This is an optimization exercise on Yosys and OpenROAD, whose aim is small area, a short achievable clock period and few clock cycles per item, not a production implementation. RTL that was checked went through simulation tests only; none was proved equivalent to the original. Not every run is shown, and edits may drop behaviour that the tests do not exercise. No functional check of the RTL was part of run 7. Power is estimated from default activity; no workload was simulated.

### config.mk
export PLATFORM = sky130hd
export DESIGN_NAME = scr_search
export DESIGN_NICKNAME = scr_search
export VERILOG_FILES = /design/flow/design.v
export SDC_FILE = /design/flow/constraint.sdc
export NUM_CORES = 4
export LEC_CHECK = 0
export CAP_MARGIN = 20
export CORE_MARGIN = 2
export CORE_UTILIZATION = 25
export PLACE_DENSITY = 0.45
export SLEW_MARGIN = 20
### constraint.sdc
create_clock -name core_clock -period 12.0 [get_ports {clk}]
set_input_delay 2.4000 -clock core_clock [delete_from_list [all_inputs] [get_ports {clk}]]
set_output_delay 2.4000 -clock core_clock [all_outputs]
set_load 0.01 [all_outputs]
### design.v
`timescale 1ns / 1ps
module scr_search(clk,rst,start,R_fixed,angle1,adder,error,X,Y,done
    );
wire [13:0] R_LUT[255:0];
wire [13:0] tan_LUT[255:0];
wire [3:0] adder_LUT[255:0];
wire [13:0] sind_LUT[19:0];
assign sind_LUT[0]=14'b00000001001001;
assign sind_LUT[1]=14'b00000001010000;
assign sind_LUT[2]=14'b00000001011000;
assign sind_LUT[3]=14'b00000001011111;
assign sind_LUT[4]=14'b00000001100110;
assign sind_LUT[5]=14'b00000001101110;
assign sind_LUT[6]=14'b00000001110101;
assign sind_LUT[7]=14'b00000001111100;
assign sind_LUT[8]=14'b00000010000100;
assign sind_LUT[9]=14'b00000010001011;
assign sind_LUT[10]=14'b00000010010010;
assign sind_LUT[11]=14'b00000010011010;
assign sind_LUT[12]=14'b00000010100001;
assign sind_LUT[13]=14'b00000010101000;
assign sind_LUT[14]=14'b00000010110000;
assign sind_LUT[15]=14'b00000010110111;
assign sind_LUT[16]=14'b00000010111110;
assign sind_LUT[17]=14'b00000011000110;
assign sind_LUT[18]=14'b00000011001101;
assign sind_LUT[19]=14'b00000011010100;
assign R_LUT[0]=14'b000000000000000;
assign R_LUT[1]=14'b000000010000000;
assign R_LUT[2]=14'b000000100000000;
assign R_LUT[3]=14'b000000110000000;
assign R_LUT[4]=14'b000001000000000;
assign R_LUT[5]=14'b000001010000000;
assign R_LUT[6]=14'b000001100000000;
assign R_LUT[7]=14'b000001110000000;
assign R_LUT[8]=14'b000010000000000;
assign R_LUT[9]=14'b000010010000000;
assign R_LUT[10]=14'b00010100000000;
assign R_LUT[11]=14'b00010110000000;
assign R_LUT[12]=14'b00011000000000;
assign R_LUT[13]=14'b00011010000000;
assign R_LUT[14]=14'b00011100000000;
assign R_LUT[15]=14'b00011110000000;
assign R_LUT[16]=14'b00000010000000;
assign R_LUT[17]=14'b00000010110101;
assign R_LUT[18]=14'b00000100011110;
assign R_LUT[19]=14'b00000110010100;
assign R_LUT[20]=14'b00001000001111;
assign R_LUT[21]=14'b00001010001100;
assign R_LUT[22]=14'b00001100001010;
assign R_LUT[23]=14'b00001110001001;
assign R_LUT[24]=14'b00010000000111;
assign R_LUT[25]=14'b00010010000111;
assign R_LUT[26]=14'b00010100000110;
assign R_LUT[27]=14'b00010110000101;
assign R_LUT[28]=14'b00011000000101;
assign R_LUT[29]=14'b00011010000100;
assign R_LUT[30]=14'b00011100000100;
assign R_LUT[31]=14'b00011110000100;
assign R_LUT[32]=14'b00000100000000;
assign R_LUT[33]=14'b00000100011110;
assign R_LUT[34]=14'b00000101101010;
assign R_LUT[35]=14'b00000111001101;
assign R_LUT[36]=14'b00001000111100;
assign R_LUT[37]=14'b00001010110001;
assign R_LUT[38]=14'b00001100101001;
assign R_LUT[39]=14'b00001110100011;
assign R_LUT[40]=14'b00010000011111;
assign R_LUT[41]=14'b00010010011100;
assign R_LUT[42]=14'b00010100011001;
assign R_LUT[43]=14'b00010110010111;
assign R_LUT[44]=14'b00011000010101;
assign R_LUT[45]=14'b00011010010011;
assign R_LUT[46]=14'b00011100010010;
assign R_LUT[47]=14'b00011110010000;
assign R_LUT[48]=14'b00000110000000;
assign R_LUT[49]=14'b00000110010100;
assign R_LUT[50]=14'b00000111001101;
assign R_LUT[51]=14'b00001000011111;
assign R_LUT[52]=14'b00001010000000;
assign R_LUT[53]=14'b00001011101010;
assign R_LUT[54]=14'b00001101011010;
assign R_LUT[55]=14'b00001111001110;
assign R_LUT[56]=14'b00010001000101;
assign R_LUT[57]=14'b00010010111110;
assign R_LUT[58]=14'b00010100111000;
assign R_LUT[59]=14'b00010110110011;
assign R_LUT[60]=14'b00011000101111;
assign R_LUT[61]=14'b00011010101011;
assign R_LUT[62]=14'b00011100101000;
assign R_LUT[63]=14'b00011110100110;
assign R_LUT[64]=14'b00001000000000;
assign R_LUT[65]=14'b00001000001111;
assign R_LUT[66]=14'b00001000111100;
assign R_LUT[67]=14'b00001010000000;
assign R_LUT[68]=14'b00001011010100;
assign R_LUT[69]=14'b00001100110011;
assign R_LUT[70]=14'b00001110011011;
assign R_LUT[71]=14'b00010000000111;
assign R_LUT[72]=14'b00010001111000;
assign R_LUT[73]=14'b00010011101100;
assign R_LUT[74]=14'b00010101100010;
assign R_LUT[75]=14'b00010111011010;
assign R_LUT[76]=14'b00011001010011;
assign R_LUT[77]=14'b00011011001100;
assign R_LUT[78]=14'b00011101000111;
assign R_LUT[79]=14'b00011111000011;
assign R_LUT[80]=14'b00001010000000;
assign R_LUT[81]=14'b00001010001100;
assign R_LUT[82]=14'b00001010110001;
assign R_LUT[83]=14'b00001011101010;
assign R_LUT[84]=14'b00001100110011;
assign R_LUT[85]=14'b00001110001001;
assign R_LUT[86]=14'b00001111100111;
assign R_LUT[87]=14'b00010001001101;
assign R_LUT[88]=14'b00010010110111;
assign R_LUT[89]=14'b00010100100101;
assign R_LUT[90]=14'b00010110010111;
assign R_LUT[91]=14'b00011000001010;
assign R_LUT[92]=14'b00011010000000;
assign R_LUT[93]=14'b00011011110110;
assign R_LUT[94]=14'b00011101101110;
assign R_LUT[95]=14'b00011111100111;
assign R_LUT[96]=14'b00001100000000;
assign R_LUT[97]=14'b00001100001010;
assign R_LUT[98]=14'b00001100101001;
assign R_LUT[99]=14'b00001101011010;
assign R_LUT[100]=14'b00001110011011;
assign R_LUT[101]=14'b00001111100111;
assign R_LUT[102]=14'b00010000111110;
assign R_LUT[103]=14'b00010010011100;
assign R_LUT[104]=14'b00010100000000;
assign R_LUT[105]=14'b00010101101000;
assign R_LUT[106]=14'b00010111010100;
assign R_LUT[107]=14'b00011001000011;
assign R_LUT[108]=14'b00011010110101;
assign R_LUT[109]=14'b00011100101000;
assign R_LUT[110]=14'b00011110011101;
assign R_LUT[111]=14'b00100000010011;
assign R_LUT[112]=14'b00001110000000;
assign R_LUT[113]=14'b00001110001001;
assign R_LUT[114]=14'b00001110100011;
assign R_LUT[115]=14'b00001111001110;
assign R_LUT[116]=14'b00010000000111;
assign R_LUT[117]=14'b00010001001101;
assign R_LUT[118]=14'b00010010011100;
assign R_LUT[119]=14'b00010011110011;
assign R_LUT[120]=14'b00010101010000;
assign R_LUT[121]=14'b00010110110011;
assign R_LUT[122]=14'b00011000011010;
assign R_LUT[123]=14'b00011010000100;
assign R_LUT[124]=14'b00011011110010;
assign R_LUT[125]=14'b00011101100001;
assign R_LUT[126]=14'b00011111010011;
assign R_LUT[127]=14'b00100001000110;
assign R_LUT[128]=14'b00010000000000;
assign R_LUT[129]=14'b00010000000111;
assign R_LUT[130]=14'b00010000011111;
assign R_LUT[131]=14'b00010001000101;
assign R_LUT[132]=14'b00010001111000;
assign R_LUT[133]=14'b00010010110111;
assign R_LUT[134]=14'b00010100000000;
assign R_LUT[135]=14'b00010101010000;
assign R_LUT[136]=14'b00010110101000;
assign R_LUT[137]=14'b00011000000101;
assign R_LUT[138]=14'b00011001100111;
assign R_LUT[139]=14'b00011011001100;
assign R_LUT[140]=14'b00011100110110;
assign R_LUT[141]=14'b00011110100001;
assign R_LUT[142]=14'b00100000001111;
assign R_LUT[143]=14'b00100010000000;
assign R_LUT[144]=14'b00010010000000;
assign R_LUT[145]=14'b00010010000111;
assign R_LUT[146]=14'b00010010011100;
assign R_LUT[147]=14'b00010010111110;
assign R_LUT[148]=14'b00010011101100;
assign R_LUT[149]=14'b00010100100101;
assign R_LUT[150]=14'b00010101101000;
assign R_LUT[151]=14'b00010110110011;
assign R_LUT[152]=14'b00011000000101;
assign R_LUT[153]=14'b00011001011101;
assign R_LUT[154]=14'b00011010111010;
assign R_LUT[155]=14'b00011100011011;
assign R_LUT[156]=14'b00011110000000;
assign R_LUT[157]=14'b00011111100111;
assign R_LUT[158]=14'b00100001010010;
assign R_LUT[159]=14'b00100010111111;
assign R_LUT[160]=14'b00010100000000;
assign R_LUT[161]=14'b00010100000110;
assign R_LUT[162]=14'b00010100011001;
assign R_LUT[163]=14'b00010100111000;
assign R_LUT[164]=14'b00010101100010;
assign R_LUT[165]=14'b00010110010111;
assign R_LUT[166]=14'b00010111010100;
assign R_LUT[167]=14'b00011000011010;
assign R_LUT[168]=14'b00011001100111;
assign R_LUT[169]=14'b00011010111010;
assign R_LUT[170]=14'b00011100010010;
assign R_LUT[171]=14'b00011101101110;
assign R_LUT[172]=14'b00011111001111;
assign R_LUT[173]=14'b00100000110011;
assign R_LUT[174]=14'b00100010011010;
assign R_LUT[175]=14'b00100100000011;
assign R_LUT[176]=14'b00010110000000;
assign R_LUT[177]=14'b00010110000101;
assign R_LUT[178]=14'b00010110010111;
assign R_LUT[179]=14'b00010110110011;
assign R_LUT[180]=14'b00010111011010;
assign R_LUT[181]=14'b00011000001010;
assign R_LUT[182]=14'b00011001000011;
assign R_LUT[183]=14'b00011010000100;
assign R_LUT[184]=14'b00011011001100;
assign R_LUT[185]=14'b00011100011011;
assign R_LUT[186]=14'b00011101101110;
assign R_LUT[187]=14'b00011111000111;
assign R_LUT[188]=14'b00100000100011;
assign R_LUT[189]=14'b00100010000011;
assign R_LUT[190]=14'b00100011100110;
assign R_LUT[191]=14'b00100101001100;
assign R_LUT[192]=14'b00011000000000;
assign R_LUT[193]=14'b00011000000101;
assign R_LUT[194]=14'b00011000010101;
assign R_LUT[195]=14'b00011000101111;
assign R_LUT[196]=14'b00011001010011;
assign R_LUT[197]=14'b00011010000000;
assign R_LUT[198]=14'b00011010110101;
assign R_LUT[199]=14'b00011011110010;
assign R_LUT[200]=14'b00011100110110;
assign R_LUT[201]=14'b00011110000000;
assign R_LUT[202]=14'b00011111001111;
assign R_LUT[203]=14'b00100000100011;
assign R_LUT[204]=14'b00100001111100;
assign R_LUT[205]=14'b00100011011000;
assign R_LUT[206]=14'b00100100111000;
assign R_LUT[207]=14'b00100110011010;
assign R_LUT[208]=14'b00011010000000;
assign R_LUT[209]=14'b00011010000100;
assign R_LUT[210]=14'b00011010010011;
assign R_LUT[211]=14'b00011010101011;
assign R_LUT[212]=14'b00011011001100;
assign R_LUT[213]=14'b00011011110110;
assign R_LUT[214]=14'b00011100101000;
assign R_LUT[215]=14'b00011101100001;
assign R_LUT[216]=14'b00011110100001;
assign R_LUT[217]=14'b00011111100111;
assign R_LUT[218]=14'b00100000110011;
assign R_LUT[219]=14'b00100010000011;
assign R_LUT[220]=14'b00100011011000;
assign R_LUT[221]=14'b00100100110001;
assign R_LUT[222]=14'b00100110001101;
assign R_LUT[223]=14'b00100111101100;
assign R_LUT[224]=14'b00011100000000;
assign R_LUT[225]=14'b00011100000100;
assign R_LUT[226]=14'b00011100010010;
assign R_LUT[227]=14'b00011100101000;
assign R_LUT[228]=14'b00011101000111;
assign R_LUT[229]=14'b00011101101110;
assign R_LUT[230]=14'b00011110011101;
assign R_LUT[231]=14'b00011111010011;
assign R_LUT[232]=14'b00100000001111;
assign R_LUT[233]=14'b00100001010010;
assign R_LUT[234]=14'b00100010011010;
assign R_LUT[235]=14'b00100011100110;
assign R_LUT[236]=14'b00100100111000;
assign R_LUT[237]=14'b00100110001101;
assign R_LUT[238]=14'b00100111100110;
assign R_LUT[239]=14'b00101001000010;
assign R_LUT[240]=14'b00011110000000;
assign R_LUT[241]=14'b00011110000100;
assign R_LUT[242]=14'b00011110010000;
assign R_LUT[243]=14'b00011110100110;
assign R_LUT[244]=14'b00011111000011;
assign R_LUT[245]=14'b00011111100111;
assign R_LUT[246]=14'b00100000010011;
assign R_LUT[247]=14'b00100001000110;
assign R_LUT[248]=14'b00100010000000;
assign R_LUT[249]=14'b00100010111111;
assign R_LUT[250]=14'b00100100000011;
assign R_LUT[251]=14'b00100101001100;
assign R_LUT[252]=14'b00100110011010;
assign R_LUT[253]=14'b00100111101100;
assign R_LUT[254]=14'b00101001000010;
assign R_LUT[255]=14'b00101010011011;
assign adder_LUT[0]=4'b0010;
assign adder_LUT[1]=4'b0010;
assign adder_LUT[2]=4'b0011;
assign adder_LUT[3]=4'b0010;
assign adder_LUT[4]=4'b0011;
assign adder_LUT[5]=4'b0011;
assign adder_LUT[6]=4'b0100;
assign adder_LUT[7]=4'b0010;
assign adder_LUT[8]=4'b0011;
assign adder_LUT[9]=4'b0011;
assign adder_LUT[10]=4'b0100;
assign adder_LUT[11]=4'b0011;
assign adder_LUT[12]=4'b0100;
assign adder_LUT[13]=4'b0100;
assign adder_LUT[14]=4'b0101;
assign adder_LUT[15]=4'b0010;
assign adder_LUT[16]=4'b0010;
assign adder_LUT[17]=4'b0010;
assign adder_LUT[18]=4'b0011;
assign adder_LUT[19]=4'b0010;
assign adder_LUT[20]=4'b0011;
assign adder_LUT[21]=4'b0011;
assign adder_LUT[22]=4'b0100;
assign adder_LUT[23]=4'b0010;
assign adder_LUT[24]=4'b0011;
assign adder_LUT[25]=4'b0011;
assign adder_LUT[26]=4'b0100;
assign adder_LUT[27]=4'b011;
assign adder_LUT[28]=4'b0100;
assign adder_LUT[29]=4'b0100;
assign adder_LUT[30]=4'b0101;
assign adder_LUT[31]=4'b0010;
assign adder_LUT[32]=4'b0011;
assign adder_LUT[33]=4'b0011;
assign adder_LUT[34]=4'b0100;
assign adder_LUT[35]=4'b0011;
assign adder_LUT[36]=4'b0100;
assign adder_LUT[37]=4'b0100;
assign adder_LUT[38]=4'b0101;
assign adder_LUT[39]=4'b0011;
assign adder_LUT[40]=4'b0100;
assign adder_LUT[41]=4'b0100;
assign adder_LUT[42]=4'b0101;
assign adder_LUT[43]=4'b0100;
assign adder_LUT[44]=4'b0101;
assign adder_LUT[45]=4'b0101;
assign adder_LUT[46]=4'b0110;
assign adder_LUT[47]=4'b0011;
assign adder_LUT[48]=4'b0010;
assign adder_LUT[49]=4'b0010;
assign adder_LUT[50]=4'b0011;
assign adder_LUT[51]=4'b0010;
assign adder_LUT[52]=4'b0011;
assign adder_LUT[53]=4'b0011;
assign adder_LUT[54]=4'b0100;
assign adder_LUT[55]=4'b0010;
assign adder_LUT[56]=4'b0011;
assign adder_LUT[57]=4'b0011;
assign adder_LUT[58]=4'b0100;
assign adder_LUT[59]=4'b0011;
assign adder_LUT[60]=4'b0100;
assign adder_LUT[61]=4'b0100;
assign adder_LUT[62]=4'b0101;
assign adder_LUT[63]=4'b0010;
assign adder_LUT[64]=4'b0011;
assign adder_LUT[65]=4'b0011;
assign adder_LUT[66]=4'b0100;
assign adder_LUT[67]=4'b0011;
assign adder_LUT[68]=4'b0100;
assign adder_LUT[69]=4'b0100;
assign adder_LUT[70]=4'b0101;
assign adder_LUT[71]=4'b0011;
assign adder_LUT[72]=4'b0100;
assign adder_LUT[73]=4'b0100;
assign adder_LUT[74]=4'b0101;
assign adder_LUT[75]=4'b0100;
assign adder_LUT[76]=4'b0101;
assign adder_LUT[77]=4'b0101;
assign adder_LUT[78]=4'b0110;
assign adder_LUT[79]=4'b0011;
assign adder_LUT[80]=4'b0011;
assign adder_LUT[81]=4'b0011;
assign adder_LUT[82]=4'b0100;
assign adder_LUT[83]=4'b0011;
assign adder_LUT[84]=4'b0100;
assign adder_LUT[85]=4'b0100;
assign adder_LUT[86]=4'b0101;
assign adder_LUT[87]=4'b0011;
assign adder_LUT[88]=4'b0100;
assign adder_LUT[89]=4'b0100;
assign adder_LUT[90]=4'b0101;
assign adder_LUT[91]=4'b0100;
assign adder_LUT[92]=4'b0101;
assign adder_LUT[93]=4'b0101;
assign adder_LUT[94]=4'b0110;
assign adder_LUT[95]=4'b0011;
assign adder_LUT[96]=4'b0100;
assign adder_LUT[97]=4'b0100;
assign adder_LUT[98]=4'b0101;
assign adder_LUT[99]=4'b0100;
assign adder_LUT[100]=4'b0101;
assign adder_LUT[101]=4'b0101;
assign adder_LUT[102]=4'b0110;
assign adder_LUT[103]=4'b0100;
assign adder_LUT[104]=4'b0101;
assign adder_LUT[105]=4'b0101;
assign adder_LUT[106]=4'b0110;
assign adder_LUT[107]=4'b0101;
assign adder_LUT[108]=4'b0110;
assign adder_LUT[109]=4'b0110;
assign adder_LUT[110]=4'b0111;
assign adder_LUT[111]=4'b0100;
assign adder_LUT[112]=4'b0010;
assign adder_LUT[113]=4'b0010;
assign adder_LUT[114]=4'b0011;
assign adder_LUT[115]=4'b0010;
assign adder_LUT[116]=4'b0011;
assign adder_LUT[117]=4'b0011;
assign adder_LUT[118]=4'b0100;
assign adder_LUT[119]=4'b0010;
assign adder_LUT[120]=4'b0011;
assign adder_LUT[121]=4'b0011;
assign adder_LUT[122]=4'b0100;
assign adder_LUT[123]=4'b0011;
assign adder_LUT[124]=4'b0100;
assign adder_LUT[125]=4'b0100;
assign adder_LUT[126]=4'b0101;
assign adder_LUT[127]=4'b0010;
assign adder_LUT[128]=4'b0011;
assign adder_LUT[129]=4'b0011;
assign adder_LUT[130]=4'b0100;
assign adder_LUT[131]=4'b0011;
assign adder_LUT[132]=4'b0100;
assign adder_LUT[133]=4'b0100;
assign adder_LUT[134]=4'b0101;
assign adder_LUT[135]=4'b0011;
assign adder_LUT[136]=4'b0100;
assign adder_LUT[137]=4'b0100;
assign adder_LUT[138]=4'b0101;
assign adder_LUT[139]=4'b0100;
assign adder_LUT[140]=4'b0101;
assign adder_LUT[141]=4'b0101;
assign adder_LUT[142]=4'b0110;
assign adder_LUT[143]=4'b0011;
assign adder_LUT[144]=4'b0011;
assign adder_LUT[145]=4'b0011;
assign adder_LUT[146]=4'b0100;
assign adder_LUT[147]=4'b0011;
assign adder_LUT[148]=4'b0100;
assign adder_LUT[149]=4'b0100;
assign adder_LUT[150]=4'b0101;
assign adder_LUT[151]=4'b0011;
assign adder_LUT[152]=4'b0100;
assign adder_LUT[153]=4'b0100;
assign adder_LUT[154]=4'b0101;
assign adder_LUT[155]=4'b0100;
assign adder_LUT[156]=4'b0101;
assign adder_LUT[157]=4'b0101;
assign adder_LUT[158]=4'b0110;
assign adder_LUT[159]=4'b0011;
assign adder_LUT[160]=4'b0100;
assign adder_LUT[161]=4'b0100;
assign adder_LUT[162]=4'b0101;
assign adder_LUT[163]=4'b0100;
assign adder_LUT[164]=4'b0101;
assign adder_LUT[165]=4'b0101;
assign adder_LUT[166]=4'b0110;
assign adder_LUT[167]=4'b0100;
assign adder_LUT[168]=4'b0101;
assign adder_LUT[169]=4'b0101;
assign adder_LUT[170]=4'b0110;
assign adder_LUT[171]=4'b0101;
assign adder_LUT[172]=4'b0110;
assign adder_LUT[173]=4'b0110;
assign adder_LUT[174]=4'b0111;
assign adder_LUT[175]=4'b0100;
assign adder_LUT[176]=4'b0011;
assign adder_LUT[177]=4'b0011;
assign adder_LUT[178]=4'b0100;
assign adder_LUT[179]=4'b0011;
assign adder_LUT[180]=4'b0100;
assign adder_LUT[181]=4'b0100;
assign adder_LUT[182]=4'b0101;
assign adder_LUT[183]=4'b0011;
assign adder_LUT[184]=4'b0100;
assign adder_LUT[185]=4'b0100;
assign adder_LUT[186]=4'b0101;
assign adder_LUT[187]=4'b0100;
assign adder_LUT[188]=4'b0101;
assign adder_LUT[189]=4'b0101;
assign adder_LUT[190]=4'b0110;
assign adder_LUT[191]=4'b0011;
assign adder_LUT[192]=4'b0100;
assign adder_LUT[193]=4'b0100;
assign adder_LUT[194]=4'b0101;
assign adder_LUT[195]=4'b0100;
assign adder_LUT[196]=4'b0101;
assign adder_LUT[197]=4'b0101;
assign adder_LUT[198]=4'b0110;
assign adder_LUT[199]=4'b0100;
assign adder_LUT[200]=4'b0101;
assign adder_LUT[201]=4'b0101;
assign adder_LUT[202]=4'b0110;
assign adder_LUT[203]=4'b0101;
assign adder_LUT[204]=4'b0110;
assign adder_LUT[205]=4'b0110;
assign adder_LUT[206]=4'b0111;
assign adder_LUT[207]=4'b0100;
assign adder_LUT[208]=4'b0100;
assign adder_LUT[209]=4'b0100;
assign adder_LUT[210]=4'b0101;
assign adder_LUT[211]=4'b0100;
assign adder_LUT[212]=4'b0101;
assign adder_LUT[213]=4'b0101;
assign adder_LUT[214]=4'b0110;
assign adder_LUT[215]=4'b0100;
assign adder_LUT[216]=4'b0101;
assign adder_LUT[217]=4'b0101;
assign adder_LUT[218]=4'b0110;
assign adder_LUT[219]=4'b0101;
assign adder_LUT[220]=4'b0110;
assign adder_LUT[221]=4'b0110;
assign adder_LUT[222]=4'b0111;
assign adder_LUT[223]=4'b0100;
assign adder_LUT[224]=4'b0101;
assign adder_LUT[225]=4'b0101;
assign adder_LUT[226]=4'b0110;
assign adder_LUT[227]=4'b0101;
assign adder_LUT[228]=4'b0110;
assign adder_LUT[229]=4'b0110;
assign adder_LUT[230]=4'b0111;
assign adder_LUT[231]=4'b0101;
assign adder_LUT[232]=4'b0110;
assign adder_LUT[233]=4'b0110;
assign adder_LUT[234]=4'b0111;
assign adder_LUT[235]=4'b0110;
assign adder_LUT[236]=4'b0111;
assign adder_LUT[237]=4'b0111;
assign adder_LUT[238]=4'b1000;
assign adder_LUT[239]=4'b0101;
assign adder_LUT[240]=4'b0010;
assign adder_LUT[241]=4'b0010;
assign adder_LUT[242]=4'b00011;
assign adder_LUT[243]=4'b0010;
assign adder_LUT[244]=4'b0011;
assign adder_LUT[245]=4'b0011;
assign adder_LUT[246]=4'b0100;
assign adder_LUT[247]=4'b0010;
assign adder_LUT[248]=4'b0011;
assign adder_LUT[249]=4'b0011;
assign adder_LUT[250]=4'b0100;
assign adder_LUT[251]=4'b0011;
assign adder_LUT[252]=4'b0100;
assign adder_LUT[253]=4'b0100;
assign adder_LUT[254]=4'b0101;
assign adder_LUT[255]=4'b0010;
assign tan_LUT[0]=14'b10110100000000;
assign tan_LUT[1]=14'b10110100000000;
assign tan_LUT[2]=14'b10110100000000;
assign tan_LUT[3]=14'b10110100000000;
assign tan_LUT[4]=14'b10110100000000;
assign tan_LUT[5]=14'b10110100000000;
assign tan_LUT[6]=14'b10110100000000;
assign tan_LUT[7]=14'b10110100000000;
assign tan_LUT[8]=14'b10110100000000;
assign tan_LUT[9]=14'b10110100000000;
assign tan_LUT[10]=14'b10110100000000;
assign tan_LUT[11]=14'b10110100000000;
assign tan_LUT[12]=14'b10110100000000;
assign tan_LUT[13]=14'b10110100000000;
assign tan_LUT[14]=14'b10110100000000;
assign tan_LUT[15]=14'b10110100000000;
assign tan_LUT[16]=14'b00000000000000;
assign tan_LUT[17]=14'b01011010000000;
assign tan_LUT[18]=14'b01111110110111;
assign tan_LUT[19]=14'b10001111001000;
assign tan_LUT[20]=14'b10010111111011;
assign tan_LUT[21]=14'b10011101011000;
assign tan_LUT[22]=14'b10100001000100;
assign tan_LUT[23]=14'b10100011101111;
assign tan_LUT[24]=14'b10100101110000;
assign tan_LUT[25]=14'b10100111010100;
assign tan_LUT[26]=14'b10101000100101;
assign tan_LUT[27]=14'b10101001100111;
assign tan_LUT[28]=14'b10101010011110;
assign tan_LUT[29]=14'b10101011001100;
assign tan_LUT[30]=14'b10101011110101;
assign tan_LUT[31]=14'b10101100010111;
assign tan_LUT[32]=14'b00000000000000;
assign tan_LUT[33]=14'b00110101001000;
assign tan_LUT[34]=14'b01011010000000;
assign tan_LUT[35]=14'b01110000100111;
assign tan_LUT[36]=14'b01111110110111;
assign tan_LUT[37]=14'b10001000011001;
assign tan_LUT[38]=14'b10001111001000;
assign tan_LUT[39]=14'b10010100000110;
assign tan_LUT[40]=14'b10010111111011;
assign tan_LUT[41]=14'b10011010111100;
assign tan_LUT[42]=14'b10011101011000;
assign tan_LUT[43]=14'b10011111011000;
assign tan_LUT[44]=14'b10100001000100;
assign tan_LUT[45]=14'b10100010100000;
assign tan_LUT[46]=14'b10100011101111;
assign tan_LUT[47]=14'b10100100110011;
assign tan_LUT[48]=14'b00000000000000;
assign tan_LUT[49]=14'b00100100110111;
assign tan_LUT[50]=14'b01000011011000;
assign tan_LUT[51]=14'b01011010000000;
assign tan_LUT[52]=14'b01101010010000;
assign tan_LUT[53]=14'b01110110000100;
assign tan_LUT[54]=14'b01111110110111;
assign tan_LUT[55]=14'b10000101100110;
assign tan_LUT[56]=14'b10001010111000;
assign tan_LUT[57]=14'b10001111001000;
assign tan_LUT[58]=14'b10010010100110;
assign tan_LUT[59]=14'b10010101011111;
assign tan_LUT[60]=14'b10010111111011;
assign tan_LUT[61]=14'b10011010000000;
assign tan_LUT[62]=14'b10011011110011;
assign tan_LUT[63]=14'b10011101011000;
assign tan_LUT[64]=14'b00000000000000;
assign tan_LUT[65]=14'b00011100000100;
assign tan_LUT[66]=14'b00110101001000;
assign tan_LUT[67]=14'b01001001101111;
assign tan_LUT[68]=14'b01011010000000;
assign tan_LUT[69]=14'b01100110101011;
assign tan_LUT[70]=14'b01110000100111;
assign tan_LUT[71]=14'b01111000100000;
assign tan_LUT[72]=14'b01111110110111;
assign tan_LUT[73]=14'b10000100000100;
assign tan_LUT[74]=14'b10001000011001;
assign tan_LUT[75]=14'b10001100000010;
assign tan_LUT[76]=14'b10001111001000;
assign tan_LUT[77]=14'b10010001110010;
assign tan_LUT[78]=14'b10010100000110;
assign tan_LUT[79]=14'b10010110001000;
assign tan_LUT[80]=14'b00000000000000;
assign tan_LUT[81]=14'b00010110100111;
assign tan_LUT[82]=14'b00101011100110;
assign tan_LUT[83]=14'b00111101111011;
assign tan_LUT[84]=14'b01001101010100;
assign tan_LUT[85]=14'b01011010000000;
assign tan_LUT[86]=14'b01100100011000;
assign tan_LUT[87]=14'b01101100111011;
assign tan_LUT[88]=14'b01110011111111;
assign tan_LUT[89]=14'b01111001111001;
assign tan_LUT[90]=14'b01111110110111;
assign tan_LUT[91]=14'b10000011000111;
assign tan_LUT[92]=14'b10000110110000;
assign tan_LUT[93]=14'b10001001111011;
assign tan_LUT[94]=14'b10001100101100;
assign tan_LUT[95]=14'b10001111001000;
assign tan_LUT[96]=14'b00000000000000;
assign tan_LUT[97]=14'b00010010111011;
assign tan_LUT[98]=14'b00100100110111;
assign tan_LUT[99]=14'b00110101001000;
assign tan_LUT[100]=14'b01000011011000;
assign tan_LUT[101]=14'b01001111100111;
assign tan_LUT[102]=14'b01011010000000;
assign tan_LUT[103]=14'b01100010110011;
assign tan_LUT[104]=14'b01101010010000;
assign tan_LUT[105]=14'b01110000100111;
assign tan_LUT[106]=14'b01110110000100;
assign tan_LUT[107]=14'b01111010110001;
assign tan_LUT[108]=14'b01111110110111;
assign tan_LUT[109]=14'b10000010011100;
assign tan_LUT[110]=14'b10000101100110;
assign tan_LUT[111]=14'b10001000011001;
assign tan_LUT[112]=14'b00000000000000;
assign tan_LUT[113]=14'b00010000010000;
assign tan_LUT[114]=14'b00011111111001;
assign tan_LUT[115]=14'b00101110011001;
assign tan_LUT[116]=14'b00111011011111;
assign tan_LUT[117]=14'b01000111000100;
assign tan_LUT[118]=14'b01010001001100;
assign tan_LUT[119]=14'b01011010000000;
assign tan_LUT[120]=14'b01100001101000;
assign tan_LUT[121]=14'b01101000010000;
assign tan_LUT[122]=14'b01101110000001;
assign tan_LUT[123]=14'b01110011000011;
assign tan_LUT[124]=14'b01110111011111;
assign tan_LUT[125]=14'b01111011011001;
assign tan_LUT[126]=14'b01111110110111;
assign tan_LUT[127]=14'b10000001111101;
assign tan_LUT[128]=14'b00000000000000;
assign tan_LUT[129]=14'b00001110010000;
assign tan_LUT[130]=14'b00011100000100;
assign tan_LUT[131]=14'b00101001000111;
assign tan_LUT[132]=14'b00110101001000;
assign tan_LUT[133]=14'b01000000000000;
assign tan_LUT[134]=14'b01001001101111;
assign tan_LUT[135]=14'b01010010010111;
assign tan_LUT[136]=14'b01011010000000;
assign tan_LUT[137]=14'b01100000101110;
assign tan_LUT[138]=14'b01100110101011;
assign tan_LUT[139]=14'b01101011111100;
assign tan_LUT[140]=14'b01110000100111;
assign tan_LUT[141]=14'b01110100110010;
assign tan_LUT[142]=14'b01111000100000;
assign tan_LUT[143]=14'b01111011110110;
assign tan_LUT[144]=14'b00000000000000;
assign tan_LUT[145]=14'b00001100101011;
assign tan_LUT[146]=14'b00011001000011;
assign tan_LUT[147]=14'b00100100110111;
assign tan_LUT[148]=14'b00101111111011;
assign tan_LUT[149]=14'b00111010000110;
assign tan_LUT[150]=14'b01000011011000;
assign tan_LUT[151]=14'b01001011110000;
assign tan_LUT[152]=14'b01010011010001;
assign tan_LUT[153]=14'b01011010000000;
assign tan_LUT[154]=14'b01100000000001;
assign tan_LUT[155]=14'b01100101011010;
assign tan_LUT[156]=14'b01101010010000;
assign tan_LUT[157]=14'b01101110100111;
assign tan_LUT[158]=14'b01110010100001;
assign tan_LUT[159]=14'b01110110000100;
assign tan_LUT[160]=14'b00000000000000;
assign tan_LUT[161]=14'b00001011011010;
assign tan_LUT[162]=14'b00010110100111;
assign tan_LUT[163]=14'b00100001011001;
assign tan_LUT[164]=14'b00101011100110;
assign tan_LUT[165]=14'b00110101001000;
assign tan_LUT[166]=14'b00111101111011;
assign tan_LUT[167]=14'b01000101111110;
assign tan_LUT[168]=14'b01001101010100;
assign tan_LUT[169]=14'b01010011111110;
assign tan_LUT[170]=14'b01011010000000;
assign tan_LUT[171]=14'b01011111011100;
assign tan_LUT[172]=14'b01100100011000;
assign tan_LUT[173]=14'b01101000110111;
assign tan_LUT[174]=14'b01101100111011;
assign tan_LUT[175]=14'b01110000100111;
assign tan_LUT[176]=14'b00000000000000;
assign tan_LUT[177]=14'b00001010011000;
assign tan_LUT[178]=14'b00010100100111;
assign tan_LUT[179]=14'b00011110100000;
assign tan_LUT[180]=14'b00100111111101;
assign tan_LUT[181]=14'b00110000111000;
assign tan_LUT[182]=14'b00111001001110;
assign tan_LUT[183]=14'b01000000111100;
assign tan_LUT[184]=14'b01001000000011;
assign tan_LUT[185]=14'b01001110100101;
assign tan_LUT[186]=14'b01010100100011;
assign tan_LUT[187]=14'b01011010000000;
assign tan_LUT[188]=14'b01011110111110;
assign tan_LUT[189]=14'b01100011100001;
assign tan_LUT[190]=14'b01100111101011;
assign tan_LUT[191]=14'b01101011011111;
assign tan_LUT[192]=14'b00000000000000;
assign tan_LUT[193]=14'b00001001100001;
assign tan_LUT[194]=14'b00010010111011;
assign tan_LUT[195]=14'b00011100000100;
assign tan_LUT[196]=14'b00100100110111;
assign tan_LUT[197]=14'b00101101001111;
assign tan_LUT[198]=14'b00110101001000;
assign tan_LUT[199]=14'b00111100100000;
assign tan_LUT[200]=14'b01000011011000;
assign tan_LUT[201]=14'b01001001101111;
assign tan_LUT[202]=14'b01001111100111;
assign tan_LUT[203]=14'b01010101000001;
assign tan_LUT[204]=14'b01011010000000;
assign tan_LUT[205]=14'b01011110100101;
assign tan_LUT[206]=14'b01100010110011;
assign tan_LUT[207]=14'b01100110101011;
assign tan_LUT[208]=14'b00000000000000;
assign tan_LUT[209]=14'b00001000110011;
assign tan_LUT[210]=14'b00010001011111;
assign tan_LUT[211]=14'b00011001111111;
assign tan_LUT[212]=14'b00100010001101;
assign tan_LUT[213]=14'b00101010000100;
assign tan_LUT[214]=14'b00110001100011;
assign tan_LUT[215]=14'b00111000100110;
assign tan_LUT[216]=14'b00111111001101;
assign tan_LUT[217]=14'b01000101011000;
assign tan_LUT[218]=14'b01001011001000;
assign tan_LUT[219]=14'b01010000011110;
assign tan_LUT[220]=14'b01010101011010;
assign tan_LUT[221]=14'b01011010000000;
assign tan_LUT[222]=14'b01011110001111;
assign tan_LUT[223]=14'b01100010001010;
assign tan_LUT[224]=14'b00000000000000;
assign tan_LUT[225]=14'b00001000001010;
assign tan_LUT[226]=14'b00010000010000;
assign tan_LUT[227]=14'b00011000001100;
assign tan_LUT[228]=14'b00011111111001;
assign tan_LUT[229]=14'b00100111010011;
assign tan_LUT[230]=14'b00101110011001;
assign tan_LUT[231]=14'b00110101001000;
assign tan_LUT[232]=14'b00111011011111;
assign tan_LUT[233]=14'b01000001011110;
assign tan_LUT[234]=14'b01000111000100;
assign tan_LUT[235]=14'b01001100010100;
assign tan_LUT[236]=14'b01010001001100;
assign tan_LUT[237]=14'b01010101110000;
assign tan_LUT[238]=14'b01011010000000;
assign tan_LUT[239]=14'b01011101111100;
assign tan_LUT[240]=14'b00000000000000;
assign tan_LUT[241]=14'b00000111101000;
assign tan_LUT[242]=14'b00001111001100;
assign tan_LUT[243]=14'b00010110100111;
assign tan_LUT[244]=14'b00011101110111;
assign tan_LUT[245]=14'b00100100110111;
assign tan_LUT[246]=14'b00101011100110;
assign tan_LUT[247]=14'b00110010000010;
assign tan_LUT[248]=14'b00111000001001;
assign tan_LUT[249]=14'b00111101111011;
assign tan_LUT[250]=14'b01000011011000;
assign tan_LUT[251]=14'b01001000100000;
assign tan_LUT[252]=14'b01001101010100;
assign tan_LUT[253]=14'b01010001110101;
assign tan_LUT[254]=14'b01010110000011;
assign tan_LUT[255]=14'b01011010000000;
input clk;
input rst;
input start;
input [13:0] R_fixed ;
input [13:0] angle1;
input [3:0] adder;
input [4:0] error;
output [3:0] X;
output [3:0] Y;
output done;
reg [13:0] data_outR; 
reg [13:0] data_outtan; 
reg [3:0] data_outadder; 
reg [7:0] count;
reg [9:0] globalcount;
reg [13:0] temp;
reg [3:0] X;
reg [3:0] Y;
reg [13:0] temp_tan;
reg busy;
reg done;
always@(posedge clk)
begin
	if(rst)
	begin
		busy = 1'b0;
		done = 1'b0;
	end
	else if(!busy)
	begin
		if(start)
		begin
			busy = 1'b1;
			done = 1'b0;
			count = 8'b00000000;
			globalcount = 10'b0000000000;
			temp_tan = 14'b11111111111111;
			X = 4'b0000;
			Y = 4'b0000;
		end
	end
	else if(globalcount < 764)
	begin
	globalcount=globalcount+1;
	if(globalcount==1 || globalcount==4 || globalcount==7 || globalcount==10 || globalcount==13 || globalcount==16 || globalcount==19 || globalcount==22 || globalcount==25 || globalcount==28 || globalcount==31 || globalcount==34 || globalcount==37 || globalcount==40 || globalcount==43 || globalcount==46 || globalcount==49 || globalcount==52 || globalcount==55 || globalcount==58 || globalcount==61 || globalcount==64 || globalcount==67 || globalcount==70 || globalcount==73 || globalcount==76 || globalcount==79 || globalcount==82 || globalcount==85 || globalcount==88 || globalcount==91 || globalcount==94 || globalcount==97 ||globalcount==100 || globalcount==103 || globalcount==106 || globalcount==109 || globalcount==112 || globalcount==115 || globalcount==118 || globalcount==121 || globalcount==124 || globalcount==127 || globalcount==130 || globalcount==133 || globalcount==136 || globalcount==139 || globalcount==142 || globalcount==145 || globalcount==148 || globalcount==151 || globalcount==154 || globalcount==157 || globalcount==160 || globalcount==163 || globalcount==166 || globalcount==169 || globalcount==172 || globalcount==175 || globalcount==178 || globalcount==181 || globalcount==184 || globalcount==187 || globalcount==190 || globalcount==193 || globalcount==196 || globalcount==199 || globalcount==202 || globalcount==205 || globalcount==208 || globalcount==211 || globalcount==214 || globalcount==217 || globalcount==220 || globalcount==223 || globalcount==226 || globalcount==229 || globalcount==232 || globalcount==235 || globalcount==238 || globalcount==241 || globalcount==244 || globalcount==247 || globalcount==250 || globalcount==253 || globalcount==256 || globalcount==259 || globalcount==262 || globalcount==265 || globalcount==268 || globalcount==271 || globalcount==274 || globalcount==277 || globalcount==280 || globalcount==283 || globalcount==286 || globalcount==289 || globalcount==292 || globalcount==295 || globalcount==298 || globalcount==301 || globalcount==304 || globalcount==307 || globalcount==310 || globalcount==313 || globalcount==316 || globalcount==319 || globalcount==322 || globalcount==325 || globalcount==328 || globalcount==331 || globalcount==334 || globalcount==337 || globalcount==340 || globalcount==343 || globalcount==346 || globalcount==349 || globalcount==352 || globalcount==355 || globalcount==358 || globalcount==361 || globalcount==364 || globalcount==367 || globalcount==370 || globalcount==373 || globalcount==376 || globalcount==379 || globalcount==382 || globalcount==385 || globalcount==388 || globalcount==391 || globalcount==394 || globalcount==397 || globalcount==400 || globalcount==403 || globalcount==406 || globalcount==409 || globalcount==412 || globalcount==415 || globalcount==418 || globalcount==421 || globalcount==424 || globalcount==427 || globalcount==430 || globalcount==433 || globalcount==436 || globalcount==439 || globalcount==442 || globalcount==445 || globalcount==448 || globalcount==451 || globalcount==454 || globalcount==457 || globalcount==460 || globalcount==463 ||globalcount==466 || globalcount==469 || globalcount==472 || globalcount==475 || globalcount==478 || globalcount==481 || globalcount==484 || globalcount==487 || globalcount==490 || globalcount==493 || globalcount==496 || globalcount==499 || globalcount==502 || globalcount==505 || globalcount==508 || globalcount==511 || globalcount==514 || globalcount==517 || globalcount==520 || globalcount==523 || globalcount==526 || globalcount==529 || globalcount==532 || globalcount==535 || globalcount==538 || globalcount==541 || globalcount==544 || globalcount==547 || globalcount==550 || globalcount==553 || globalcount==556 || globalcount==559 || globalcount==562 || globalcount==565 || globalcount==568 || globalcount==571 || globalcount==574 || globalcount==577 || globalcount==580 || globalcount==583 || globalcount==586 || globalcount==589 || globalcount==592 || globalcount==595 || globalcount==598 || globalcount==601 || globalcount==604 || globalcount==607 || globalcount==610 || globalcount==613 || globalcount==616 || globalcount==619 || globalcount==622 || globalcount==625 || globalcount==628 || globalcount==631 || globalcount==634 || globalcount==637 || globalcount==640 || globalcount==643 || globalcount==646 || globalcount==649 || globalcount==652 || globalcount==655 || globalcount==658 || globalcount==661 || globalcount==664 || globalcount==667 || globalcount==670 || globalcount==673 || globalcount==676 || globalcount==679 || globalcount==682 || globalcount==685 || globalcount==688 || globalcount==691 || globalcount==694 || globalcount==697 || globalcount==700 || globalcount==703 || globalcount==706 || globalcount==709 || globalcount==712 || globalcount==715 || globalcount==718 || globalcount==721 || globalcount==724 || globalcount==727 || globalcount==730 ||globalcount==733 ||globalcount==736 || globalcount==739 || globalcount==742 || globalcount==745 || globalcount==748 || globalcount==751 || globalcount==754 || globalcount==757 || globalcount==760 || globalcount==763) 
	begin
		count = count + 8'b00000001;
		data_outR = R_LUT[count];
		data_outadder = adder_LUT[count];
		data_outtan = tan_LUT[count];
		temp=(data_outtan>angle1)?(data_outtan-angle1):(angle1-data_outtan);
		if(data_outR < R_fixed  && data_outadder < adder && (temp)< sind_LUT[error])
		begin
			if ( temp < temp_tan  ) 
			begin
				  temp_tan=temp;
				  X[3:0] = count[7:4];
				  Y[3:0] = count[3:0];
			end
			end	
		end
	end
	else
	begin
		busy = 1'b0;
		done = 1'b1;
	end
end
endmodule
### run.sh
#!/bin/bash
# synth_recipe.tcl (not shown) runs the flow's synth.tcl, then flattens the netlist and writes it again
# the make line also repeats each setting of config.mk as NAME=value (left out here)
make -C /OpenROAD-flow-scripts/flow DESIGN_CONFIG=/design/flow/config.mk WORK_HOME=/design/flow/orfs CLKGATE_MAP_FILE= SYNTH_SCRIPT=/design/flow/synth_recipe.tcl finish
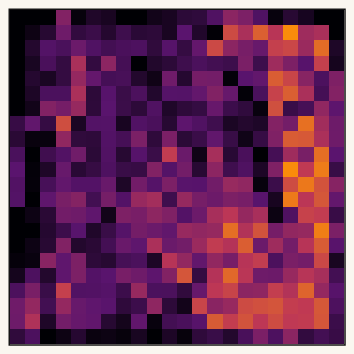
Fig. 1. Placement density heat map (run 1).
(1.5 px per um) 22 x 22 tiles, from black (low) to pale yellow (high), 0 to 100% covered.
densest ninth of the die: bottom right
nearly empty tiles: 6.8%
mean over tiles: 26%
tiles over 75% full: 0.20%
fullest tile: 75%

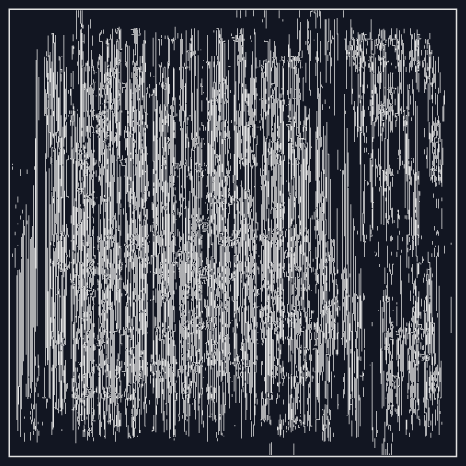
Fig. 2. Metal 2 (run 1).
(2 px per um)
main direction: vertical
longest straight run: 138 um
wire length on this layer: 42.1 mm

==> results.ini, run 1 <==
[critical_path]
cp_top_family = simple AND/OR/NAND/NOR gates
arrival_ns = 11.08
start_kind = register
path_class = register to register
cp_slowest_cell = edfxtp_1
r2r_cells = 32
crit_cells = 32
timing.rr.end = Y[1]

[sta]
period_needed_ns = 11.08
setup_ws_ns = 0.917
fmax_mhz = 90.2

[outcome]
status = no timing/DRC/antenna violations

[synthesis]
ys_types = 100
ys_ff_latch = 42
yosys-top-cells-count = nor2_1, nand2_1, a21oi_1, o21ai_0, clkbuf_1
syn_avg_cell_area_sq_um = 6.68
synth_fp_nets = 1905

[power_and_ir_drop]
p_total_w = 0.00190
clkPwrFrac_pct = 8.0
seq_power_share_pct = 11.0

[final_layout]
clkbuf_count = 7
n_all_buffers = 169
largest_class = multi-input combinational cells

[placed_design]
portBuffers = 48
place_congestion = 1.04

[hold_path]
hold_start = done

[clock_tree]
numCtsBuffers = 5
clk_pin_slew_ns = 0.06
post_cts_buffers = 0

[global_routing]
grt_max_degree = 34
grt_pass1_vias = 16100

[floorplan]
fp.dieW_um = 223

[route]
routedWlPerCell_um = 41.0

Testbench counts for the RTL of run 1, summed over its fixed seeds: cycles 294,144, queries 384.
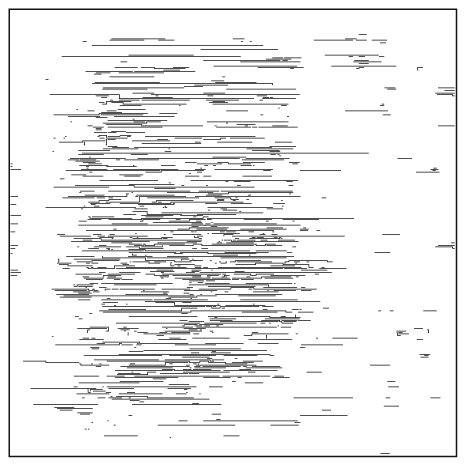
Fig. 3. Met3 routing (run 1).
(2 px per um)
wire length on this layer: 10500 um
nets with wire on the layer: 407
share of all routed wire: 11%
longest straight run: 143 um
main direction: horizontal
Via Count: 17000
met3 Usage GRT: 9.18%
drt total wl: 99200 um

## Run 2: files that changed since run 1, shown whole
==> design.v <==
module scr_search(clk,rst,start,R_fixed,angle1,adder,error,X,Y,done);
input clk; input rst; input start; input [13:0] R_fixed; input [13:0] angle1; input [3:0] adder; input [4:0] error;
output reg [3:0] X; output reg [3:0] Y; output reg done;
wire rl_128 = R_fixed > 14'd128;
wire rl_181 = R_fixed > 14'd181;
wire rl_286 = R_fixed > 14'd286;
wire rl_404 = R_fixed > 14'd404;
wire rl_461 = R_fixed > 14'd461;
wire rl_527 = R_fixed > 14'd527;
wire rl_640 = R_fixed > 14'd640;
wire rl_652 = R_fixed > 14'd652;
wire rl_689 = R_fixed > 14'd689;
wire rl_746 = R_fixed > 14'd746;
wire rl_778 = R_fixed > 14'd778;
wire rl_819 = R_fixed > 14'd819;
wire rl_905 = R_fixed > 14'd905;
wire rl_931 = R_fixed > 14'd931;
wire rl_974 = R_fixed > 14'd974;
wire rl_999 = R_fixed > 14'd999;
wire rl_1031 = R_fixed > 14'd1031;
wire rl_1093 = R_fixed > 14'd1093;
wire rl_1101 = R_fixed > 14'd1101;
wire rl_1159 = R_fixed > 14'd1159;
wire rl_1180 = R_fixed > 14'd1180;
wire rl_1207 = R_fixed > 14'd1207;
wire rl_1260 = R_fixed > 14'd1260;
wire rl_1286 = R_fixed > 14'd1286;
wire rl_1317 = R_fixed > 14'd1317;
wire rl_1336 = R_fixed > 14'd1336;
wire rl_1360 = R_fixed > 14'd1360;
wire rl_1413 = R_fixed > 14'd1413;
wire rl_1431 = R_fixed > 14'd1431;
wire rl_1459 = R_fixed > 14'd1459;
wire rl_1498 = R_fixed > 14'd1498;
wire rl_1541 = R_fixed > 14'd1541;
wire rl_1546 = R_fixed > 14'd1546;
wire rl_1562 = R_fixed > 14'd1562;
wire rl_1603 = R_fixed > 14'd1603;
wire rl_1664 = R_fixed > 14'd1664;
wire rl_1668 = R_fixed > 14'd1668;
wire rl_1683 = R_fixed > 14'd1683;
wire rl_1707 = R_fixed > 14'd1707;
wire rl_1722 = R_fixed > 14'd1722;
wire rl_1740 = R_fixed > 14'd1740;
wire rl_1778 = R_fixed > 14'd1778;
wire rl_1782 = R_fixed > 14'd1782;
wire rl_1796 = R_fixed > 14'd1796;
wire rl_1819 = R_fixed > 14'd1819;
wire rl_1832 = R_fixed > 14'd1832;
wire rl_1889 = R_fixed > 14'd1889;
wire rl_1902 = R_fixed > 14'd1902;
wire rl_1924 = R_fixed > 14'd1924;
wire rl_1936 = R_fixed > 14'd1936;
wire rl_1953 = R_fixed > 14'd1953;
wire rl_1958 = R_fixed > 14'd1958;
wire rl_1987 = R_fixed > 14'd1987;
wire rl_2023 = R_fixed > 14'd2023;
wire rl_2083 = R_fixed > 14'd2083;
wire rl_2099 = R_fixed > 14'd2099;
wire rl_2118 = R_fixed > 14'd2118;
wire rl_2130 = R_fixed > 14'd2130;
wire rl_2176 = R_fixed > 14'd2176;
wire rl_2179 = R_fixed > 14'd2179;
wire rl_2264 = R_fixed > 14'd2264;
wire rl_2278 = R_fixed > 14'd2278;
wire rl_2380 = R_fixed > 14'd2380;
wire rl_2445 = R_fixed > 14'd2445;
wire rl_2540 = R_fixed > 14'd2540;
wire rl_2626 = R_fixed > 14'd2626;
wire al_2 = adder > 4'd2;
wire al_3 = adder > 4'd3;
wire al_4 = adder > 4'd4;
wire al_5 = adder > 4'd5;
wire al_6 = adder > 4'd6;
wire al_7 = adder > 4'd7;
wire m_16 = rl_128 & al_2;
wire m_241 = rl_1924 & al_2;
wire m_225 = rl_1796 & al_5;
wire m_209 = rl_1668 & al_4;
wire m_193 = rl_1541 & al_4;
wire m_177 = rl_1413 & al_3;
wire m_161 = rl_1286 & al_4;
wire m_145 = rl_1159 & al_3;
wire m_129 = rl_1031 & al_3;
wire m_242 = rl_1936 & al_3;
wire m_113 = rl_905 & al_2;
wire m_210 = rl_1683 & al_5;
wire m_97 = rl_778 & al_4;
wire m_178 = rl_1431 & al_4;
wire m_81 = rl_652 & al_3;
wire m_243 = rl_1958 & al_2;
wire m_227 = rl_1832 & al_5;
wire m_146 = rl_1180 & al_4;
wire m_211 = rl_1707 & al_4;
wire m_65 = rl_527 & al_3;
wire m_244 = rl_1987 & al_3;
wire m_179 = rl_1459 & al_3;
wire m_114 = rl_931 & al_3;
wire m_163 = rl_1336 & al_4;
wire m_212 = rl_1740 & al_5;
wire m_49 = rl_404 & al_2;
wire m_229 = rl_1902 & al_6;
wire m_180 = rl_1498 & al_4;
wire m_131 = rl_1093 & al_3;
wire m_213 = rl_1782 & al_5;
wire m_82 = rl_689 & al_4;
wire m_197 = rl_1664 & al_5;
wire m_115 = rl_974 & al_2;
wire m_148 = rl_1260 & al_4;
wire m_181 = rl_1546 & al_4;
wire m_214 = rl_1832 & al_6;
wire m_247 = rl_2118 & al_2;
wire m_33 = rl_286 & al_3;
wire m_248 = rl_2176 & al_3;
wire m_215 = rl_1889 & al_4;
wire m_182 = rl_1603 & al_5;
wire m_149 = rl_1317 & al_4;
wire m_116 = rl_1031 & al_3;
wire m_199 = rl_1778 & al_4;
wire m_83 = rl_746 & al_3;
wire m_216 = rl_1953 & al_5;
wire m_133 = rl_1207 & al_4;
wire m_183 = rl_1668 & al_3;
wire m_233 = rl_2130 & al_6;
wire m_50 = rl_461 & al_3;
wire m_217 = rl_2023 & al_5;
wire m_167 = rl_1562 & al_4;
wire m_117 = rl_1101 & al_3;
wire m_184 = rl_1740 & al_4;
wire m_251 = rl_2380 & al_3;
wire m_67 = rl_640 & al_3;
wire m_218 = rl_2099 & al_6;
wire m_151 = rl_1459 & al_3;
wire m_235 = rl_2278 & al_6;
wire m_84 = rl_819 & al_4;
wire m_185 = rl_1819 & al_4;
wire m_101 = rl_999 & al_5;
wire m_219 = rl_2179 & al_5;
wire m_118 = rl_1180 & al_4;
wire m_253 = rl_2540 & al_4;
wire m_135 = rl_1360 & al_3;
wire m_152 = rl_1541 & al_4;
wire m_169 = rl_1722 & al_5;
wire m_186 = rl_1902 & al_5;
wire m_203 = rl_2083 & al_5;
wire m_220 = rl_2264 & al_6;
wire m_237 = rl_2445 & al_7;
wire m_254 = rl_2626 & al_5;
wire m_17 = rl_181 & al_2;
wire m_239 = rl_2626 & al_5;
wire m_222 = rl_2445 & al_7;
wire m_205 = rl_2264 & al_6;
wire m_188 = rl_2083 & al_5;
wire m_171 = rl_1902 & al_5;
wire m_154 = rl_1722 & al_5;
wire m_137 = rl_1541 & al_4;
wire m_120 = rl_1360 & al_3;
wire m_223 = rl_2540 & al_4;
wire m_103 = rl_1180 & al_4;
wire m_189 = rl_2179 & al_5;
wire m_86 = rl_999 & al_5;
wire m_155 = rl_1819 & al_4;
wire m_69 = rl_819 & al_4;
wire m_190 = rl_2278 & al_6;
wire m_121 = rl_1459 & al_3;
wire m_173 = rl_2099 & al_6;
wire m_52 = rl_640 & al_3;
wire m_191 = rl_2380 & al_3;
wire m_139 = rl_1740 & al_4;
wire m_87 = rl_1101 & al_3;
wire m_122 = rl_1562 & al_4;
wire m_157 = rl_2023 & al_5;
wire m_35 = rl_461 & al_3;
wire m_158 = rl_2130 & al_6;
wire m_123 = rl_1668 & al_3;
wire m_88 = rl_1207 & al_4;
wire m_141 = rl_1953 & al_5;
wire m_53 = rl_746 & al_3;
wire m_124 = rl_1778 & al_4;
wire m_71 = rl_1031 & al_3;
wire m_89 = rl_1317 & al_4;
wire m_107 = rl_1603 & al_5;
wire m_125 = rl_1889 & al_4;
wire m_143 = rl_2176 & al_3;
wire m_18 = rl_286 & al_3;
wire m_127 = rl_2118 & al_2;
wire m_109 = rl_1832 & al_6;
wire m_91 = rl_1546 & al_4;
wire m_73 = rl_1260 & al_4;
wire m_55 = rl_974 & al_2;
wire m_92 = rl_1664 & al_5;
wire m_37 = rl_689 & al_4;
wire m_93 = rl_1782 & al_5;
wire m_56 = rl_1093 & al_3;
wire m_75 = rl_1498 & al_4;
wire m_94 = rl_1902 & al_6;
wire m_19 = rl_404 & al_2;
wire m_77 = rl_1740 & al_5;
wire m_58 = rl_1336 & al_4;
wire m_39 = rl_931 & al_3;
wire m_59 = rl_1459 & al_3;
wire m_79 = rl_1987 & al_3;
wire m_20 = rl_527 & al_3;
wire m_61 = rl_1707 & al_4;
wire m_41 = rl_1180 & al_4;
wire m_62 = rl_1832 & al_5;
wire m_21 = rl_652 & al_3;
wire m_63 = rl_1958 & al_2;
wire m_43 = rl_1431 & al_4;
wire m_22 = rl_778 & al_4;
wire m_45 = rl_1683 & al_5;
wire m_23 = rl_905 & al_2;
wire m_47 = rl_1936 & al_3;
wire m_24 = rl_1031 & al_3;
wire m_25 = rl_1159 & al_3;
wire m_26 = rl_1286 & al_4;
wire m_27 = rl_1413 & al_3;
wire m_28 = rl_1541 & al_4;
wire m_29 = rl_1668 & al_4;
wire m_30 = rl_1796 & al_5;
wire m_31 = rl_1924 & al_2;
wire m_1 = rl_128 & al_2;
wire v_0 = m_16;
wire g_0 = angle1 >= 14'd0;
wire v_1 = m_241;
wire g_1 = angle1 >= 14'd488;
wire v_2 = m_225;
wire g_2 = angle1 >= 14'd522;
wire v_3 = m_209;
wire g_3 = angle1 >= 14'd563;
wire v_4 = m_193;
wire g_4 = angle1 >= 14'd609;
wire v_5 = m_177;
wire g_5 = angle1 >= 14'd664;
wire v_6 = m_161;
wire g_6 = angle1 >= 14'd730;
wire v_7 = m_145;
wire g_7 = angle1 >= 14'd811;
wire v_8 = m_129;
wire g_8 = angle1 >= 14'd912;
wire v_9 = m_242;
wire g_9 = angle1 >= 14'd972;
wire v_10 = m_113;
wire g_10 = angle1 >= 14'd1040;
wire v_11 = m_210;
wire g_11 = angle1 >= 14'd1119;
wire v_12 = m_97;
wire g_12 = angle1 >= 14'd1211;
wire v_13 = m_178;
wire g_13 = angle1 >= 14'd1319;
wire v_14 = m_81 | m_243;
wire f_81 = m_81;
wire f_243 = m_243 & ~(m_81);
wire g_14 = angle1 >= 14'd1447;
wire v_15 = m_227;
wire g_15 = angle1 >= 14'd1548;
wire v_16 = m_146;
wire g_16 = angle1 >= 14'd1603;
wire v_17 = m_211;
wire g_17 = angle1 >= 14'd1663;
wire v_18 = m_65;
wire g_18 = angle1 >= 14'd1796;
wire v_19 = m_244;
wire g_19 = angle1 >= 14'd1911;
wire v_20 = m_179;
wire g_20 = angle1 >= 14'd1952;
wire v_21 = m_114;
wire g_21 = angle1 >= 14'd2041;
wire v_22 = m_163;
wire g_22 = angle1 >= 14'd2137;
wire v_23 = m_212;
wire g_23 = angle1 >= 14'd2189;
wire v_24 = m_49;
wire g_24 = angle1 >= 14'd2359;
wire v_25 = m_229;
wire g_25 = angle1 >= 14'd2515;
wire v_26 = m_180;
wire g_26 = angle1 >= 14'd2557;
wire v_27 = m_131;
wire g_27 = angle1 >= 14'd2631;
wire v_28 = m_213;
wire g_28 = angle1 >= 14'd2692;
wire v_29 = m_82;
wire g_29 = angle1 >= 14'd2790;
wire v_30 = m_197;
wire g_30 = angle1 >= 14'd2895;
wire v_31 = m_115;
wire g_31 = angle1 >= 14'd2969;
wire v_32 = m_148;
wire g_32 = angle1 >= 14'd3067;
wire v_33 = m_181;
wire g_33 = angle1 >= 14'd3128;
wire v_34 = m_214;
wire g_34 = angle1 >= 14'd3171;
wire v_35 = m_247;
wire g_35 = angle1 >= 14'd3202;
wire v_36 = m_33;
wire g_36 = angle1 >= 14'd3400;
wire v_37 = m_248;
wire g_37 = angle1 >= 14'd3593;
wire v_38 = m_215;
wire g_38 = angle1 >= 14'd3622;
wire v_39 = m_182;
wire g_39 = angle1 >= 14'd3662;
wire v_40 = m_149;
wire g_40 = angle1 >= 14'd3718;
wire v_41 = m_116;
wire g_41 = angle1 >= 14'd3807;
wire v_42 = m_199;
wire g_42 = angle1 >= 14'd3872;
wire v_43 = m_83;
wire g_43 = angle1 >= 14'd3963;
wire v_44 = m_216;
wire g_44 = angle1 >= 14'd4045;
wire v_45 = m_133;
wire g_45 = angle1 >= 14'd4096;
wire v_46 = m_183;
wire g_46 = angle1 >= 14'd4156;
wire v_47 = m_233;
wire g_47 = angle1 >= 14'd4190;
wire v_48 = m_50;
wire g_48 = angle1 >= 14'd4312;
wire v_49 = m_217;
wire g_49 = angle1 >= 14'd4440;
wire v_50 = m_167;
wire g_50 = angle1 >= 14'd4478;
wire v_51 = m_117;
wire g_51 = angle1 >= 14'd4548;
wire v_52 = m_184;
wire g_52 = angle1 >= 14'd4611;
wire v_53 = m_251;
wire g_53 = angle1 >= 14'd4640;
wire v_54 = m_67;
wire g_54 = angle1 >= 14'd4719;
wire v_55 = m_218;
wire g_55 = angle1 >= 14'd4808;
wire v_56 = m_151;
wire g_56 = angle1 >= 14'd4848;
wire v_57 = m_235;
wire g_57 = angle1 >= 14'd4884;
wire v_58 = m_84;
wire g_58 = angle1 >= 14'd4948;
wire v_59 = m_185;
wire g_59 = angle1 >= 14'd5029;
wire v_60 = m_101;
wire g_60 = angle1 >= 14'd5095;
wire v_61 = m_219;
wire g_61 = angle1 >= 14'd5150;
wire v_62 = m_118;
wire g_62 = angle1 >= 14'd5196;
wire v_63 = m_253;
wire g_63 = angle1 >= 14'd5237;
wire v_64 = m_135;
wire g_64 = angle1 >= 14'd5271;
wire v_65 = m_152;
wire g_65 = angle1 >= 14'd5329;
wire v_66 = m_169;
wire g_66 = angle1 >= 14'd5374;
wire v_67 = m_186;
wire g_67 = angle1 >= 14'd5411;
wire v_68 = m_203;
wire g_68 = angle1 >= 14'd5441;
wire v_69 = m_220;
wire g_69 = angle1 >= 14'd5466;
wire v_70 = m_237;
wire g_70 = angle1 >= 14'd5488;
wire v_71 = m_254;
wire g_71 = angle1 >= 14'd5507;
wire v_72 = m_17;
wire g_72 = angle1 >= 14'd5760;
wire v_73 = m_239;
wire g_73 = angle1 >= 14'd6012;
wire v_74 = m_222;
wire g_74 = angle1 >= 14'd6031;
wire v_75 = m_205;
wire g_75 = angle1 >= 14'd6053;
wire v_76 = m_188;
wire g_76 = angle1 >= 14'd6078;
wire v_77 = m_171;
wire g_77 = angle1 >= 14'd6108;
wire v_78 = m_154;
wire g_78 = angle1 >= 14'd6145;
wire v_79 = m_137;
wire g_79 = angle1 >= 14'd6190;
wire v_80 = m_120;
wire g_80 = angle1 >= 14'd6248;
wire v_81 = m_223;
wire g_81 = angle1 >= 14'd6282;
wire v_82 = m_103;
wire g_82 = angle1 >= 14'd6323;
wire v_83 = m_189;
wire g_83 = angle1 >= 14'd6369;
wire v_84 = m_86;
wire g_84 = angle1 >= 14'd6424;
wire v_85 = m_155;
wire g_85 = angle1 >= 14'd6490;
wire v_86 = m_69;
wire g_86 = angle1 >= 14'd6571;
wire v_87 = m_190;
wire g_87 = angle1 >= 14'd6635;
wire v_88 = m_121;
wire g_88 = angle1 >= 14'd6672;
wire v_89 = m_173;
wire g_89 = angle1 >= 14'd6711;
wire v_90 = m_52;
wire g_90 = angle1 >= 14'd6800;
wire v_91 = m_191;
wire g_91 = angle1 >= 14'd6879;
wire v_92 = m_139;
wire g_92 = angle1 >= 14'd6908;
wire v_93 = m_87;
wire g_93 = angle1 >= 14'd6971;
wire v_94 = m_122;
wire g_94 = angle1 >= 14'd7041;
wire v_95 = m_157;
wire g_95 = angle1 >= 14'd7079;
wire v_96 = m_35;
wire g_96 = angle1 >= 14'd7207;
wire v_97 = m_158;
wire g_97 = angle1 >= 14'd7329;
wire v_98 = m_123;
wire g_98 = angle1 >= 14'd7363;
wire v_99 = m_88;
wire g_99 = angle1 >= 14'd7423;
wire v_100 = m_141;
wire g_100 = angle1 >= 14'd7474;
wire v_101 = m_53;
wire g_101 = angle1 >= 14'd7556;
wire v_102 = m_124;
wire g_102 = angle1 >= 14'd7647;
wire v_103 = m_71;
wire g_103 = angle1 >= 14'd7712;
wire v_104 = m_89;
wire g_104 = angle1 >= 14'd7801;
wire v_105 = m_107;
wire g_105 = angle1 >= 14'd7857;
wire v_106 = m_125;
wire g_106 = angle1 >= 14'd7897;
wire v_107 = m_143;
wire g_107 = angle1 >= 14'd7926;
wire v_108 = m_18;
wire g_108 = angle1 >= 14'd8119;
wire v_109 = m_127;
wire g_109 = angle1 >= 14'd8317;
wire v_110 = m_109;
wire g_110 = angle1 >= 14'd8348;
wire v_111 = m_91;
wire g_111 = angle1 >= 14'd8391;
wire v_112 = m_73;
wire g_112 = angle1 >= 14'd8452;
wire v_113 = m_55;
wire g_113 = angle1 >= 14'd8550;
wire v_114 = m_92;
wire g_114 = angle1 >= 14'd8624;
wire v_115 = m_37;
wire g_115 = angle1 >= 14'd8729;
wire v_116 = m_93;
wire g_116 = angle1 >= 14'd8827;
wire v_117 = m_56;
wire g_117 = angle1 >= 14'd8888;
wire v_118 = m_75;
wire g_118 = angle1 >= 14'd8962;
wire v_119 = m_94;
wire g_119 = angle1 >= 14'd9004;
wire v_120 = m_19;
wire g_120 = angle1 >= 14'd9160;
wire v_121 = m_77;
wire g_121 = angle1 >= 14'd9330;
wire v_122 = m_58;
wire g_122 = angle1 >= 14'd9382;
wire v_123 = m_39;
wire g_123 = angle1 >= 14'd9478;
wire v_124 = m_59;
wire g_124 = angle1 >= 14'd9567;
wire v_125 = m_79;
wire g_125 = angle1 >= 14'd9608;
wire v_126 = m_20;
wire g_126 = angle1 >= 14'd9723;
wire v_127 = m_61;
wire g_127 = angle1 >= 14'd9856;
wire v_128 = m_41;
wire g_128 = angle1 >= 14'd9916;
wire v_129 = m_62;
wire g_129 = angle1 >= 14'd9971;
wire v_130 = m_21 | m_63;
wire f_21 = m_21;
wire f_63 = m_63 & ~(m_21);
wire g_130 = angle1 >= 14'd10072;
wire v_131 = m_43;
wire g_131 = angle1 >= 14'd10200;
wire v_132 = m_22;
wire g_132 = angle1 >= 14'd10308;
wire v_133 = m_45;
wire g_133 = angle1 >= 14'd10400;
wire v_134 = m_23;
wire g_134 = angle1 >= 14'd10479;
wire v_135 = m_47;
wire g_135 = angle1 >= 14'd10547;
wire v_136 = m_24;
wire g_136 = angle1 >= 14'd10608;
wire v_137 = m_25;
wire g_137 = angle1 >= 14'd10708;
wire v_138 = m_26;
wire g_138 = angle1 >= 14'd10789;
wire v_139 = m_27;
wire g_139 = angle1 >= 14'd10855;
wire v_140 = m_28;
wire g_140 = angle1 >= 14'd10910;
wire v_141 = m_29;
wire g_141 = angle1 >= 14'd10956;
wire v_142 = m_30;
wire g_142 = angle1 >= 14'd10997;
wire v_143 = m_31;
wire g_143 = angle1 >= 14'd11031;
wire v_144 = m_1;
wire g_144 = angle1 >= 14'd11520;
wire bb_0 = v_0 & g_0 & (angle1 < 14'd256);
wire aa_0 = v_0 & ~g_0;
wire bb_1 = v_1 & g_1 & ~g_6;
wire aa_1 = v_1 & ~g_1 & (angle1 >= 14'd256);
wire bb_2 = v_2 & g_2 & ~g_7;
wire aa_2 = v_2 & ~g_2 & (angle1 >= 14'd256);
wire bb_3 = v_3 & g_3 & ~g_7;
wire aa_3 = v_3 & ~g_3 & (angle1 >= 14'd256);
wire bb_4 = v_4 & g_4 & ~g_8;
wire aa_4 = v_4 & ~g_4 & (angle1 >= 14'd256);
wire bb_5 = v_5 & g_5 & ~g_8;
wire aa_5 = v_5 & ~g_5 & (angle1 >= 14'd256);
wire bb_6 = v_6 & g_6 & ~g_9;
wire aa_6 = v_6 & ~g_6 & g_1;
wire bb_7 = v_7 & g_7 & ~g_10;
wire aa_7 = v_7 & ~g_7 & g_3;
wire bb_8 = v_8 & g_8 & ~g_12;
wire aa_8 = v_8 & ~g_8 & g_5;
wire bb_9 = v_9 & g_9 & ~g_12;
wire aa_9 = v_9 & ~g_9 & g_6;
wire bb_10 = v_10 & g_10 & ~g_13;
wire aa_10 = v_10 & ~g_10 & g_7;
wire bb_11 = v_11 & g_11 & ~g_14;
wire aa_11 = v_11 & ~g_11 & g_7;
wire bb_12 = v_12 & g_12 & ~g_14;
wire aa_12 = v_12 & ~g_12 & g_9;
wire bb_13 = v_13 & g_13 & ~g_15;
wire aa_13 = v_13 & ~g_13 & g_10;
wire bb_14 = v_14 & g_14 & ~g_17;
wire aa_14 = v_14 & ~g_14 & g_12;
wire bb_15 = v_15 & g_15 & ~g_18;
wire aa_15 = v_15 & ~g_15 & g_13;
wire bb_16 = v_16 & g_16 & ~g_19;
wire aa_16 = v_16 & ~g_16 & g_13;
wire bb_17 = v_17 & g_17 & ~g_19;
wire aa_17 = v_17 & ~g_17 & g_14;
wire bb_18 = v_18 & g_18 & ~g_21;
wire aa_18 = v_18 & ~g_18 & g_15;
wire bb_19 = v_19 & g_19 & ~g_22;
wire aa_19 = v_19 & ~g_19 & g_17;
wire bb_20 = v_20 & g_20 & ~g_23;
wire aa_20 = v_20 & ~g_20 & g_17;
wire bb_21 = v_21 & g_21 & ~g_24;
wire aa_21 = v_21 & ~g_21 & g_18;
wire bb_22 = v_22 & g_22 & ~g_24;
wire aa_22 = v_22 & ~g_22 & g_19;
wire bb_23 = v_23 & g_23 & ~g_25;
wire aa_23 = v_23 & ~g_23 & g_20;
wire bb_24 = v_24 & g_24 & ~g_27;
wire aa_24 = v_24 & ~g_24 & g_22;
wire bb_25 = v_25 & g_25 & ~g_29;
wire aa_25 = v_25 & ~g_25 & g_23;
wire bb_26 = v_26 & g_26 & ~g_29;
wire aa_26 = v_26 & ~g_26 & g_23;
wire bb_27 = v_27 & g_27 & ~g_30;
wire aa_27 = v_27 & ~g_27 & g_24;
wire bb_28 = v_28 & g_28 & ~g_31;
wire aa_28 = v_28 & ~g_28 & g_24;
wire bb_29 = v_29 & g_29 & ~g_32;
wire aa_29 = v_29 & ~g_29 & g_26;
wire bb_30 = v_30 & g_30 & ~g_33;
wire aa_30 = v_30 & ~g_30 & g_27;
wire bb_31 = v_31 & g_31 & ~g_35;
wire aa_31 = v_31 & ~g_31 & g_28;
wire bb_32 = v_32 & g_32 & ~g_36;
wire aa_32 = v_32 & ~g_32 & g_29;
wire bb_33 = v_33 & g_33 & ~g_36;
wire aa_33 = v_33 & ~g_33 & g_30;
wire bb_34 = v_34 & g_34 & ~g_36;
wire aa_34 = v_34 & ~g_34 & g_30;
wire bb_35 = v_35 & g_35 & ~g_37;
wire aa_35 = v_35 & ~g_35 & g_31;
wire bb_36 = v_36 & g_36 & ~g_38;
wire aa_36 = v_36 & ~g_36 & g_34;
wire bb_37 = v_37 & g_37 & ~g_41;
wire aa_37 = v_37 & ~g_37 & g_35;
wire bb_38 = v_38 & g_38 & ~g_42;
wire aa_38 = v_38 & ~g_38 & g_36;
wire bb_39 = v_39 & g_39 & ~g_43;
wire aa_39 = v_39 & ~g_39 & g_36;
wire bb_40 = v_40 & g_40 & ~g_43;
wire aa_40 = v_40 & ~g_40 & g_36;
wire bb_41 = v_41 & g_41 & ~g_44;
wire aa_41 = v_41 & ~g_41 & g_37;
wire bb_42 = v_42 & g_42 & ~g_45;
wire aa_42 = v_42 & ~g_42 & g_38;
wire bb_43 = v_43 & g_43 & ~g_47;
wire aa_43 = v_43 & ~g_43 & g_40;
wire bb_44 = v_44 & g_44 & ~g_48;
wire aa_44 = v_44 & ~g_44 & g_41;
wire bb_45 = v_45 & g_45 & ~g_48;
wire aa_45 = v_45 & ~g_45 & g_42;
wire bb_46 = v_46 & g_46 & ~g_49;
wire aa_46 = v_46 & ~g_46 & g_42;
wire bb_47 = v_47 & g_47 & ~g_49;
wire aa_47 = v_47 & ~g_47 & g_43;
wire bb_48 = v_48 & g_48 & ~g_51;
wire aa_48 = v_48 & ~g_48 & g_45;
wire bb_49 = v_49 & g_49 & ~g_54;
wire aa_49 = v_49 & ~g_49 & g_47;
wire bb_50 = v_50 & g_50 & ~g_54;
wire aa_50 = v_50 & ~g_50 & g_47;
wire bb_51 = v_51 & g_51 & ~g_55;
wire aa_51 = v_51 & ~g_51 & g_48;
wire bb_52 = v_52 & g_52 & ~g_56;
wire aa_52 = v_52 & ~g_52 & g_48;
wire bb_53 = v_53 & g_53 & ~g_57;
wire aa_53 = v_53 & ~g_53 & g_48;
wire bb_54 = v_54 & g_54 & ~g_58;
wire aa_54 = v_54 & ~g_54 & g_50;
wire bb_55 = v_55 & g_55 & ~g_59;
wire aa_55 = v_55 & ~g_55 & g_51;
wire bb_56 = v_56 & g_56 & ~g_60;
wire aa_56 = v_56 & ~g_56 & g_52;
wire bb_57 = v_57 & g_57 & ~g_61;
wire aa_57 = v_57 & ~g_57 & g_53;
wire bb_58 = v_58 & g_58 & ~g_62;
wire aa_58 = v_58 & ~g_58 & g_54;
wire bb_59 = v_59 & g_59 & ~g_64;
wire aa_59 = v_59 & ~g_59 & g_55;
wire bb_60 = v_60 & g_60 & ~g_65;
wire aa_60 = v_60 & ~g_60 & g_57;
wire bb_61 = v_61 & g_61 & ~g_66;
wire aa_61 = v_61 & ~g_61 & g_57;
wire bb_62 = v_62 & g_62 & ~g_67;
wire aa_62 = v_62 & ~g_62 & g_58;
wire bb_63 = v_63 & g_63 & ~g_69;
wire aa_63 = v_63 & ~g_63 & g_58;
wire bb_64 = v_64 & g_64 & ~g_70;
wire aa_64 = v_64 & ~g_64 & g_59;
wire bb_65 = v_65 & g_65 & ~g_72;
wire aa_65 = v_65 & ~g_65 & g_60;
wire bb_66 = v_66 & g_66 & ~g_72;
wire aa_66 = v_66 & ~g_66 & g_61;
wire bb_67 = v_67 & g_67 & ~g_72;
wire aa_67 = v_67 & ~g_67 & g_62;
wire bb_68 = v_68 & g_68 & ~g_72;
wire aa_68 = v_68 & ~g_68 & g_62;
wire bb_69 = v_69 & g_69 & ~g_72;
wire aa_69 = v_69 & ~g_69 & g_63;
wire bb_70 = v_70 & g_70 & ~g_72;
wire aa_70 = v_70 & ~g_70 & g_64;
wire bb_71 = v_71 & g_71 & ~g_72;
wire aa_71 = v_71 & ~g_71 & g_64;
wire bb_72 = v_72 & g_72 & ~g_73;
wire aa_72 = v_72 & ~g_72 & g_71;
wire bb_73 = v_73 & g_73 & ~g_80;
wire aa_73 = v_73 & ~g_73 & g_72;
wire bb_74 = v_74 & g_74 & ~g_80;
wire aa_74 = v_74 & ~g_74 & g_72;
wire bb_75 = v_75 & g_75 & ~g_81;
wire aa_75 = v_75 & ~g_75 & g_72;
wire bb_76 = v_76 & g_76 & ~g_82;
wire aa_76 = v_76 & ~g_76 & g_72;
wire bb_77 = v_77 & g_77 & ~g_82;
wire aa_77 = v_77 & ~g_77 & g_72;
wire bb_78 = v_78 & g_78 & ~g_83;
wire aa_78 = v_78 & ~g_78 & g_72;
wire bb_79 = v_79 & g_79 & ~g_84;
wire aa_79 = v_79 & ~g_79 & g_72;
wire bb_80 = v_80 & g_80 & ~g_85;
wire aa_80 = v_80 & ~g_80 & g_74;
wire bb_81 = v_81 & g_81 & ~g_86;
wire aa_81 = v_81 & ~g_81 & g_75;
wire bb_82 = v_82 & g_82 & ~g_86;
wire aa_82 = v_82 & ~g_82 & g_77;
wire bb_83 = v_83 & g_83 & ~g_87;
wire aa_83 = v_83 & ~g_83 & g_78;
wire bb_84 = v_84 & g_84 & ~g_88;
wire aa_84 = v_84 & ~g_84 & g_79;
wire bb_85 = v_85 & g_85 & ~g_89;
wire aa_85 = v_85 & ~g_85 & g_80;
wire bb_86 = v_86 & g_86 & ~g_90;
wire aa_86 = v_86 & ~g_86 & g_82;
wire bb_87 = v_87 & g_87 & ~g_91;
wire aa_87 = v_87 & ~g_87 & g_84;
wire bb_88 = v_88 & g_88 & ~g_92;
wire aa_88 = v_88 & ~g_88 & g_84;
wire bb_89 = v_89 & g_89 & ~g_93;
wire aa_89 = v_89 & ~g_89 & g_85;
wire bb_90 = v_90 & g_90 & ~g_94;
wire aa_90 = v_90 & ~g_90 & g_86;
wire bb_91 = v_91 & g_91 & ~g_96;
wire aa_91 = v_91 & ~g_91 & g_87;
wire bb_92 = v_92 & g_92 & ~g_96;
wire aa_92 = v_92 & ~g_92 & g_88;
wire bb_93 = v_93 & g_93 & ~g_96;
wire aa_93 = v_93 & ~g_93 & g_89;
wire bb_94 = v_94 & g_94 & ~g_97;
wire aa_94 = v_94 & ~g_94 & g_90;
wire bb_95 = v_95 & g_95 & ~g_97;
wire aa_95 = v_95 & ~g_95 & g_90;
wire bb_96 = v_96 & g_96 & ~g_99;
wire aa_96 = v_96 & ~g_96 & g_93;
wire bb_97 = v_97 & g_97 & ~g_101;
wire aa_97 = v_97 & ~g_97 & g_95;
wire bb_98 = v_98 & g_98 & ~g_102;
wire aa_98 = v_98 & ~g_98 & g_95;
wire bb_99 = v_99 & g_99 & ~g_102;
wire aa_99 = v_99 & ~g_99 & g_96;
wire bb_100 = v_100 & g_100 & ~g_103;
wire aa_100 = v_100 & ~g_100 & g_96;
wire bb_101 = v_101 & g_101 & ~g_104;
wire aa_101 = v_101 & ~g_101 & g_97;
wire bb_102 = v_102 & g_102 & ~g_106;
wire aa_102 = v_102 & ~g_102 & g_99;
wire bb_103 = v_103 & g_103 & ~g_107;
wire aa_103 = v_103 & ~g_103 & g_100;
wire bb_104 = v_104 & g_104 & ~g_108;
wire aa_104 = v_104 & ~g_104 & g_101;
wire bb_105 = v_105 & g_105 & ~g_108;
wire aa_105 = v_105 & ~g_105 & g_101;
wire bb_106 = v_106 & g_106 & ~g_108;
wire aa_106 = v_106 & ~g_106 & g_102;
wire bb_107 = v_107 & g_107 & ~g_109;
wire aa_107 = v_107 & ~g_107 & g_103;
wire bb_108 = v_108 & g_108 & ~g_110;
wire aa_108 = v_108 & ~g_108 & g_106;
wire bb_109 = v_109 & g_109 & ~g_113;
wire aa_109 = v_109 & ~g_109 & g_107;
wire bb_110 = v_110 & g_110 & ~g_114;
wire aa_110 = v_110 & ~g_110 & g_108;
wire bb_111 = v_111 & g_111 & ~g_114;
wire aa_111 = v_111 & ~g_111 & g_108;
wire bb_112 = v_112 & g_112 & ~g_115;
wire aa_112 = v_112 & ~g_112 & g_108;
wire bb_113 = v_113 & g_113 & ~g_116;
wire aa_113 = v_113 & ~g_113 & g_109;
wire bb_114 = v_114 & g_114 & ~g_117;
wire aa_114 = v_114 & ~g_114 & g_111;
wire bb_115 = v_115 & g_115 & ~g_118;
wire aa_115 = v_115 & ~g_115 & g_112;
wire bb_116 = v_116 & g_116 & ~g_120;
wire aa_116 = v_116 & ~g_116 & g_113;
wire bb_117 = v_117 & g_117 & ~g_120;
wire aa_117 = v_117 & ~g_117 & g_114;
wire bb_118 = v_118 & g_118 & ~g_121;
wire aa_118 = v_118 & ~g_118 & g_115;
wire bb_119 = v_119 & g_119 & ~g_121;
wire aa_119 = v_119 & ~g_119 & g_115;
wire bb_120 = v_120 & g_120 & ~g_122;
wire aa_120 = v_120 & ~g_120 & g_117;
wire bb_121 = v_121 & g_121 & ~g_124;
wire aa_121 = v_121 & ~g_121 & g_119;
wire bb_122 = v_122 & g_122 & ~g_125;
wire aa_122 = v_122 & ~g_122 & g_120;
wire bb_123 = v_123 & g_123 & ~g_126;
wire aa_123 = v_123 & ~g_123 & g_120;
wire bb_124 = v_124 & g_124 & ~g_127;
wire aa_124 = v_124 & ~g_124 & g_121;
wire bb_125 = v_125 & g_125 & ~g_127;
wire aa_125 = v_125 & ~g_125 & g_122;
wire bb_126 = v_126 & g_126 & ~g_129;
wire aa_126 = v_126 & ~g_126 & g_123;
wire bb_127 = v_127 & g_127 & ~g_130;
wire aa_127 = v_127 & ~g_127 & g_125;
wire bb_128 = v_128 & g_128 & ~g_131;
wire aa_128 = v_128 & ~g_128 & g_125;
wire bb_129 = v_129 & g_129 & ~g_131;
wire aa_129 = v_129 & ~g_129 & g_126;
wire bb_130 = v_130 & g_130 & ~g_132;
wire aa_130 = v_130 & ~g_130 & g_127;
wire bb_131 = v_131 & g_131 & ~g_134;
wire aa_131 = v_131 & ~g_131 & g_129;
wire bb_132 = v_132 & g_132 & ~g_135;
wire aa_132 = v_132 & ~g_132 & g_130;
wire bb_133 = v_133 & g_133 & ~g_137;
wire aa_133 = v_133 & ~g_133 & g_130;
wire bb_134 = v_134 & g_134 & ~g_137;
wire aa_134 = v_134 & ~g_134 & g_131;
wire bb_135 = v_135 & g_135 & ~g_138;
wire aa_135 = v_135 & ~g_135 & g_132;
wire bb_136 = v_136 & g_136 & ~g_139;
wire aa_136 = v_136 & ~g_136 & g_132;
wire bb_137 = v_137 & g_137 & ~g_141;
wire aa_137 = v_137 & ~g_137 & g_134;
wire bb_138 = v_138 & g_138 & ~g_143;
wire aa_138 = v_138 & ~g_138 & g_135;
wire bb_139 = v_139 & g_139 & (angle1 < 14'd11264);
wire aa_139 = v_139 & ~g_139 & g_136;
wire bb_140 = v_140 & g_140 & (angle1 < 14'd11264);
wire aa_140 = v_140 & ~g_140 & g_136;
wire bb_141 = v_141 & g_141 & (angle1 < 14'd11264);
wire aa_141 = v_141 & ~g_141 & g_137;
wire bb_142 = v_142 & g_142 & (angle1 < 14'd11264);
wire aa_142 = v_142 & ~g_142 & g_137;
wire bb_143 = v_143 & g_143 & (angle1 < 14'd11264);
wire aa_143 = v_143 & ~g_143 & g_138;
wire bb_144 = v_144 & g_144 & (angle1 < 14'd11776);
wire aa_144 = v_144 & ~g_144 & (angle1 >= 14'd11264);
wire bb4_0 = (bb_0 | bb_1 | bb_2 | bb_3);
wire bb4_1 = (bb_4 | bb_5 | bb_6 | bb_7);
wire bb4_2 = (bb_8 | bb_9 | bb_10 | bb_11);
wire bb4_3 = (bb_12 | bb_13 | bb_14 | bb_15);
wire bb4_4 = (bb_16 | bb_17 | bb_18 | bb_19);
wire bb4_5 = (bb_20 | bb_21 | bb_22 | bb_23);
wire bb4_6 = (bb_24 | bb_25 | bb_26 | bb_27);
wire bb4_7 = (bb_28 | bb_29 | bb_30 | bb_31);
wire bb4_8 = (bb_32 | bb_33 | bb_34 | bb_35);
wire bb4_9 = (bb_36 | bb_37 | bb_38 | bb_39);
wire bb4_10 = (bb_40 | bb_41 | bb_42 | bb_43);
wire bb4_11 = (bb_44 | bb_45 | bb_46 | bb_47);
wire bb4_12 = (bb_48 | bb_49 | bb_50 | bb_51);
wire bb4_13 = (bb_52 | bb_53 | bb_54 | bb_55);
wire bb4_14 = (bb_56 | bb_57 | bb_58 | bb_59);
wire bb4_15 = (bb_60 | bb_61 | bb_62 | bb_63);
wire bb4_16 = (bb_64 | bb_65 | bb_66 | bb_67);
wire bb4_17 = (bb_68 | bb_69 | bb_70 | bb_71);
wire bb4_18 = (bb_72 | bb_73 | bb_74 | bb_75);
wire bb4_19 = (bb_76 | bb_77 | bb_78 | bb_79);
wire bb4_20 = (bb_80 | bb_81 | bb_82 | bb_83);
wire bb4_21 = (bb_84 | bb_85 | bb_86 | bb_87);
wire bb4_22 = (bb_88 | bb_89 | bb_90 | bb_91);
wire bb4_23 = (bb_92 | bb_93 | bb_94 | bb_95);
wire bb4_24 = (bb_96 | bb_97 | bb_98 | bb_99);
wire bb4_25 = (bb_100 | bb_101 | bb_102 | bb_103);
wire bb4_26 = (bb_104 | bb_105 | bb_106 | bb_107);
wire bb4_27 = (bb_108 | bb_109 | bb_110 | bb_111);
wire bb4_28 = (bb_112 | bb_113 | bb_114 | bb_115);
wire bb4_29 = (bb_116 | bb_117 | bb_118 | bb_119);
wire bb4_30 = (bb_120 | bb_121 | bb_122 | bb_123);
wire bb4_31 = (bb_124 | bb_125 | bb_126 | bb_127);
wire bb4_32 = (bb_128 | bb_129 | bb_130 | bb_131);
wire bb4_33 = (bb_132 | bb_133 | bb_134 | bb_135);
wire bb4_34 = (bb_136 | bb_137 | bb_138 | bb_139);
wire bb4_35 = (bb_140 | bb_141 | bb_142 | bb_143);
wire bb4_36 = bb_144;
wire aa4_0 = (aa_0 | aa_1 | aa_2 | aa_3);
wire aa4_1 = (aa_4 | aa_5 | aa_6 | aa_7);
wire aa4_2 = (aa_8 | aa_9 | aa_10 | aa_11);
wire aa4_3 = (aa_12 | aa_13 | aa_14 | aa_15);
wire aa4_4 = (aa_16 | aa_17 | aa_18 | aa_19);
wire aa4_5 = (aa_20 | aa_21 | aa_22 | aa_23);
wire aa4_6 = (aa_24 | aa_25 | aa_26 | aa_27);
wire aa4_7 = (aa_28 | aa_29 | aa_30 | aa_31);
wire aa4_8 = (aa_32 | aa_33 | aa_34 | aa_35);
wire aa4_9 = (aa_36 | aa_37 | aa_38 | aa_39);
wire aa4_10 = (aa_40 | aa_41 | aa_42 | aa_43);
wire aa4_11 = (aa_44 | aa_45 | aa_46 | aa_47);
wire aa4_12 = (aa_48 | aa_49 | aa_50 | aa_51);
wire aa4_13 = (aa_52 | aa_53 | aa_54 | aa_55);
wire aa4_14 = (aa_56 | aa_57 | aa_58 | aa_59);
wire aa4_15 = (aa_60 | aa_61 | aa_62 | aa_63);
wire aa4_16 = (aa_64 | aa_65 | aa_66 | aa_67);
wire aa4_17 = (aa_68 | aa_69 | aa_70 | aa_71);
wire aa4_18 = (aa_72 | aa_73 | aa_74 | aa_75);
wire aa4_19 = (aa_76 | aa_77 | aa_78 | aa_79);
wire aa4_20 = (aa_80 | aa_81 | aa_82 | aa_83);
wire aa4_21 = (aa_84 | aa_85 | aa_86 | aa_87);
wire aa4_22 = (aa_88 | aa_89 | aa_90 | aa_91);
wire aa4_23 = (aa_92 | aa_93 | aa_94 | aa_95);
wire aa4_24 = (aa_96 | aa_97 | aa_98 | aa_99);
wire aa4_25 = (aa_100 | aa_101 | aa_102 | aa_103);
wire aa4_26 = (aa_104 | aa_105 | aa_106 | aa_107);
wire aa4_27 = (aa_108 | aa_109 | aa_110 | aa_111);
wire aa4_28 = (aa_112 | aa_113 | aa_114 | aa_115);
wire aa4_29 = (aa_116 | aa_117 | aa_118 | aa_119);
wire aa4_30 = (aa_120 | aa_121 | aa_122 | aa_123);
wire aa4_31 = (aa_124 | aa_125 | aa_126 | aa_127);
wire aa4_32 = (aa_128 | aa_129 | aa_130 | aa_131);
wire aa4_33 = (aa_132 | aa_133 | aa_134 | aa_135);
wire aa4_34 = (aa_136 | aa_137 | aa_138 | aa_139);
wire aa4_35 = (aa_140 | aa_141 | aa_142 | aa_143);
wire aa4_36 = aa_144;
wire bh_0 = bb_0 & ~1'b0;
wire ah_0 = aa_0 & ~1'b0;
wire bh_1 = bb_1 & ~(bb_2 | bb_3 | bb_4 | bb_5);
wire ah_1 = aa_1 & ~1'b0;
wire bh_2 = bb_2 & ~(bb_3 | bb_4 | bb_5 | bb_6);
wire ah_2 = aa_2 & ~aa_1;
wire bh_3 = bb_3 & ~(bb_4 | bb_5 | bb_6);
wire ah_3 = aa_3 & ~(aa_1 | aa_2);
wire bh_4 = bb_4 & ~(bb_5 | bb_6 | bb_7);
wire ah_4 = aa_4 & ~(aa_1 | aa_2 | aa_3);
wire bh_5 = bb_5 & ~(bb_6 | bb_7);
wire ah_5 = aa_5 & ~(aa_1 | aa_2 | aa_3 | aa_4);
wire bh_6 = bb_6 & ~(bb_7 | bb_8);
wire ah_6 = aa_6 & ~((aa_1 | aa_2) | (aa_3 | aa_4) | aa_5);
wire bh_7 = bb_7 & ~(bb_8 | bb_9);
wire ah_7 = aa_7 & ~(aa_3 | aa_4 | aa_5 | aa_6);
wire bh_8 = bb_8 & ~(bb_9 | bb_10 | bb_11);
wire ah_8 = aa_8 & ~(aa_5 | aa_6 | aa_7);
wire bh_9 = bb_9 & ~(bb_10 | bb_11);
wire ah_9 = aa_9 & ~(aa_6 | aa_7 | aa_8);
wire bh_10 = bb_10 & ~(bb_11 | bb_12);
wire ah_10 = aa_10 & ~(aa_7 | aa_8 | aa_9);
wire bh_11 = bb_11 & ~(bb_12 | bb_13);
wire ah_11 = aa_11 & ~(aa_7 | aa_8 | aa_9 | aa_10);
wire bh_12 = bb_12 & ~bb_13;
wire ah_12 = aa_12 & ~(aa_9 | aa_10 | aa_11);
wire bh_13 = bb_13 & ~bb_14;
wire ah_13 = aa_13 & ~(aa_10 | aa_11 | aa_12);
wire bh_14 = bb_14 & ~(bb_15 | bb_16);
wire ah_14 = aa_14 & ~(aa_12 | aa_13);
wire bh_15 = bb_15 & ~(bb_16 | bb_17);
wire ah_15 = aa_15 & ~(aa_13 | aa_14);
wire bh_16 = bb_16 & ~(bb_17 | bb_18);
wire ah_16 = aa_16 & ~(aa_13 | aa_14 | aa_15);
wire bh_17 = bb_17 & ~bb_18;
wire ah_17 = aa_17 & ~(aa_14 | aa_15 | aa_16);
wire bh_18 = bb_18 & ~(bb_19 | bb_20);
wire ah_18 = aa_18 & ~(aa_15 | aa_16 | aa_17);
wire bh_19 = bb_19 & ~(bb_20 | bb_21);
wire ah_19 = aa_19 & ~(aa_17 | aa_18);
wire bh_20 = bb_20 & ~(bb_21 | bb_22);
wire ah_20 = aa_20 & ~(aa_17 | aa_18 | aa_19);
wire bh_21 = bb_21 & ~(bb_22 | bb_23);
wire ah_21 = aa_21 & ~(aa_18 | aa_19 | aa_20);
wire bh_22 = bb_22 & ~bb_23;
wire ah_22 = aa_22 & ~(aa_19 | aa_20 | aa_21);
wire bh_23 = bb_23 & ~bb_24;
wire ah_23 = aa_23 & ~(aa_20 | aa_21 | aa_22);
wire bh_24 = bb_24 & ~(bb_25 | bb_26);
wire ah_24 = aa_24 & ~(aa_22 | aa_23);
wire bh_25 = bb_25 & ~(bb_26 | bb_27 | bb_28);
wire ah_25 = aa_25 & ~(aa_23 | aa_24);
wire bh_26 = bb_26 & ~(bb_27 | bb_28);
wire ah_26 = aa_26 & ~(aa_23 | aa_24 | aa_25);
wire bh_27 = bb_27 & ~(bb_28 | bb_29);
wire ah_27 = aa_27 & ~(aa_24 | aa_25 | aa_26);
wire bh_28 = bb_28 & ~(bb_29 | bb_30);
wire ah_28 = aa_28 & ~aa4_6;
wire bh_29 = bb_29 & ~(bb_30 | bb_31);
wire ah_29 = aa_29 & ~(aa_26 | aa_27 | aa_28);
wire bh_30 = bb_30 & ~(bb_31 | bb_32);
wire ah_30 = aa_30 & ~(aa_27 | aa_28 | aa_29);
wire bh_31 = bb_31 & ~(bb_32 | bb_33 | bb_34);
wire ah_31 = aa_31 & ~(aa_28 | aa_29 | aa_30);
wire bh_32 = bb_32 & ~(bb_33 | bb_34 | bb_35);
wire ah_32 = aa_32 & ~(aa_29 | aa_30 | aa_31);
wire bh_33 = bb_33 & ~(bb_34 | bb_35);
wire ah_33 = aa_33 & ~(aa_30 | aa_31 | aa_32);
wire bh_34 = bb_34 & ~bb_35;
wire ah_34 = aa_34 & ~(aa_30 | aa_31 | aa_32 | aa_33);
wire bh_35 = bb_35 & ~bb_36;
wire ah_35 = aa_35 & ~(aa_31 | aa_32 | aa_33 | aa_34);
wire bh_36 = bb_36 & ~bb_37;
wire ah_36 = aa_36 & ~(aa_34 | aa_35);
wire bh_37 = bb_37 & ~(bb_38 | bb_39 | bb_40);
wire ah_37 = aa_37 & ~(aa_35 | aa_36);
wire bh_38 = bb_38 & ~(bb_39 | bb_40 | bb_41);
wire ah_38 = aa_38 & ~(aa_36 | aa_37);
wire bh_39 = bb_39 & ~(bb_40 | bb_41 | bb_42);
wire ah_39 = aa_39 & ~(aa_36 | aa_37 | aa_38);
wire bh_40 = bb_40 & ~(bb_41 | bb_42);
wire ah_40 = aa_40 & ~aa4_9;
wire bh_41 = bb_41 & ~(bb_42 | bb_43);
wire ah_41 = aa_41 & ~(aa_37 | aa_38 | aa_39 | aa_40);
wire bh_42 = bb_42 & ~(bb_43 | bb_44);
wire ah_42 = aa_42 & ~(aa_38 | aa_39 | aa_40 | aa_41);
wire bh_43 = bb_43 & ~(bb_44 | bb_45 | bb_46);
wire ah_43 = aa_43 & ~(aa_40 | aa_41 | aa_42);
wire bh_44 = bb_44 & ~(bb_45 | bb_46 | bb_47);
wire ah_44 = aa_44 & ~(aa_41 | aa_42 | aa_43);
wire bh_45 = bb_45 & ~(bb_46 | bb_47);
wire ah_45 = aa_45 & ~(aa_42 | aa_43 | aa_44);
wire bh_46 = bb_46 & ~(bb_47 | bb_48);
wire ah_46 = aa_46 & ~(aa_42 | aa_43 | aa_44 | aa_45);
wire bh_47 = bb_47 & ~bb_48;
wire ah_47 = aa_47 & ~(aa_43 | aa_44 | aa_45 | aa_46);
wire bh_48 = bb_48 & ~(bb_49 | bb_50);
wire ah_48 = aa_48 & ~(aa_45 | aa_46 | aa_47);
wire bh_49 = bb_49 & ~(bb_50 | bb_51 | bb_52 | bb_53);
wire ah_49 = aa_49 & ~(aa_47 | aa_48);
wire bh_50 = bb_50 & ~(bb_51 | bb_52 | bb_53);
wire ah_50 = aa_50 & ~(aa_47 | aa_48 | aa_49);
wire bh_51 = bb_51 & ~(bb_52 | bb_53 | bb_54);
wire ah_51 = aa_51 & ~(aa_48 | aa_49 | aa_50);
wire bh_52 = bb_52 & ~(bb_53 | bb_54 | bb_55);
wire ah_52 = aa_52 & ~aa4_12;
wire bh_53 = bb_53 & ~(bb_54 | bb_55 | bb_56);
wire ah_53 = aa_53 & ~(aa4_12 | aa_52);
wire bh_54 = bb_54 & ~(bb_55 | bb_56 | bb_57);
wire ah_54 = aa_54 & ~(aa_50 | aa_51 | aa_52 | aa_53);
wire bh_55 = bb_55 & ~(bb_56 | bb_57 | bb_58);
wire ah_55 = aa_55 & ~(aa_51 | aa_52 | aa_53 | aa_54);
wire bh_56 = bb_56 & ~(bb_57 | bb_58 | bb_59);
wire ah_56 = aa_56 & ~aa4_13;
wire bh_57 = bb_57 & ~(bb_58 | bb_59 | bb_60);
wire ah_57 = aa_57 & ~(aa_53 | aa_54 | aa_55 | aa_56);
wire bh_58 = bb_58 & ~(bb_59 | bb_60 | bb_61);
wire ah_58 = aa_58 & ~(aa_54 | aa_55 | aa_56 | aa_57);
wire bh_59 = bb_59 & ~bb4_15;
wire ah_59 = aa_59 & ~(aa_55 | aa_56 | aa_57 | aa_58);
wire bh_60 = bb_60 & ~(bb_61 | bb_62 | bb_63 | bb_64);
wire ah_60 = aa_60 & ~(aa_57 | aa_58 | aa_59);
wire bh_61 = bb_61 & ~(bb_62 | bb_63 | bb_64 | bb_65);
wire ah_61 = aa_61 & ~(aa_57 | aa_58 | aa_59 | aa_60);
wire bh_62 = bb_62 & ~(bb_63 | bb_64 | bb_65 | bb_66);
wire ah_62 = aa_62 & ~(aa_58 | aa_59 | aa_60 | aa_61);
wire bh_63 = bb_63 & ~(bb4_16 | bb_68);
wire ah_63 = aa_63 & ~((aa_58 | aa_59) | (aa_60 | aa_61) | aa_62);
wire bh_64 = bb_64 & ~((bb_65 | bb_66) | (bb_67 | bb_68) | bb_69);
wire ah_64 = aa_64 & ~(aa_59 | aa4_15);
wire bh_65 = bb_65 & ~(bb_66 | bb_67 | bb4_17);
wire ah_65 = aa_65 & ~(aa4_15 | aa_64);
wire bh_66 = bb_66 & ~(bb_67 | bb4_17);
wire ah_66 = aa_66 & ~((aa_61 | aa_62) | (aa_63 | aa_64) | aa_65);
wire bh_67 = bb_67 & ~bb4_17;
wire ah_67 = aa_67 & ~((aa_62 | aa_63) | (aa_64 | aa_65) | aa_66);
wire bh_68 = bb_68 & ~(bb_69 | bb_70 | bb_71);
wire ah_68 = aa_68 & ~(aa_62 | aa_63 | aa4_16);
wire bh_69 = bb_69 & ~(bb_70 | bb_71);
wire ah_69 = aa_69 & ~(aa_63 | aa4_16 | aa_68);
wire bh_70 = bb_70 & ~bb_71;
wire ah_70 = aa_70 & ~(aa4_16 | aa_68 | aa_69);
wire bh_71 = bb_71 & ~1'b0;
wire ah_71 = aa_71 & ~(aa4_16 | aa_68 | aa_69 | aa_70);
wire bh_72 = bb_72 & ~1'b0;
wire ah_72 = aa_72 & ~aa_71;
wire bh_73 = bb_73 & ~(bb_74 | bb_75 | bb4_19);
wire ah_73 = aa_73 & ~aa_72;
wire bh_74 = bb_74 & ~(bb_75 | bb4_19);
wire ah_74 = aa_74 & ~(aa_72 | aa_73);
wire bh_75 = bb_75 & ~(bb4_19 | bb_80);
wire ah_75 = aa_75 & ~(aa_72 | aa_73 | aa_74);
wire bh_76 = bb_76 & ~((bb_77 | bb_78) | (bb_79 | bb_80) | bb_81);
wire ah_76 = aa_76 & ~aa4_18;
wire bh_77 = bb_77 & ~(bb_78 | bb_79 | bb_80 | bb_81);
wire ah_77 = aa_77 & ~(aa4_18 | aa_76);
wire bh_78 = bb_78 & ~(bb_79 | bb_80 | bb_81 | bb_82);
wire ah_78 = aa_78 & ~(aa4_18 | aa_76 | aa_77);
wire bh_79 = bb_79 & ~bb4_20;
wire ah_79 = aa_79 & ~(aa4_18 | aa_76 | aa_77 | aa_78);
wire bh_80 = bb_80 & ~(bb_81 | bb_82 | bb_83 | bb_84);
wire ah_80 = aa_80 & ~(aa_74 | aa_75 | aa4_19);
wire bh_81 = bb_81 & ~(bb_82 | bb_83 | bb_84 | bb_85);
wire ah_81 = aa_81 & ~(aa_75 | aa4_19 | aa_80);
wire bh_82 = bb_82 & ~(bb_83 | bb_84 | bb_85);
wire ah_82 = aa_82 & ~((aa_77 | aa_78) | (aa_79 | aa_80) | aa_81);
wire bh_83 = bb_83 & ~(bb_84 | bb_85 | bb_86);
wire ah_83 = aa_83 & ~((aa_78 | aa_79) | (aa_80 | aa_81) | aa_82);
wire bh_84 = bb_84 & ~(bb_85 | bb_86 | bb_87);
wire ah_84 = aa_84 & ~(aa_79 | aa4_20);
wire bh_85 = bb_85 & ~(bb_86 | bb_87 | bb_88);
wire ah_85 = aa_85 & ~(aa4_20 | aa_84);
wire bh_86 = bb_86 & ~(bb_87 | bb_88 | bb_89);
wire ah_86 = aa_86 & ~(aa_82 | aa_83 | aa_84 | aa_85);
wire bh_87 = bb_87 & ~(bb_88 | bb_89 | bb_90);
wire ah_87 = aa_87 & ~(aa_84 | aa_85 | aa_86);
wire bh_88 = bb_88 & ~(bb_89 | bb_90 | bb_91);
wire ah_88 = aa_88 & ~aa4_21;
wire bh_89 = bb_89 & ~(bb_90 | bb_91 | bb_92);
wire ah_89 = aa_89 & ~(aa_85 | aa_86 | aa_87 | aa_88);
wire bh_90 = bb_90 & ~(bb_91 | bb_92 | bb_93);
wire ah_90 = aa_90 & ~(aa_86 | aa_87 | aa_88 | aa_89);
wire bh_91 = bb_91 & ~bb4_23;
wire ah_91 = aa_91 & ~(aa_87 | aa_88 | aa_89 | aa_90);
wire bh_92 = bb_92 & ~(bb_93 | bb_94 | bb_95);
wire ah_92 = aa_92 & ~aa4_22;
wire bh_93 = bb_93 & ~(bb_94 | bb_95);
wire ah_93 = aa_93 & ~(aa_89 | aa_90 | aa_91 | aa_92);
wire bh_94 = bb_94 & ~(bb_95 | bb_96);
wire ah_94 = aa_94 & ~(aa_90 | aa_91 | aa_92 | aa_93);
wire bh_95 = bb_95 & ~bb_96;
wire ah_95 = aa_95 & ~((aa_90 | aa_91) | (aa_92 | aa_93) | aa_94);
wire bh_96 = bb_96 & ~(bb_97 | bb_98);
wire ah_96 = aa_96 & ~(aa_93 | aa_94 | aa_95);
wire bh_97 = bb_97 & ~(bb_98 | bb_99 | bb_100);
wire ah_97 = aa_97 & ~(aa_95 | aa_96);
wire bh_98 = bb_98 & ~(bb_99 | bb_100 | bb_101);
wire ah_98 = aa_98 & ~(aa_95 | aa_96 | aa_97);
wire bh_99 = bb_99 & ~(bb_100 | bb_101);
wire ah_99 = aa_99 & ~(aa_96 | aa_97 | aa_98);
wire bh_100 = bb_100 & ~(bb_101 | bb_102);
wire ah_100 = aa_100 & ~aa4_24;
wire bh_101 = bb_101 & ~(bb_102 | bb_103);
wire ah_101 = aa_101 & ~(aa_97 | aa_98 | aa_99 | aa_100);
wire bh_102 = bb_102 & ~(bb_103 | bb_104 | bb_105);
wire ah_102 = aa_102 & ~(aa_99 | aa_100 | aa_101);
wire bh_103 = bb_103 & ~(bb_104 | bb_105 | bb_106);
wire ah_103 = aa_103 & ~(aa_100 | aa_101 | aa_102);
wire bh_104 = bb_104 & ~(bb_105 | bb_106 | bb_107);
wire ah_104 = aa_104 & ~(aa_101 | aa_102 | aa_103);
wire bh_105 = bb_105 & ~(bb_106 | bb_107);
wire ah_105 = aa_105 & ~(aa_101 | aa_102 | aa_103 | aa_104);
wire bh_106 = bb_106 & ~bb_107;
wire ah_106 = aa_106 & ~(aa_102 | aa_103 | aa_104 | aa_105);
wire bh_107 = bb_107 & ~bb_108;
wire ah_107 = aa_107 & ~(aa_103 | aa_104 | aa_105 | aa_106);
wire bh_108 = bb_108 & ~bb_109;
wire ah_108 = aa_108 & ~(aa_106 | aa_107);
wire bh_109 = bb_109 & ~(bb_110 | bb_111 | bb_112);
wire ah_109 = aa_109 & ~(aa_107 | aa_108);
wire bh_110 = bb_110 & ~(bb_111 | bb_112 | bb_113);
wire ah_110 = aa_110 & ~(aa_108 | aa_109);
wire bh_111 = bb_111 & ~(bb_112 | bb_113);
wire ah_111 = aa_111 & ~(aa_108 | aa_109 | aa_110);
wire bh_112 = bb_112 & ~(bb_113 | bb_114);
wire ah_112 = aa_112 & ~aa4_27;
wire bh_113 = bb_113 & ~(bb_114 | bb_115);
wire ah_113 = aa_113 & ~(aa_109 | aa_110 | aa_111 | aa_112);
wire bh_114 = bb_114 & ~(bb_115 | bb_116);
wire ah_114 = aa_114 & ~(aa_111 | aa_112 | aa_113);
wire bh_115 = bb_115 & ~(bb_116 | bb_117);
wire ah_115 = aa_115 & ~(aa_112 | aa_113 | aa_114);
wire bh_116 = bb_116 & ~(bb_117 | bb_118 | bb_119);
wire ah_116 = aa_116 & ~(aa_113 | aa_114 | aa_115);
wire bh_117 = bb_117 & ~(bb_118 | bb_119);
wire ah_117 = aa_117 & ~(aa_114 | aa_115 | aa_116);
wire bh_118 = bb_118 & ~(bb_119 | bb_120);
wire ah_118 = aa_118 & ~(aa_115 | aa_116 | aa_117);
wire bh_119 = bb_119 & ~bb_120;
wire ah_119 = aa_119 & ~(aa_115 | aa_116 | aa_117 | aa_118);
wire bh_120 = bb_120 & ~bb_121;
wire ah_120 = aa_120 & ~(aa_117 | aa_118 | aa_119);
wire bh_121 = bb_121 & ~(bb_122 | bb_123);
wire ah_121 = aa_121 & ~(aa_119 | aa_120);
wire bh_122 = bb_122 & ~(bb_123 | bb_124);
wire ah_122 = aa_122 & ~(aa_120 | aa_121);
wire bh_123 = bb_123 & ~(bb_124 | bb_125);
wire ah_123 = aa_123 & ~(aa_120 | aa_121 | aa_122);
wire bh_124 = bb_124 & ~(bb_125 | bb_126);
wire ah_124 = aa_124 & ~(aa_121 | aa_122 | aa_123);
wire bh_125 = bb_125 & ~bb_126;
wire ah_125 = aa_125 & ~(aa_122 | aa_123 | aa_124);
wire bh_126 = bb_126 & ~(bb_127 | bb_128);
wire ah_126 = aa_126 & ~(aa_123 | aa_124 | aa_125);
wire bh_127 = bb_127 & ~(bb_128 | bb_129);
wire ah_127 = aa_127 & ~(aa_125 | aa_126);
wire bh_128 = bb_128 & ~(bb_129 | bb_130);
wire ah_128 = aa_128 & ~(aa_125 | aa_126 | aa_127);
wire bh_129 = bb_129 & ~bb_130;
wire ah_129 = aa_129 & ~(aa_126 | aa_127 | aa_128);
wire bh_130 = bb_130 & ~bb_131;
wire ah_130 = aa_130 & ~(aa_127 | aa_128 | aa_129);
wire bh_131 = bb_131 & ~(bb_132 | bb_133);
wire ah_131 = aa_131 & ~(aa_129 | aa_130);
wire bh_132 = bb_132 & ~(bb_133 | bb_134);
wire ah_132 = aa_132 & ~(aa_130 | aa_131);
wire bh_133 = bb_133 & ~(bb_134 | bb_135 | bb_136);
wire ah_133 = aa_133 & ~(aa_130 | aa_131 | aa_132);
wire bh_134 = bb_134 & ~(bb_135 | bb_136);
wire ah_134 = aa_134 & ~(aa_131 | aa_132 | aa_133);
wire bh_135 = bb_135 & ~(bb_136 | bb_137);
wire ah_135 = aa_135 & ~(aa_132 | aa_133 | aa_134);
wire bh_136 = bb_136 & ~(bb_137 | bb_138);
wire ah_136 = aa_136 & ~aa4_33;
wire bh_137 = bb_137 & ~(bb_138 | bb_139 | bb_140);
wire ah_137 = aa_137 & ~(aa_134 | aa_135 | aa_136);
wire bh_138 = bb_138 & ~(bb_139 | bb_140 | bb_141 | bb_142);
wire ah_138 = aa_138 & ~(aa_135 | aa_136 | aa_137);
wire bh_139 = bb_139 & ~bb4_35;
wire ah_139 = aa_139 & ~(aa_136 | aa_137 | aa_138);
wire bh_140 = bb_140 & ~(bb_141 | bb_142 | bb_143);
wire ah_140 = aa_140 & ~aa4_34;
wire bh_141 = bb_141 & ~(bb_142 | bb_143);
wire ah_141 = aa_141 & ~(aa_137 | aa_138 | aa_139 | aa_140);
wire bh_142 = bb_142 & ~bb_143;
wire ah_142 = aa_142 & ~((aa_137 | aa_138) | (aa_139 | aa_140) | aa_141);
wire bh_143 = bb_143 & ~1'b0;
wire ah_143 = aa_143 & ~((aa_138 | aa_139) | (aa_140 | aa_141) | aa_142);
wire bh_144 = bb_144 & ~1'b0;
wire ah_144 = aa_144 & ~1'b0;
wire bv = ((((bh_0 | bh_1 | bh_2) | (bh_3 | bh_4 | bh_5) | (bh_6 | bh_7 | bh_8) | bh_9) | ((bh_10 | bh_11 | bh_12) | (bh_13 | bh_14 | bh_15) | (bh_16 | bh_17 | bh_18) | bh_19) | ((bh_20 | bh_21 | bh_22) | (bh_23 | bh_24 | bh_25) | (bh_26 | bh_27 | bh_28) | bh_29) | ((bh_30 | bh_31) | (bh_32 | bh_33) | (bh_34 | bh_35) | bh_36)) | (((bh_37 | bh_38 | bh_39) | (bh_40 | bh_41 | bh_42) | (bh_43 | bh_44 | bh_45) | bh_46) | ((bh_47 | bh_48 | bh_49) | (bh_50 | bh_51 | bh_52) | (bh_53 | bh_54 | bh_55) | bh_56) | ((bh_57 | bh_58 | bh_59) | (bh_60 | bh_61 | bh_62) | (bh_63 | bh_64 | bh_65) | bh_66) | ((bh_67 | bh_68) | (bh_69 | bh_70) | (bh_71 | bh_72) | bh_73)) | (((bh_74 | bh_75 | bh_76) | (bh_77 | bh_78 | bh_79) | (bh_80 | bh_81 | bh_82) | bh_83) | ((bh_84 | bh_85 | bh_86) | (bh_87 | bh_88 | bh_89) | (bh_90 | bh_91 | bh_92) | bh_93) | ((bh_94 | bh_95 | bh_96) | (bh_97 | bh_98 | bh_99) | (bh_100 | bh_101 | bh_102) | bh_103) | ((bh_104 | bh_105) | (bh_106 | bh_107) | (bh_108 | bh_109) | bh_110)) | (((bh_111 | bh_112 | bh_113) | (bh_114 | bh_115 | bh_116) | (bh_117 | bh_118 | bh_119)) | ((bh_120 | bh_121 | bh_122) | (bh_123 | bh_124 | bh_125) | (bh_126 | bh_127 | bh_128)) | ((bh_129 | bh_130 | bh_131) | (bh_132 | bh_133 | bh_134) | (bh_135 | bh_136 | bh_137)) | ((bh_138 | bh_139) | (bh_140 | bh_141) | (bh_142 | bh_143) | bh_144)));
wire av = ((((ah_0 | ah_1 | ah_2) | (ah_3 | ah_4 | ah_5) | (ah_6 | ah_7 | ah_8) | ah_9) | ((ah_10 | ah_11 | ah_12) | (ah_13 | ah_14 | ah_15) | (ah_16 | ah_17 | ah_18) | ah_19) | ((ah_20 | ah_21 | ah_22) | (ah_23 | ah_24 | ah_25) | (ah_26 | ah_27 | ah_28) | ah_29) | ((ah_30 | ah_31) | (ah_32 | ah_33) | (ah_34 | ah_35) | ah_36)) | (((ah_37 | ah_38 | ah_39) | (ah_40 | ah_41 | ah_42) | (ah_43 | ah_44 | ah_45) | ah_46) | ((ah_47 | ah_48 | ah_49) | (ah_50 | ah_51 | ah_52) | (ah_53 | ah_54 | ah_55) | ah_56) | ((ah_57 | ah_58 | ah_59) | (ah_60 | ah_61 | ah_62) | (ah_63 | ah_64 | ah_65) | ah_66) | ((ah_67 | ah_68) | (ah_69 | ah_70) | (ah_71 | ah_72) | ah_73)) | (((ah_74 | ah_75 | ah_76) | (ah_77 | ah_78 | ah_79) | (ah_80 | ah_81 | ah_82) | ah_83) | ((ah_84 | ah_85 | ah_86) | (ah_87 | ah_88 | ah_89) | (ah_90 | ah_91 | ah_92) | ah_93) | ((ah_94 | ah_95 | ah_96) | (ah_97 | ah_98 | ah_99) | (ah_100 | ah_101 | ah_102) | ah_103) | ((ah_104 | ah_105) | (ah_106 | ah_107) | (ah_108 | ah_109) | ah_110)) | (((ah_111 | ah_112 | ah_113) | (ah_114 | ah_115 | ah_116) | (ah_117 | ah_118 | ah_119)) | ((ah_120 | ah_121 | ah_122) | (ah_123 | ah_124 | ah_125) | (ah_126 | ah_127 | ah_128)) | ((ah_129 | ah_130 | ah_131) | (ah_132 | ah_133 | ah_134) | (ah_135 | ah_136 | ah_137)) | ((ah_138 | ah_139) | (ah_140 | ah_141) | (ah_142 | ah_143) | ah_144)));
wire [9:0] tb;
assign tb[0] = ((((bh_3 | bh_4) | (bh_7 | bh_11) | bh_12) | ((bh_13 | bh_14) | (bh_16 | bh_17) | bh_19) | ((bh_21 | bh_22) | (bh_23 | bh_24) | bh_25) | (bh_26 | bh_27 | bh_30)) | (((bh_31 | bh_32) | (bh_34 | bh_37) | bh_41) | ((bh_43 | bh_44) | (bh_52 | bh_54) | bh_59) | ((bh_60 | bh_63) | (bh_64 | bh_65) | bh_67) | (bh_68 | bh_71 | bh_74)) | (((bh_75 | bh_78) | (bh_82 | bh_83) | bh_86) | ((bh_87 | bh_89) | (bh_91 | bh_93) | bh_94) | ((bh_95 | bh_96) | (bh_97 | bh_98) | bh_99) | (bh_102 | bh_104 | bh_105)) | ((bh_106 | bh_108 | bh_109 | bh_111) | (bh_115 | bh_116 | bh_124 | bh_126) | (bh_129 | bh_134 | bh_135 | bh_138) | (bh_139 | bh_142 | bh_143)));
assign tb[1] = ((((bh_2 | bh_3) | (bh_6 | bh_7) | bh_11) | ((bh_12 | bh_13) | (bh_14 | bh_16) | bh_17) | ((bh_19 | bh_24) | (bh_25 | bh_27) | bh_29) | (bh_30 | bh_32 | bh_34)) | (((bh_35 | bh_38) | (bh_39 | bh_40) | bh_41) | ((bh_43 | bh_47) | (bh_50 | bh_52) | bh_54) | ((bh_60 | bh_61) | (bh_64 | bh_66) | bh_67) | (bh_69 | bh_71 | bh_74)) | (((bh_76 | bh_79) | (bh_81 | bh_82) | bh_85) | ((bh_86 | bh_87) | (bh_89 | bh_91) | bh_93) | ((bh_95 | bh_96) | (bh_98 | bh_99) | bh_100) | (bh_102 | bh_107 | bh_108)) | ((bh_111 | bh_113 | bh_116 | bh_118) | (bh_121 | bh_122 | bh_123 | bh_124) | (bh_126 | bh_129 | bh_134 | bh_135) | (bh_139 | bh_140 | bh_143)));
assign tb[2] = ((((bh_9 | bh_11) | (bh_13 | bh_14) | bh_15) | ((bh_17 | bh_18) | (bh_19 | bh_23) | bh_24) | ((bh_26 | bh_27) | (bh_28 | bh_29) | bh_30) | (bh_38 | bh_39 | bh_40)) | (((bh_41 | bh_44) | (bh_46 | bh_47) | bh_50) | ((bh_51 | bh_54) | (bh_57 | bh_58) | bh_59) | ((bh_60 | bh_61) | (bh_62 | bh_63) | bh_64) | (bh_66 | bh_73 | bh_74)) | (((bh_75 | bh_76) | (bh_77 | bh_79) | bh_89) | ((bh_91 | bh_92) | (bh_95 | bh_96) | bh_99) | ((bh_101 | bh_102) | (bh_107 | bh_108) | bh_109) | (bh_110 | bh_111 | bh_112)) | ((bh_113 | bh_119 | bh_122 | bh_123) | (bh_124 | bh_128 | bh_132 | bh_134) | (bh_137 | bh_138 | bh_139 | bh_140) | (bh_141 | bh_142 | bh_143)));
assign tb[3] = ((((bh_1 | bh_2) | (bh_5 | bh_6) | bh_7) | ((bh_9 | bh_11) | (bh_12 | bh_15) | bh_17) | ((bh_21 | bh_22) | (bh_23 | bh_26) | bh_30) | (bh_31 | bh_32 | bh_33)) | (((bh_36 | bh_37) | (bh_39 | bh_41) | bh_43) | ((bh_44 | bh_46) | (bh_47 | bh_48) | bh_49) | ((bh_50 | bh_54) | (bh_55 | bh_61) | bh_62) | (bh_66 | bh_69 | bh_73)) | (((bh_74 | bh_76) | (bh_77 | bh_79) | bh_80) | ((bh_81 | bh_84) | (bh_85 | bh_86) | bh_87) | ((bh_91 | bh_92) | (bh_93 | bh_99) | bh_102) | (bh_104 | bh_106 | bh_109)) | ((bh_110 | bh_115 | bh_116 | bh_117) | (bh_119 | bh_120 | bh_124 | bh_125) | (bh_126 | bh_128 | bh_130 | bh_131) | (bh_134 | bh_140 | bh_141)));
assign tb[4] = ((((bh_3 | bh_5) | (bh_6 | bh_8) | bh_10) | ((bh_11 | bh_12) | (bh_17 | bh_19) | bh_21) | ((bh_22 | bh_24) | (bh_25 | bh_26) | bh_31) | (bh_32 | bh_33 | bh_41 | bh_43)) | (((bh_46 | bh_47) | (bh_48 | bh_49) | bh_50) | ((bh_56 | bh_57) | (bh_58 | bh_61) | bh_63) | ((bh_64 | bh_65) | (bh_66 | bh_69) | bh_70) | (bh_73 | bh_76 | bh_77 | bh_82)) | (((bh_84 | bh_85) | (bh_88 | bh_89) | bh_90) | ((bh_91 | bh_92) | (bh_93 | bh_99) | bh_100) | ((bh_102 | bh_104) | (bh_105 | bh_106) | bh_107) | (bh_108 | bh_109 | bh_110 | bh_114)) | ((bh_115 | bh_116 | bh_117 | bh_121) | (bh_124 | bh_126 | bh_128 | bh_129) | (bh_130 | bh_131 | bh_135 | bh_136) | (bh_137 | bh_140 | bh_142 | bh_143)));
assign tb[5] = ((((bh_1 | bh_3) | (bh_4 | bh_7) | bh_12) | ((bh_13 | bh_14) | (bh_17 | bh_19) | bh_20) | ((bh_21 | bh_24) | (bh_26 | bh_29) | bh_32) | (bh_33 | bh_34 | bh_38)) | (((bh_42 | bh_43) | (bh_46 | bh_50) | bh_53) | ((bh_54 | bh_56) | (bh_59 | bh_60) | bh_63) | ((bh_66 | bh_67) | (bh_70 | bh_73) | bh_75) | (bh_76 | bh_79 | bh_80)) | (((bh_82 | bh_83) | (bh_86 | bh_87) | bh_89) | ((bh_92 | bh_93) | (bh_95 | bh_96) | bh_97) | ((bh_99 | bh_100) | (bh_103 | bh_104) | bh_105) | (bh_107 | bh_108 | bh_109)) | (((bh_113 | bh_114) | (bh_116 | bh_117) | bh_119) | ((bh_121 | bh_122) | (bh_126 | bh_128) | bh_129) | ((bh_133 | bh_134) | (bh_135 | bh_136) | bh_138) | (bh_139 | bh_142)));
assign tb[6] = ((((bh_1 | bh_4) | (bh_6 | bh_9) | bh_11) | ((bh_16 | bh_17) | (bh_19 | bh_21) | bh_22) | ((bh_25 | bh_26) | (bh_27 | bh_29) | bh_30) | (bh_32 | bh_34 | bh_36)) | (((bh_39 | bh_41) | (bh_43 | bh_44) | bh_47) | ((bh_48 | bh_49) | (bh_50 | bh_51) | bh_54) | ((bh_55 | bh_56) | (bh_58 | bh_60) | bh_62) | (bh_63 | bh_65 | bh_66)) | (((bh_68 | bh_69) | (bh_70 | bh_73) | bh_77) | ((bh_80 | bh_83) | (bh_85 | bh_87) | bh_91) | ((bh_92 | bh_98) | (bh_99 | bh_102) | bh_104) | (bh_106 | bh_107 | bh_109)) | (((bh_111 | bh_113) | (bh_116 | bh_120) | bh_121) | ((bh_124 | bh_126) | (bh_129 | bh_130) | bh_131) | ((bh_132 | bh_134) | (bh_136 | bh_137) | bh_139) | (bh_141 | bh_142)));
assign tb[7] = ((((bh_1 | bh_5) | (bh_6 | bh_8) | bh_9) | ((bh_12 | bh_14) | (bh_20 | bh_21) | bh_23) | ((bh_25 | bh_26) | (bh_28 | bh_29) | bh_31) | (bh_32 | bh_35 | bh_40)) | (((bh_41 | bh_44) | (bh_48 | bh_51) | bh_55) | ((bh_56 | bh_59) | (bh_60 | bh_64) | bh_65) | ((bh_66 | bh_71) | (bh_72 | bh_74) | bh_75) | (bh_76 | bh_77 | bh_81)) | (((bh_82 | bh_83) | (bh_86 | bh_87) | bh_90) | ((bh_91 | bh_92) | (bh_94 | bh_95) | bh_97) | ((bh_98 | bh_99) | (bh_101 | bh_102) | bh_105) | (bh_106 | bh_107 | bh_108)) | (((bh_110 | bh_111) | (bh_114 | bh_117) | bh_120) | ((bh_122 | bh_125) | (bh_126 | bh_127) | bh_128) | ((bh_129 | bh_131) | (bh_133 | bh_134) | bh_137) | (bh_140 | bh_141 | bh_142)));
assign tb[8] = ((((bh_1 | bh_7) | (bh_8 | bh_9) | bh_13) | ((bh_14 | bh_18) | (bh_19 | bh_20) | bh_21) | ((bh_24 | bh_25) | (bh_26 | bh_30) | bh_31) | (bh_32 | bh_36)) | (((bh_42 | bh_43) | (bh_44 | bh_49) | bh_50) | ((bh_51 | bh_57) | (bh_58 | bh_59) | bh_60) | ((bh_67 | bh_68) | (bh_69 | bh_70) | bh_71) | (bh_73 | bh_74)) | (((bh_75 | bh_76) | (bh_77 | bh_84) | bh_85) | ((bh_86 | bh_87) | (bh_93 | bh_94) | bh_95) | ((bh_100 | bh_101) | (bh_102 | bh_108) | bh_112) | (bh_113 | bh_114)) | ((bh_118 | bh_119 | bh_120 | bh_123) | (bh_124 | bh_125 | bh_126 | bh_130) | (bh_131 | bh_135 | bh_136 | bh_137) | (bh_143 | bh_144)));
assign tb[9] = ((((bh_2 | bh_3) | (bh_4 | bh_5) | bh_6) | ((bh_7 | bh_8) | (bh_9 | bh_15) | bh_16) | ((bh_17 | bh_18) | (bh_19 | bh_20) | bh_21) | (bh_27 | bh_28 | bh_29 | bh_30)) | (((bh_31 | bh_32) | (bh_37 | bh_38) | bh_39) | ((bh_40 | bh_41) | (bh_42 | bh_43) | bh_44) | ((bh_52 | bh_53) | (bh_54 | bh_55) | bh_56) | (bh_57 | bh_58 | bh_59 | bh_60)) | (((bh_72 | bh_73) | (bh_74 | bh_75) | bh_76) | ((bh_77 | bh_88) | (bh_89 | bh_90) | bh_91) | ((bh_92 | bh_93) | (bh_94 | bh_95) | bh_103) | (bh_104 | bh_105 | bh_106 | bh_107)) | (((bh_108 | bh_115) | (bh_116 | bh_117) | bh_118) | ((bh_119 | bh_120) | (bh_127 | bh_128) | bh_129) | ((bh_130 | bh_131) | (bh_138 | bh_139) | bh_140) | (bh_141 | bh_142 | bh_143)));
wire [3:0] Xb;
assign Xb[0] = ((((bh_0 | bh_1) | (bh_3 | bh_5) | (bh_7 | bh_9) | bh_10) | ((bh_11 | bh_13) | ((bh_14 & f_81) | (bh_14 & f_243)) | (bh_16 | bh_17) | bh_19) | ((bh_20 | bh_21) | (bh_23 | bh_24) | (bh_26 | bh_28) | bh_29) | (bh_31 | bh_32 | bh_33 | bh_34)) | (((bh_35 | bh_37) | (bh_38 | bh_39) | (bh_40 | bh_41) | bh_43) | ((bh_44 | bh_46) | (bh_48 | bh_49) | (bh_51 | bh_52) | bh_53) | ((bh_55 | bh_56) | (bh_58 | bh_59) | (bh_61 | bh_62) | bh_63) | (bh_65 | bh_67 | bh_69 | bh_71)) | (((bh_72 | bh_74) | (bh_76 | bh_78) | (bh_80 | bh_81) | bh_83) | ((bh_84 | bh_85) | (bh_87 | bh_88) | (bh_90 | bh_91) | bh_93) | ((bh_94 | bh_95) | (bh_97 | bh_98) | (bh_99 | bh_101) | bh_102) | (bh_104 | bh_106 | bh_108 | bh_109)) | (((bh_111 | bh_113) | (bh_114 | bh_116) | (bh_117 | bh_119)) | ((bh_120 | bh_122) | (bh_124 | bh_126) | (bh_127 | bh_129)) | (((bh_130 & f_21) | (bh_130 & f_63)) | (bh_132 | bh_134) | (bh_136 | bh_137)) | ((bh_138 | bh_139) | (bh_140 | bh_141) | (bh_142 | bh_143))));
assign Xb[1] = ((((bh_1 | bh_2) | (bh_5 | bh_6) | bh_9) | ((bh_10 | bh_12) | (bh_13 | (bh_14 & f_243)) | bh_15) | ((bh_19 | bh_20) | (bh_21 | bh_22) | bh_24) | (bh_25 | bh_26 | bh_31 | bh_33)) | (((bh_35 | bh_36) | (bh_37 | bh_39) | bh_41) | ((bh_46 | bh_47) | (bh_48 | bh_50) | bh_51) | ((bh_52 | bh_53) | (bh_57 | bh_59) | bh_60) | (bh_62 | bh_63 | bh_66 | bh_67)) | (((bh_70 | bh_71) | (bh_73 | bh_76) | bh_77) | ((bh_80 | bh_82) | (bh_83 | bh_87) | bh_88) | ((bh_89 | bh_90) | (bh_91 | bh_94) | bh_96) | (bh_98 | bh_101 | bh_102 | bh_105)) | ((bh_106 | bh_109 | bh_110 | bh_113) | (bh_115 | bh_117 | bh_122 | bh_123) | (bh_124 | bh_127 | bh_128 | bh_129) | ((bh_130 & f_63) | bh_131 | bh_133 | bh_135)));
assign Xb[2] = ((((bh_1 | bh_2) | (bh_3 | bh_4) | bh_9) | ((bh_10 | bh_11) | (bh_12 | (bh_14 & f_81)) | (bh_14 & f_243)) | ((bh_15 | bh_17) | (bh_18 | bh_19) | bh_21) | (bh_23 | bh_25 | bh_28 | bh_29)) | (((bh_30 | bh_31) | (bh_34 | bh_35) | bh_37) | ((bh_38 | bh_41) | (bh_42 | bh_43) | bh_44) | ((bh_47 | bh_49) | (bh_51 | bh_53) | bh_54) | (bh_55 | bh_57 | bh_58 | bh_60)) | (((bh_61 | bh_62) | (bh_63 | bh_68) | bh_69) | ((bh_70 | bh_71) | (bh_73 | bh_74) | bh_75) | ((bh_80 | bh_81) | (bh_82 | bh_84) | bh_86) | (bh_88 | bh_93 | bh_94 | bh_98)) | ((bh_99 | bh_102 | bh_103 | bh_104) | (bh_105 | bh_106 | bh_109 | bh_110) | (bh_111 | bh_112 | bh_114 | bh_116) | (bh_118 | bh_119 | bh_121 | bh_125)));
assign Xb[3] = ((((bh_1 | bh_2) | (bh_3 | bh_4) | bh_5) | ((bh_6 | bh_7) | (bh_8 | bh_9) | bh_11) | ((bh_13 | (bh_14 & f_243)) | (bh_15 | bh_16) | bh_17) | (bh_19 | bh_20 | bh_22 | bh_23)) | (((bh_25 | bh_26) | (bh_27 | bh_28) | bh_30) | ((bh_32 | bh_33) | (bh_34 | bh_35) | bh_37) | ((bh_38 | bh_39) | (bh_40 | bh_42) | bh_44) | (bh_45 | bh_46 | bh_47 | bh_49)) | (((bh_50 | bh_52) | (bh_53 | bh_55) | bh_56) | ((bh_57 | bh_59) | (bh_61 | bh_63) | bh_64) | ((bh_65 | bh_66) | (bh_67 | bh_68) | bh_69) | (bh_70 | bh_71 | bh_73 | bh_74)) | ((bh_75 | bh_76 | bh_77 | bh_78) | (bh_79 | bh_81 | bh_83 | bh_85) | (bh_87 | bh_89 | bh_91 | bh_92) | (bh_95 | bh_97 | bh_100 | bh_107)));
wire [3:0] Yb;
assign Yb[0] = ((((bh_1 | bh_2) | (bh_3 | bh_4) | (bh_5 | bh_6) | bh_7) | ((bh_8 | bh_10) | (bh_12 | (bh_14 & f_81)) | ((bh_14 & f_243) | bh_15) | bh_17) | ((bh_18 | bh_20) | (bh_22 | bh_24) | (bh_25 | bh_27) | bh_28) | (bh_30 | bh_31 | bh_33 | bh_35)) | (((bh_36 | bh_38) | (bh_40 | bh_42) | (bh_43 | bh_45) | bh_46) | ((bh_47 | bh_49) | (bh_50 | bh_51) | (bh_53 | bh_54) | bh_56) | ((bh_57 | bh_59) | (bh_60 | bh_61) | (bh_63 | bh_64) | bh_66) | (bh_68 | bh_70 | bh_72 | bh_73)) | (((bh_75 | bh_77) | (bh_79 | bh_81) | (bh_82 | bh_83) | bh_85) | ((bh_86 | bh_88) | (bh_89 | bh_91) | (bh_92 | bh_93) | bh_95) | ((bh_96 | bh_98) | (bh_100 | bh_101) | (bh_103 | bh_104) | bh_105) | (bh_106 | bh_107 | bh_109 | bh_110)) | (((bh_111 | bh_112) | (bh_113 | bh_115) | (bh_116 | bh_118)) | ((bh_120 | bh_121) | (bh_123 | bh_124) | (bh_125 | bh_127)) | ((bh_128 | (bh_130 & f_21)) | ((bh_130 & f_63) | bh_131) | (bh_133 | bh_134)) | ((bh_135 | bh_137) | (bh_139 | bh_141) | (bh_143 | bh_144))));
assign Yb[1] = ((((bh_9 | bh_11) | (bh_13 | (bh_14 & f_243)) | bh_15) | ((bh_16 | bh_17) | (bh_20 | bh_21) | bh_22) | ((bh_27 | bh_29) | (bh_31 | bh_34) | bh_35) | (bh_38 | bh_39 | bh_42 | bh_43)) | (((bh_46 | bh_48) | (bh_50 | bh_53) | bh_54) | ((bh_55 | bh_56) | (bh_57 | bh_61) | bh_62) | ((bh_64 | bh_67) | (bh_68 | bh_71) | bh_73) | (bh_74 | bh_77 | bh_78 | bh_81)) | (((bh_82 | bh_84) | (bh_85 | bh_87) | bh_91) | ((bh_92 | bh_93) | (bh_94 | bh_96) | bh_97) | ((bh_98 | bh_103) | (bh_105 | bh_107) | bh_108) | (bh_109 | bh_111 | bh_113 | bh_118)) | ((bh_119 | bh_120 | bh_122 | bh_123) | (bh_124 | bh_125 | bh_129 | (bh_130 & f_63)) | (bh_131 | bh_132 | bh_134 | bh_135) | (bh_138 | bh_139 | bh_142 | bh_143)));
assign Yb[2] = ((((bh_19 | bh_23) | (bh_25 | bh_26) | bh_28) | ((bh_30 | bh_32) | (bh_33 | bh_34) | bh_35) | ((bh_38 | bh_39) | (bh_40 | bh_41) | bh_42) | (bh_45 | bh_46 | bh_50 | bh_51)) | (((bh_56 | bh_58) | (bh_60 | bh_62) | bh_63) | ((bh_64 | bh_69) | (bh_70 | bh_71) | bh_73) | ((bh_74 | bh_75) | (bh_76 | bh_81) | bh_82) | (bh_83 | bh_84 | bh_86 | bh_87)) | (((bh_89 | bh_90) | (bh_91 | bh_93) | bh_95) | ((bh_97 | bh_100) | (bh_101 | bh_102) | bh_103) | ((bh_106 | bh_107) | (bh_109 | bh_110) | bh_113) | (bh_114 | bh_115 | bh_116 | bh_119)) | ((bh_121 | bh_123 | bh_125 | bh_126) | (bh_127 | bh_129 | (bh_130 & f_21) | (bh_130 & f_63)) | (bh_132 | bh_133 | bh_134 | bh_135) | (bh_140 | bh_141 | bh_142 | bh_143)));
assign Yb[3] = ((((bh_37 | bh_44) | (bh_47 | bh_49) | bh_52) | ((bh_53 | bh_55) | (bh_57 | bh_59) | bh_61) | ((bh_63 | bh_65) | (bh_66 | bh_67) | bh_68) | (bh_69 | bh_70 | bh_71 | bh_73)) | (((bh_74 | bh_75) | (bh_76 | bh_77) | bh_78) | ((bh_79 | bh_80) | (bh_81 | bh_83) | bh_85) | ((bh_87 | bh_88) | (bh_89 | bh_91) | bh_92) | (bh_94 | bh_95 | bh_97 | bh_98)) | (((bh_99 | bh_100) | (bh_102 | bh_104) | bh_105) | ((bh_106 | bh_107) | (bh_109 | bh_110) | bh_111) | ((bh_112 | bh_114) | (bh_116 | bh_117) | bh_118) | (bh_119 | bh_121 | bh_122 | bh_124)) | ((bh_125 | bh_127 | bh_128 | bh_129) | ((bh_130 & f_63) | bh_131 | bh_133 | bh_135) | (bh_136 | bh_137 | bh_138 | bh_139) | (bh_140 | bh_141 | bh_142 | bh_143)));
wire [9:0] ta;
assign ta[0] = ((((ah_3 | ah_4) | (ah_7 | ah_11) | ah_12) | ((ah_13 | ah_14) | (ah_16 | ah_17) | ah_19) | ((ah_21 | ah_22) | (ah_23 | ah_24) | ah_25) | (ah_26 | ah_27 | ah_30)) | (((ah_31 | ah_32) | (ah_34 | ah_37) | ah_41) | ((ah_43 | ah_44) | (ah_52 | ah_54) | ah_59) | ((ah_60 | ah_63) | (ah_64 | ah_65) | ah_67) | (ah_68 | ah_71 | ah_74)) | (((ah_75 | ah_78) | (ah_82 | ah_83) | ah_86) | ((ah_87 | ah_89) | (ah_91 | ah_93) | ah_94) | ((ah_95 | ah_96) | (ah_97 | ah_98) | ah_99) | (ah_102 | ah_104 | ah_105)) | ((ah_106 | ah_108 | ah_109 | ah_111) | (ah_115 | ah_116 | ah_124 | ah_126) | (ah_129 | ah_134 | ah_135 | ah_138) | (ah_139 | ah_142 | ah_143)));
assign ta[1] = ((((ah_2 | ah_3) | (ah_6 | ah_7) | ah_11) | ((ah_12 | ah_13) | (ah_14 | ah_16) | ah_17) | ((ah_19 | ah_24) | (ah_25 | ah_27) | ah_29) | (ah_30 | ah_32 | ah_34)) | (((ah_35 | ah_38) | (ah_39 | ah_40) | ah_41) | ((ah_43 | ah_47) | (ah_50 | ah_52) | ah_54) | ((ah_60 | ah_61) | (ah_64 | ah_66) | ah_67) | (ah_69 | ah_71 | ah_74)) | (((ah_76 | ah_79) | (ah_81 | ah_82) | ah_85) | ((ah_86 | ah_87) | (ah_89 | ah_91) | ah_93) | ((ah_95 | ah_96) | (ah_98 | ah_99) | ah_100) | (ah_102 | ah_107 | ah_108)) | ((ah_111 | ah_113 | ah_116 | ah_118) | (ah_121 | ah_122 | ah_123 | ah_124) | (ah_126 | ah_129 | ah_134 | ah_135) | (ah_139 | ah_140 | ah_143)));
assign ta[2] = ((((ah_9 | ah_11) | (ah_13 | ah_14) | ah_15) | ((ah_17 | ah_18) | (ah_19 | ah_23) | ah_24) | ((ah_26 | ah_27) | (ah_28 | ah_29) | ah_30) | (ah_38 | ah_39 | ah_40)) | (((ah_41 | ah_44) | (ah_46 | ah_47) | ah_50) | ((ah_51 | ah_54) | (ah_57 | ah_58) | ah_59) | ((ah_60 | ah_61) | (ah_62 | ah_63) | ah_64) | (ah_66 | ah_73 | ah_74)) | (((ah_75 | ah_76) | (ah_77 | ah_79) | ah_89) | ((ah_91 | ah_92) | (ah_95 | ah_96) | ah_99) | ((ah_101 | ah_102) | (ah_107 | ah_108) | ah_109) | (ah_110 | ah_111 | ah_112)) | ((ah_113 | ah_119 | ah_122 | ah_123) | (ah_124 | ah_128 | ah_132 | ah_134) | (ah_137 | ah_138 | ah_139 | ah_140) | (ah_141 | ah_142 | ah_143)));
assign ta[3] = ((((ah_1 | ah_2) | (ah_5 | ah_6) | ah_7) | ((ah_9 | ah_11) | (ah_12 | ah_15) | ah_17) | ((ah_21 | ah_22) | (ah_23 | ah_26) | ah_30) | (ah_31 | ah_32 | ah_33)) | (((ah_36 | ah_37) | (ah_39 | ah_41) | ah_43) | ((ah_44 | ah_46) | (ah_47 | ah_48) | ah_49) | ((ah_50 | ah_54) | (ah_55 | ah_61) | ah_62) | (ah_66 | ah_69 | ah_73)) | (((ah_74 | ah_76) | (ah_77 | ah_79) | ah_80) | ((ah_81 | ah_84) | (ah_85 | ah_86) | ah_87) | ((ah_91 | ah_92) | (ah_93 | ah_99) | ah_102) | (ah_104 | ah_106 | ah_109)) | ((ah_110 | ah_115 | ah_116 | ah_117) | (ah_119 | ah_120 | ah_124 | ah_125) | (ah_126 | ah_128 | ah_130 | ah_131) | (ah_134 | ah_140 | ah_141)));
assign ta[4] = ((((ah_3 | ah_5) | (ah_6 | ah_8) | ah_10) | ((ah_11 | ah_12) | (ah_17 | ah_19) | ah_21) | ((ah_22 | ah_24) | (ah_25 | ah_26) | ah_31) | (ah_32 | ah_33 | ah_41 | ah_43)) | (((ah_46 | ah_47) | (ah_48 | ah_49) | ah_50) | ((ah_56 | ah_57) | (ah_58 | ah_61) | ah_63) | ((ah_64 | ah_65) | (ah_66 | ah_69) | ah_70) | (ah_73 | ah_76 | ah_77 | ah_82)) | (((ah_84 | ah_85) | (ah_88 | ah_89) | ah_90) | ((ah_91 | ah_92) | (ah_93 | ah_99) | ah_100) | ((ah_102 | ah_104) | (ah_105 | ah_106) | ah_107) | (ah_108 | ah_109 | ah_110 | ah_114)) | ((ah_115 | ah_116 | ah_117 | ah_121) | (ah_124 | ah_126 | ah_128 | ah_129) | (ah_130 | ah_131 | ah_135 | ah_136) | (ah_137 | ah_140 | ah_142 | ah_143)));
assign ta[5] = ((((ah_1 | ah_3) | (ah_4 | ah_7) | ah_12) | ((ah_13 | ah_14) | (ah_17 | ah_19) | ah_20) | ((ah_21 | ah_24) | (ah_26 | ah_29) | ah_32) | (ah_33 | ah_34 | ah_38)) | (((ah_42 | ah_43) | (ah_46 | ah_50) | ah_53) | ((ah_54 | ah_56) | (ah_59 | ah_60) | ah_63) | ((ah_66 | ah_67) | (ah_70 | ah_73) | ah_75) | (ah_76 | ah_79 | ah_80)) | (((ah_82 | ah_83) | (ah_86 | ah_87) | ah_89) | ((ah_92 | ah_93) | (ah_95 | ah_96) | ah_97) | ((ah_99 | ah_100) | (ah_103 | ah_104) | ah_105) | (ah_107 | ah_108 | ah_109)) | (((ah_113 | ah_114) | (ah_116 | ah_117) | ah_119) | ((ah_121 | ah_122) | (ah_126 | ah_128) | ah_129) | ((ah_133 | ah_134) | (ah_135 | ah_136) | ah_138) | (ah_139 | ah_142)));
assign ta[6] = ((((ah_1 | ah_4) | (ah_6 | ah_9) | ah_11) | ((ah_16 | ah_17) | (ah_19 | ah_21) | ah_22) | ((ah_25 | ah_26) | (ah_27 | ah_29) | ah_30) | (ah_32 | ah_34 | ah_36)) | (((ah_39 | ah_41) | (ah_43 | ah_44) | ah_47) | ((ah_48 | ah_49) | (ah_50 | ah_51) | ah_54) | ((ah_55 | ah_56) | (ah_58 | ah_60) | ah_62) | (ah_63 | ah_65 | ah_66)) | (((ah_68 | ah_69) | (ah_70 | ah_73) | ah_77) | ((ah_80 | ah_83) | (ah_85 | ah_87) | ah_91) | ((ah_92 | ah_98) | (ah_99 | ah_102) | ah_104) | (ah_106 | ah_107 | ah_109)) | (((ah_111 | ah_113) | (ah_116 | ah_120) | ah_121) | ((ah_124 | ah_126) | (ah_129 | ah_130) | ah_131) | ((ah_132 | ah_134) | (ah_136 | ah_137) | ah_139) | (ah_141 | ah_142)));
assign ta[7] = ((((ah_1 | ah_5) | (ah_6 | ah_8) | ah_9) | ((ah_12 | ah_14) | (ah_20 | ah_21) | ah_23) | ((ah_25 | ah_26) | (ah_28 | ah_29) | ah_31) | (ah_32 | ah_35 | ah_40)) | (((ah_41 | ah_44) | (ah_48 | ah_51) | ah_55) | ((ah_56 | ah_59) | (ah_60 | ah_64) | ah_65) | ((ah_66 | ah_71) | (ah_72 | ah_74) | ah_75) | (ah_76 | ah_77 | ah_81)) | (((ah_82 | ah_83) | (ah_86 | ah_87) | ah_90) | ((ah_91 | ah_92) | (ah_94 | ah_95) | ah_97) | ((ah_98 | ah_99) | (ah_101 | ah_102) | ah_105) | (ah_106 | ah_107 | ah_108)) | (((ah_110 | ah_111) | (ah_114 | ah_117) | ah_120) | ((ah_122 | ah_125) | (ah_126 | ah_127) | ah_128) | ((ah_129 | ah_131) | (ah_133 | ah_134) | ah_137) | (ah_140 | ah_141 | ah_142)));
assign ta[8] = ((((ah_1 | ah_7) | (ah_8 | ah_9) | ah_13) | ((ah_14 | ah_18) | (ah_19 | ah_20) | ah_21) | ((ah_24 | ah_25) | (ah_26 | ah_30) | ah_31) | (ah_32 | ah_36)) | (((ah_42 | ah_43) | (ah_44 | ah_49) | ah_50) | ((ah_51 | ah_57) | (ah_58 | ah_59) | ah_60) | ((ah_67 | ah_68) | (ah_69 | ah_70) | ah_71) | (ah_73 | ah_74)) | (((ah_75 | ah_76) | (ah_77 | ah_84) | ah_85) | ((ah_86 | ah_87) | (ah_93 | ah_94) | ah_95) | ((ah_100 | ah_101) | (ah_102 | ah_108) | ah_112) | (ah_113 | ah_114)) | ((ah_118 | ah_119 | ah_120 | ah_123) | (ah_124 | ah_125 | ah_126 | ah_130) | (ah_131 | ah_135 | ah_136 | ah_137) | (ah_143 | ah_144)));
assign ta[9] = ((((ah_2 | ah_3) | (ah_4 | ah_5) | ah_6) | ((ah_7 | ah_8) | (ah_9 | ah_15) | ah_16) | ((ah_17 | ah_18) | (ah_19 | ah_20) | ah_21) | (ah_27 | ah_28 | ah_29 | ah_30)) | (((ah_31 | ah_32) | (ah_37 | ah_38) | ah_39) | ((ah_40 | ah_41) | (ah_42 | ah_43) | ah_44) | ((ah_52 | ah_53) | (ah_54 | ah_55) | ah_56) | (ah_57 | ah_58 | ah_59 | ah_60)) | (((ah_72 | ah_73) | (ah_74 | ah_75) | ah_76) | ((ah_77 | ah_88) | (ah_89 | ah_90) | ah_91) | ((ah_92 | ah_93) | (ah_94 | ah_95) | ah_103) | (ah_104 | ah_105 | ah_106 | ah_107)) | (((ah_108 | ah_115) | (ah_116 | ah_117) | ah_118) | ((ah_119 | ah_120) | (ah_127 | ah_128) | ah_129) | ((ah_130 | ah_131) | (ah_138 | ah_139) | ah_140) | (ah_141 | ah_142 | ah_143)));
wire [3:0] Xa;
assign Xa[0] = ((((ah_0 | ah_1) | (ah_3 | ah_5) | (ah_7 | ah_9) | ah_10) | ((ah_11 | ah_13) | ((ah_14 & f_81) | (ah_14 & f_243)) | (ah_16 | ah_17) | ah_19) | ((ah_20 | ah_21) | (ah_23 | ah_24) | (ah_26 | ah_28) | ah_29) | (ah_31 | ah_32 | ah_33 | ah_34)) | (((ah_35 | ah_37) | (ah_38 | ah_39) | (ah_40 | ah_41) | ah_43) | ((ah_44 | ah_46) | (ah_48 | ah_49) | (ah_51 | ah_52) | ah_53) | ((ah_55 | ah_56) | (ah_58 | ah_59) | (ah_61 | ah_62) | ah_63) | (ah_65 | ah_67 | ah_69 | ah_71)) | (((ah_72 | ah_74) | (ah_76 | ah_78) | (ah_80 | ah_81) | ah_83) | ((ah_84 | ah_85) | (ah_87 | ah_88) | (ah_90 | ah_91) | ah_93) | ((ah_94 | ah_95) | (ah_97 | ah_98) | (ah_99 | ah_101) | ah_102) | (ah_104 | ah_106 | ah_108 | ah_109)) | (((ah_111 | ah_113) | (ah_114 | ah_116) | (ah_117 | ah_119)) | ((ah_120 | ah_122) | (ah_124 | ah_126) | (ah_127 | ah_129)) | (((ah_130 & f_21) | (ah_130 & f_63)) | (ah_132 | ah_134) | (ah_136 | ah_137)) | ((ah_138 | ah_139) | (ah_140 | ah_141) | (ah_142 | ah_143))));
assign Xa[1] = ((((ah_1 | ah_2) | (ah_5 | ah_6) | ah_9) | ((ah_10 | ah_12) | (ah_13 | (ah_14 & f_243)) | ah_15) | ((ah_19 | ah_20) | (ah_21 | ah_22) | ah_24) | (ah_25 | ah_26 | ah_31 | ah_33)) | (((ah_35 | ah_36) | (ah_37 | ah_39) | ah_41) | ((ah_46 | ah_47) | (ah_48 | ah_50) | ah_51) | ((ah_52 | ah_53) | (ah_57 | ah_59) | ah_60) | (ah_62 | ah_63 | ah_66 | ah_67)) | (((ah_70 | ah_71) | (ah_73 | ah_76) | ah_77) | ((ah_80 | ah_82) | (ah_83 | ah_87) | ah_88) | ((ah_89 | ah_90) | (ah_91 | ah_94) | ah_96) | (ah_98 | ah_101 | ah_102 | ah_105)) | ((ah_106 | ah_109 | ah_110 | ah_113) | (ah_115 | ah_117 | ah_122 | ah_123) | (ah_124 | ah_127 | ah_128 | ah_129) | ((ah_130 & f_63) | ah_131 | ah_133 | ah_135)));
assign Xa[2] = ((((ah_1 | ah_2) | (ah_3 | ah_4) | ah_9) | ((ah_10 | ah_11) | (ah_12 | (ah_14 & f_81)) | (ah_14 & f_243)) | ((ah_15 | ah_17) | (ah_18 | ah_19) | ah_21) | (ah_23 | ah_25 | ah_28 | ah_29)) | (((ah_30 | ah_31) | (ah_34 | ah_35) | ah_37) | ((ah_38 | ah_41) | (ah_42 | ah_43) | ah_44) | ((ah_47 | ah_49) | (ah_51 | ah_53) | ah_54) | (ah_55 | ah_57 | ah_58 | ah_60)) | (((ah_61 | ah_62) | (ah_63 | ah_68) | ah_69) | ((ah_70 | ah_71) | (ah_73 | ah_74) | ah_75) | ((ah_80 | ah_81) | (ah_82 | ah_84) | ah_86) | (ah_88 | ah_93 | ah_94 | ah_98)) | ((ah_99 | ah_102 | ah_103 | ah_104) | (ah_105 | ah_106 | ah_109 | ah_110) | (ah_111 | ah_112 | ah_114 | ah_116) | (ah_118 | ah_119 | ah_121 | ah_125)));
assign Xa[3] = ((((ah_1 | ah_2) | (ah_3 | ah_4) | ah_5) | ((ah_6 | ah_7) | (ah_8 | ah_9) | ah_11) | ((ah_13 | (ah_14 & f_243)) | (ah_15 | ah_16) | ah_17) | (ah_19 | ah_20 | ah_22 | ah_23)) | (((ah_25 | ah_26) | (ah_27 | ah_28) | ah_30) | ((ah_32 | ah_33) | (ah_34 | ah_35) | ah_37) | ((ah_38 | ah_39) | (ah_40 | ah_42) | ah_44) | (ah_45 | ah_46 | ah_47 | ah_49)) | (((ah_50 | ah_52) | (ah_53 | ah_55) | ah_56) | ((ah_57 | ah_59) | (ah_61 | ah_63) | ah_64) | ((ah_65 | ah_66) | (ah_67 | ah_68) | ah_69) | (ah_70 | ah_71 | ah_73 | ah_74)) | ((ah_75 | ah_76 | ah_77 | ah_78) | (ah_79 | ah_81 | ah_83 | ah_85) | (ah_87 | ah_89 | ah_91 | ah_92) | (ah_95 | ah_97 | ah_100 | ah_107)));
wire [3:0] Ya;
assign Ya[0] = ((((ah_1 | ah_2) | (ah_3 | ah_4) | (ah_5 | ah_6) | ah_7) | ((ah_8 | ah_10) | (ah_12 | (ah_14 & f_81)) | ((ah_14 & f_243) | ah_15) | ah_17) | ((ah_18 | ah_20) | (ah_22 | ah_24) | (ah_25 | ah_27) | ah_28) | (ah_30 | ah_31 | ah_33 | ah_35)) | (((ah_36 | ah_38) | (ah_40 | ah_42) | (ah_43 | ah_45) | ah_46) | ((ah_47 | ah_49) | (ah_50 | ah_51) | (ah_53 | ah_54) | ah_56) | ((ah_57 | ah_59) | (ah_60 | ah_61) | (ah_63 | ah_64) | ah_66) | (ah_68 | ah_70 | ah_72 | ah_73)) | (((ah_75 | ah_77) | (ah_79 | ah_81) | (ah_82 | ah_83) | ah_85) | ((ah_86 | ah_88) | (ah_89 | ah_91) | (ah_92 | ah_93) | ah_95) | ((ah_96 | ah_98) | (ah_100 | ah_101) | (ah_103 | ah_104) | ah_105) | (ah_106 | ah_107 | ah_109 | ah_110)) | (((ah_111 | ah_112) | (ah_113 | ah_115) | (ah_116 | ah_118)) | ((ah_120 | ah_121) | (ah_123 | ah_124) | (ah_125 | ah_127)) | ((ah_128 | (ah_130 & f_21)) | ((ah_130 & f_63) | ah_131) | (ah_133 | ah_134)) | ((ah_135 | ah_137) | (ah_139 | ah_141) | (ah_143 | ah_144))));
assign Ya[1] = ((((ah_9 | ah_11) | (ah_13 | (ah_14 & f_243)) | ah_15) | ((ah_16 | ah_17) | (ah_20 | ah_21) | ah_22) | ((ah_27 | ah_29) | (ah_31 | ah_34) | ah_35) | (ah_38 | ah_39 | ah_42 | ah_43)) | (((ah_46 | ah_48) | (ah_50 | ah_53) | ah_54) | ((ah_55 | ah_56) | (ah_57 | ah_61) | ah_62) | ((ah_64 | ah_67) | (ah_68 | ah_71) | ah_73) | (ah_74 | ah_77 | ah_78 | ah_81)) | (((ah_82 | ah_84) | (ah_85 | ah_87) | ah_91) | ((ah_92 | ah_93) | (ah_94 | ah_96) | ah_97) | ((ah_98 | ah_103) | (ah_105 | ah_107) | ah_108) | (ah_109 | ah_111 | ah_113 | ah_118)) | ((ah_119 | ah_120 | ah_122 | ah_123) | (ah_124 | ah_125 | ah_129 | (ah_130 & f_63)) | (ah_131 | ah_132 | ah_134 | ah_135) | (ah_138 | ah_139 | ah_142 | ah_143)));
assign Ya[2] = ((((ah_19 | ah_23) | (ah_25 | ah_26) | ah_28) | ((ah_30 | ah_32) | (ah_33 | ah_34) | ah_35) | ((ah_38 | ah_39) | (ah_40 | ah_41) | ah_42) | (ah_45 | ah_46 | ah_50 | ah_51)) | (((ah_56 | ah_58) | (ah_60 | ah_62) | ah_63) | ((ah_64 | ah_69) | (ah_70 | ah_71) | ah_73) | ((ah_74 | ah_75) | (ah_76 | ah_81) | ah_82) | (ah_83 | ah_84 | ah_86 | ah_87)) | (((ah_89 | ah_90) | (ah_91 | ah_93) | ah_95) | ((ah_97 | ah_100) | (ah_101 | ah_102) | ah_103) | ((ah_106 | ah_107) | (ah_109 | ah_110) | ah_113) | (ah_114 | ah_115 | ah_116 | ah_119)) | ((ah_121 | ah_123 | ah_125 | ah_126) | (ah_127 | ah_129 | (ah_130 & f_21) | (ah_130 & f_63)) | (ah_132 | ah_133 | ah_134 | ah_135) | (ah_140 | ah_141 | ah_142 | ah_143)));
assign Ya[3] = ((((ah_37 | ah_44) | (ah_47 | ah_49) | ah_52) | ((ah_53 | ah_55) | (ah_57 | ah_59) | ah_61) | ((ah_63 | ah_65) | (ah_66 | ah_67) | ah_68) | (ah_69 | ah_70 | ah_71 | ah_73)) | (((ah_74 | ah_75) | (ah_76 | ah_77) | ah_78) | ((ah_79 | ah_80) | (ah_81 | ah_83) | ah_85) | ((ah_87 | ah_88) | (ah_89 | ah_91) | ah_92) | (ah_94 | ah_95 | ah_97 | ah_98)) | (((ah_99 | ah_100) | (ah_102 | ah_104) | ah_105) | ((ah_106 | ah_107) | (ah_109 | ah_110) | ah_111) | ((ah_112 | ah_114) | (ah_116 | ah_117) | ah_118) | (ah_119 | ah_121 | ah_122 | ah_124)) | ((ah_125 | ah_127 | ah_128 | ah_129) | ((ah_130 & f_63) | ah_131 | ah_133 | ah_135) | (ah_136 | ah_137 | ah_138 | ah_139) | (ah_140 | ah_141 | ah_142 | ah_143)));
reg [7:0] emax;
always @* case(error)
  5'd0: emax = 8'd73;
  5'd1: emax = 8'd80;
  5'd2: emax = 8'd88;
  5'd3: emax = 8'd95;
  5'd4: emax = 8'd102;
  5'd5: emax = 8'd110;
  5'd6: emax = 8'd117;
  5'd7: emax = 8'd124;
  5'd8: emax = 8'd132;
  5'd9: emax = 8'd139;
  5'd10: emax = 8'd146;
  5'd11: emax = 8'd154;
  5'd12: emax = 8'd161;
  5'd13: emax = 8'd168;
  5'd14: emax = 8'd176;
  5'd15: emax = 8'd183;
  5'd16: emax = 8'd190;
  5'd17: emax = 8'd198;
  5'd18: emax = 8'd205;
  5'd19: emax = 8'd212;
  default: emax = 8'd0;
endcase
wire [9:0] ang = angle1[9:0];
wire [9:0] zb = ang - {2'd0,emax};    
wire [9:0] za = ang + {2'd0,emax};    
wire [9:0] eb = zb - tb;   
wire [9:0] ea = ta - za;   
wire okb = bv & eb[9];
wire oka = av & ea[9];
wire [9:0] sd = ta + tb - {ang[8:0],1'b0};  
wire sgt = ~sd[9] & (|sd);
wire seq = ~(|sd);
wire chb = ~av | bv & (sgt | (seq & (Xb <= Xa)));
wire ok = chb ? okb : oka;
wire [3:0] Xn = ok ? (chb ? Xb : Xa) : 4'd0;
wire [3:0] Yn = ok ? (chb ? Yb : Ya) : 4'd0;
always @(posedge clk) begin
  if (rst) done <= 1'b0;
  else if (start) begin done <= 1'b1; X <= Xn; Y <= Yn; end
end
endmodule
==> config.mk <==
export PLATFORM = sky130hd
export DESIGN_NAME = scr_search
export DESIGN_NICKNAME = scr_search
export VERILOG_FILES = /design/flow/design.v
export SDC_FILE = /design/flow/constraint.sdc
export NUM_CORES = 4
export LEC_CHECK = 0
export ABC_AREA = 1
export CAP_MARGIN = 20
export CORE_MARGIN = 2
export CORE_UTILIZATION = 15
export PLACE_DENSITY = 0.3
export SLEW_MARGIN = 20
==> run 2 against run 1 <==
Net effect:
- design area up 71%
- clock power down 63%
- die area rose to 2.8 times the previous value
- final cell count rose to 2.6 times the previous value
- combinational power up 5%
- maximum frequency up 1.9%
- clock skew down 0.0033 ns
- still clean on timing, DRC and antenna
- register-to-register slack better by 11 ns
- sequential power down about 80%
- largest power group unchanged
- synthesized cell count up 140%
- wire length up 150%
==> results.ini, run 2 <==
[placed_design]
portBuffers = 48  ; unchanged
place_congestion = 1.11  ; +6.0%

[final_layout]
clkbuf_count = 4  ; -3
largest_class = multi-input combinational cells
n_all_buffers = 170  ; +0.59%

[synthesis]
synth_fp_nets = 4484  ; +140%
yosys-top-cells-count = nand2_1, nor2_1, inv_1, nand3_1, nand4_1
syn_avg_cell_area_sq_um = 4.58  ; -31%
ys_types = 63  ; -37%
ys_ff_latch = 9  ; -79%

[critical_path]
start_kind = input pin
cp_slowest_cell = inv_1
cp_top_family = simple AND/OR/NAND/NOR gates
crit_cells = 37  ; +16%
arrival_ns = 10.86  ; -0.22 ns
r2r_cells = 2  ; -94%
timing.rr.end = done
path_class = input pin to register

[clock_tree]
post_cts_buffers = 0  ; unchanged
clk_pin_slew_ns = 0.04  ; -0.02 ns
numCtsBuffers = 3  ; -2

[power_and_ir_drop]
clkPwrFrac_pct = 3.3  ; -4.7 points
seq_power_share_pct = 2.4  ; -8.6 points

[sta]
period_needed_ns = 10.88  ; -0.205 ns

[outcome]
status = no timing/DRC/antenna violations

[floorplan]
fp.dieW_um = 370  ; +66%

[hold_path]
hold_start = done

[global_routing]
grt_max_degree = 25  ; -26%

Testbench counts for the RTL of run 2, summed over its fixed seeds: cycles 384, queries 384.
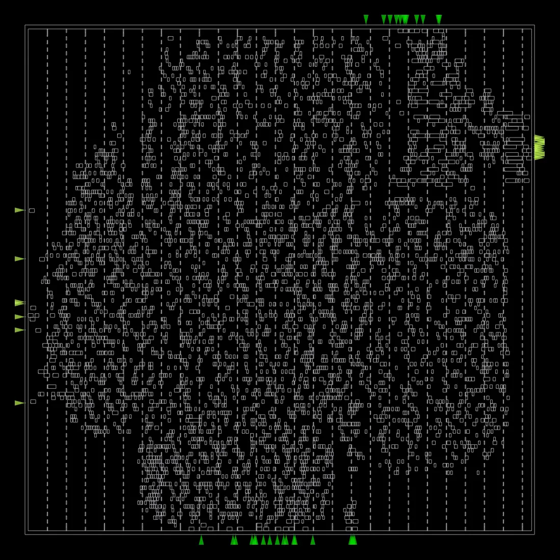
Fig. 4. Cell outlines without signal wires (run 2).
Core Area: 0.133 sq mm
Layout Cells excl Fill: 6282
Seq/total area: 1.11%

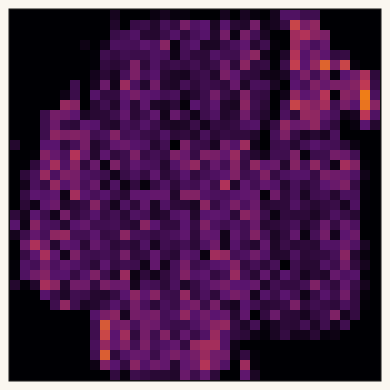
Fig. 5. Placement density heat map (run 2).
(1 px per um) 37 x 37 tiles, from black (low) to pale yellow (high), 0 to 100% covered.
starting density of the core: 15.1%
Finished Core Util: 17.7%

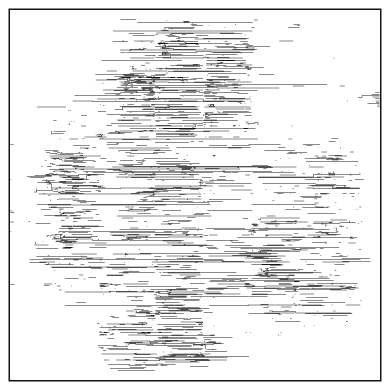
Fig. 6. Met3 routing (run 2).
(1 px per um)
drt total wl: 246000 um
met3 Usage GRT: 7.08%
Via Count: 34200

==> run 2 -> run 3 <==
--- a/config.mk
+++ b/config.mk
@@ -5,7 +5,6 @@
 export SDC_FILE = /design/flow/constraint.sdc
 export NUM_CORES = 4
 export LEC_CHECK = 0
-export ABC_AREA = 1
 export CAP_MARGIN = 20
 export CORE_MARGIN = 2
 export CORE_UTILIZATION = 15
==> run 3 against run 2 <==
Net effect:
- still clean on timing, DRC and antenna
- maximum frequency is 5.1% lower
- design area is 6.5% lower
- critical path depth is 8 lower
- count of clock-buffer cells in the layout stayed put
- area after synthesis is 8.9% lower
- non-clock buffer count is 132 higher
- first-iteration DRC count is 21% lower
- synthesized cell count is 32% lower
- die area is 8.8% lower
- sequential share of layout area is 0.077 points higher
- total power is 16% lower
- largest power group unchanged
==> results.ini, run 3 <==
[hold_path]
worstHoldPathCells = 2
hold_start = done
min_to = done

[route]
wl_met3_um = 19700
wl_um = 223000  ; -9.3%
num_vias = 29900  ; -13%

[clock_tree]
cts.htree.levels = 1
holdBufCountCts = 0
numCtsBuffers = 3  ; unchanged
post_cts_buffers = 0  ; unchanged
clk_pin_slew_ns = 0.04  ; about the same

[final_layout]
n_all_buffers = 302  ; +78%
clkbuf_count = 4  ; unchanged
largest_class = multi-input combinational cells
nNonClkInverters = 85
regArea_sq_um = 260

[critical_path]
r2r_cells = 2  ; unchanged
cp-startpoint = R_fixed[9]
arrival_ns = 11.45  ; +0.59 ns
cp_slowest_cell = clkdlybuf4s50_1
timing.rr.end = done
cp_top_family = simple AND/OR/NAND/NOR gates
r2r_slack_ns = 11.45
crit_cells = 29  ; -22%
start_kind = input pin

[sta]
hold_ws_ns = 0.478
period_needed_ns = 11.47  ; +0.589 ns
fin_setup_tns_ns = 0

[power_and_ir_drop]
seq_power_share_pct = 3.3  ; +0.9 points
clkPwrFrac_pct = 4.1  ; +0.8 points
p_per_area_mw_per_mm2 = 64.7

[global_routing]
grt_max_degree = 50  ; +100%
use_met3_pct = 6.16  ; -0.92 points

[placed_design]
place_congestion = 1.10  ; -1.0%
portBuffers = 48  ; unchanged

[floorplan]
fp.dieW_um = 353  ; -4.5%
row_count = 128
die_h_um = 353
die-area_sq_mm = 0.125

[synthesis]
synth_fp_nets = 3063  ; -32%
ys_types = 97  ; +54%
synth_top_family_by_area = simple AND/OR/NAND/NOR gates
syn_avg_cell_area_sq_um = 6.18  ; +35%
synth-warning-count = 1
yosys.area_share.simple_pct = 56.7
yosys-top-cells-count = nand2_1, nor2_1, nand3_1, nor3_1, a21oi_1
ys_ff_latch = 9  ; unchanged

[outcome]
status = no timing/DRC/antenna violations

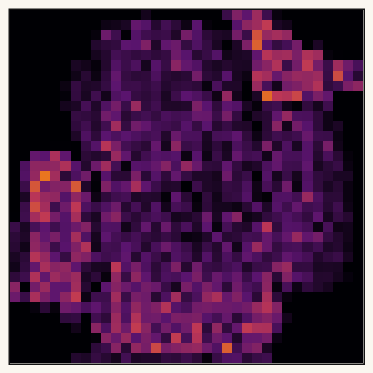
Fig. 7. Placement density heat map (run 3).
(1 px per um) 35 x 35 tiles, from black (low) to pale yellow (high), 0 to 100% covered.
Core Area: 0.122 sq mm
Finished Core Util: 18.1%
starting density of the core: 15.1%

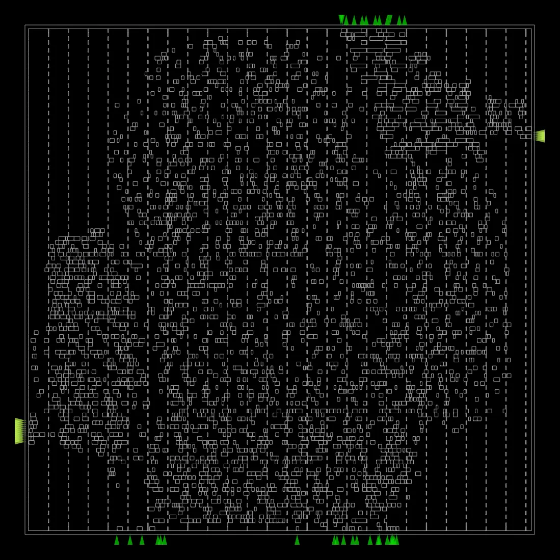
Fig. 8. Cell outlines without signal wires (run 3).
Seq/total area: 1.18%
n_taps: 1625
Seq cells: 9
Layout Cells excl Fill: 4696
FILL cells: 14300

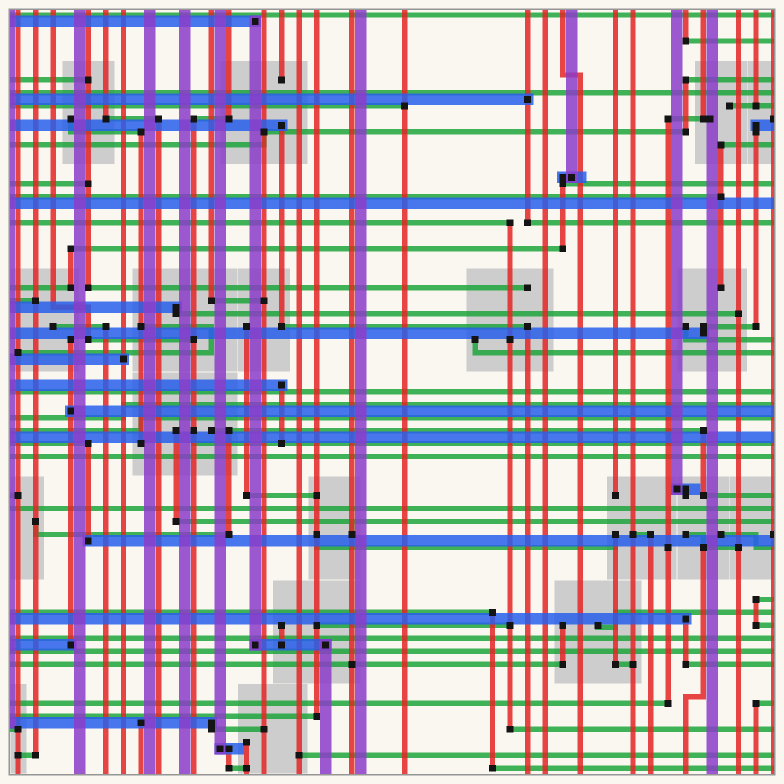
Fig. 9. Zoomed window (run 3).
Window x 167 to 187, y 237 to 257 um. Cells in gray, sequential cells in the stronger gray; small squares are vias.
| layer | color |
|---|---|
| M1 | green |
| M3 | blue |
| M4 | purple |
| M2 | red |
most frequent: nor2b_1 (3)
sequential cells in the window: 0
cells with their middle in the window: 16

==> run 4: too many edits to list; what changed since run 3 <==
design.v: 1257 -> 1916 lines; modules unchanged: 0
  scr_search: edited, 1257 -> 1916 lines
--- a/config.mk
+++ b/config.mk
@@ -10,3 +10,4 @@
 export CORE_UTILIZATION = 15
 export PLACE_DENSITY = 0.3
+export SETUP_SLACK_MARGIN = 3
 export SLEW_MARGIN = 20
==> run 4 against run 3 <==
Net effect:
- critical path depth fell by 4
- largest power group unchanged
- setup slack improved by 2.5 ns
- first-iteration DRC count fell by 13%
- register-to-register slack barely moved
==> results.ini, run 4 <==
[final_layout]
regArea_sq_um = 260  ; unchanged
seq_cells = 9  ; unchanged
fillers = 13500  ; -5.2%
final_cells = 4796  ; +2.1%
n_all_buffers = 560  ; +85%
nNonClkInverters = 79  ; -7.1%
finalCoreUtilization_pct = 23.0  ; +4.9 points
seq-cell-share_pct = 0.960  ; -0.22 points

[floorplan]
die_h_um = 349  ; -1.2%
taps = 1536  ; -5.5%
row_count = 126  ; -1.6%
die-area_sq_mm = 0.122  ; -2.4%
start_util_pct = 15.1  ; +0.068 points
fp.dieW_um = 349  ; -1.2%

[hold_path]
min_to = done
hold_start = done
worstHoldPathCells = 2  ; unchanged

[global_routing]
met1_usage_pct = 49.7
grt_antenna_before_repair = 17
grt_max_degree = 36  ; -28%
busiest_layer = met2

[power_and_ir_drop]
seq_power_share_pct = 2.5  ; -0.8 points
p_per_area_mw_per_mm2 = 66.9  ; +3.3%

[synthesis]
yosys.area_share.simple_pct = 49.9  ; -6.9 points
syn_avg_cell_area_sq_um = 6.27  ; +1.4%
ys_types = 120  ; +24%
synth-warning-count = 1  ; unchanged
synth_top_family_by_area = simple AND/OR/NAND/NOR gates
synth_most_common_cell = nand2_1
yosys-top-cells-count = nand2_1, nor2_1, a21oi_1, nand3_1, nor3_1
synth_fp_nets = 2963  ; -3.3%

[critical_path]
r2r_cells = 2  ; unchanged
start_kind = input pin
cp-startpoint = R_fixed[6]
r2r_slack_ns = 11.46  ; about the same
arrival_ns = 8.87  ; -2.58 ns
crit_cells = 25  ; -14%
timing.rr.end = done
cp_slowest_cell = or4_4
path_buf_inv = 4

[sta]
hold_ws_ns = 0.475  ; -0.00381 ns

[route]
wl_met3_um = 23600  ; +20%

[clock_tree]
post_cts_buffers = 84  ; +84
holdBufCountCts = 0  ; unchanged
cts.htree.levels = 1  ; unchanged

[placed_design]
portBuffers = 48  ; unchanged

[outcome]
status = no timing/DRC/antenna violations

Testbench counts for the RTL of run 4, summed over its fixed seeds: cycles 384, queries 384.
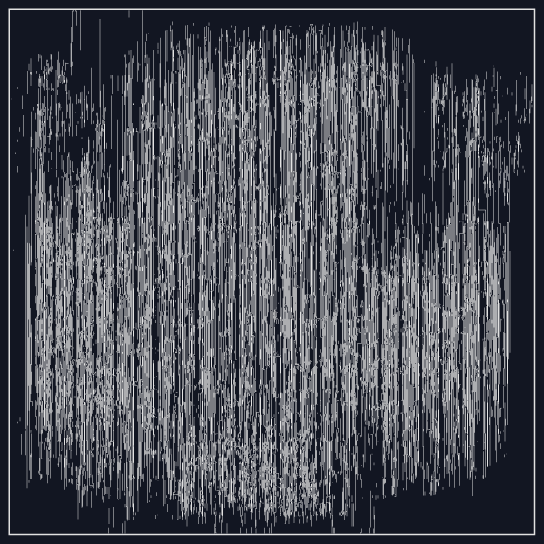
Fig. 10. Metal 2 (run 4).
(1.5 px per um)
met2 Track Usage GR: 56.2%
drt total wl: 246000 um
Via Count: 30200

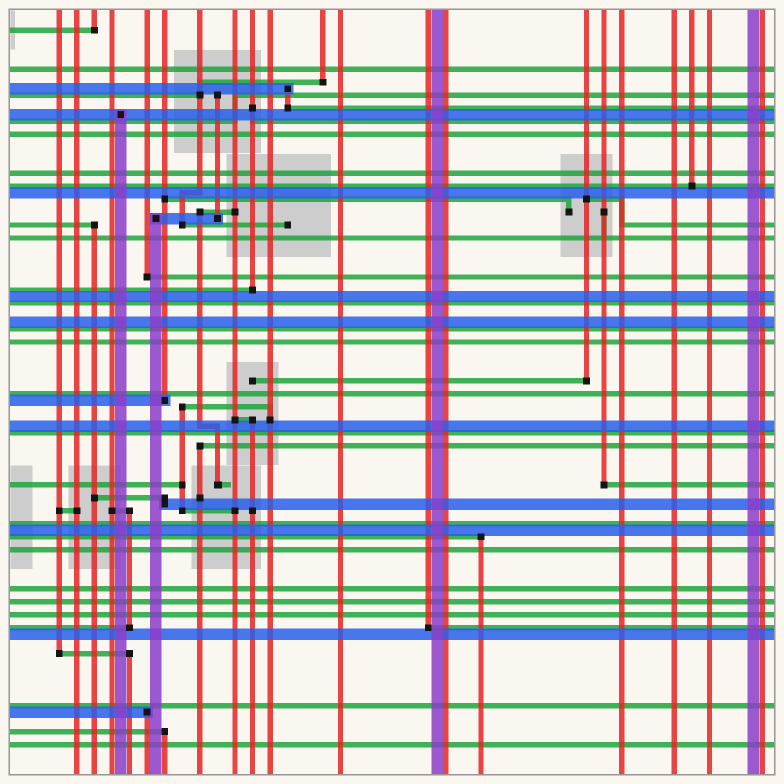
Fig. 11. Zoomed window (run 4).
Window x 165 to 185, y 234 to 254 um. Cells in gray, sequential cells in the stronger gray; small squares are vias.
| layer | color |
|---|---|
| M1 | green |
| M2 | red |
| M4 | purple |
| M3 | blue |
most frequent: nand2_1 (2)
cells with their middle in the window: 6
sequential cells in the window: 0

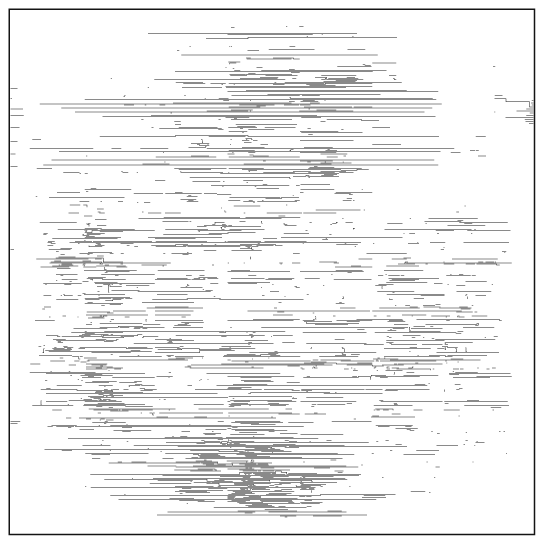
Fig. 12. Met3 routing (run 4).
(1.5 px per um)
met3 Usage GRT: 9.54%

==> run 4 -> run 5 <==
--- a/config.mk
+++ b/config.mk
@@ -9,5 +9,5 @@
 export CORE_MARGIN = 2
 export CORE_UTILIZATION = 15
 export PLACE_DENSITY = 0.3
-export SETUP_SLACK_MARGIN = 3
+export SETUP_SLACK_MARGIN = 1.5
 export SLEW_MARGIN = 20
==> run 5 against run 4 <==
Net effect:
- area after synthesis did not move
- design area fell by 17%
- wire length fell by 1.1%
- total power fell by 11%
- highest routed layer unchanged
- sequential power barely moved
- still clean on timing, DRC and antenna
- clock skew did not move
- first-iteration DRC count rose by 9.9%
- critical path depth rose by 2
- flip-flop and latch count did not move
- worst hold slack barely moved
- synthesized cell count did not move
- combinational power fell by 12%
==> results.ini, run 5 <==
[critical_path]
start_kind = input pin
path_buf_inv = 4  ; unchanged
cp_slowest_cell = a211oi_1
timing.rr.end = done
arrival_ns = 10.29  ; +1.42 ns
crit_cells = 27  ; +8.0%
r2r_cells = 2  ; unchanged
cp-startpoint = angle1[0]
endpoint = Y[1]

[final_layout]
nNonClkInverters = 79  ; unchanged
multi_input_area_sq_mm = 0.0168
drive_above_1_share_pct = 18.9
multi_input_cells = 2601
fillers = 13900  ; +2.6%
n_all_buffers = 394  ; -30%
regArea_sq_um = 260  ; unchanged
seq-cell-share_pct = 1.16  ; +0.20 points
seq_cells = 9  ; unchanged

[synthesis]
yosys-top-cells-count = nand2_1, nor2_1, a21oi_1, nand3_1, nor3_1
ys_types = 120  ; unchanged
synth-warning-count = 1  ; unchanged
synth_most_common_cell = nand2_1
synth_fa_ha_area_share_pct = 5.47
synth_top_family_by_area = simple AND/OR/NAND/NOR gates
synth_edf_count = 8
yosys.area_share.simple_pct = 49.9  ; unchanged
ys_ff_latch = 9

[floorplan]
die-area_sq_mm = 0.122  ; unchanged
start_util_pct = 15.1  ; unchanged
fp.dieW_um = 349  ; unchanged
die_h_um = 349  ; unchanged

[sta]
hold_ws_ns = 0.475  ; +0.00000500 ns

[hold_path]
hold_start = done
min_to = done

[global_routing]
grt_pass1_wl_um = 307000
use_met3_pct = 9.11  ; -0.43 points
met1_usage_pct = 49.6  ; -0.059 points
busiest_layer = met2
grt_antenna_before_repair = 18  ; +1
grt_max_degree = 36  ; unchanged

[route]
wl_met3_um = 23200  ; -1.7%

[power_and_ir_drop]
comb_power_share_pct = 93.6
p_per_area_mw_per_mm2 = 72.2  ; +8.0%
seq_power_share_pct = 2.8  ; +0.3 points
peakVddDrop_uv = 30.2

[outcome]
status = no timing/DRC/antenna violations

[clock_tree]
cts.htree.levels = 1  ; unchanged
holdBufCountCts = 0  ; unchanged
post_cts_buffers = 3  ; -96%

[placed_design]
portBuffers = 48  ; unchanged

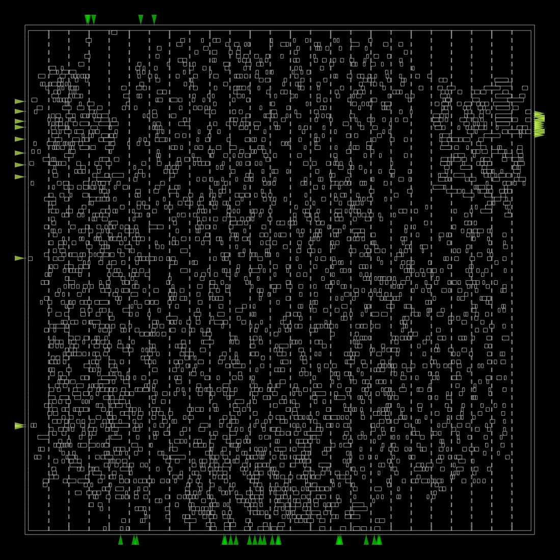
Fig. 13. Cell outlines without signal wires (run 5).
n_taps: 1536
Core Area: 0.118 sq mm
# rows: 126
Finished Core Util: 19.0%
Layout Cells excl Fill: 4629

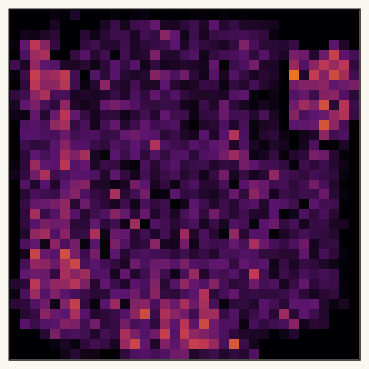
Fig. 14. Placement density heat map (run 5).
(1 px per um) 35 x 35 tiles, from black (low) to pale yellow (high), 0 to 100% covered.
emptiest ninth of the die: bottom right
mean over tiles: 17%
densest ninth of the die: bottom middle
nearly empty tiles: 16%
fullest tile: 68%

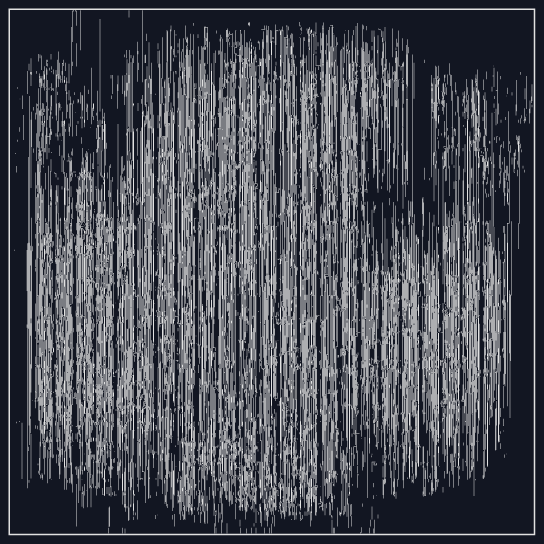
Fig. 15. Metal 2 (run 5).
(1.5 px per um)
share of all routed wire: 41%
wire length on this layer: 99.1 mm
longest straight run: 233 um
met2 Track Usage GR: 56.9%
Via Count: 29200
drt total wl: 243000 um

==> run 5 -> run 6 <==
--- a/config.mk
+++ b/config.mk
@@ -7,7 +7,7 @@
 export LEC_CHECK = 0
 export CAP_MARGIN = 20
 export CORE_MARGIN = 2
-export CORE_UTILIZATION = 15
-export PLACE_DENSITY = 0.3
+export CORE_UTILIZATION = 20
+export PLACE_DENSITY = 0.35
 export SETUP_SLACK_MARGIN = 1.5
 export SLEW_MARGIN = 20
==> run 6 against run 5 <==
Net effect:
- maximum frequency shrank 0.93%
- critical path depth shrank 2
- setup slack got worse by 0.097 ns
- count of clock-buffer cells in the layout unchanged
- final cell count fell by 8.8%
- total power down 2.7%
- sequential power about the same
- utilization is 5.4 points higher
- wire length fell by 5.8%
- sequential share of layout area is essentially flat
- critical endpoint is now Y[2]
- largest power group unchanged
==> results.ini, run 6 <==
[power_and_ir_drop]
seq_power_share_pct = 2.8  ; about the same
power.switching_w = 0.00111
seq-power_w = 0.0000446
p_per_area_mw_per_mm2 = 73.0  ; +1.0%
peakVddDrop_uv = 36.1  ; +20%

[synthesis]
ys_ff_latch = 9  ; unchanged
synth_fa_ha_area_share_pct = 5.47  ; unchanged
syn_avg_cell_area_sq_um = 6.27
yosys-top-cells-count = nand2_1, nor2_1, a21oi_1, nand3_1, nor3_1
synth-warning-count = 1  ; unchanged
synth_most_common_cell = nand2_1
synth_top_family_by_area = simple AND/OR/NAND/NOR gates
ys_types = 120  ; unchanged
synthXorXnorAreaFrac_pct = 1.71

[global_routing]
gr-total-overflow = 0
met1_usage_pct = 56.5  ; +6.9 points
grt_pass1_wl_um = 292000  ; -4.8%
grt_antenna_before_repair = 26  ; +8
busiest_layer = met2
grt_max_degree = 42  ; +17%

[floorplan]
die-area_sq_mm = 0.0918  ; -25%
taps = 1165  ; -24%
fp.dieW_um = 303  ; -13%
die_h_um = 303  ; -13%
row_count = 109  ; -13%

[final_layout]
multi_input_area_sq_mm = 0.0167  ; -0.66%
fillers = 10300  ; -25%
nNonClkInverters = 79  ; unchanged
clk_share_pct = 0.366
multi_input_cells = 2601  ; unchanged
regArea_sq_um = 260  ; unchanged
final_cells = 4223  ; -8.8%
drive_above_1_share_pct = 17.5  ; -1.4 points
n_all_buffers = 358  ; -9.1%
seq_cells = 9  ; unchanged
seq-cell-share_pct = 1.21  ; +0.045 points

[critical_path]
start_kind = input pin
cp_slowest_cell = nor3b_1
r2r_cells = 2  ; unchanged
arrival_ns = 10.39  ; +0.10 ns
crit_cells = 25  ; -7.4%
path_buf_inv = 4  ; unchanged
cp-startpoint = angle1[10]
timing.rr.end = done
endpoint = Y[2]

[sta]
hold_ws_ns = 0.464  ; -0.0106 ns

[placed_design]
dpl.cell_count = 4204
portBuffers = 48  ; unchanged

[outcome]
status = no timing/DRC/antenna violations

[route]
drtAntennaViolNets = 0
wl_met3_um = 31900  ; +37%

[clock_tree]
post_cts_buffers = 0  ; -3
cts_tree = done
holdBufCountCts = 0  ; unchanged
ctsResizeCount = 0

[hold_path]
hold_start = done
hold_path.class = register to register

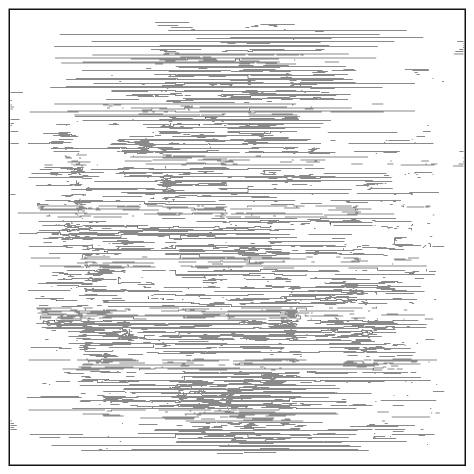
Fig. 16. Met3 routing (run 6).
(1.5 px per um)
met3 Usage GRT: 22.9%
Via Count: 30000
drt total wl: 229000 um

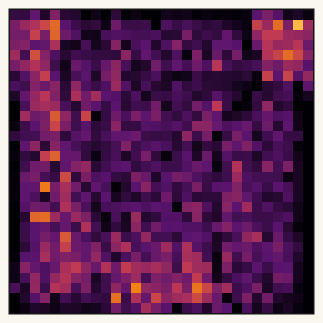
Fig. 17. Placement density heat map (run 6).
(1 px per um) 30 x 30 tiles, from black (low) to pale yellow (high), 0 to 100% covered.
Core Area: 0.0885 sq mm
starting density of the core: 20.2%
Finished Core Util: 24.4%

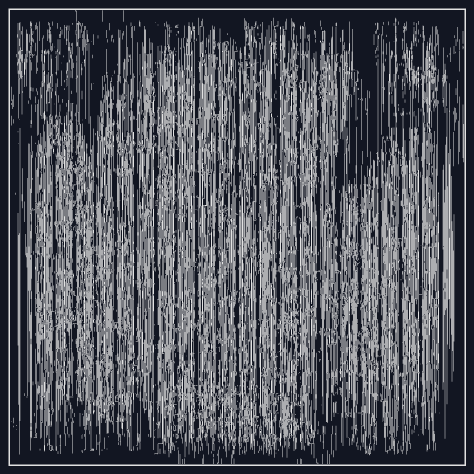
Fig. 18. Metal 2 (run 6).
(1.5 px per um)
met2 Track Usage GR: 67.8%

## Run 7: large edit since run 6, in outline
design.v: 1916 -> 1921 lines; modules unchanged: 0
  scr_search: edited, 1916 -> 1921 lines
--- a/config.mk
+++ b/config.mk
@@ -8,6 +8,6 @@
 export CAP_MARGIN = 20
 export CORE_MARGIN = 2
-export CORE_UTILIZATION = 20
-export PLACE_DENSITY = 0.35
+export CORE_UTILIZATION = 15
+export PLACE_DENSITY = 0.3
 export SETUP_SLACK_MARGIN = 1.5
 export SLEW_MARGIN = 20
==> run 7 against run 6 <==
Net effect:
- still clean on timing, DRC and antenna
- flip-flop and latch count rose by 53
- clock skew rose by 0.0075 ns
- wire length rose by 4.2%
- combinational power rose by about 10%
==> results.ini, run 7 <==
[floorplan]
fp.dieW_um = 367  ; +21%
die_h_um = 367  ; +21%

[final_layout]
nNonClkInverters = 86  ; +8.9%
clk_share_pct = 1.36  ; +1.0 points
drive_above_1_share_pct = 13.9  ; -3.5 points
fillers = 15300  ; +48%
multi_input_cells = 2580  ; -0.81%
regArea_sq_mm = 0.00177  ; +580%
n_all_buffers = 258  ; -28%
multi_input_area_sq_mm = 0.0171  ; +2.5%

[global_routing]
gr-total-overflow = 0  ; unchanged
grt_antenna_before_repair = 22  ; -15%
busiest_layer = met2
grt_pass1_wl_um = 304000  ; +4.0%
use_met3_pct = 7.37  ; -15 points
met1_usage_pct = 42.6  ; -14 points
grt_max_degree = 49  ; +17%

[synthesis]
synth_compound_area_share_pct = 35.1
ys_ff_latch = 62  ; +53
synth_top_family_by_area = simple AND/OR/NAND/NOR gates
synth_most_common_cell = nor2_1
yosys-top-cells-count = nor2_1, nand2_1, nor3_1, nand3_1, a21oi_1
synth-warning-count = 1  ; unchanged
synth_fa_ha_area_share_pct = 4.94  ; -0.53 points
syn_avg_cell_area_sq_um = 6.82  ; +8.8%
synthXorXnorAreaFrac_pct = 1.46  ; -0.25 points

[hold_path]
hold_path.class = register to register
hold_start = done

[critical_path]
crit_cells = 10  ; -60%
endpoint = Ya[3]
arrival_ns = 8.38  ; -2.01 ns
cp_slowest_cell = clkdlybuf4s50_1
path_buf_inv = 1  ; -3
cp-startpoint = R_fixed[8]

[outcome]
status = no timing/DRC/antenna violations

[power_and_ir_drop]
p_per_area_mw_per_mm2 = 92.6  ; +27%
pg_clk_w = 0.000302
power.switching_w = 0.00134  ; +21%
peakVddDrop_uv = 74.5  ; +110%
seq-power_w = 0.000276  ; +520%

[placed_design]
portBuffers = 48  ; unchanged
dpl.cell_count = 4740  ; +13%
hpwl_um = 206000

[clock_tree]
ctsResizeCount = 0  ; unchanged
holdBufCountCts = 0  ; unchanged
cts_tree = done
post_cts_buffers = 0  ; unchanged

[route]
drtAntennaViolNets = 0  ; unchanged
wl_met3_um = 21200  ; -34%

[sta]
hold_ws_ns = 0.487  ; +0.0233 ns

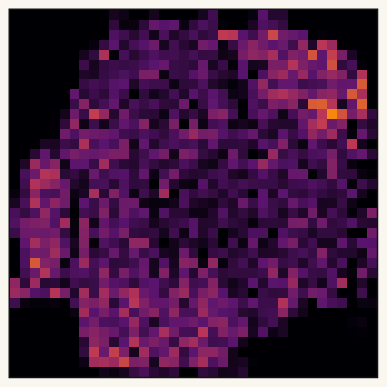
Fig. 19. Placement density heat map (run 7).
(1 px per um) 37 x 37 tiles, from black (low) to pale yellow (high), 0 to 100% covered.
mean over tiles: 16%
emptiest ninth of the die: top left
fullest tile: 73%
nearly empty tiles: 25%
Finished Core Util: 18.1%
starting density of the core: 15.1%
Core Area: 0.131 sq mm

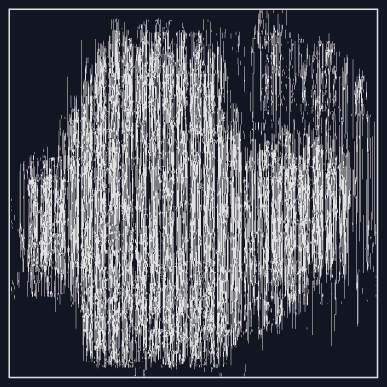
Fig. 20. Metal 2 (run 7).
(1 px per um)
met2 Track Usage GR: 50.5%
drt total wl: 239000 um
Via Count: 30100

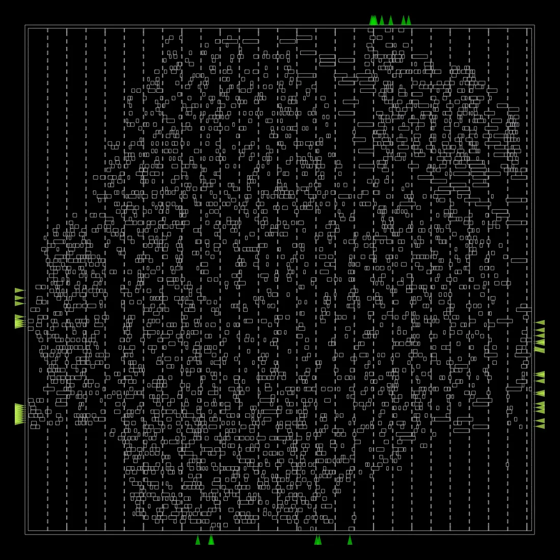
Fig. 21. Cell outlines without signal wires (run 7).
n_taps: 1755
Seq/total area: 7.47%
Layout Cells excl Fill: 4764
Seq cells: 62

## Run 8: large edit since run 7, in outline
design.v: 1921 -> 1226 lines; modules unchanged: 0
  scr_search: edited, 1921 -> 1226 lines
--- a/config.mk
+++ b/config.mk
@@ -10,4 +10,4 @@
 export CORE_UTILIZATION = 15
 export PLACE_DENSITY = 0.3
-export SETUP_SLACK_MARGIN = 1.5
+export SETUP_SLACK_MARGIN = 3
 export SLEW_MARGIN = 20
==> run 8 against run 7 <==
Net effect:
- die area fell by 23%
- combinational power is 14% lower
- flip-flop and latch count rose by 1
- final cell count decreased by 27%
- largest power group unchanged
- highest routed layer unchanged
==> results.ini, run 8 <==
[outcome]
status = no timing/DRC/antenna violations

[hold_path]
hold_path.class = register to register

[floorplan]
start_util_pct = 15.2  ; +0.10 points
die_h_um = 322  ; -12%
core_area_sq_mm = 0.100  ; -24%
fp.dieW_um = 322  ; -12%

[global_routing]
grt_antenna_before_repair = 1  ; -95%
met1_usage_pct = 27.6  ; -15 points
grt_max_degree = 63  ; +29%

[final_layout]
final_cells = 3490  ; -27%
finalCoreUtilization_pct = 17.6  ; -0.49 points
fillers = 11500  ; -25%

[synthesis]
yosys-top-cells-count = nand2_1, nor2_1, nand3_1, a21oi_1, nor3_1
synth_compound_area_share_pct = 31.5  ; -3.7 points
synthXorXnorAreaFrac_pct = 2.31  ; +0.84 points
synth_fa_ha_area_share_pct = 7.00  ; +2.1 points
synth_top_family_by_area = simple AND/OR/NAND/NOR gates

[critical_path]
crit_cells = 15  ; +5
cp-startpoint = angle1[8]
cp_slowest_cell = a2111oi_0

[power_and_ir_drop]
peakVddDrop_uv = 67.5  ; -9.3%
seq-power_w = 0.000311  ; +13%
pg_clk_w = 0.000257  ; -15%

[route]
drtAntennaViolNets = 0  ; unchanged

[clock_tree]
holdBufCountCts = 0  ; unchanged
post_cts_buffers = 0  ; unchanged

[placed_design]
dpl.cell_count = 3470  ; -27%
hpwl_um = 96500  ; -53%
portBuffers = 48  ; unchanged

[sta]
hold_ws_ns = 0.478  ; -0.00903 ns

Testbench counts for the RTL of run 8, summed over its fixed seeds: cycles 384, queries 384.
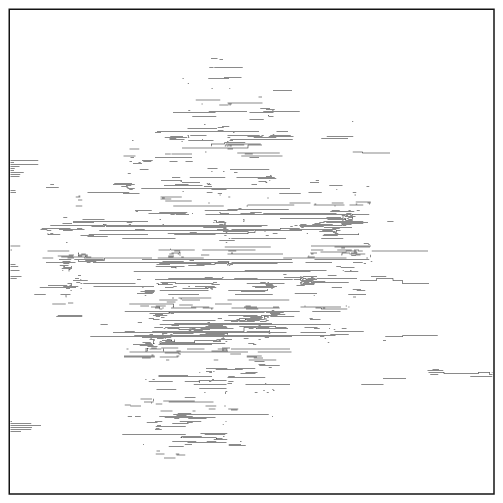
Fig. 22. Met3 routing (run 8).
(1.5 px per um)
nets with wire on the layer: 467
wire length on this layer: 8890 um
Via Count: 20000
drt total wl: 116000 um
met3 Usage GRT: 3.65%

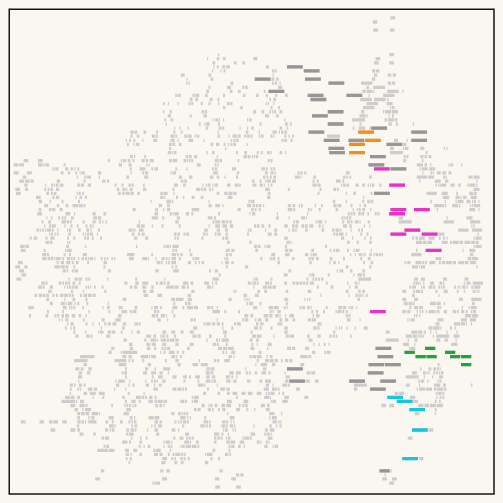
Fig. 23. Where the registers sit (run 8).
(1.5 px per um) Other sequential cells in the stronger gray, the rest of the logic in the fainter gray.
| netlist name | color | flops | where |
|---|---|---|---|
| ta | magenta | 10 | right middle |
| err | cyan | 5 | bottom right |
| emax | green | 8 | bottom right |
| Ya | orange | 4 | top right |
not colored: 36
Seq/total area: 10.2%
area occupied by registers: 0.00180 sq mm

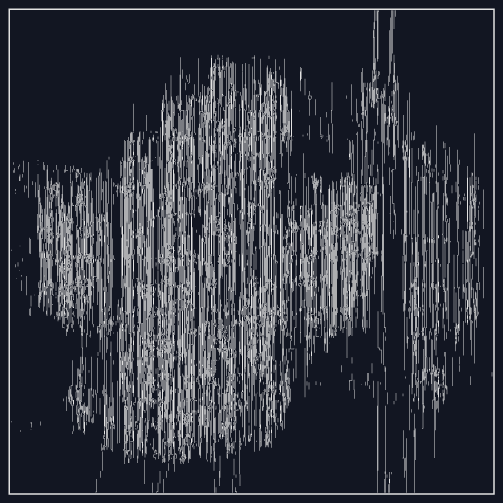
Fig. 24. Metal 2 (run 8).
(1.5 px per um)
met2 Track Usage GR: 35.5%

==> run 8 -> run 9 <==
--- a/config.mk
+++ b/config.mk
@@ -9,5 +9,5 @@
 export CORE_MARGIN = 2
 export CORE_UTILIZATION = 15
 export PLACE_DENSITY = 0.3
-export SETUP_SLACK_MARGIN = 3
+export SETUP_SLACK_MARGIN = 5
 export SLEW_MARGIN = 20
==> run 9 against run 8 <==
Net effect:
- clock skew is 0.0019 ns lower
- via count is 2.7% higher
- first-iteration DRC count is 3.9% lower
- maximum frequency is 23% higher
- final cell count is 2.3% higher
==> results.ini, run 9 <==
[global_routing]
grt_max_degree = 58  ; -7.9%
met1_usage_pct = 28.5  ; +0.96 points
grt_antenna_before_repair = 0  ; -1
grt_util_met2_pct = 36.2  ; +0.69 points

[power_and_ir_drop]
peakVddDrop_uv = 67.5  ; about the same
seq-power_w = 0.000312  ; about the same
p_comb_w = 0.00160
comb_power_share_pct = 73.8
pg_clk_w = 0.000256  ; about the same

[final_layout]
seq_cells = 63
clkbuf_count = 9
seq-cell-share_pct = 9.10  ; -1.1 points
finalCoreUtilization_pct = 19.8  ; +2.2 points
drive_above_1_share_pct = 20.3
regArea_sq_mm = 0.00180  ; unchanged
final_cells = 3570  ; +2.3%

[placed_design]
portBuffers = 48  ; unchanged
dpl.cell_count = 3470  ; unchanged
hpwl_um = 96500  ; unchanged
dpl_cell_area_sq_mm = 0.0173

[outcome]
status = no timing/DRC/antenna violations

[route]
drtAntennaViolNets = 0  ; unchanged
routedWlPerCell_um = 33.5
num_vias = 20500  ; +2.7%

[critical_path]
path_common_cell = nand3_1
cp-startpoint = angle1[8]
cp_slowest_cell = a31oi_1
cpPeakStageDelay_ns = 0.77
timing.rr.end = emax[1]
endpoint = tb[8]
crit_cells = 16  ; +1

[clock_tree]
holdBufCountCts = 0  ; unchanged
post_cts_buffers = 53  ; +53
insertion_delay_ns = 0.35
clk_pin_slew_ns = 0.07

[hold_path]
min_to = done
hold_start = done
hold_path.class = register to register

[synthesis]
ys_types = 103
synth.area.top_cells = edfxtp_1, ha_1, nand2_1
synth_top_family_by_area = simple AND/OR/NAND/NOR gates
syn_avg_cell_area_sq_um = 6.92
synth_fa_ha_area_share_pct = 7.00  ; unchanged
synth_compound_area_share_pct = 31.5  ; unchanged
muxShareOfSynthArea_pct = 5.41
yosys-top-cells-count = nand2_1, nor2_1, nand3_1, a21oi_1, nor3_1
synthXorXnorAreaFrac_pct = 2.31  ; unchanged
synth_top_area_share_pct = 10.7
synth_edf_count = 54

[sta]
slew_headroom_pct = 18.2
setup_ws_ns = 4.91
hold_ws_ns = 0.478  ; -0.000603 ns

[floorplan]
die_h_um = 322  ; unchanged
fp.dieW_um = 322  ; unchanged
start_util_pct = 15.2  ; unchanged

[flow_run]
drv_cap = 0

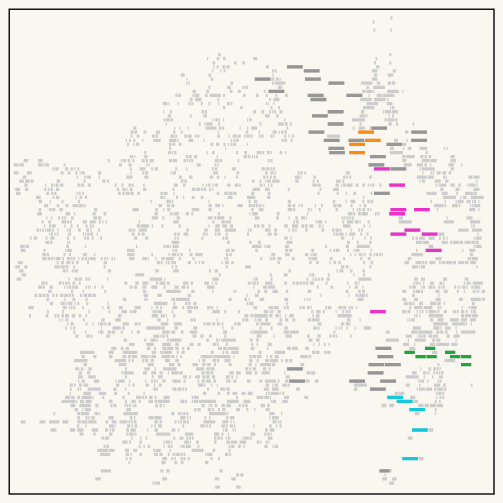
Fig. 25. Where the registers sit (run 9).
(1.5 px per um) Other sequential cells in the stronger gray, the rest of the logic in the fainter gray.
| netlist name | color | flops | where |
|---|---|---|---|
| err | cyan | 5 | bottom right |
| ta | magenta | 10 | right middle |
| emax | green | 8 | bottom right |
| Ya | orange | 4 | top right |
not colored: 36

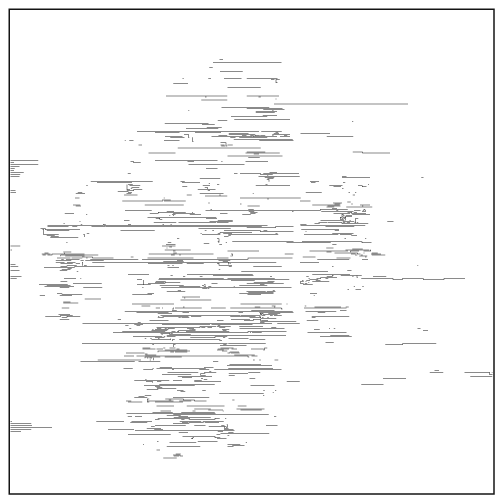
Fig. 26. Met3 routing (run 9).
(1.5 px per um)
met3 Usage GRT: 3.43%
drt total wl: 120000 um

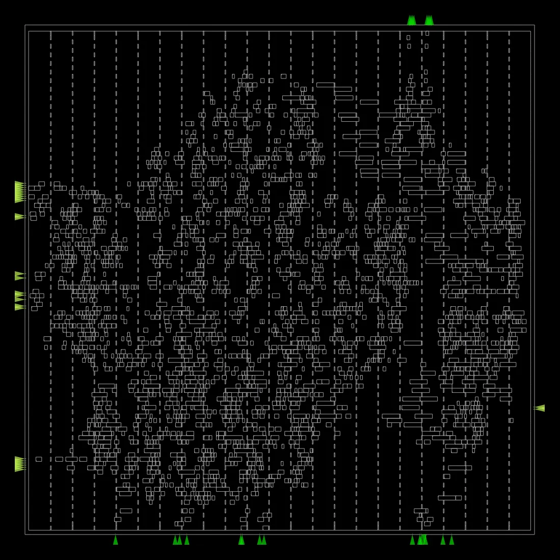
Fig. 27. Cell outlines without signal wires (run 9).
FILL cells: 11300
Core Area: 0.100 sq mm

==> run 9 -> run 10 <==
--- a/config.mk
+++ b/config.mk
@@ -9,5 +9,5 @@
 export CORE_MARGIN = 2
 export CORE_UTILIZATION = 15
 export PLACE_DENSITY = 0.3
-export SETUP_SLACK_MARGIN = 5
+export SETUP_SLACK_MARGIN = 1.5
 export SLEW_MARGIN = 20
==> run 10 against run 9 <==
Net effect:
- area after synthesis unchanged
- flip-flop and latch count did not move
- final cell count shrank 2.2%
- count of clock-buffer cells in the layout is the same
- sequential share of layout area increased by 1.1 points
- via count is 2.6% lower
- maximum frequency shrank 26%
- critical path depth unchanged
- critical path type unchanged
- largest cell class unchanged
- highest routed layer unchanged
==> results.ini, run 10 <==
[outcome]
status = no timing/DRC/antenna violations

[power_and_ir_drop]
peakVddDrop_uv = 67.4  ; about the same
seq-power_w = 0.000311  ; about the same
comb_power_share_pct = 71.1  ; -2.7 points
p_comb_w = 0.00140  ; -13%
pg_clk_w = 0.000257  ; about the same

[floorplan]
start_util_pct = 15.2  ; unchanged
fp.dieW_um = 322  ; unchanged
die_h_um = 322  ; unchanged
core_area_sq_mm = 0.100  ; unchanged

[global_routing]
grt_util_met2_pct = 35.6  ; -0.60 points
grt_antenna_before_repair = 1  ; +1
met1_usage_pct = 27.4  ; -1.1 points

[final_layout]
clk_share_pct = 1.60
clkbuf_count = 9  ; unchanged
drive_above_1_share_pct = 8.68  ; -12 points
finalCoreUtilization_pct = 17.6  ; -2.2 points
regArea_sq_mm = 0.00180  ; unchanged

[critical_path]
path_common_cell = buf_4
cp-startpoint = angle1[8]
cpPeakStageDelay_ns = 1.08  ; +0.31 ns
endpoint = av

[synthesis]
ys_seq_area_share_pct = 11.9
synth_edf_count = 54  ; unchanged
ys_ff_latch = 63
synth_compound_area_share_pct = 31.5  ; unchanged
ys_types = 103  ; unchanged
synth_top_area_share_pct = 10.7  ; unchanged
syn_avg_cell_area_sq_um = 6.92  ; unchanged
synth_fa_ha_area_share_pct = 7.00  ; unchanged
yosys-top-cells-count = nand2_1, nor2_1, nand3_1, a21oi_1, nor3_1
synth_top_family_by_area = simple AND/OR/NAND/NOR gates
synth.area.top_cells = edfxtp_1, ha_1, nand2_1
muxShareOfSynthArea_pct = 5.41  ; unchanged

[placed_design]
portBuffers = 48  ; unchanged
hpwl_um = 96500  ; unchanged
dpl.cell_count = 3470  ; unchanged
dpl_cell_area_sq_mm = 0.0173  ; unchanged

[hold_path]
hold_start = done
hold_path.class = register to register
min_to = done

[route]
routedWlPerCell_um = 33.3  ; -0.60%
wl_um = 116000  ; -2.8%
drtAntennaViolNets = 0  ; unchanged
num_vias = 20000  ; -2.6%

[flow_run]
drv_cap = 0  ; unchanged

[sta]
setup_ws_ns = 2.41  ; -2.49 ns
slew_headroom_pct = 16.6  ; -1.6 points
hold_ws_ns = 0.478  ; +0.000600 ns
fin_setup_tns_ns = 0

[clock_tree]
clk_pin_slew_ns = 0.07  ; about the same

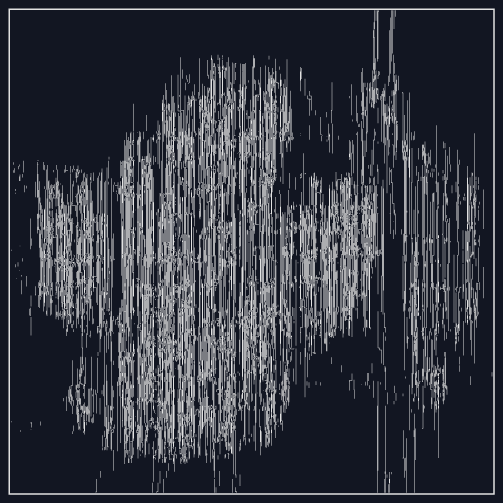
Fig. 28. Metal 2 (run 10).
(1.5 px per um)
longest straight run: 106 um
wire length on this layer: 52.4 mm
main direction: vertical
nets with wire on the layer: 2025

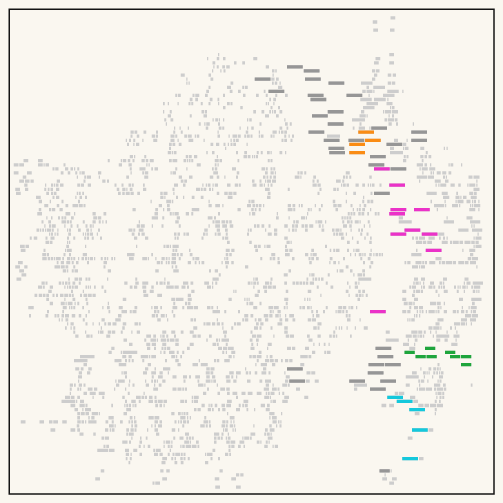
Fig. 29. Where the registers sit (run 10).
(1.5 px per um) Other sequential cells in the stronger gray, the rest of the logic in the fainter gray.
| netlist name | color | flops | where |
|---|---|---|---|
| Ya | orange | 4 | top right |
| ta | magenta | 10 | right middle |
| emax | green | 8 | bottom right |
| err | cyan | 5 | bottom right |
not colored: 36

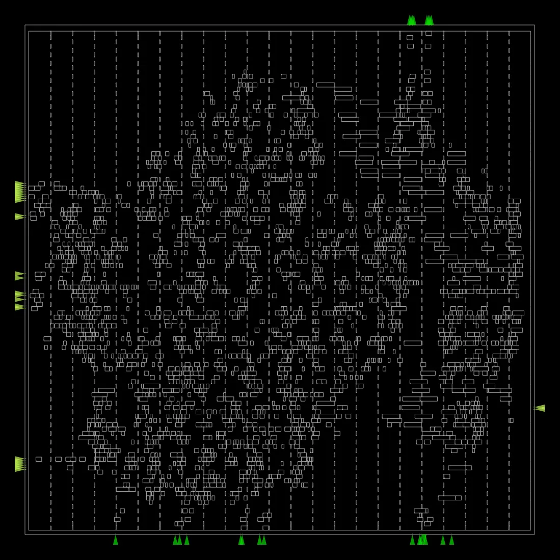
Fig. 30. Cell outlines without signal wires (run 10).
Seq cells: 63
Seq/total area: 10.2%
Layout Cells excl Fill: 3491

==> run 10 -> run 11 <==
==> flow/run.sh (new file) <==
#!/bin/bash
# The standard layout (standard.sh, unchanged synthesis and steps), with one change:
# the port buffers that global placement inserts are plain buffers instead of the default cell.
set -euo pipefail
export BUFFER_PORTS_ARGS="-buffer_cell sky130_fd_sc_hd__buf_2"
bash standard.sh > standard_flow.log 2>&1
==> standard.sh (new file) <==
#!/bin/bash
# synth_recipe.tcl (not shown) runs the flow's synth.tcl, then flattens the netlist and writes it again
# the make line also repeats each setting of config.mk as NAME=value (left out here)
make -C /OpenROAD-flow-scripts/flow DESIGN_CONFIG=/design/flow/config.mk WORK_HOME=/design/flow/orfs CLKGATE_MAP_FILE= SYNTH_SCRIPT=/design/flow/synth_recipe.tcl "${@:-finish}"
removed: run.sh
==> run 11 against run 10 <==
Net effect:
- combinational power about the same
- global-route usage up 0.30 points
- non-clock buffer count down 12
- utilization down 0.24 points
- critical path depth down 2
- via count about the same
- still clean
- area after synthesis unchanged
- sequential power about the same
==> results.ini, run 11 <==
[outcome]
status = no timing/DRC/antenna violations

[synthesis]
synth_top_area_share_pct = 10.7  ; unchanged
synth_fa_ha_area_share_pct = 7.00  ; unchanged
ys_seq_area_share_pct = 11.9  ; unchanged
synth_compound_area_share_pct = 31.5  ; unchanged
synth_top_family_by_area = simple AND/OR/NAND/NOR gates
syn_avg_cell_area_sq_um = 6.92  ; unchanged

[power_and_ir_drop]
comb_power_share_pct = 69.3  ; -1.8 points
pg_clk_w = 0.000296  ; +15%
p_comb_w = 0.00137  ; about the same

[critical_path]
cp-startpoint = angle1[8]
cpPeakStageDelay_ns = 0.86  ; -0.22 ns

[flow_run]
drv_cap = 0  ; unchanged

[hold_path]
hold_start = done

[global_routing]
met1_usage_pct = 27.9  ; +0.46 points

[floorplan]
start_util_pct = 15.2  ; unchanged
core_area_sq_mm = 0.100  ; unchanged
fp.dieW_um = 322  ; unchanged

[sta]
hold_ws_ns = 0.474  ; -0.00439 ns
slew_headroom_pct = 19.3  ; +2.7 points

[clock_tree]
clk_pin_slew_ns = 0.06  ; about the same

[final_layout]
regArea_sq_mm = 0.00180  ; unchanged
seq_cells = 63  ; unchanged
seq-cell-share_pct = 10.4  ; +0.14 points
drive_above_1_share_pct = 10.6  ; +1.9 points
clk_share_pct = 1.85  ; +0.25 points

[route]
routedWlPerCell_um = 34.0  ; +2.0%

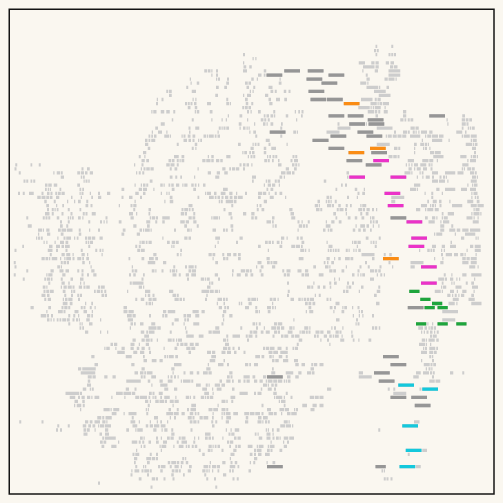
Fig. 31. Where the registers sit (run 11).
(1.5 px per um) Other sequential cells in the stronger gray, the rest of the logic in the fainter gray.
| netlist name | color | flops |
|---|---|---|
| Ya | orange | 4 |
| err | cyan | 5 |
| emax | green | 8 |
| ta | magenta | 10 |

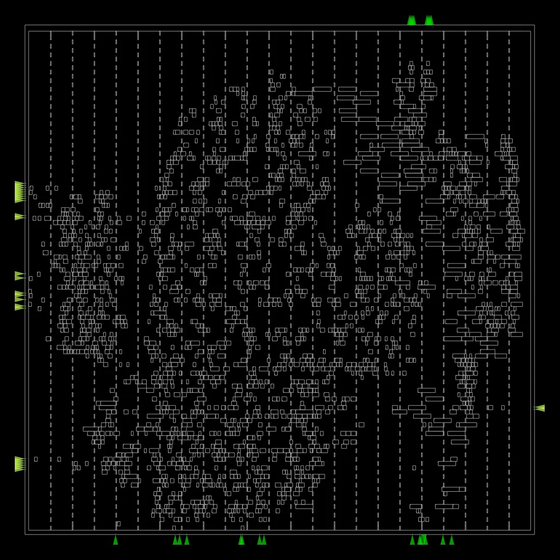
Fig. 32. Cell outlines without signal wires (run 11).
Finished Core Util: 17.3%
Layout Cells excl Fill: 3475
n_taps: 1298
FILL cells: 11500

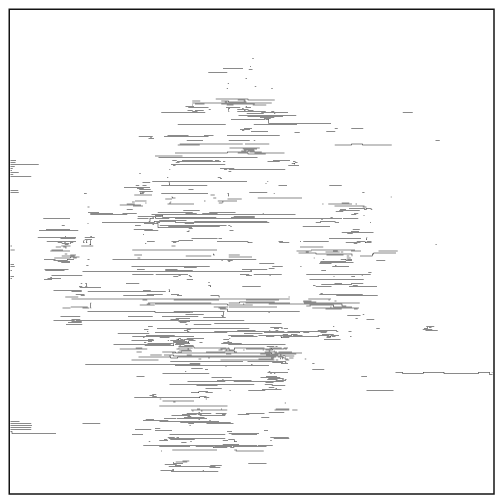
Fig. 33. Met3 routing (run 11).
(1.5 px per um)
wire length on this layer: 8500 um
longest straight run: 145 um

==> run 11 -> run 12 <==
--- a/config.mk
+++ b/config.mk
@@ -9,5 +9,5 @@
 export CORE_MARGIN = 2
 export CORE_UTILIZATION = 15
 export PLACE_DENSITY = 0.3
-export SETUP_SLACK_MARGIN = 1.5
+export SETUP_SLACK_MARGIN = 5
 export SLEW_MARGIN = 20
==> run 12 against run 11 <==
Net effect:
- still clean on timing, DRC and antenna
- register-to-register slack about the same
- utilization grew 1.5 points
- clock skew down 0.0027 ns
- via count is 2.4% higher
- total power increased by 6.9%
- final cell count rose by 1.5%
- global-route usage rose by 0.45 points
- setup slack improved by 2.2 ns
- critical path depth unchanged
- clock power about the same
- area after synthesis unchanged
- sequential share of layout area decreased by 0.84 points
- largest cell class unchanged
==> results.ini, run 12 <==
[outcome]
status = no timing/DRC/antenna violations

[route]
m1WireLength_um = 49200
routedWlPerCell_um = 34.2  ; +0.81%

[power_and_ir_drop]
p_total_w = 0.00212
p_comb_w = 0.00151  ; +10%
p_leak_nw = 6.92
comb_power_share_pct = 71.3  ; +2.0 points
p_per_area_mw_per_mm2 = 112
seq-power_w = 0.000313
pg_clk_w = 0.000296  ; about the same
clkPwrFrac_pct = 14.0

[synthesis]
syn_avg_cell_area_sq_um = 6.92  ; unchanged
synth_top_family_by_area = simple AND/OR/NAND/NOR gates
synthFlopType = edfxtp_1
synth_compound_area_share_pct = 31.5  ; unchanged
synth_fa_ha_area_share_pct = 7.00  ; unchanged
ys_seq_area_share_pct = 11.9  ; unchanged
synth-warning-count = 1
synth.area.top_cells = edfxtp_1, ha_1, nand2_1
synth_top_area_share_pct = 10.7  ; unchanged

[floorplan]
fp.dieW_um = 322  ; unchanged
start_util_pct = 15.2  ; unchanged
core_area_sq_mm = 0.100  ; unchanged
taps = 1298  ; unchanged

[final_layout]
clk_share_pct = 1.70  ; -0.15 points
seq_cells = 63  ; unchanged
fin_area_sq_mm = 0.0189
regArea_sq_mm = 0.00180  ; unchanged
buffer_area_share_pct = 6.27
multi_input_area_sq_mm = 0.0136
drive_above_1_share_pct = 18.1  ; +7.5 points

[global_routing]
gr-total-overflow = 0
grt_usage_pct = 22.5
met1_usage_pct = 28.5  ; +0.65 points
grt_util_met2_pct = 37.0

[hold_path]
hold_start = done

[clock_tree]
insertion_delay_ns = 0.35
cts.htree.levels = 3
clk_pin_slew_ns = 0.06  ; about the same

[sta]
slew_headroom_pct = 22.0  ; +2.7 points
hold_ws_ns = 0.474  ; -0.000301 ns
worst_clock_skew_ns = 0.00542

[critical_path]
cpPeakStageDelay_ns = 0.67  ; -0.19 ns
cp-startpoint = angle1[8]
path_class = input pin to register

[flow_run]
drv_cap = 0  ; unchanged

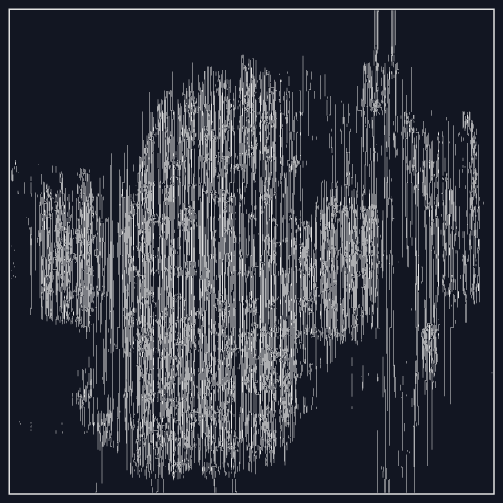
Fig. 34. Metal 2 (run 12).
(1.5 px per um)
drt total wl: 121000 um
Via Count: 20500

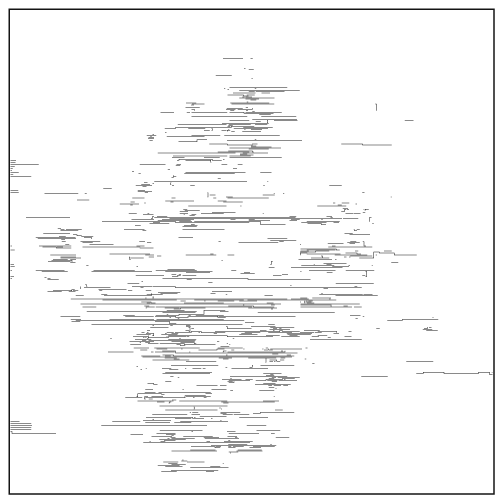
Fig. 35. Met3 routing (run 12).
(1.5 px per um)
longest straight run: 144 um
nets with wire on the layer: 488

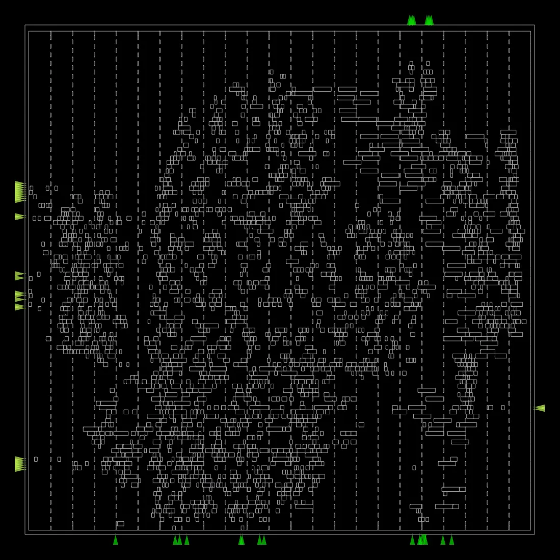
Fig. 36. Cell outlines without signal wires (run 12).
FILL cells: 11400
# rows: 116
Layout Cells excl Fill: 3526
Seq/total area: 9.54%
Finished Core Util: 18.9%

==> run 12 -> run 13 <==
==> flow/run.sh (replaced) <==
#!/bin/bash
set -euo pipefail
export BUFFER_PORTS_ARGS="-buffer_cell sky130_fd_sc_hd__buf_2"
sed 's/SETUP_SLACK_MARGIN=[0-9.]*/SETUP_SLACK_MARGIN=7/' standard.sh > standard_m.sh
grep -q 'SETUP_SLACK_MARGIN=7' standard_m.sh
bash standard_m.sh > standard_flow.log 2>&1
==> run 13 against run 12 <==
Net effect:
- maximum frequency is 0.24% higher
- final cell count is 9.6% higher
- sequential share of layout area fell by 2.6 points
- worst hold slack got worse by 0.0055 ns
- first-iteration DRC count shrank 2.2%
- sequential power hardly changed
- flip-flop and latch count stayed put
- utilization grew 7.2 points
- clock skew decreased by 0.0027 ns
- via count increased by 8.7%
- setup slack gained 0.017 ns
- critical endpoint is now X[0]
- highest routed layer unchanged
==> results.ini, run 13 <==
[route]
m1WireLength_um = 51400  ; +4.5%

[final_layout]
final_cells = 3866  ; +9.6%
finalCoreUtilization_pct = 26.1  ; +7.2 points
regArea_sq_mm = 0.00180  ; unchanged
drive_above_1_share_pct = 45.2  ; +27 points
clk_share_pct = 1.32  ; -0.38 points
seq_cells = 63  ; unchanged

[synthesis]
synthFlopType = edfxtp_1
synth_top_area_share_pct = 10.7  ; unchanged

[floorplan]
row_count = 116  ; unchanged
core_area_sq_mm = 0.100  ; unchanged
fp.dieW_um = 322  ; unchanged
taps = 1298  ; unchanged

[power_and_ir_drop]
p_leak_nw = 9.73  ; +41%
p_comb_w = 0.00208  ; +38%
p_total_w = 0.00271  ; +28%
clkPwrFrac_pct = 11.7  ; -2.3 points
comb_power_share_pct = 76.8  ; +5.5 points

[global_routing]
gr-total-overflow = 0  ; unchanged
grt_util_met2_pct = 38.4  ; +1.4 points
met1_usage_pct = 30.1  ; +1.6 points

[flow_run]
drv_cap = 0  ; unchanged

[critical_path]
cpPeakStageDelay_ns = 0.54  ; -0.13 ns

[outcome]
status = no timing/DRC/antenna violations

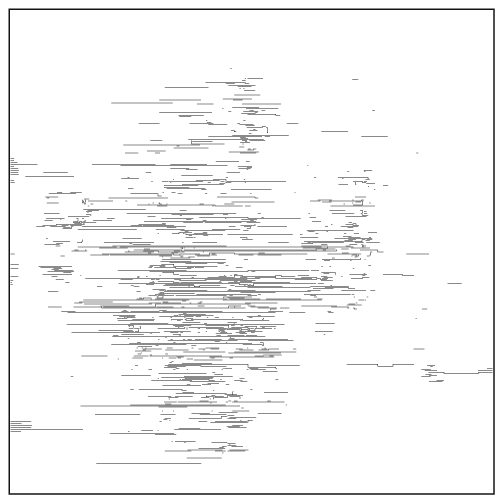
Fig. 37. Met3 routing (run 13).
(1.5 px per um)
share of all routed wire: 8.3%
wire length on this layer: 10700 um
main direction: horizontal
longest straight run: 145 um
nets with wire on the layer: 535
Via Count: 22200
drt total wl: 128000 um
met3 Usage GRT: 4.60%

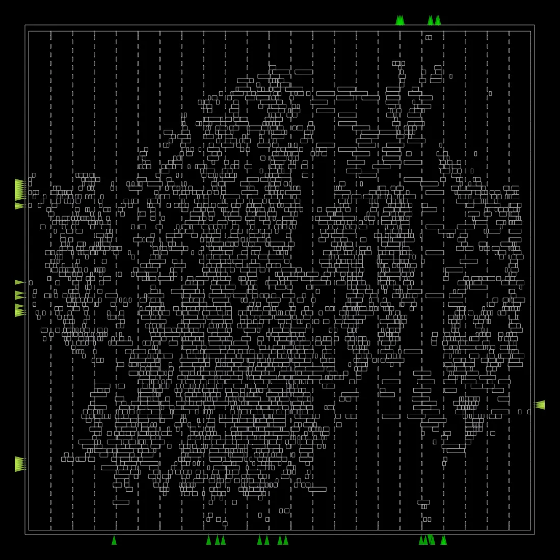
Fig. 38. Cell outlines without signal wires (run 13).
Seq/total area: 6.90%
FILL cells: 10900

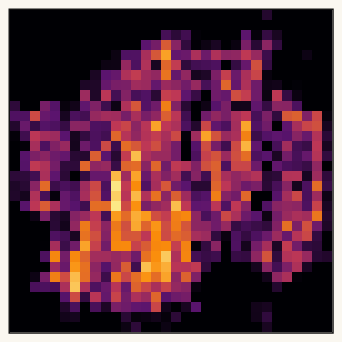
Fig. 39. Placement density heat map (run 13).
(1 px per um) 32 x 32 tiles, from black (low) to pale yellow (high), 0 to 100% covered.
nearly empty tiles: 34%
densest ninth of the die: middle
tiles over 75% full: 2.9%

## Run 14: large edit since run 13, in outline
design.v: 1226 -> 1251 lines; modules unchanged: 0
  scr_search: edited, 1226 -> 1251 lines
==> flow/run.sh (replaced) <==
#!/bin/bash
# The standard layout (standard.sh, unchanged synthesis and steps), with one change:
# the port buffers that global placement inserts are plain buffers instead of the default cell.
set -euo pipefail
export BUFFER_PORTS_ARGS="-buffer_cell sky130_fd_sc_hd__buf_2"
bash standard.sh > standard_flow.log 2>&1
==> run 14 against run 13 <==
Net effect:
- critical endpoint is now tb[2]
- clock skew about the same
- global-route usage decreased by 0.078 points
- area after synthesis increased by 0.89%
- count of clock-buffer cells in the layout unchanged
- sequential power about the same
- worst hold slack improved by 0.013 ns
- die area increased by 0.88%
- utilization decreased by 7.7 points
- final cell count decreased by 8.0%
- synthesized cell count decreased by 1.4%
- via count decreased by 10%
- largest power group unchanged
- combinational power decreased by 33%
==> results.ini, run 14 <==
[outcome]
status = no timing/DRC/antenna violations

[clock_tree]
numCtsBuffers = 9
holdBufCountCts = 0

[synthesis]
yosys.area_share.simple_pct = 39.6
netlist_area_sq_mm = 0.0153
synth_fp_nets = 2260
async_reset_ff_share_pct = 0
synthXorXnorAreaFrac_pct = 1.31
synthFlopType = edfxtp_1
synth_top_area_share_pct = 10.6  ; -0.094 points

[power_and_ir_drop]
pg_clk_w = 0.000263
comb_power_share_pct = 70.8  ; -6.0 points
p_per_area_mw_per_mm2 = 106
p_total_w = 0.00197  ; -27%
p_leak_nw = 6.64  ; -32%
clkPwrFrac_pct = 13.4  ; +1.7 points
p_comb_w = 0.00139  ; -33%

[sta]
fin_setup_tns_ns = 0
fmax_mhz = 143

[critical_path]
cpPeakStageDelay_ns = 0.67  ; +0.13 ns

[global_routing]
grt_util_met2_pct = 38.3  ; -0.075 points
gr-total-overflow = 0  ; unchanged
met1_usage_pct = 30.7  ; +0.62 points
use_met3_pct = 3.28  ; -1.3 points

[final_layout]
fillers = 11700  ; +7.6%
fin_area_sq_mm = 0.0186
final_cells = 3556  ; -8.0%
seq_cells = 63  ; unchanged
drive_above_1_share_pct = 18.3  ; -27 points
synthToLayoutAreaGrowth_pct = 21.6
layout_commonest_cell = nand2_1
regArea_sq_mm = 0.00180  ; unchanged
clk_share_pct = 1.51  ; +0.18 points

[flow_run]
drv_cap = 0  ; unchanged

[route]
num_vias = 20000  ; -10%
wl_um = 128000  ; -0.33%
routedWlPerCell_um = 35.9
m1WireLength_um = 53500  ; +4.0%

[floorplan]
fp.dieW_um = 324  ; +0.44%
row_count = 117  ; +0.86%

[placed_design]
portBuffers = 48

[hold_path]
hold_path.class = register to register

Testbench counts for the RTL of run 14, summed over its fixed seeds: cycles 384, queries 384.
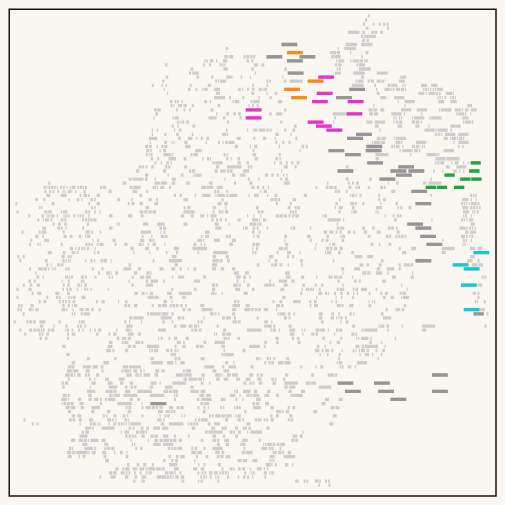
Fig. 40. Where the registers sit (run 14).
(1.5 px per um) Other sequential cells in the stronger gray, the rest of the logic in the fainter gray.
Seq group: 0.000311 W
Finished Core Util: 18.3%
Seq/total area: 9.68%

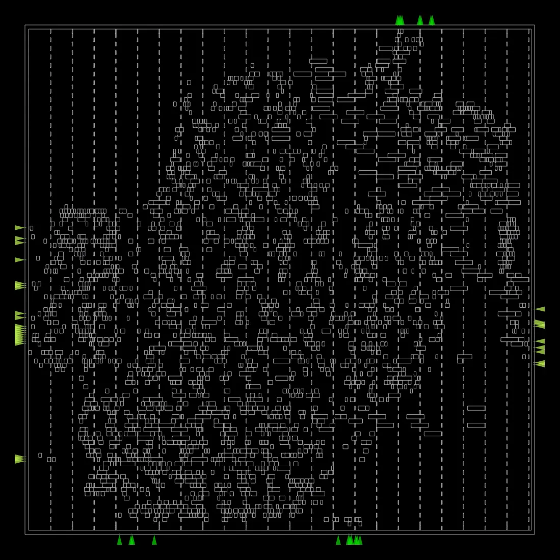
Fig. 41. Cell outlines without signal wires (run 14).
Core Area: 0.102 sq mm
n_taps: 1368

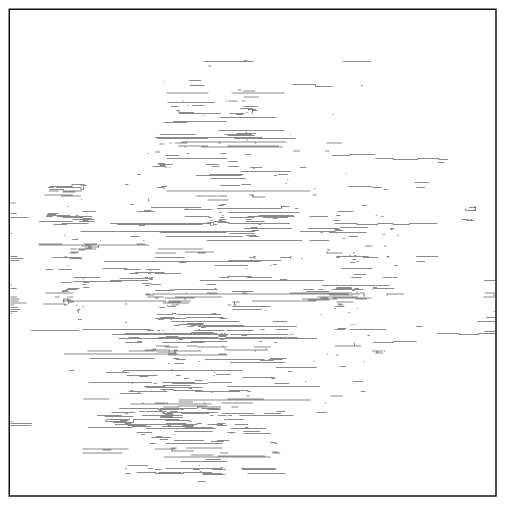
Fig. 42. Met3 routing (run 14).
(1.5 px per um)
main direction: horizontal
share of all routed wire: 6.8%
wire length on this layer: 8710 um

==> run 15: too many edits to list; what changed since run 14 <==
design.v: 1251 -> 1474 lines; modules unchanged: 0
  scr_search: edited, 1251 -> 1474 lines
==> flow/run.sh (replaced) <==
#!/bin/bash
set -euo pipefail
export BUFFER_PORTS_ARGS="-buffer_cell sky130_fd_sc_hd__buf_2"
sed 's/SETUP_SLACK_MARGIN=[0-9.]*/SETUP_SLACK_MARGIN=5.5/' standard.sh > standard_m.sh
grep -q 'SETUP_SLACK_MARGIN=5.5' standard_m.sh
bash standard_m.sh > standard_flow.log 2>&1
==> run 15 against run 14 <==
Net effect:
- worst hold slack got worse by 0.018 ns
- critical path type unchanged
- synthesized cell count decreased by 4.7%
- via count decreased by 4.2%
- total power decreased by 16%
- critical endpoint is now tb[0]
- final cell count decreased by 6.1%
- still clean on timing, DRC and antenna
- count of clock-buffer cells in the layout increased by 2
- area after synthesis decreased by 3.1%
- wire length decreased by 9.8%
- flip-flop and latch count unchanged
==> results.ini, run 15 <==
[outcome]
status = no timing/DRC/antenna violations

[global_routing]
grt_util_met2_pct = 35.1  ; -3.2 points
gr-total-overflow = 0  ; unchanged
met1_usage_pct = 28.6  ; -2.2 points

[route]
wl_um = 115000  ; -9.8%
num_vias = 19200  ; -4.2%
routedWlPerCell_um = 34.5  ; -4.0%
m1WireLength_um = 48400  ; -9.5%

[power_and_ir_drop]
pg_clk_w = 0.000309  ; +17%
p_leak_nw = 5.97  ; -10%
clkPwrFrac_pct = 18.7  ; +5.3 points
p_comb_w = 0.00105  ; -24%
p_per_area_mw_per_mm2 = 96.5  ; -8.6%
p_total_w = 0.00165  ; -16%
comb_power_share_pct = 63.7  ; -7.1 points

[critical_path]
cp_slowest_cell = and2_1
cpPeakStageDelay_ns = 0.65  ; -0.02 ns
crit_cells = 11

[hold_path]
hold_path.class = register to register

[final_layout]
drive_above_1_share_pct = 13.3  ; -5.0 points
clk_share_pct = 1.99  ; +0.48 points
regArea_sq_mm = 0.00180  ; unchanged
fin_area_sq_mm = 0.0171  ; -8.3%
synthToLayoutAreaGrowth_pct = 15.0
multi_input_area_sq_mm = 0.0121
fillers = 11300  ; -3.6%
final_cell_mix = nor2_1, nand2_1, a21oi_1
layout_commonest_cell = nor2_1
finalCoreUtilization_pct = 17.4  ; -0.95 points

[sta]
fin_setup_tns_ns = 0  ; unchanged
fmax_mhz = 151  ; +5.8%

[synthesis]
synth_top_area_share_pct = 10.9  ; +0.34 points
async_reset_ff_share_pct = 0  ; unchanged
synthXorXnorAreaFrac_pct = 1.06  ; -0.24 points
netlist_area_sq_mm = 0.0148  ; -3.1%
synth_fp_nets = 2159  ; -4.5%
yosys.area_share.simple_pct = 36.8  ; -2.8 points
synthFlopType = edfxtp_1

[clock_tree]
holdBufCountCts = 0  ; unchanged
numCtsBuffers = 9  ; unchanged
insertion_delay_ns = 0.34

[flow_run]
drv_cap = 0  ; unchanged

[floorplan]
taps = 1287  ; -5.9%
fp.dieW_um = 319  ; -1.5%

[placed_design]
portBuffers = 48  ; unchanged

Testbench counts for the RTL of run 15, summed over its fixed seeds: cycles 384, queries 384.
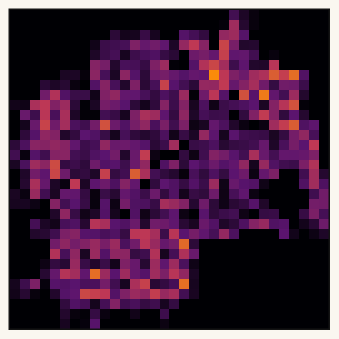
Fig. 43. Placement density heat map (run 15).
(1 px per um) 32 x 32 tiles, from black (low) to pale yellow (high), 0 to 100% covered.
nearly empty tiles: 37%
mean over tiles: 15%
emptiest ninth of the die: bottom right
fullest tile: 75%

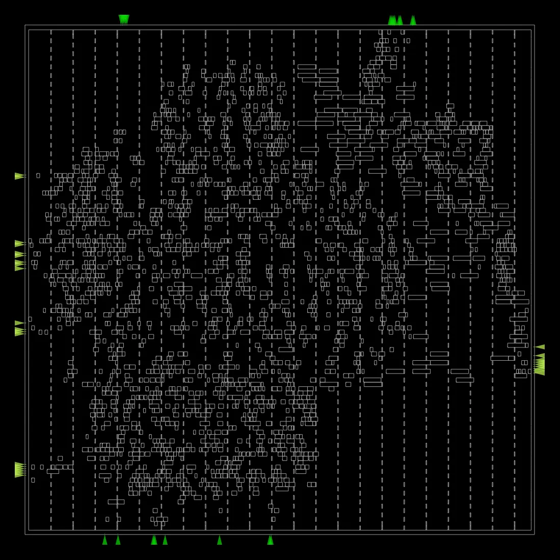
Fig. 44. Cell outlines without signal wires (run 15).
# rows: 115
Seq/total area: 10.6%
Layout Cells excl Fill: 3340

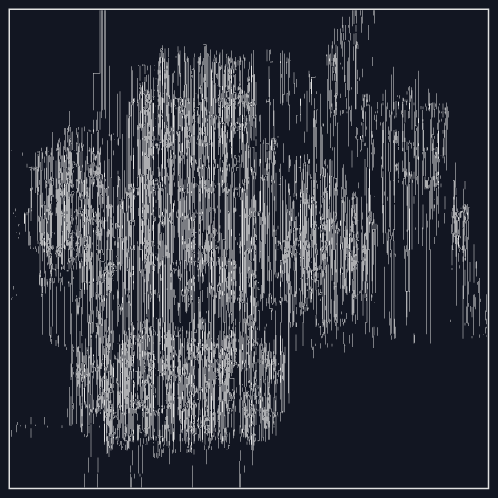
Fig. 45. Metal 2 (run 15).
(1.5 px per um)
longest straight run: 153 um
main direction: vertical
wire length on this layer: 50.8 mm

==> run 15 -> run 16 <==
==> flow/run.sh (replaced) <==
#!/bin/bash
set -euo pipefail
export BUFFER_PORTS_ARGS="-buffer_cell sky130_fd_sc_hd__buf_2"
sed 's/SETUP_SLACK_MARGIN=[0-9.]*/SETUP_SLACK_MARGIN=6.5/' standard.sh > standard_m.sh
grep -q 'SETUP_SLACK_MARGIN=6.5' standard_m.sh
bash standard_m.sh > standard_flow.log 2>&1
==> run 16 against run 15 <==
Net effect:
- still clean
- global-route usage is 2.3 points higher
- synthesized cell count unchanged
- die area is the same
- critical endpoint is now X[2]
- largest cell class unchanged
==> results.ini, run 16 <==
[synthesis]
synthXorXnorAreaFrac_pct = 1.06  ; unchanged
netlist_area_sq_mm = 0.0148  ; unchanged
synth_fp_nets = 2159  ; unchanged
synth_fa_ha_area_share_pct = 5.83
synth_top_area_share_pct = 10.9  ; unchanged
ys_ff_latch = 63
synth_compound_area_share_pct = 34.2
synth-warning-count = 1
synthFlopType = edfxtp_1
yosys.area_share.simple_pct = 36.8  ; unchanged
async_reset_ff_share_pct = 0  ; unchanged

[power_and_ir_drop]
pg_clk_w = 0.000273  ; -12%
p_total_w = 0.00199  ; +20%
seq-power_w = 0.000287
p_per_area_mw_per_mm2 = 84.4  ; -13%
comb_power_share_pct = 71.8  ; +8.1 points
p_comb_w = 0.00143  ; +36%
peakVddDrop_uv = 54.8
p_leak_nw = 8.48  ; +42%
clkPwrFrac_pct = 13.8  ; -4.9 points

[critical_path]
cpPeakStageDelay_ns = 0.57  ; -0.08 ns
cp_slowest_cell = fa_1
timing.rr.end = emax[1]
crit_cells = 13  ; +2
cp-startpoint = xr[6]

[sta]
fin_setup_tns_ns = 0  ; unchanged
finalSetupViolations = 0
fmax_mhz = 162  ; +7.5%

[final_layout]
layout_commonest_cell = buf_4
drive_above_1_share_pct = 42.4  ; +29 points
synthToLayoutAreaGrowth_pct = 58.4
fin_area_sq_mm = 0.0235  ; +38%
multi_input_area_sq_mm = 0.0153  ; +27%
regArea_sq_mm = 0.00180  ; unchanged
final_cell_mix = buf_4, nor2_1, nand2_1

[floorplan]
taps = 1287  ; unchanged
pin_count = 49
fp.dieW_um = 319  ; unchanged
row_count = 115  ; unchanged

[flow_run]
drv_cap = 0  ; unchanged

[clock_tree]
clock-sinks = 63
insertion_delay_ns = 0.35  ; about the same
holdBufCountCts = 0  ; unchanged
post_cts_buffers = 145
numCtsBuffers = 9  ; unchanged

[global_routing]
grt_util_met2_pct = 38.2  ; +3.1 points
gr-total-overflow = 0  ; unchanged
met1_usage_pct = 30.4  ; +1.9 points

[hold_path]
hold_path.class = register to register

[route]
routedWlPerCell_um = 35.8  ; +3.7%
route.met2.wl_um = 55500
m1WireLength_um = 51600  ; +6.7%

[placed_design]
hpwl_um = 98900
portBuffers = 48  ; unchanged

[outcome]
status = no timing/DRC/antenna violations

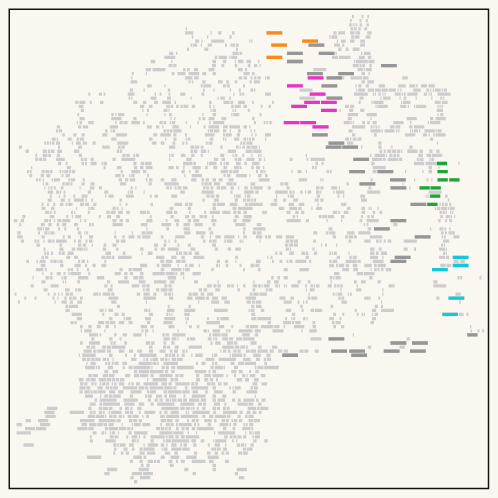
Fig. 46. Where the registers sit (run 16).
(1.5 px per um) Other sequential cells in the stronger gray, the rest of the logic in the fainter gray.
| netlist name | color | flops |
|---|---|---|
| Ya | orange | 4 |
| err | cyan | 5 |
| ta | magenta | 10 |
| emax | green | 8 |
not colored: 36

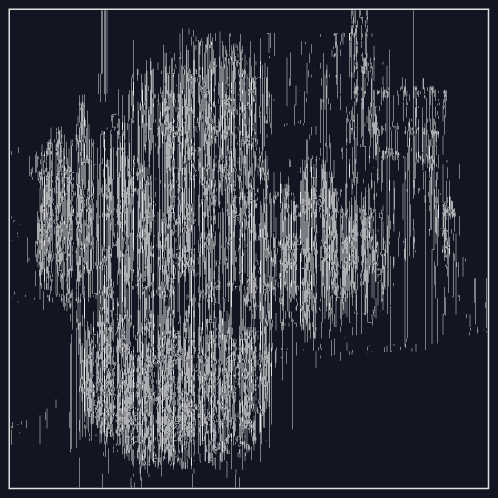
Fig. 47. Metal 2 (run 16).
(1.5 px per um)
nets with wire on the layer: 2199
share of all routed wire: 43%
drt total wl: 129000 um
Via Count: 21300

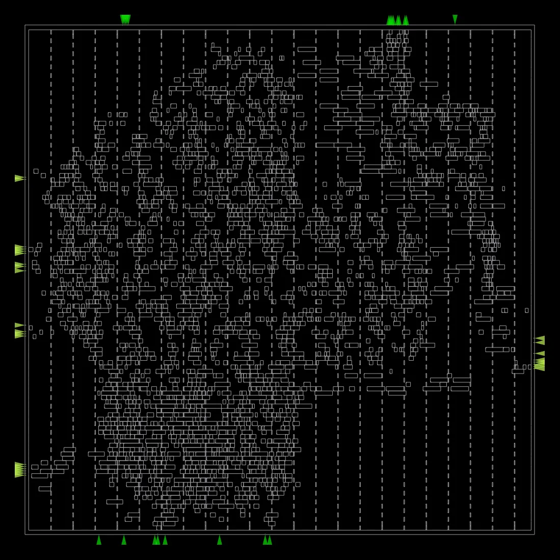
Fig. 48. Cell outlines without signal wires (run 16).
Finished Core Util: 23.9%
FILL cells: 10800
Seq/total area: 7.66%
Layout Cells excl Fill: 3608

==> run 16 -> run 17 <==
==> flow/run.sh (replaced) <==
#!/bin/bash
# The standard layout (standard.sh, unchanged synthesis and steps), with one change:
# the port buffers that global placement inserts are plain buffers instead of the default cell.
set -euo pipefail
export BUFFER_PORTS_ARGS="-buffer_cell sky130_fd_sc_hd__buf_2"
bash standard.sh > standard_flow.log 2>&1
==> run 17 against run 16 <==
Net effect:
- combinational power decreased by 29%
- via count fell by 10%
- global-route usage is 2.3 points lower
- setup slack got worse by 0.88 ns
- register-to-register slack better by 0.07 ns
- non-clock buffer count is 279 lower
- clock skew shrank 0.00084 ns
- critical path type is now input pin to register
- largest power group unchanged
- highest routed layer is now met5
==> results.ini, run 17 <==
[outcome]
status = no timing/DRC/antenna violations

[synthesis]
yosys.area_share.simple_pct = 36.8  ; unchanged
synthFlopType = edfxtp_1
synth_top_area_share_pct = 10.9  ; unchanged
synth-warning-count = 1  ; unchanged

[placed_design]
hpwl_um = 94800  ; -4.2%
portBuffers = 48  ; unchanged

[floorplan]
pin_count = 49  ; unchanged
row_count = 115  ; unchanged
fp.dieW_um = 319  ; unchanged

[route]
wl_um = 115000  ; -11%
route.met2.wl_um = 50800  ; -8.4%
routedWlPerCell_um = 34.5  ; -3.4%

[sta]
fin_setup_tns_ns = 0  ; unchanged
finalSetupViolations = 0  ; unchanged
fmax_mhz = 142  ; -13%

[power_and_ir_drop]
p_per_area_mw_per_mm2 = 96.9  ; +15%
pg_clk_w = 0.000309  ; +13%
seq-power_w = 0.000290  ; about the same
p_total_w = 0.00162  ; -18%
p_leak_nw = 5.86  ; -31%
peakVddDrop_uv = 77.6  ; +42%
comb_power_share_pct = 63.1  ; -8.7 points

[final_layout]
final_cell_mix = nor2_1, nand2_1, a21oi_1
fin_area_sq_mm = 0.0167  ; -29%
fillers = 11300  ; +5.3%
final_cells = 3330  ; -7.7%

[hold_path]
hold_path.class = register to register

[global_routing]
met1_usage_pct = 28.6  ; -1.8 points
gr-total-overflow = 0  ; unchanged

[clock_tree]
holdBufCountCts = 0  ; unchanged

[critical_path]
cp_slowest_cell = o311ai_0

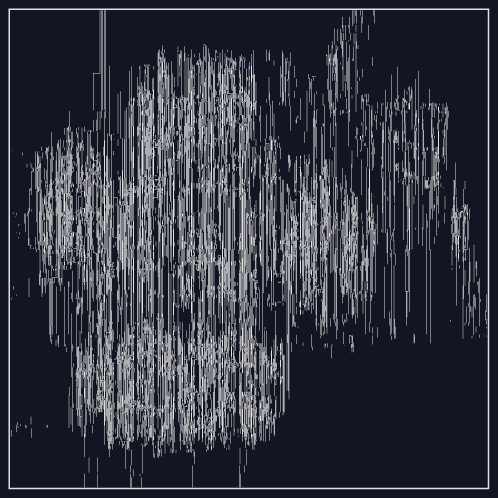
Fig. 49. Metal 2 (run 17).
(1.5 px per um)
main direction: vertical
wire length on this layer: 50.8 mm
longest straight run: 150 um
nets with wire on the layer: 1906
share of all routed wire: 44%

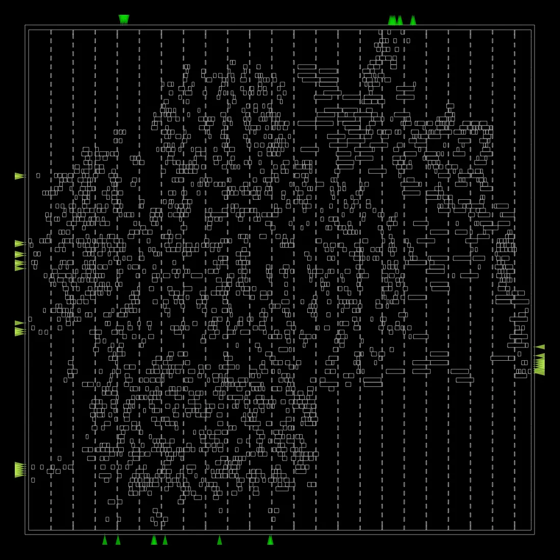
Fig. 50. Cell outlines without signal wires (run 17).
Core Area: 0.0983 sq mm
Seq/total area: 10.8%

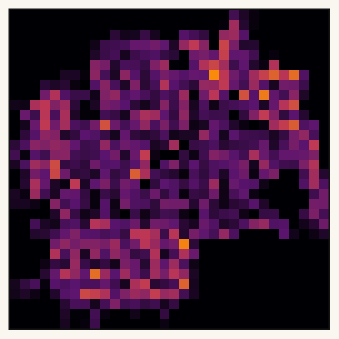
Fig. 51. Placement density heat map (run 17).
(1 px per um) 32 x 32 tiles, from black (low) to pale yellow (high), 0 to 100% covered.
mean over tiles: 15%
fullest tile: 75%
emptiest ninth of the die: bottom right
nearly empty tiles: 37%
starting density of the core: 15.1%
Finished Core Util: 17.0%

## Run 18: large edit since run 17, in outline
design.v: 1474 -> 1475 lines; modules unchanged: 0
  scr_search: edited, 1474 -> 1475 lines
==> flow/run.sh (replaced) <==
#!/bin/bash
set -euo pipefail
export BUFFER_PORTS_ARGS="-buffer_cell sky130_fd_sc_hd__buf_2"
sed 's/SETUP_SLACK_MARGIN=[0-9.]*/SETUP_SLACK_MARGIN=6/' standard.sh > standard_m.sh
grep -q 'SETUP_SLACK_MARGIN=6' standard_m.sh
bash standard_m.sh > standard_flow.log 2>&1
==> run 18 against run 17 <==
Net effect:
- global-route usage decreased by 0.24 points
- critical path type unchanged
- wire length decreased by 3.2%
- largest power group unchanged
- via count hardly changed
- sequential share of layout area shrank 0.95 points
- die area down 3.6%
- clock skew grew 0.0022 ns
- count of clock-buffer cells in the layout decreased by 1
==> results.ini, run 18 <==
[clock_tree]
holdBufCountCts = 0  ; unchanged

[synthesis]
synth-warning-count = 1  ; unchanged
synthFlopType = edfxtp_1
synthXorXnorAreaFrac_pct = 1.16
yosys.area_share.simple_pct = 37.3  ; +0.53 points
synth_top_area_share_pct = 11.3  ; +0.41 points

[power_and_ir_drop]
comb_power_share_pct = 66.5  ; +3.4 points
p_leak_nw = 6.55  ; +12%
peakVddDrop_uv = 66.5  ; -14%
power.switching_w = 0.000881
pg_clk_w = 0.000266  ; -14%
seq-power_w = 0.000299  ; +3%
p_per_area_mw_per_mm2 = 91.9  ; -5.2%

[hold_path]
hold_path.class = register to register

[route]
dr.pass1.iters = 6
route.met2.wl_um = 49400  ; -2.9%

[floorplan]
pin_count = 49  ; unchanged
row_count = 113  ; -1.7%
fp.dieW_um = 313  ; -1.8%

[outcome]
status = no timing/DRC/antenna violations

[placed_design]
hpwl_um = 89400  ; -5.7%
portBuffers = 48  ; unchanged

[final_layout]
final_cells = 3352  ; +0.66%
finalCoreUtilization_pct = 19.4  ; +2.4 points
fillers = 10800  ; -4.7%
fin_area_sq_mm = 0.0184  ; +9.7%
seq-cell-share_pct = 9.80  ; -0.95 points

[global_routing]
grt_antenna_before_repair = 2
met1_usage_pct = 27.7  ; -0.95 points
gr-total-overflow = 0  ; unchanged

[sta]
finalSetupViolations = 0  ; unchanged
fin_setup_tns_ns = 0  ; unchanged
fmax_mhz = 161  ; +13%

[critical_path]
cp_slowest_cell = a221oi_1

Testbench counts for the RTL of run 18, summed over its fixed seeds: cycles 384, queries 384.
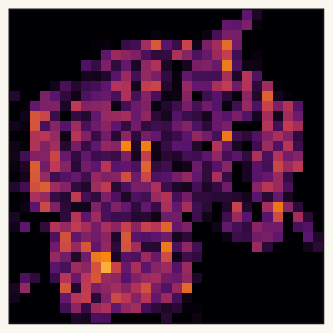
Fig. 52. Placement density heat map (run 18).
(1 px per um) 31 x 31 tiles, from black (low) to pale yellow (high), 0 to 100% covered.
starting density of the core: 15.1%
Core Area: 0.0947 sq mm

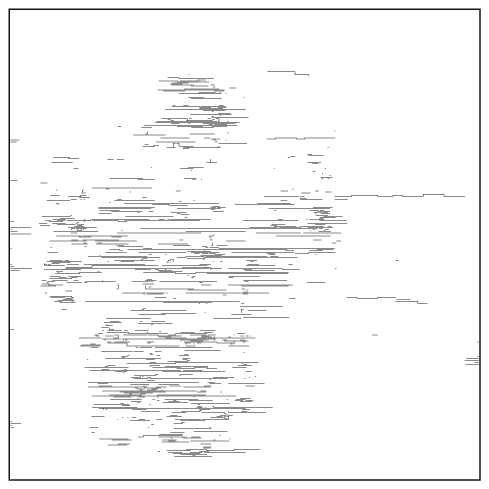
Fig. 53. Met3 routing (run 18).
(1.5 px per um)
drt total wl: 111000 um
met3 Usage GRT: 3.43%
Via Count: 19100

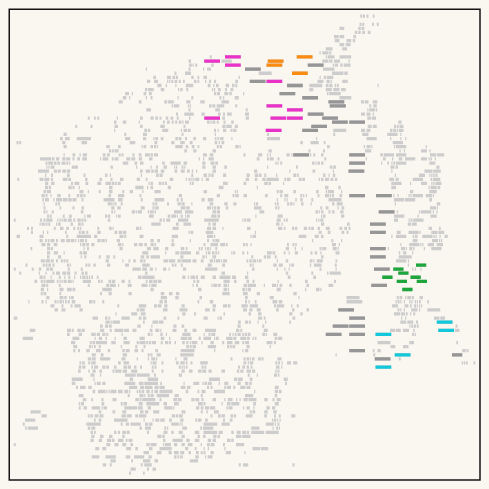
Fig. 54. Where the registers sit (run 18).
(1.5 px per um) Other sequential cells in the stronger gray, the rest of the logic in the fainter gray.
| netlist name | color | flops |
|---|---|---|
| ta | magenta | 10 |
| emax | green | 8 |
| err | cyan | 5 |
| Ya | orange | 4 |
not colored: 36

==> run 18 -> run 19 <==
==> flow/run.sh (replaced) <==
#!/bin/bash
set -euo pipefail
export BUFFER_PORTS_ARGS="-buffer_cell sky130_fd_sc_hd__buf_2"
sed 's/SETUP_SLACK_MARGIN=[0-9.]*/SETUP_SLACK_MARGIN=5.5/' standard.sh > standard_m.sh
grep -q 'SETUP_SLACK_MARGIN=5.5' standard_m.sh
bash standard_m.sh > standard_flow.log 2>&1
--- a/config.mk
+++ b/config.mk
@@ -5,6 +5,7 @@
 export SDC_FILE = /design/flow/constraint.sdc
 export NUM_CORES = 4
 export LEC_CHECK = 0
+export ABC_AREA = 1
 export CAP_MARGIN = 20
 export CORE_MARGIN = 2
 export CORE_UTILIZATION = 15
==> run 19 against run 18 <==
Net effect:
- register-to-register slack got worse by 0.18 ns
- still clean
- final cell count is 28% higher
- clock skew up 0.0042 ns
- first-iteration DRC count decreased by 12%
- maximum frequency is 2.9% lower
- via count rose by 6.8%
- sequential power grew 2%
- worst hold slack got worse by 0.014 ns
- combinational power increased by 4%
- critical path type unchanged
- synthesized cell count rose by 45%
- highest routed layer is now met4
==> results.ini, run 19 <==
[global_routing]
grt_antenna_before_repair = 1  ; -1
gr-total-overflow = 0  ; unchanged
busiest_layer = met2
met1_usage_pct = 25.7  ; -1.9 points

[critical_path]
cp_slowest_cell = nor2_1
timing.rr.end = emax[3]

[synthesis]
synthXorXnorAreaFrac_pct = 1.25  ; +0.086 points
synth-warning-count = 1  ; unchanged
yosys.area_share.simple_pct = 59.4  ; +22 points
synth_top_area_share_pct = 23.4  ; +12 points
synthFlopType = edfxtp_1

[sta]
fin_setup_tns_ns = 0  ; unchanged
finalSetupViolations = 0  ; unchanged
fmax_mhz = 156  ; -2.9%

[floorplan]
fp.dieW_um = 323  ; +3.1%
pin_count = 49  ; unchanged
die-area_sq_mm = 0.104

[power_and_ir_drop]
power.switching_w = 0.000994  ; +13%
comb_power_share_pct = 66.6  ; about the same
peakVddDrop_uv = 64.3  ; -3.2%
p_per_area_mw_per_mm2 = 101  ; +10%
p_leak_nw = 9.28  ; +42%
pg_clk_w = 0.000279  ; +5%

[final_layout]
fin_area_sq_mm = 0.0172  ; -6.3%
final_cells = 4302  ; +28%
clk_share_pct = 1.76

[outcome]
status = no timing/DRC/antenna violations

[hold_path]
hold_path.class = register to register

[placed_design]
hpwl_um = 89700  ; +0.40%
portBuffers = 48  ; unchanged

[route]
route.met2.wl_um = 46500  ; -5.8%
wl_met3_um = 6420

[clock_tree]
holdBufCountCts = 0  ; unchanged

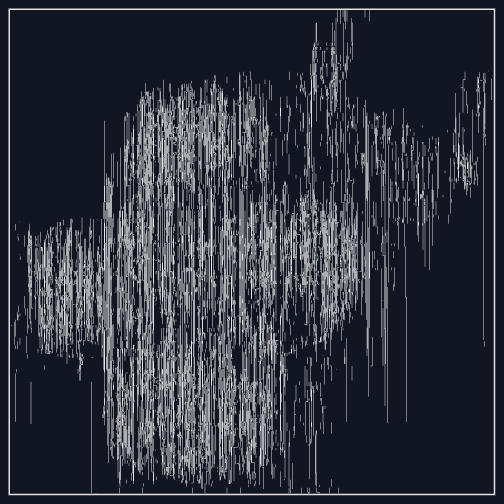
Fig. 55. Metal 2 (run 19).
(1.5 px per um)
drt total wl: 105000 um
Via Count: 20500
met2 Track Usage GR: 32.1%

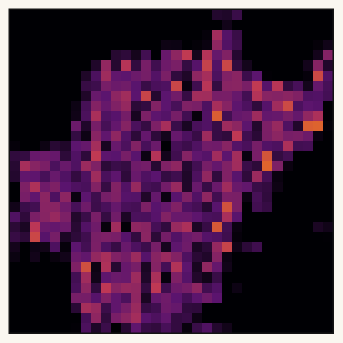
Fig. 56. Placement density heat map (run 19).
(1 px per um) 32 x 32 tiles, from black (low) to pale yellow (high), 0 to 100% covered.
Core Area: 0.100 sq mm
starting density of the core: 15.2%

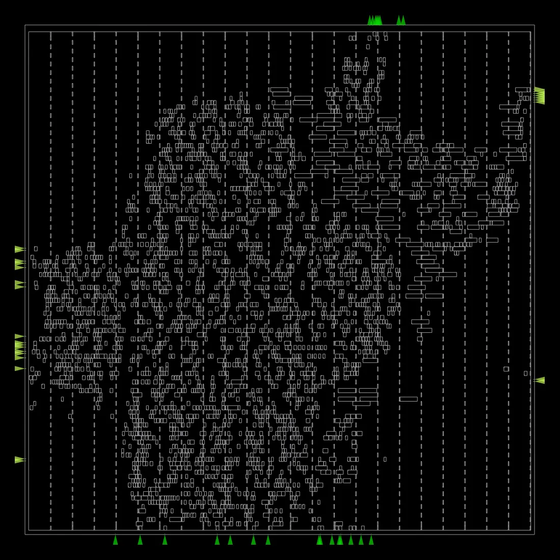
Fig. 57. Cell outlines without signal wires (run 19).
n_taps: 1357
# rows: 116
Finished Core Util: 17.2%
FILL cells: 12000
Seq/total area: 10.5%

==> run 19 -> run 20 <==
--- a/config.mk
+++ b/config.mk
@@ -5,7 +5,6 @@
 export SDC_FILE = /design/flow/constraint.sdc
 export NUM_CORES = 4
 export LEC_CHECK = 0
-export ABC_AREA = 1
 export CAP_MARGIN = 20
 export CORE_MARGIN = 2
 export CORE_UTILIZATION = 15
==> run 20 against run 19 <==
Net effect:
- sequential share of layout area increased by 0.25 points
- maximum frequency decreased by 2.4%
- critical path type unchanged
- die area decreased by 5.9%
- critical path depth decreased by 7
- synthesized cell count decreased by 31%
- global-route usage increased by 1.6 points
- non-clock buffer count increased by 69
- still clean
- via count decreased by 8.2%
- sequential power decreased by 2%
==> results.ini, run 20 <==
[outcome]
status = no timing/DRC/antenna violations

[floorplan]
core_area_sq_mm = 0.0947  ; -5.5%
start_util_pct = 15.1  ; -0.074 points
pin_count = 49  ; unchanged
die-area_sq_mm = 0.0979  ; -5.9%

[sta]
finalSetupViolations = 0  ; unchanged
fmax_mhz = 153  ; -2.4%
fin_setup_tns_ns = 0  ; unchanged

[synthesis]
synthXorXnorAreaFrac_pct = 1.16  ; -0.086 points
syn_avg_cell_area_sq_um = 7.10
synth_top_family_by_area = simple AND/OR/NAND/NOR gates
synth-warning-count = 1  ; unchanged
synthFlopType = edfxtp_1

[power_and_ir_drop]
peakVddDrop_uv = 66.3  ; +3.1%
power.switching_w = 0.000842  ; -15%
comb_power_share_pct = 64.8  ; -1.8 points
p_leak_nw = 5.99  ; -35%
pg_clk_w = 0.000265  ; -5%
p_per_area_mw_per_mm2 = 95.0  ; -6.4%

[global_routing]
gr-total-overflow = 0  ; unchanged
met1_usage_pct = 27.7  ; +1.9 points
grt_util_met2_pct = 34.3  ; +2.2 points

[final_layout]
fin_area_sq_mm = 0.0168  ; -2.3%
n_antenna_cell = 0
final_cells = 3284  ; -24%
largest_class = multi-input combinational cells

[critical_path]
worstSetupEndpointType = register

[hold_path]
hold_path.class = register to register

[route]
wl_met3_um = 8250  ; +28%
route.met2.wl_um = 48200  ; +3.7%

[placed_design]
hpwl_um = 89400  ; -0.40%

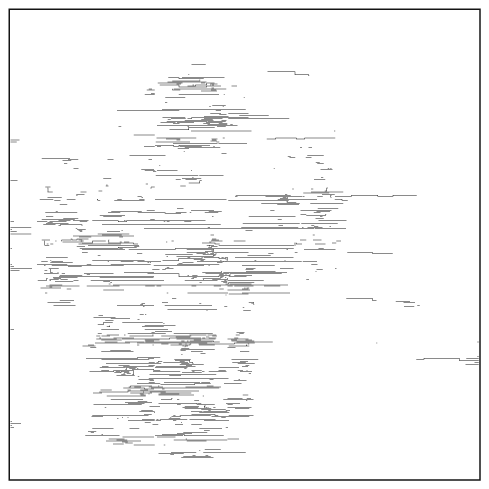
Fig. 58. Met3 routing (run 20).
(1.5 px per um)
Via Count: 18800
drt total wl: 109000 um
met3 Usage GRT: 3.06%

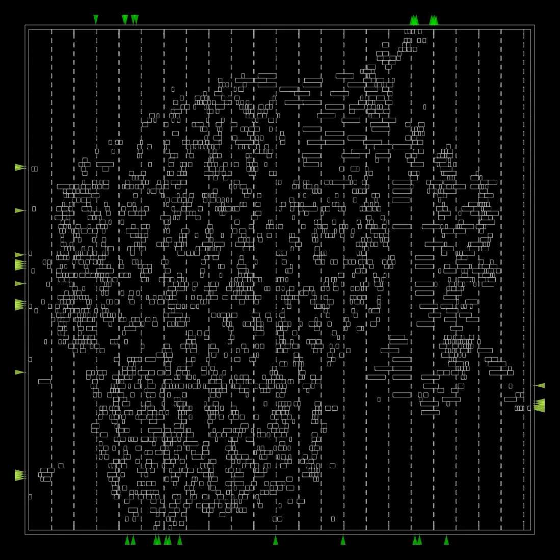
Fig. 59. Cell outlines without signal wires (run 20).
n_taps: 1265
Finished Core Util: 17.8%
Seq/total area: 10.7%
FILL cells: 10900

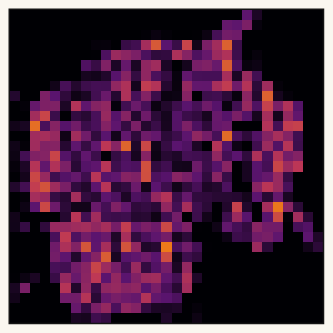
Fig. 60. Placement density heat map (run 20).
(1 px per um) 31 x 31 tiles, from black (low) to pale yellow (high), 0 to 100% covered.
fullest tile: 70%
mean over tiles: 16%
emptiest ninth of the die: bottom right
densest ninth of the die: left middle
nearly empty tiles: 39%

==> run 20 -> run 21 <==
--- a/config.mk
+++ b/config.mk
@@ -7,7 +7,7 @@
 export LEC_CHECK = 0
 export CAP_MARGIN = 20
 export CORE_MARGIN = 2
-export CORE_UTILIZATION = 15
-export PLACE_DENSITY = 0.3
+export CORE_UTILIZATION = 25
+export PLACE_DENSITY = 0.45
 export SETUP_SLACK_MARGIN = 5
 export SLEW_MARGIN = 20
==> run 21 against run 20 <==
Net effect:
- flip-flop and latch count is the same
- first-iteration DRC count rose by 15%
- critical path depth up 2
- area after synthesis unchanged
- synthesized cell count is the same
- non-clock buffer count is 2 lower
- count of clock-buffer cells in the layout increased by 4
- via count up 1.6%
- design area down 3.9%
- total power up 2.1%
- critical path type unchanged
- highest routed layer unchanged
==> results.ini, run 21 <==
[final_layout]
largest_class = multi-input combinational cells
n_antenna_cell = 1  ; +1
fin_area_sq_mm = 0.0162  ; -3.9%
seq-cell-share_pct = 11.2  ; +0.44 points
multi_input_area_sq_mm = 0.0119
final_cells = 2774  ; -16%
buffer_area_share_pct = 5.34
fillers = 6231  ; -43%
finalCoreUtilization_pct = 28.6  ; +11 points

[power_and_ir_drop]
p_leak_nw = 6.00  ; about the same
power.switching_w = 0.000829  ; -1.5%
pg_clk_w = 0.000289  ; +9.1%
p_comb_w = 0.00104
seq-power_w = 0.000298
peakVddDrop_uv = 54.1  ; -18%
comb_power_share_pct = 64.0  ; -0.8 points
p_per_area_mw_per_mm2 = 101  ; +6.3%

[floorplan]
die-area_sq_mm = 0.0591  ; -40%
pin_count = 49  ; unchanged
fp.dieW_um = 243
core_area_sq_mm = 0.0565  ; -40%
start_util_pct = 25.3  ; +10 points

[route]
wl_met3_um = 10300  ; +25%
dr.pass1.iters = 8
route.met2.wl_um = 41100  ; -15%

[placed_design]
dpl_cell_area_sq_mm = 0.0152
hpwl_um = 82500  ; -7.6%

[clock_tree]
cts.htree.levels = 3

[sta]
grt_setup_unrepaired = true
finalSetupViolations = 0  ; unchanged
fin_setup_tns_ns = 0  ; unchanged
fmax_mhz = 152  ; -0.67%

[global_routing]
grt_antenna_before_repair = 2
gr-total-overflow = 0  ; unchanged
met1_usage_pct = 43.6  ; +16 points

[synthesis]
synth_top_family_by_area = simple AND/OR/NAND/NOR gates
synth-warning-count = 1  ; unchanged
ys_types = 113
synth_top_area_share_pct = 11.3
syn_avg_cell_area_sq_um = 7.10  ; unchanged
synthXorXnorAreaFrac_pct = 1.16  ; unchanged
yosys.area_share.simple_pct = 37.3
synth_most_common_cell = nand2_1
synthFlopType = edfxtp_1
synth_fp_nets = 2115

[critical_path]
arrival_ns = 6.66
worstSetupEndpointType = register
cp-startpoint = angle1[12]
path_buf_inv = 3
cpPeakStageDelay_ns = 0.60
r2r_slack_ns = 10.19
endpoint = ta[0]

[outcome]
status = no timing/DRC/antenna violations

[hold_path]
min_to = done
hold_path.class = register to register

[flow_run]
drv_cap = 0

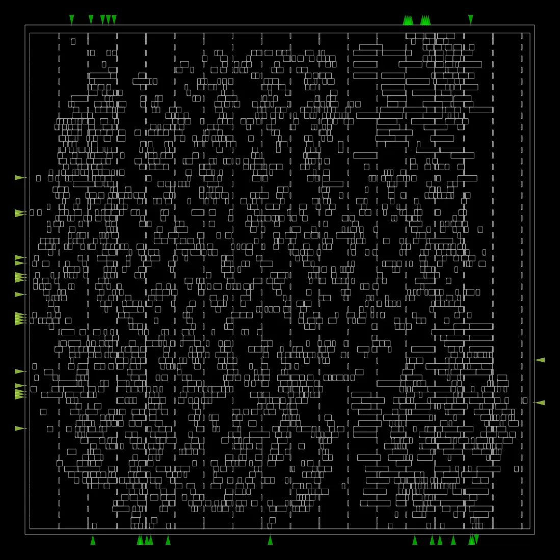
Fig. 61. Cell outlines without signal wires (run 21).
# rows: 87
n_taps: 756

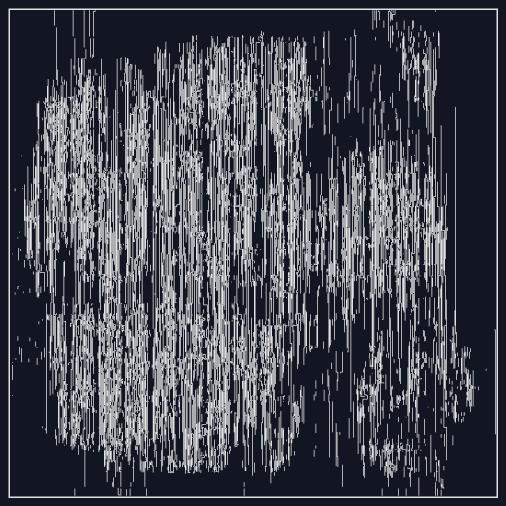
Fig. 62. Metal 2 (run 21).
(2 px per um)
longest straight run: 114 um
wire length on this layer: 41.1 mm
Via Count: 19100
met2 Track Usage GR: 48.4%
drt total wl: 101000 um

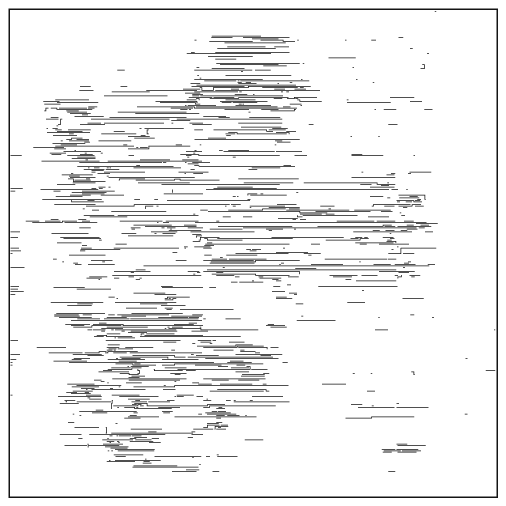
Fig. 63. Met3 routing (run 21).
(2 px per um)
longest straight run: 143 um
share of all routed wire: 10%
met3 Usage GRT: 6.09%

==> run 21 -> run 22 <==
--- a/config.mk
+++ b/config.mk
@@ -7,7 +7,10 @@
 export LEC_CHECK = 0
 export CAP_MARGIN = 20
 export CORE_MARGIN = 2
-export CORE_UTILIZATION = 25
-export PLACE_DENSITY = 0.45
+export CORE_UTILIZATION = 15
+export CTS_BUF_LIST = sky130_fd_sc_hd__clkbuf_4 sky130_fd_sc_hd__clkbuf_8
+export CTS_CLUSTER_DIAMETER = 150
+export CTS_CLUSTER_SIZE = 30
+export PLACE_DENSITY = 0.3
 export SETUP_SLACK_MARGIN = 5
 export SLEW_MARGIN = 20
==> run 22 against run 21 <==
Net effect:
- still clean on timing, DRC and antenna
- synthesized cell count unchanged
- first-iteration DRC count fell by 15%
- wire length increased by 7.0%
- clock skew is 0.0036 ns higher
- count of clock-buffer cells in the layout down 4
- setup slack got worse by 0.022 ns
- design area up 3.1%
- clock power decreased by 33%
- global-route usage down 12 points
- sequential power barely moved
- utilization is 11 points lower
- flip-flop and latch count unchanged
- critical path type unchanged
- largest cell class unchanged
==> results.ini, run 22 <==
[global_routing]
use_met3_pct = 3.27  ; -2.8 points
grt_antenna_before_repair = 3  ; +1
gr-total-overflow = 0  ; unchanged

[clock_tree]
cts.htree.levels = 3  ; unchanged

[placed_design]
dpl_cell_area_sq_mm = 0.0158  ; +4.1%
hpwl_um = 89400  ; +8.3%

[synthesis]
synth_fp_nets = 2115  ; unchanged
synth-warning-count = 1  ; unchanged
synthFlopType = edfxtp_1
yosys.area_share.simple_pct = 37.3  ; unchanged
syn_avg_cell_area_sq_um = 7.10  ; unchanged
synthXorXnorAreaFrac_pct = 1.16  ; unchanged
synth_most_common_cell = nand2_1
synth_top_area_share_pct = 11.3  ; unchanged
ys_types = 113  ; unchanged

[floorplan]
die-area_sq_mm = 0.0979  ; +65%
fp.dieW_um = 313  ; +29%
start_util_pct = 15.1  ; -10 points
pin_count = 49  ; unchanged

[flow_run]
drv_cap = 0  ; unchanged

[sta]
fin_setup_tns_ns = 0  ; unchanged
fmax_mhz = 151  ; -0.34%
final.period_utilization_pct = 55.1
grt_setup_unrepaired = true

[power_and_ir_drop]
pg_clk_w = 0.000194  ; -33%
p_per_area_mw_per_mm2 = 91.6  ; -9.3%
p_comb_w = 0.00103  ; about the same
power.switching_w = 0.000832  ; +0.33%
peakVddDrop_uv = 52.7  ; -2.7%
comb_power_share_pct = 67.7  ; +3.7 points

[critical_path]
endpoint = tb[0]
cpPeakStageDelay_ns = 0.69  ; +0.09 ns
path_buf_inv = 2  ; -1
r2r_slack_ns = 10.06  ; -0.13 ns
arrival_ns = 6.71  ; +0.05 ns
r2r_start = err[1]
worstSetupEndpointType = register
cp-startpoint = angle1[10]

[outcome]
status = no timing/DRC/antenna violations

[final_layout]
multi_input_area_sq_mm = 0.0119  ; +0.56%
fin_area_sq_mm = 0.0166  ; +3.1%
seq_cells = 63
seq-cell-share_pct = 10.8  ; -0.33 points
buffer_area_share_pct = 4.81  ; -0.53 points

[route]
dr.pass1.iters = 8  ; unchanged
route.met2.wl_um = 48100  ; +17%
wl_met3_um = 8180  ; -21%

[hold_path]
min_to = done
hold_path.class = register to register

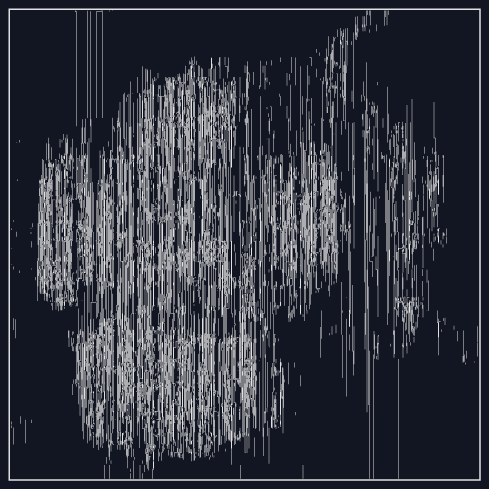
Fig. 64. Metal 2 (run 22).
(1.5 px per um)
nets with wire on the layer: 1885
share of all routed wire: 44%
longest straight run: 128 um
main direction: vertical
Via Count: 18800
met2 Track Usage GR: 34.1%
drt total wl: 109000 um

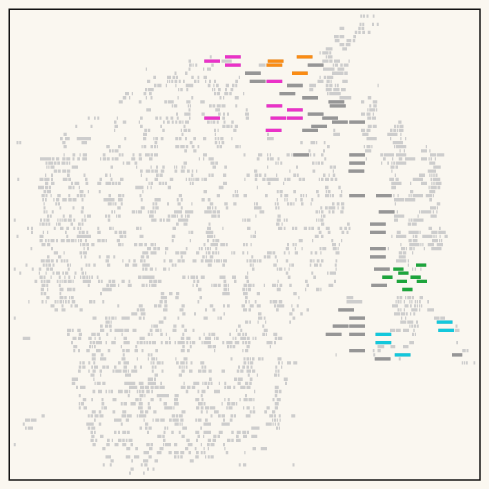
Fig. 65. Where the registers sit (run 22).
(1.5 px per um) Other sequential cells in the stronger gray, the rest of the logic in the fainter gray.
| netlist name | color | flops |
|---|---|---|
| ta | magenta | 10 |
| Ya | orange | 4 |
| emax | green | 8 |
| err | cyan | 5 |
not colored: 36

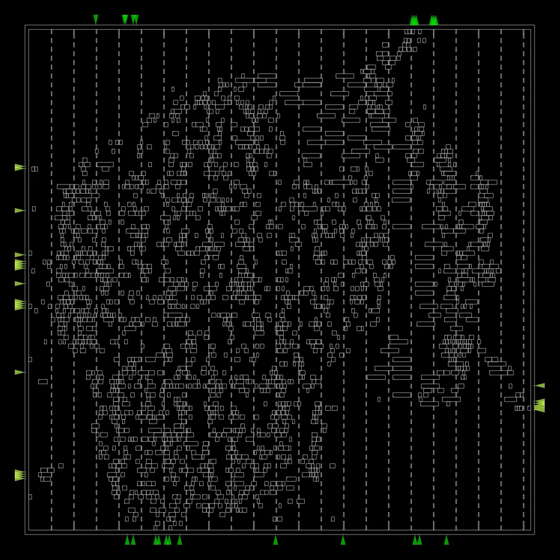
Fig. 66. Cell outlines without signal wires (run 22).
n_taps: 1265
Layout Cells excl Fill: 3280
Core Area: 0.0947 sq mm
# rows: 113
FILL cells: 10900


==> screenshots <==
Met3 routing.
shot_01.png
(1.5 px per um)
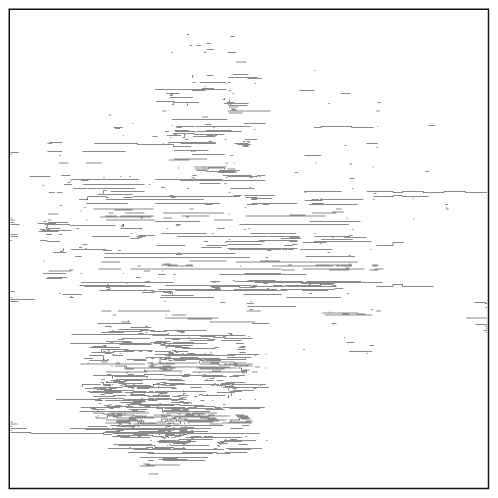
shot_02.png
(1.5 px per um)
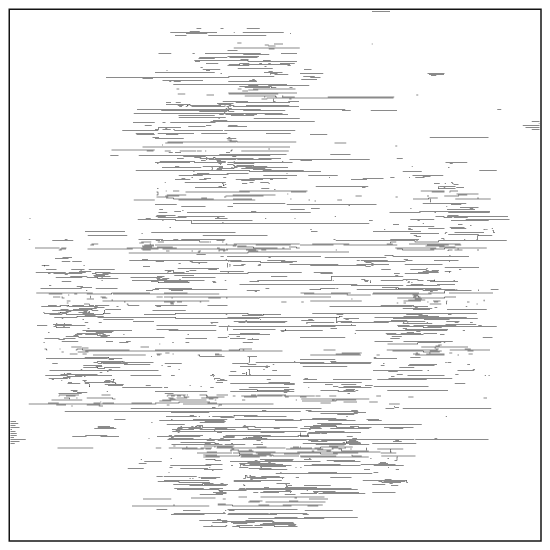
shot_03.png
(1.5 px per um)
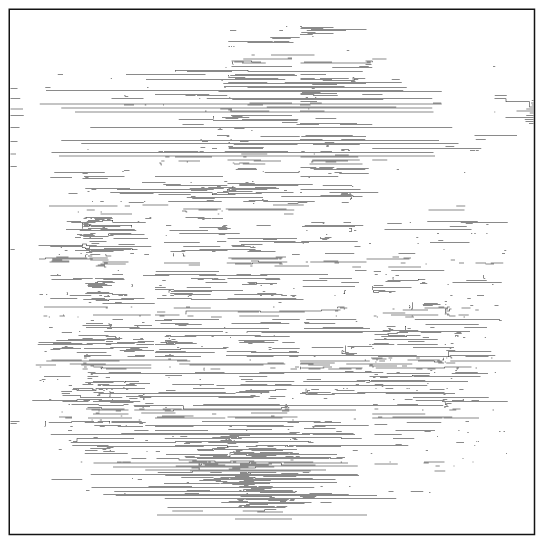
shot_04.png
(1 px per um)
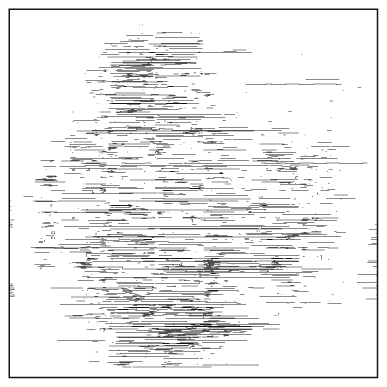
shot_03.png comes from run 5.
shot_02.png comes from run 3.
shot_04.png comes from run 7.
shot_01.png comes from run 16.


## Gallery

Met3 routing.
(1.5 px per um)
(a)
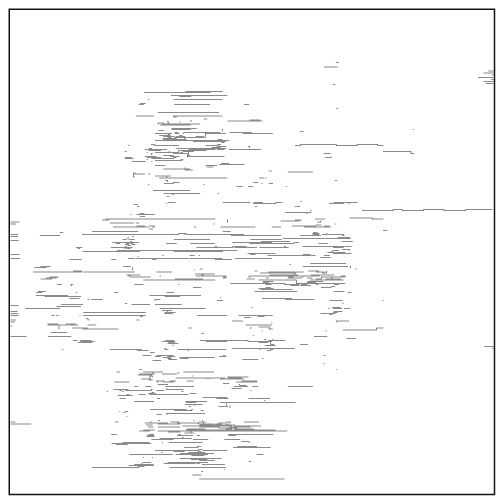
(b)
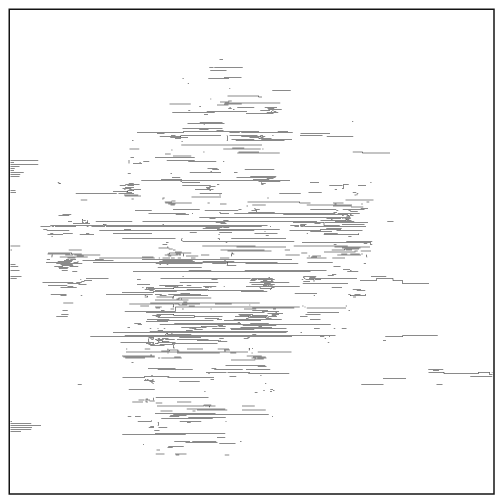
- (b) = run 10
- (a) = run 19

## what the ideal ports hide
The results above use ideal ports. As a check the final layouts listed here were re-extracted and re-timed, cells and wires unchanged. Step 1 sets driving cells, clkbuf_16 on the clock port and buf_2 on the other inputs (assumed; they add their load-dependent delay and slew). Step 2 also shifts input and output timing later by t, the mid clock arrival at the registers, as if the neighbouring blocks saw the same clock. Three values: no drivers, after step 1, after step 2; two values: the first two.
run | t (ns) | setup slack, ns | clock arrival spread, ns
run 1 | 0.321 | 0.917 / 0.917 / 0.917 | 0.003 / 0.003
run 2 | 0.252 | 1.121 / 1.124 / 0.872 | 0.001 / 0.001
run 3 | 0.258 | 0.533 / 0.530 / 0.272 | 0.002 / 0.002
run 4 | 0.259 | 3.065 / 3.068 / 2.809 | 0.001 / 0.001
run 5 | 0.259 | 1.647 / 1.625 / 1.366 | 0.001 / 0.001
run 6 | 0.252 | 1.550 / 1.555 / 1.303 | 0.002 / 0.002
run 7 | 0.445 | 3.720 / 3.758 / 3.313 | 0.019 / 0.019
run 8 | 0.400 | 3.267 / 3.291 / 2.890 | 0.015 / 0.015
run 9 | 0.397 | 4.909 / 4.894 / 4.534 | 0.014 / 0.014
run 10 | 0.400 | 2.414 / 2.439 / 2.039 | 0.016 / 0.016
run 11 | 0.399 | 2.787 / 2.813 / 2.413 | 0.020 / 0.019
run 12 | 0.403 | 4.987 / 4.943 / 4.598 | 0.016 / 0.015
run 13 | 0.408 | 5.003 / 4.952 / 5.184 | 0.012 / 0.012
run 14 | 0.425 | 5.004 / 5.020 / 4.595 | 0.029 / 0.029
run 15 | 0.392 | 5.385 / 5.409 / 5.018 | 0.011 / 0.011
run 16 | 0.398 | 5.846 / 5.798 / 5.743 | 0.008 / 0.009
run 17 | 0.392 | 4.963 / 4.987 / 4.595 | 0.012 / 0.012
run 18 | 0.412 | 5.797 / 5.758 / 5.415 | 0.010 / 0.010
run 19 | 0.401 | 5.610 / 5.638 / 5.238 | 0.011 / 0.011
run 20 | 0.408 | 5.455 / 5.485 / 5.077 | 0.009 / 0.009
run 21 | 0.396 | 5.410 / 5.437 / 5.041 | 0.006 / 0.006
run 22 | 0.443 | 5.388 / 5.413 / 4.971 | 0.015 / 0.015
After both steps setup and hold are still met in every run listed. The setup slack of run 22, which loses most, moves by +0.025 ns with the drivers and by -0.417 ns with both steps.
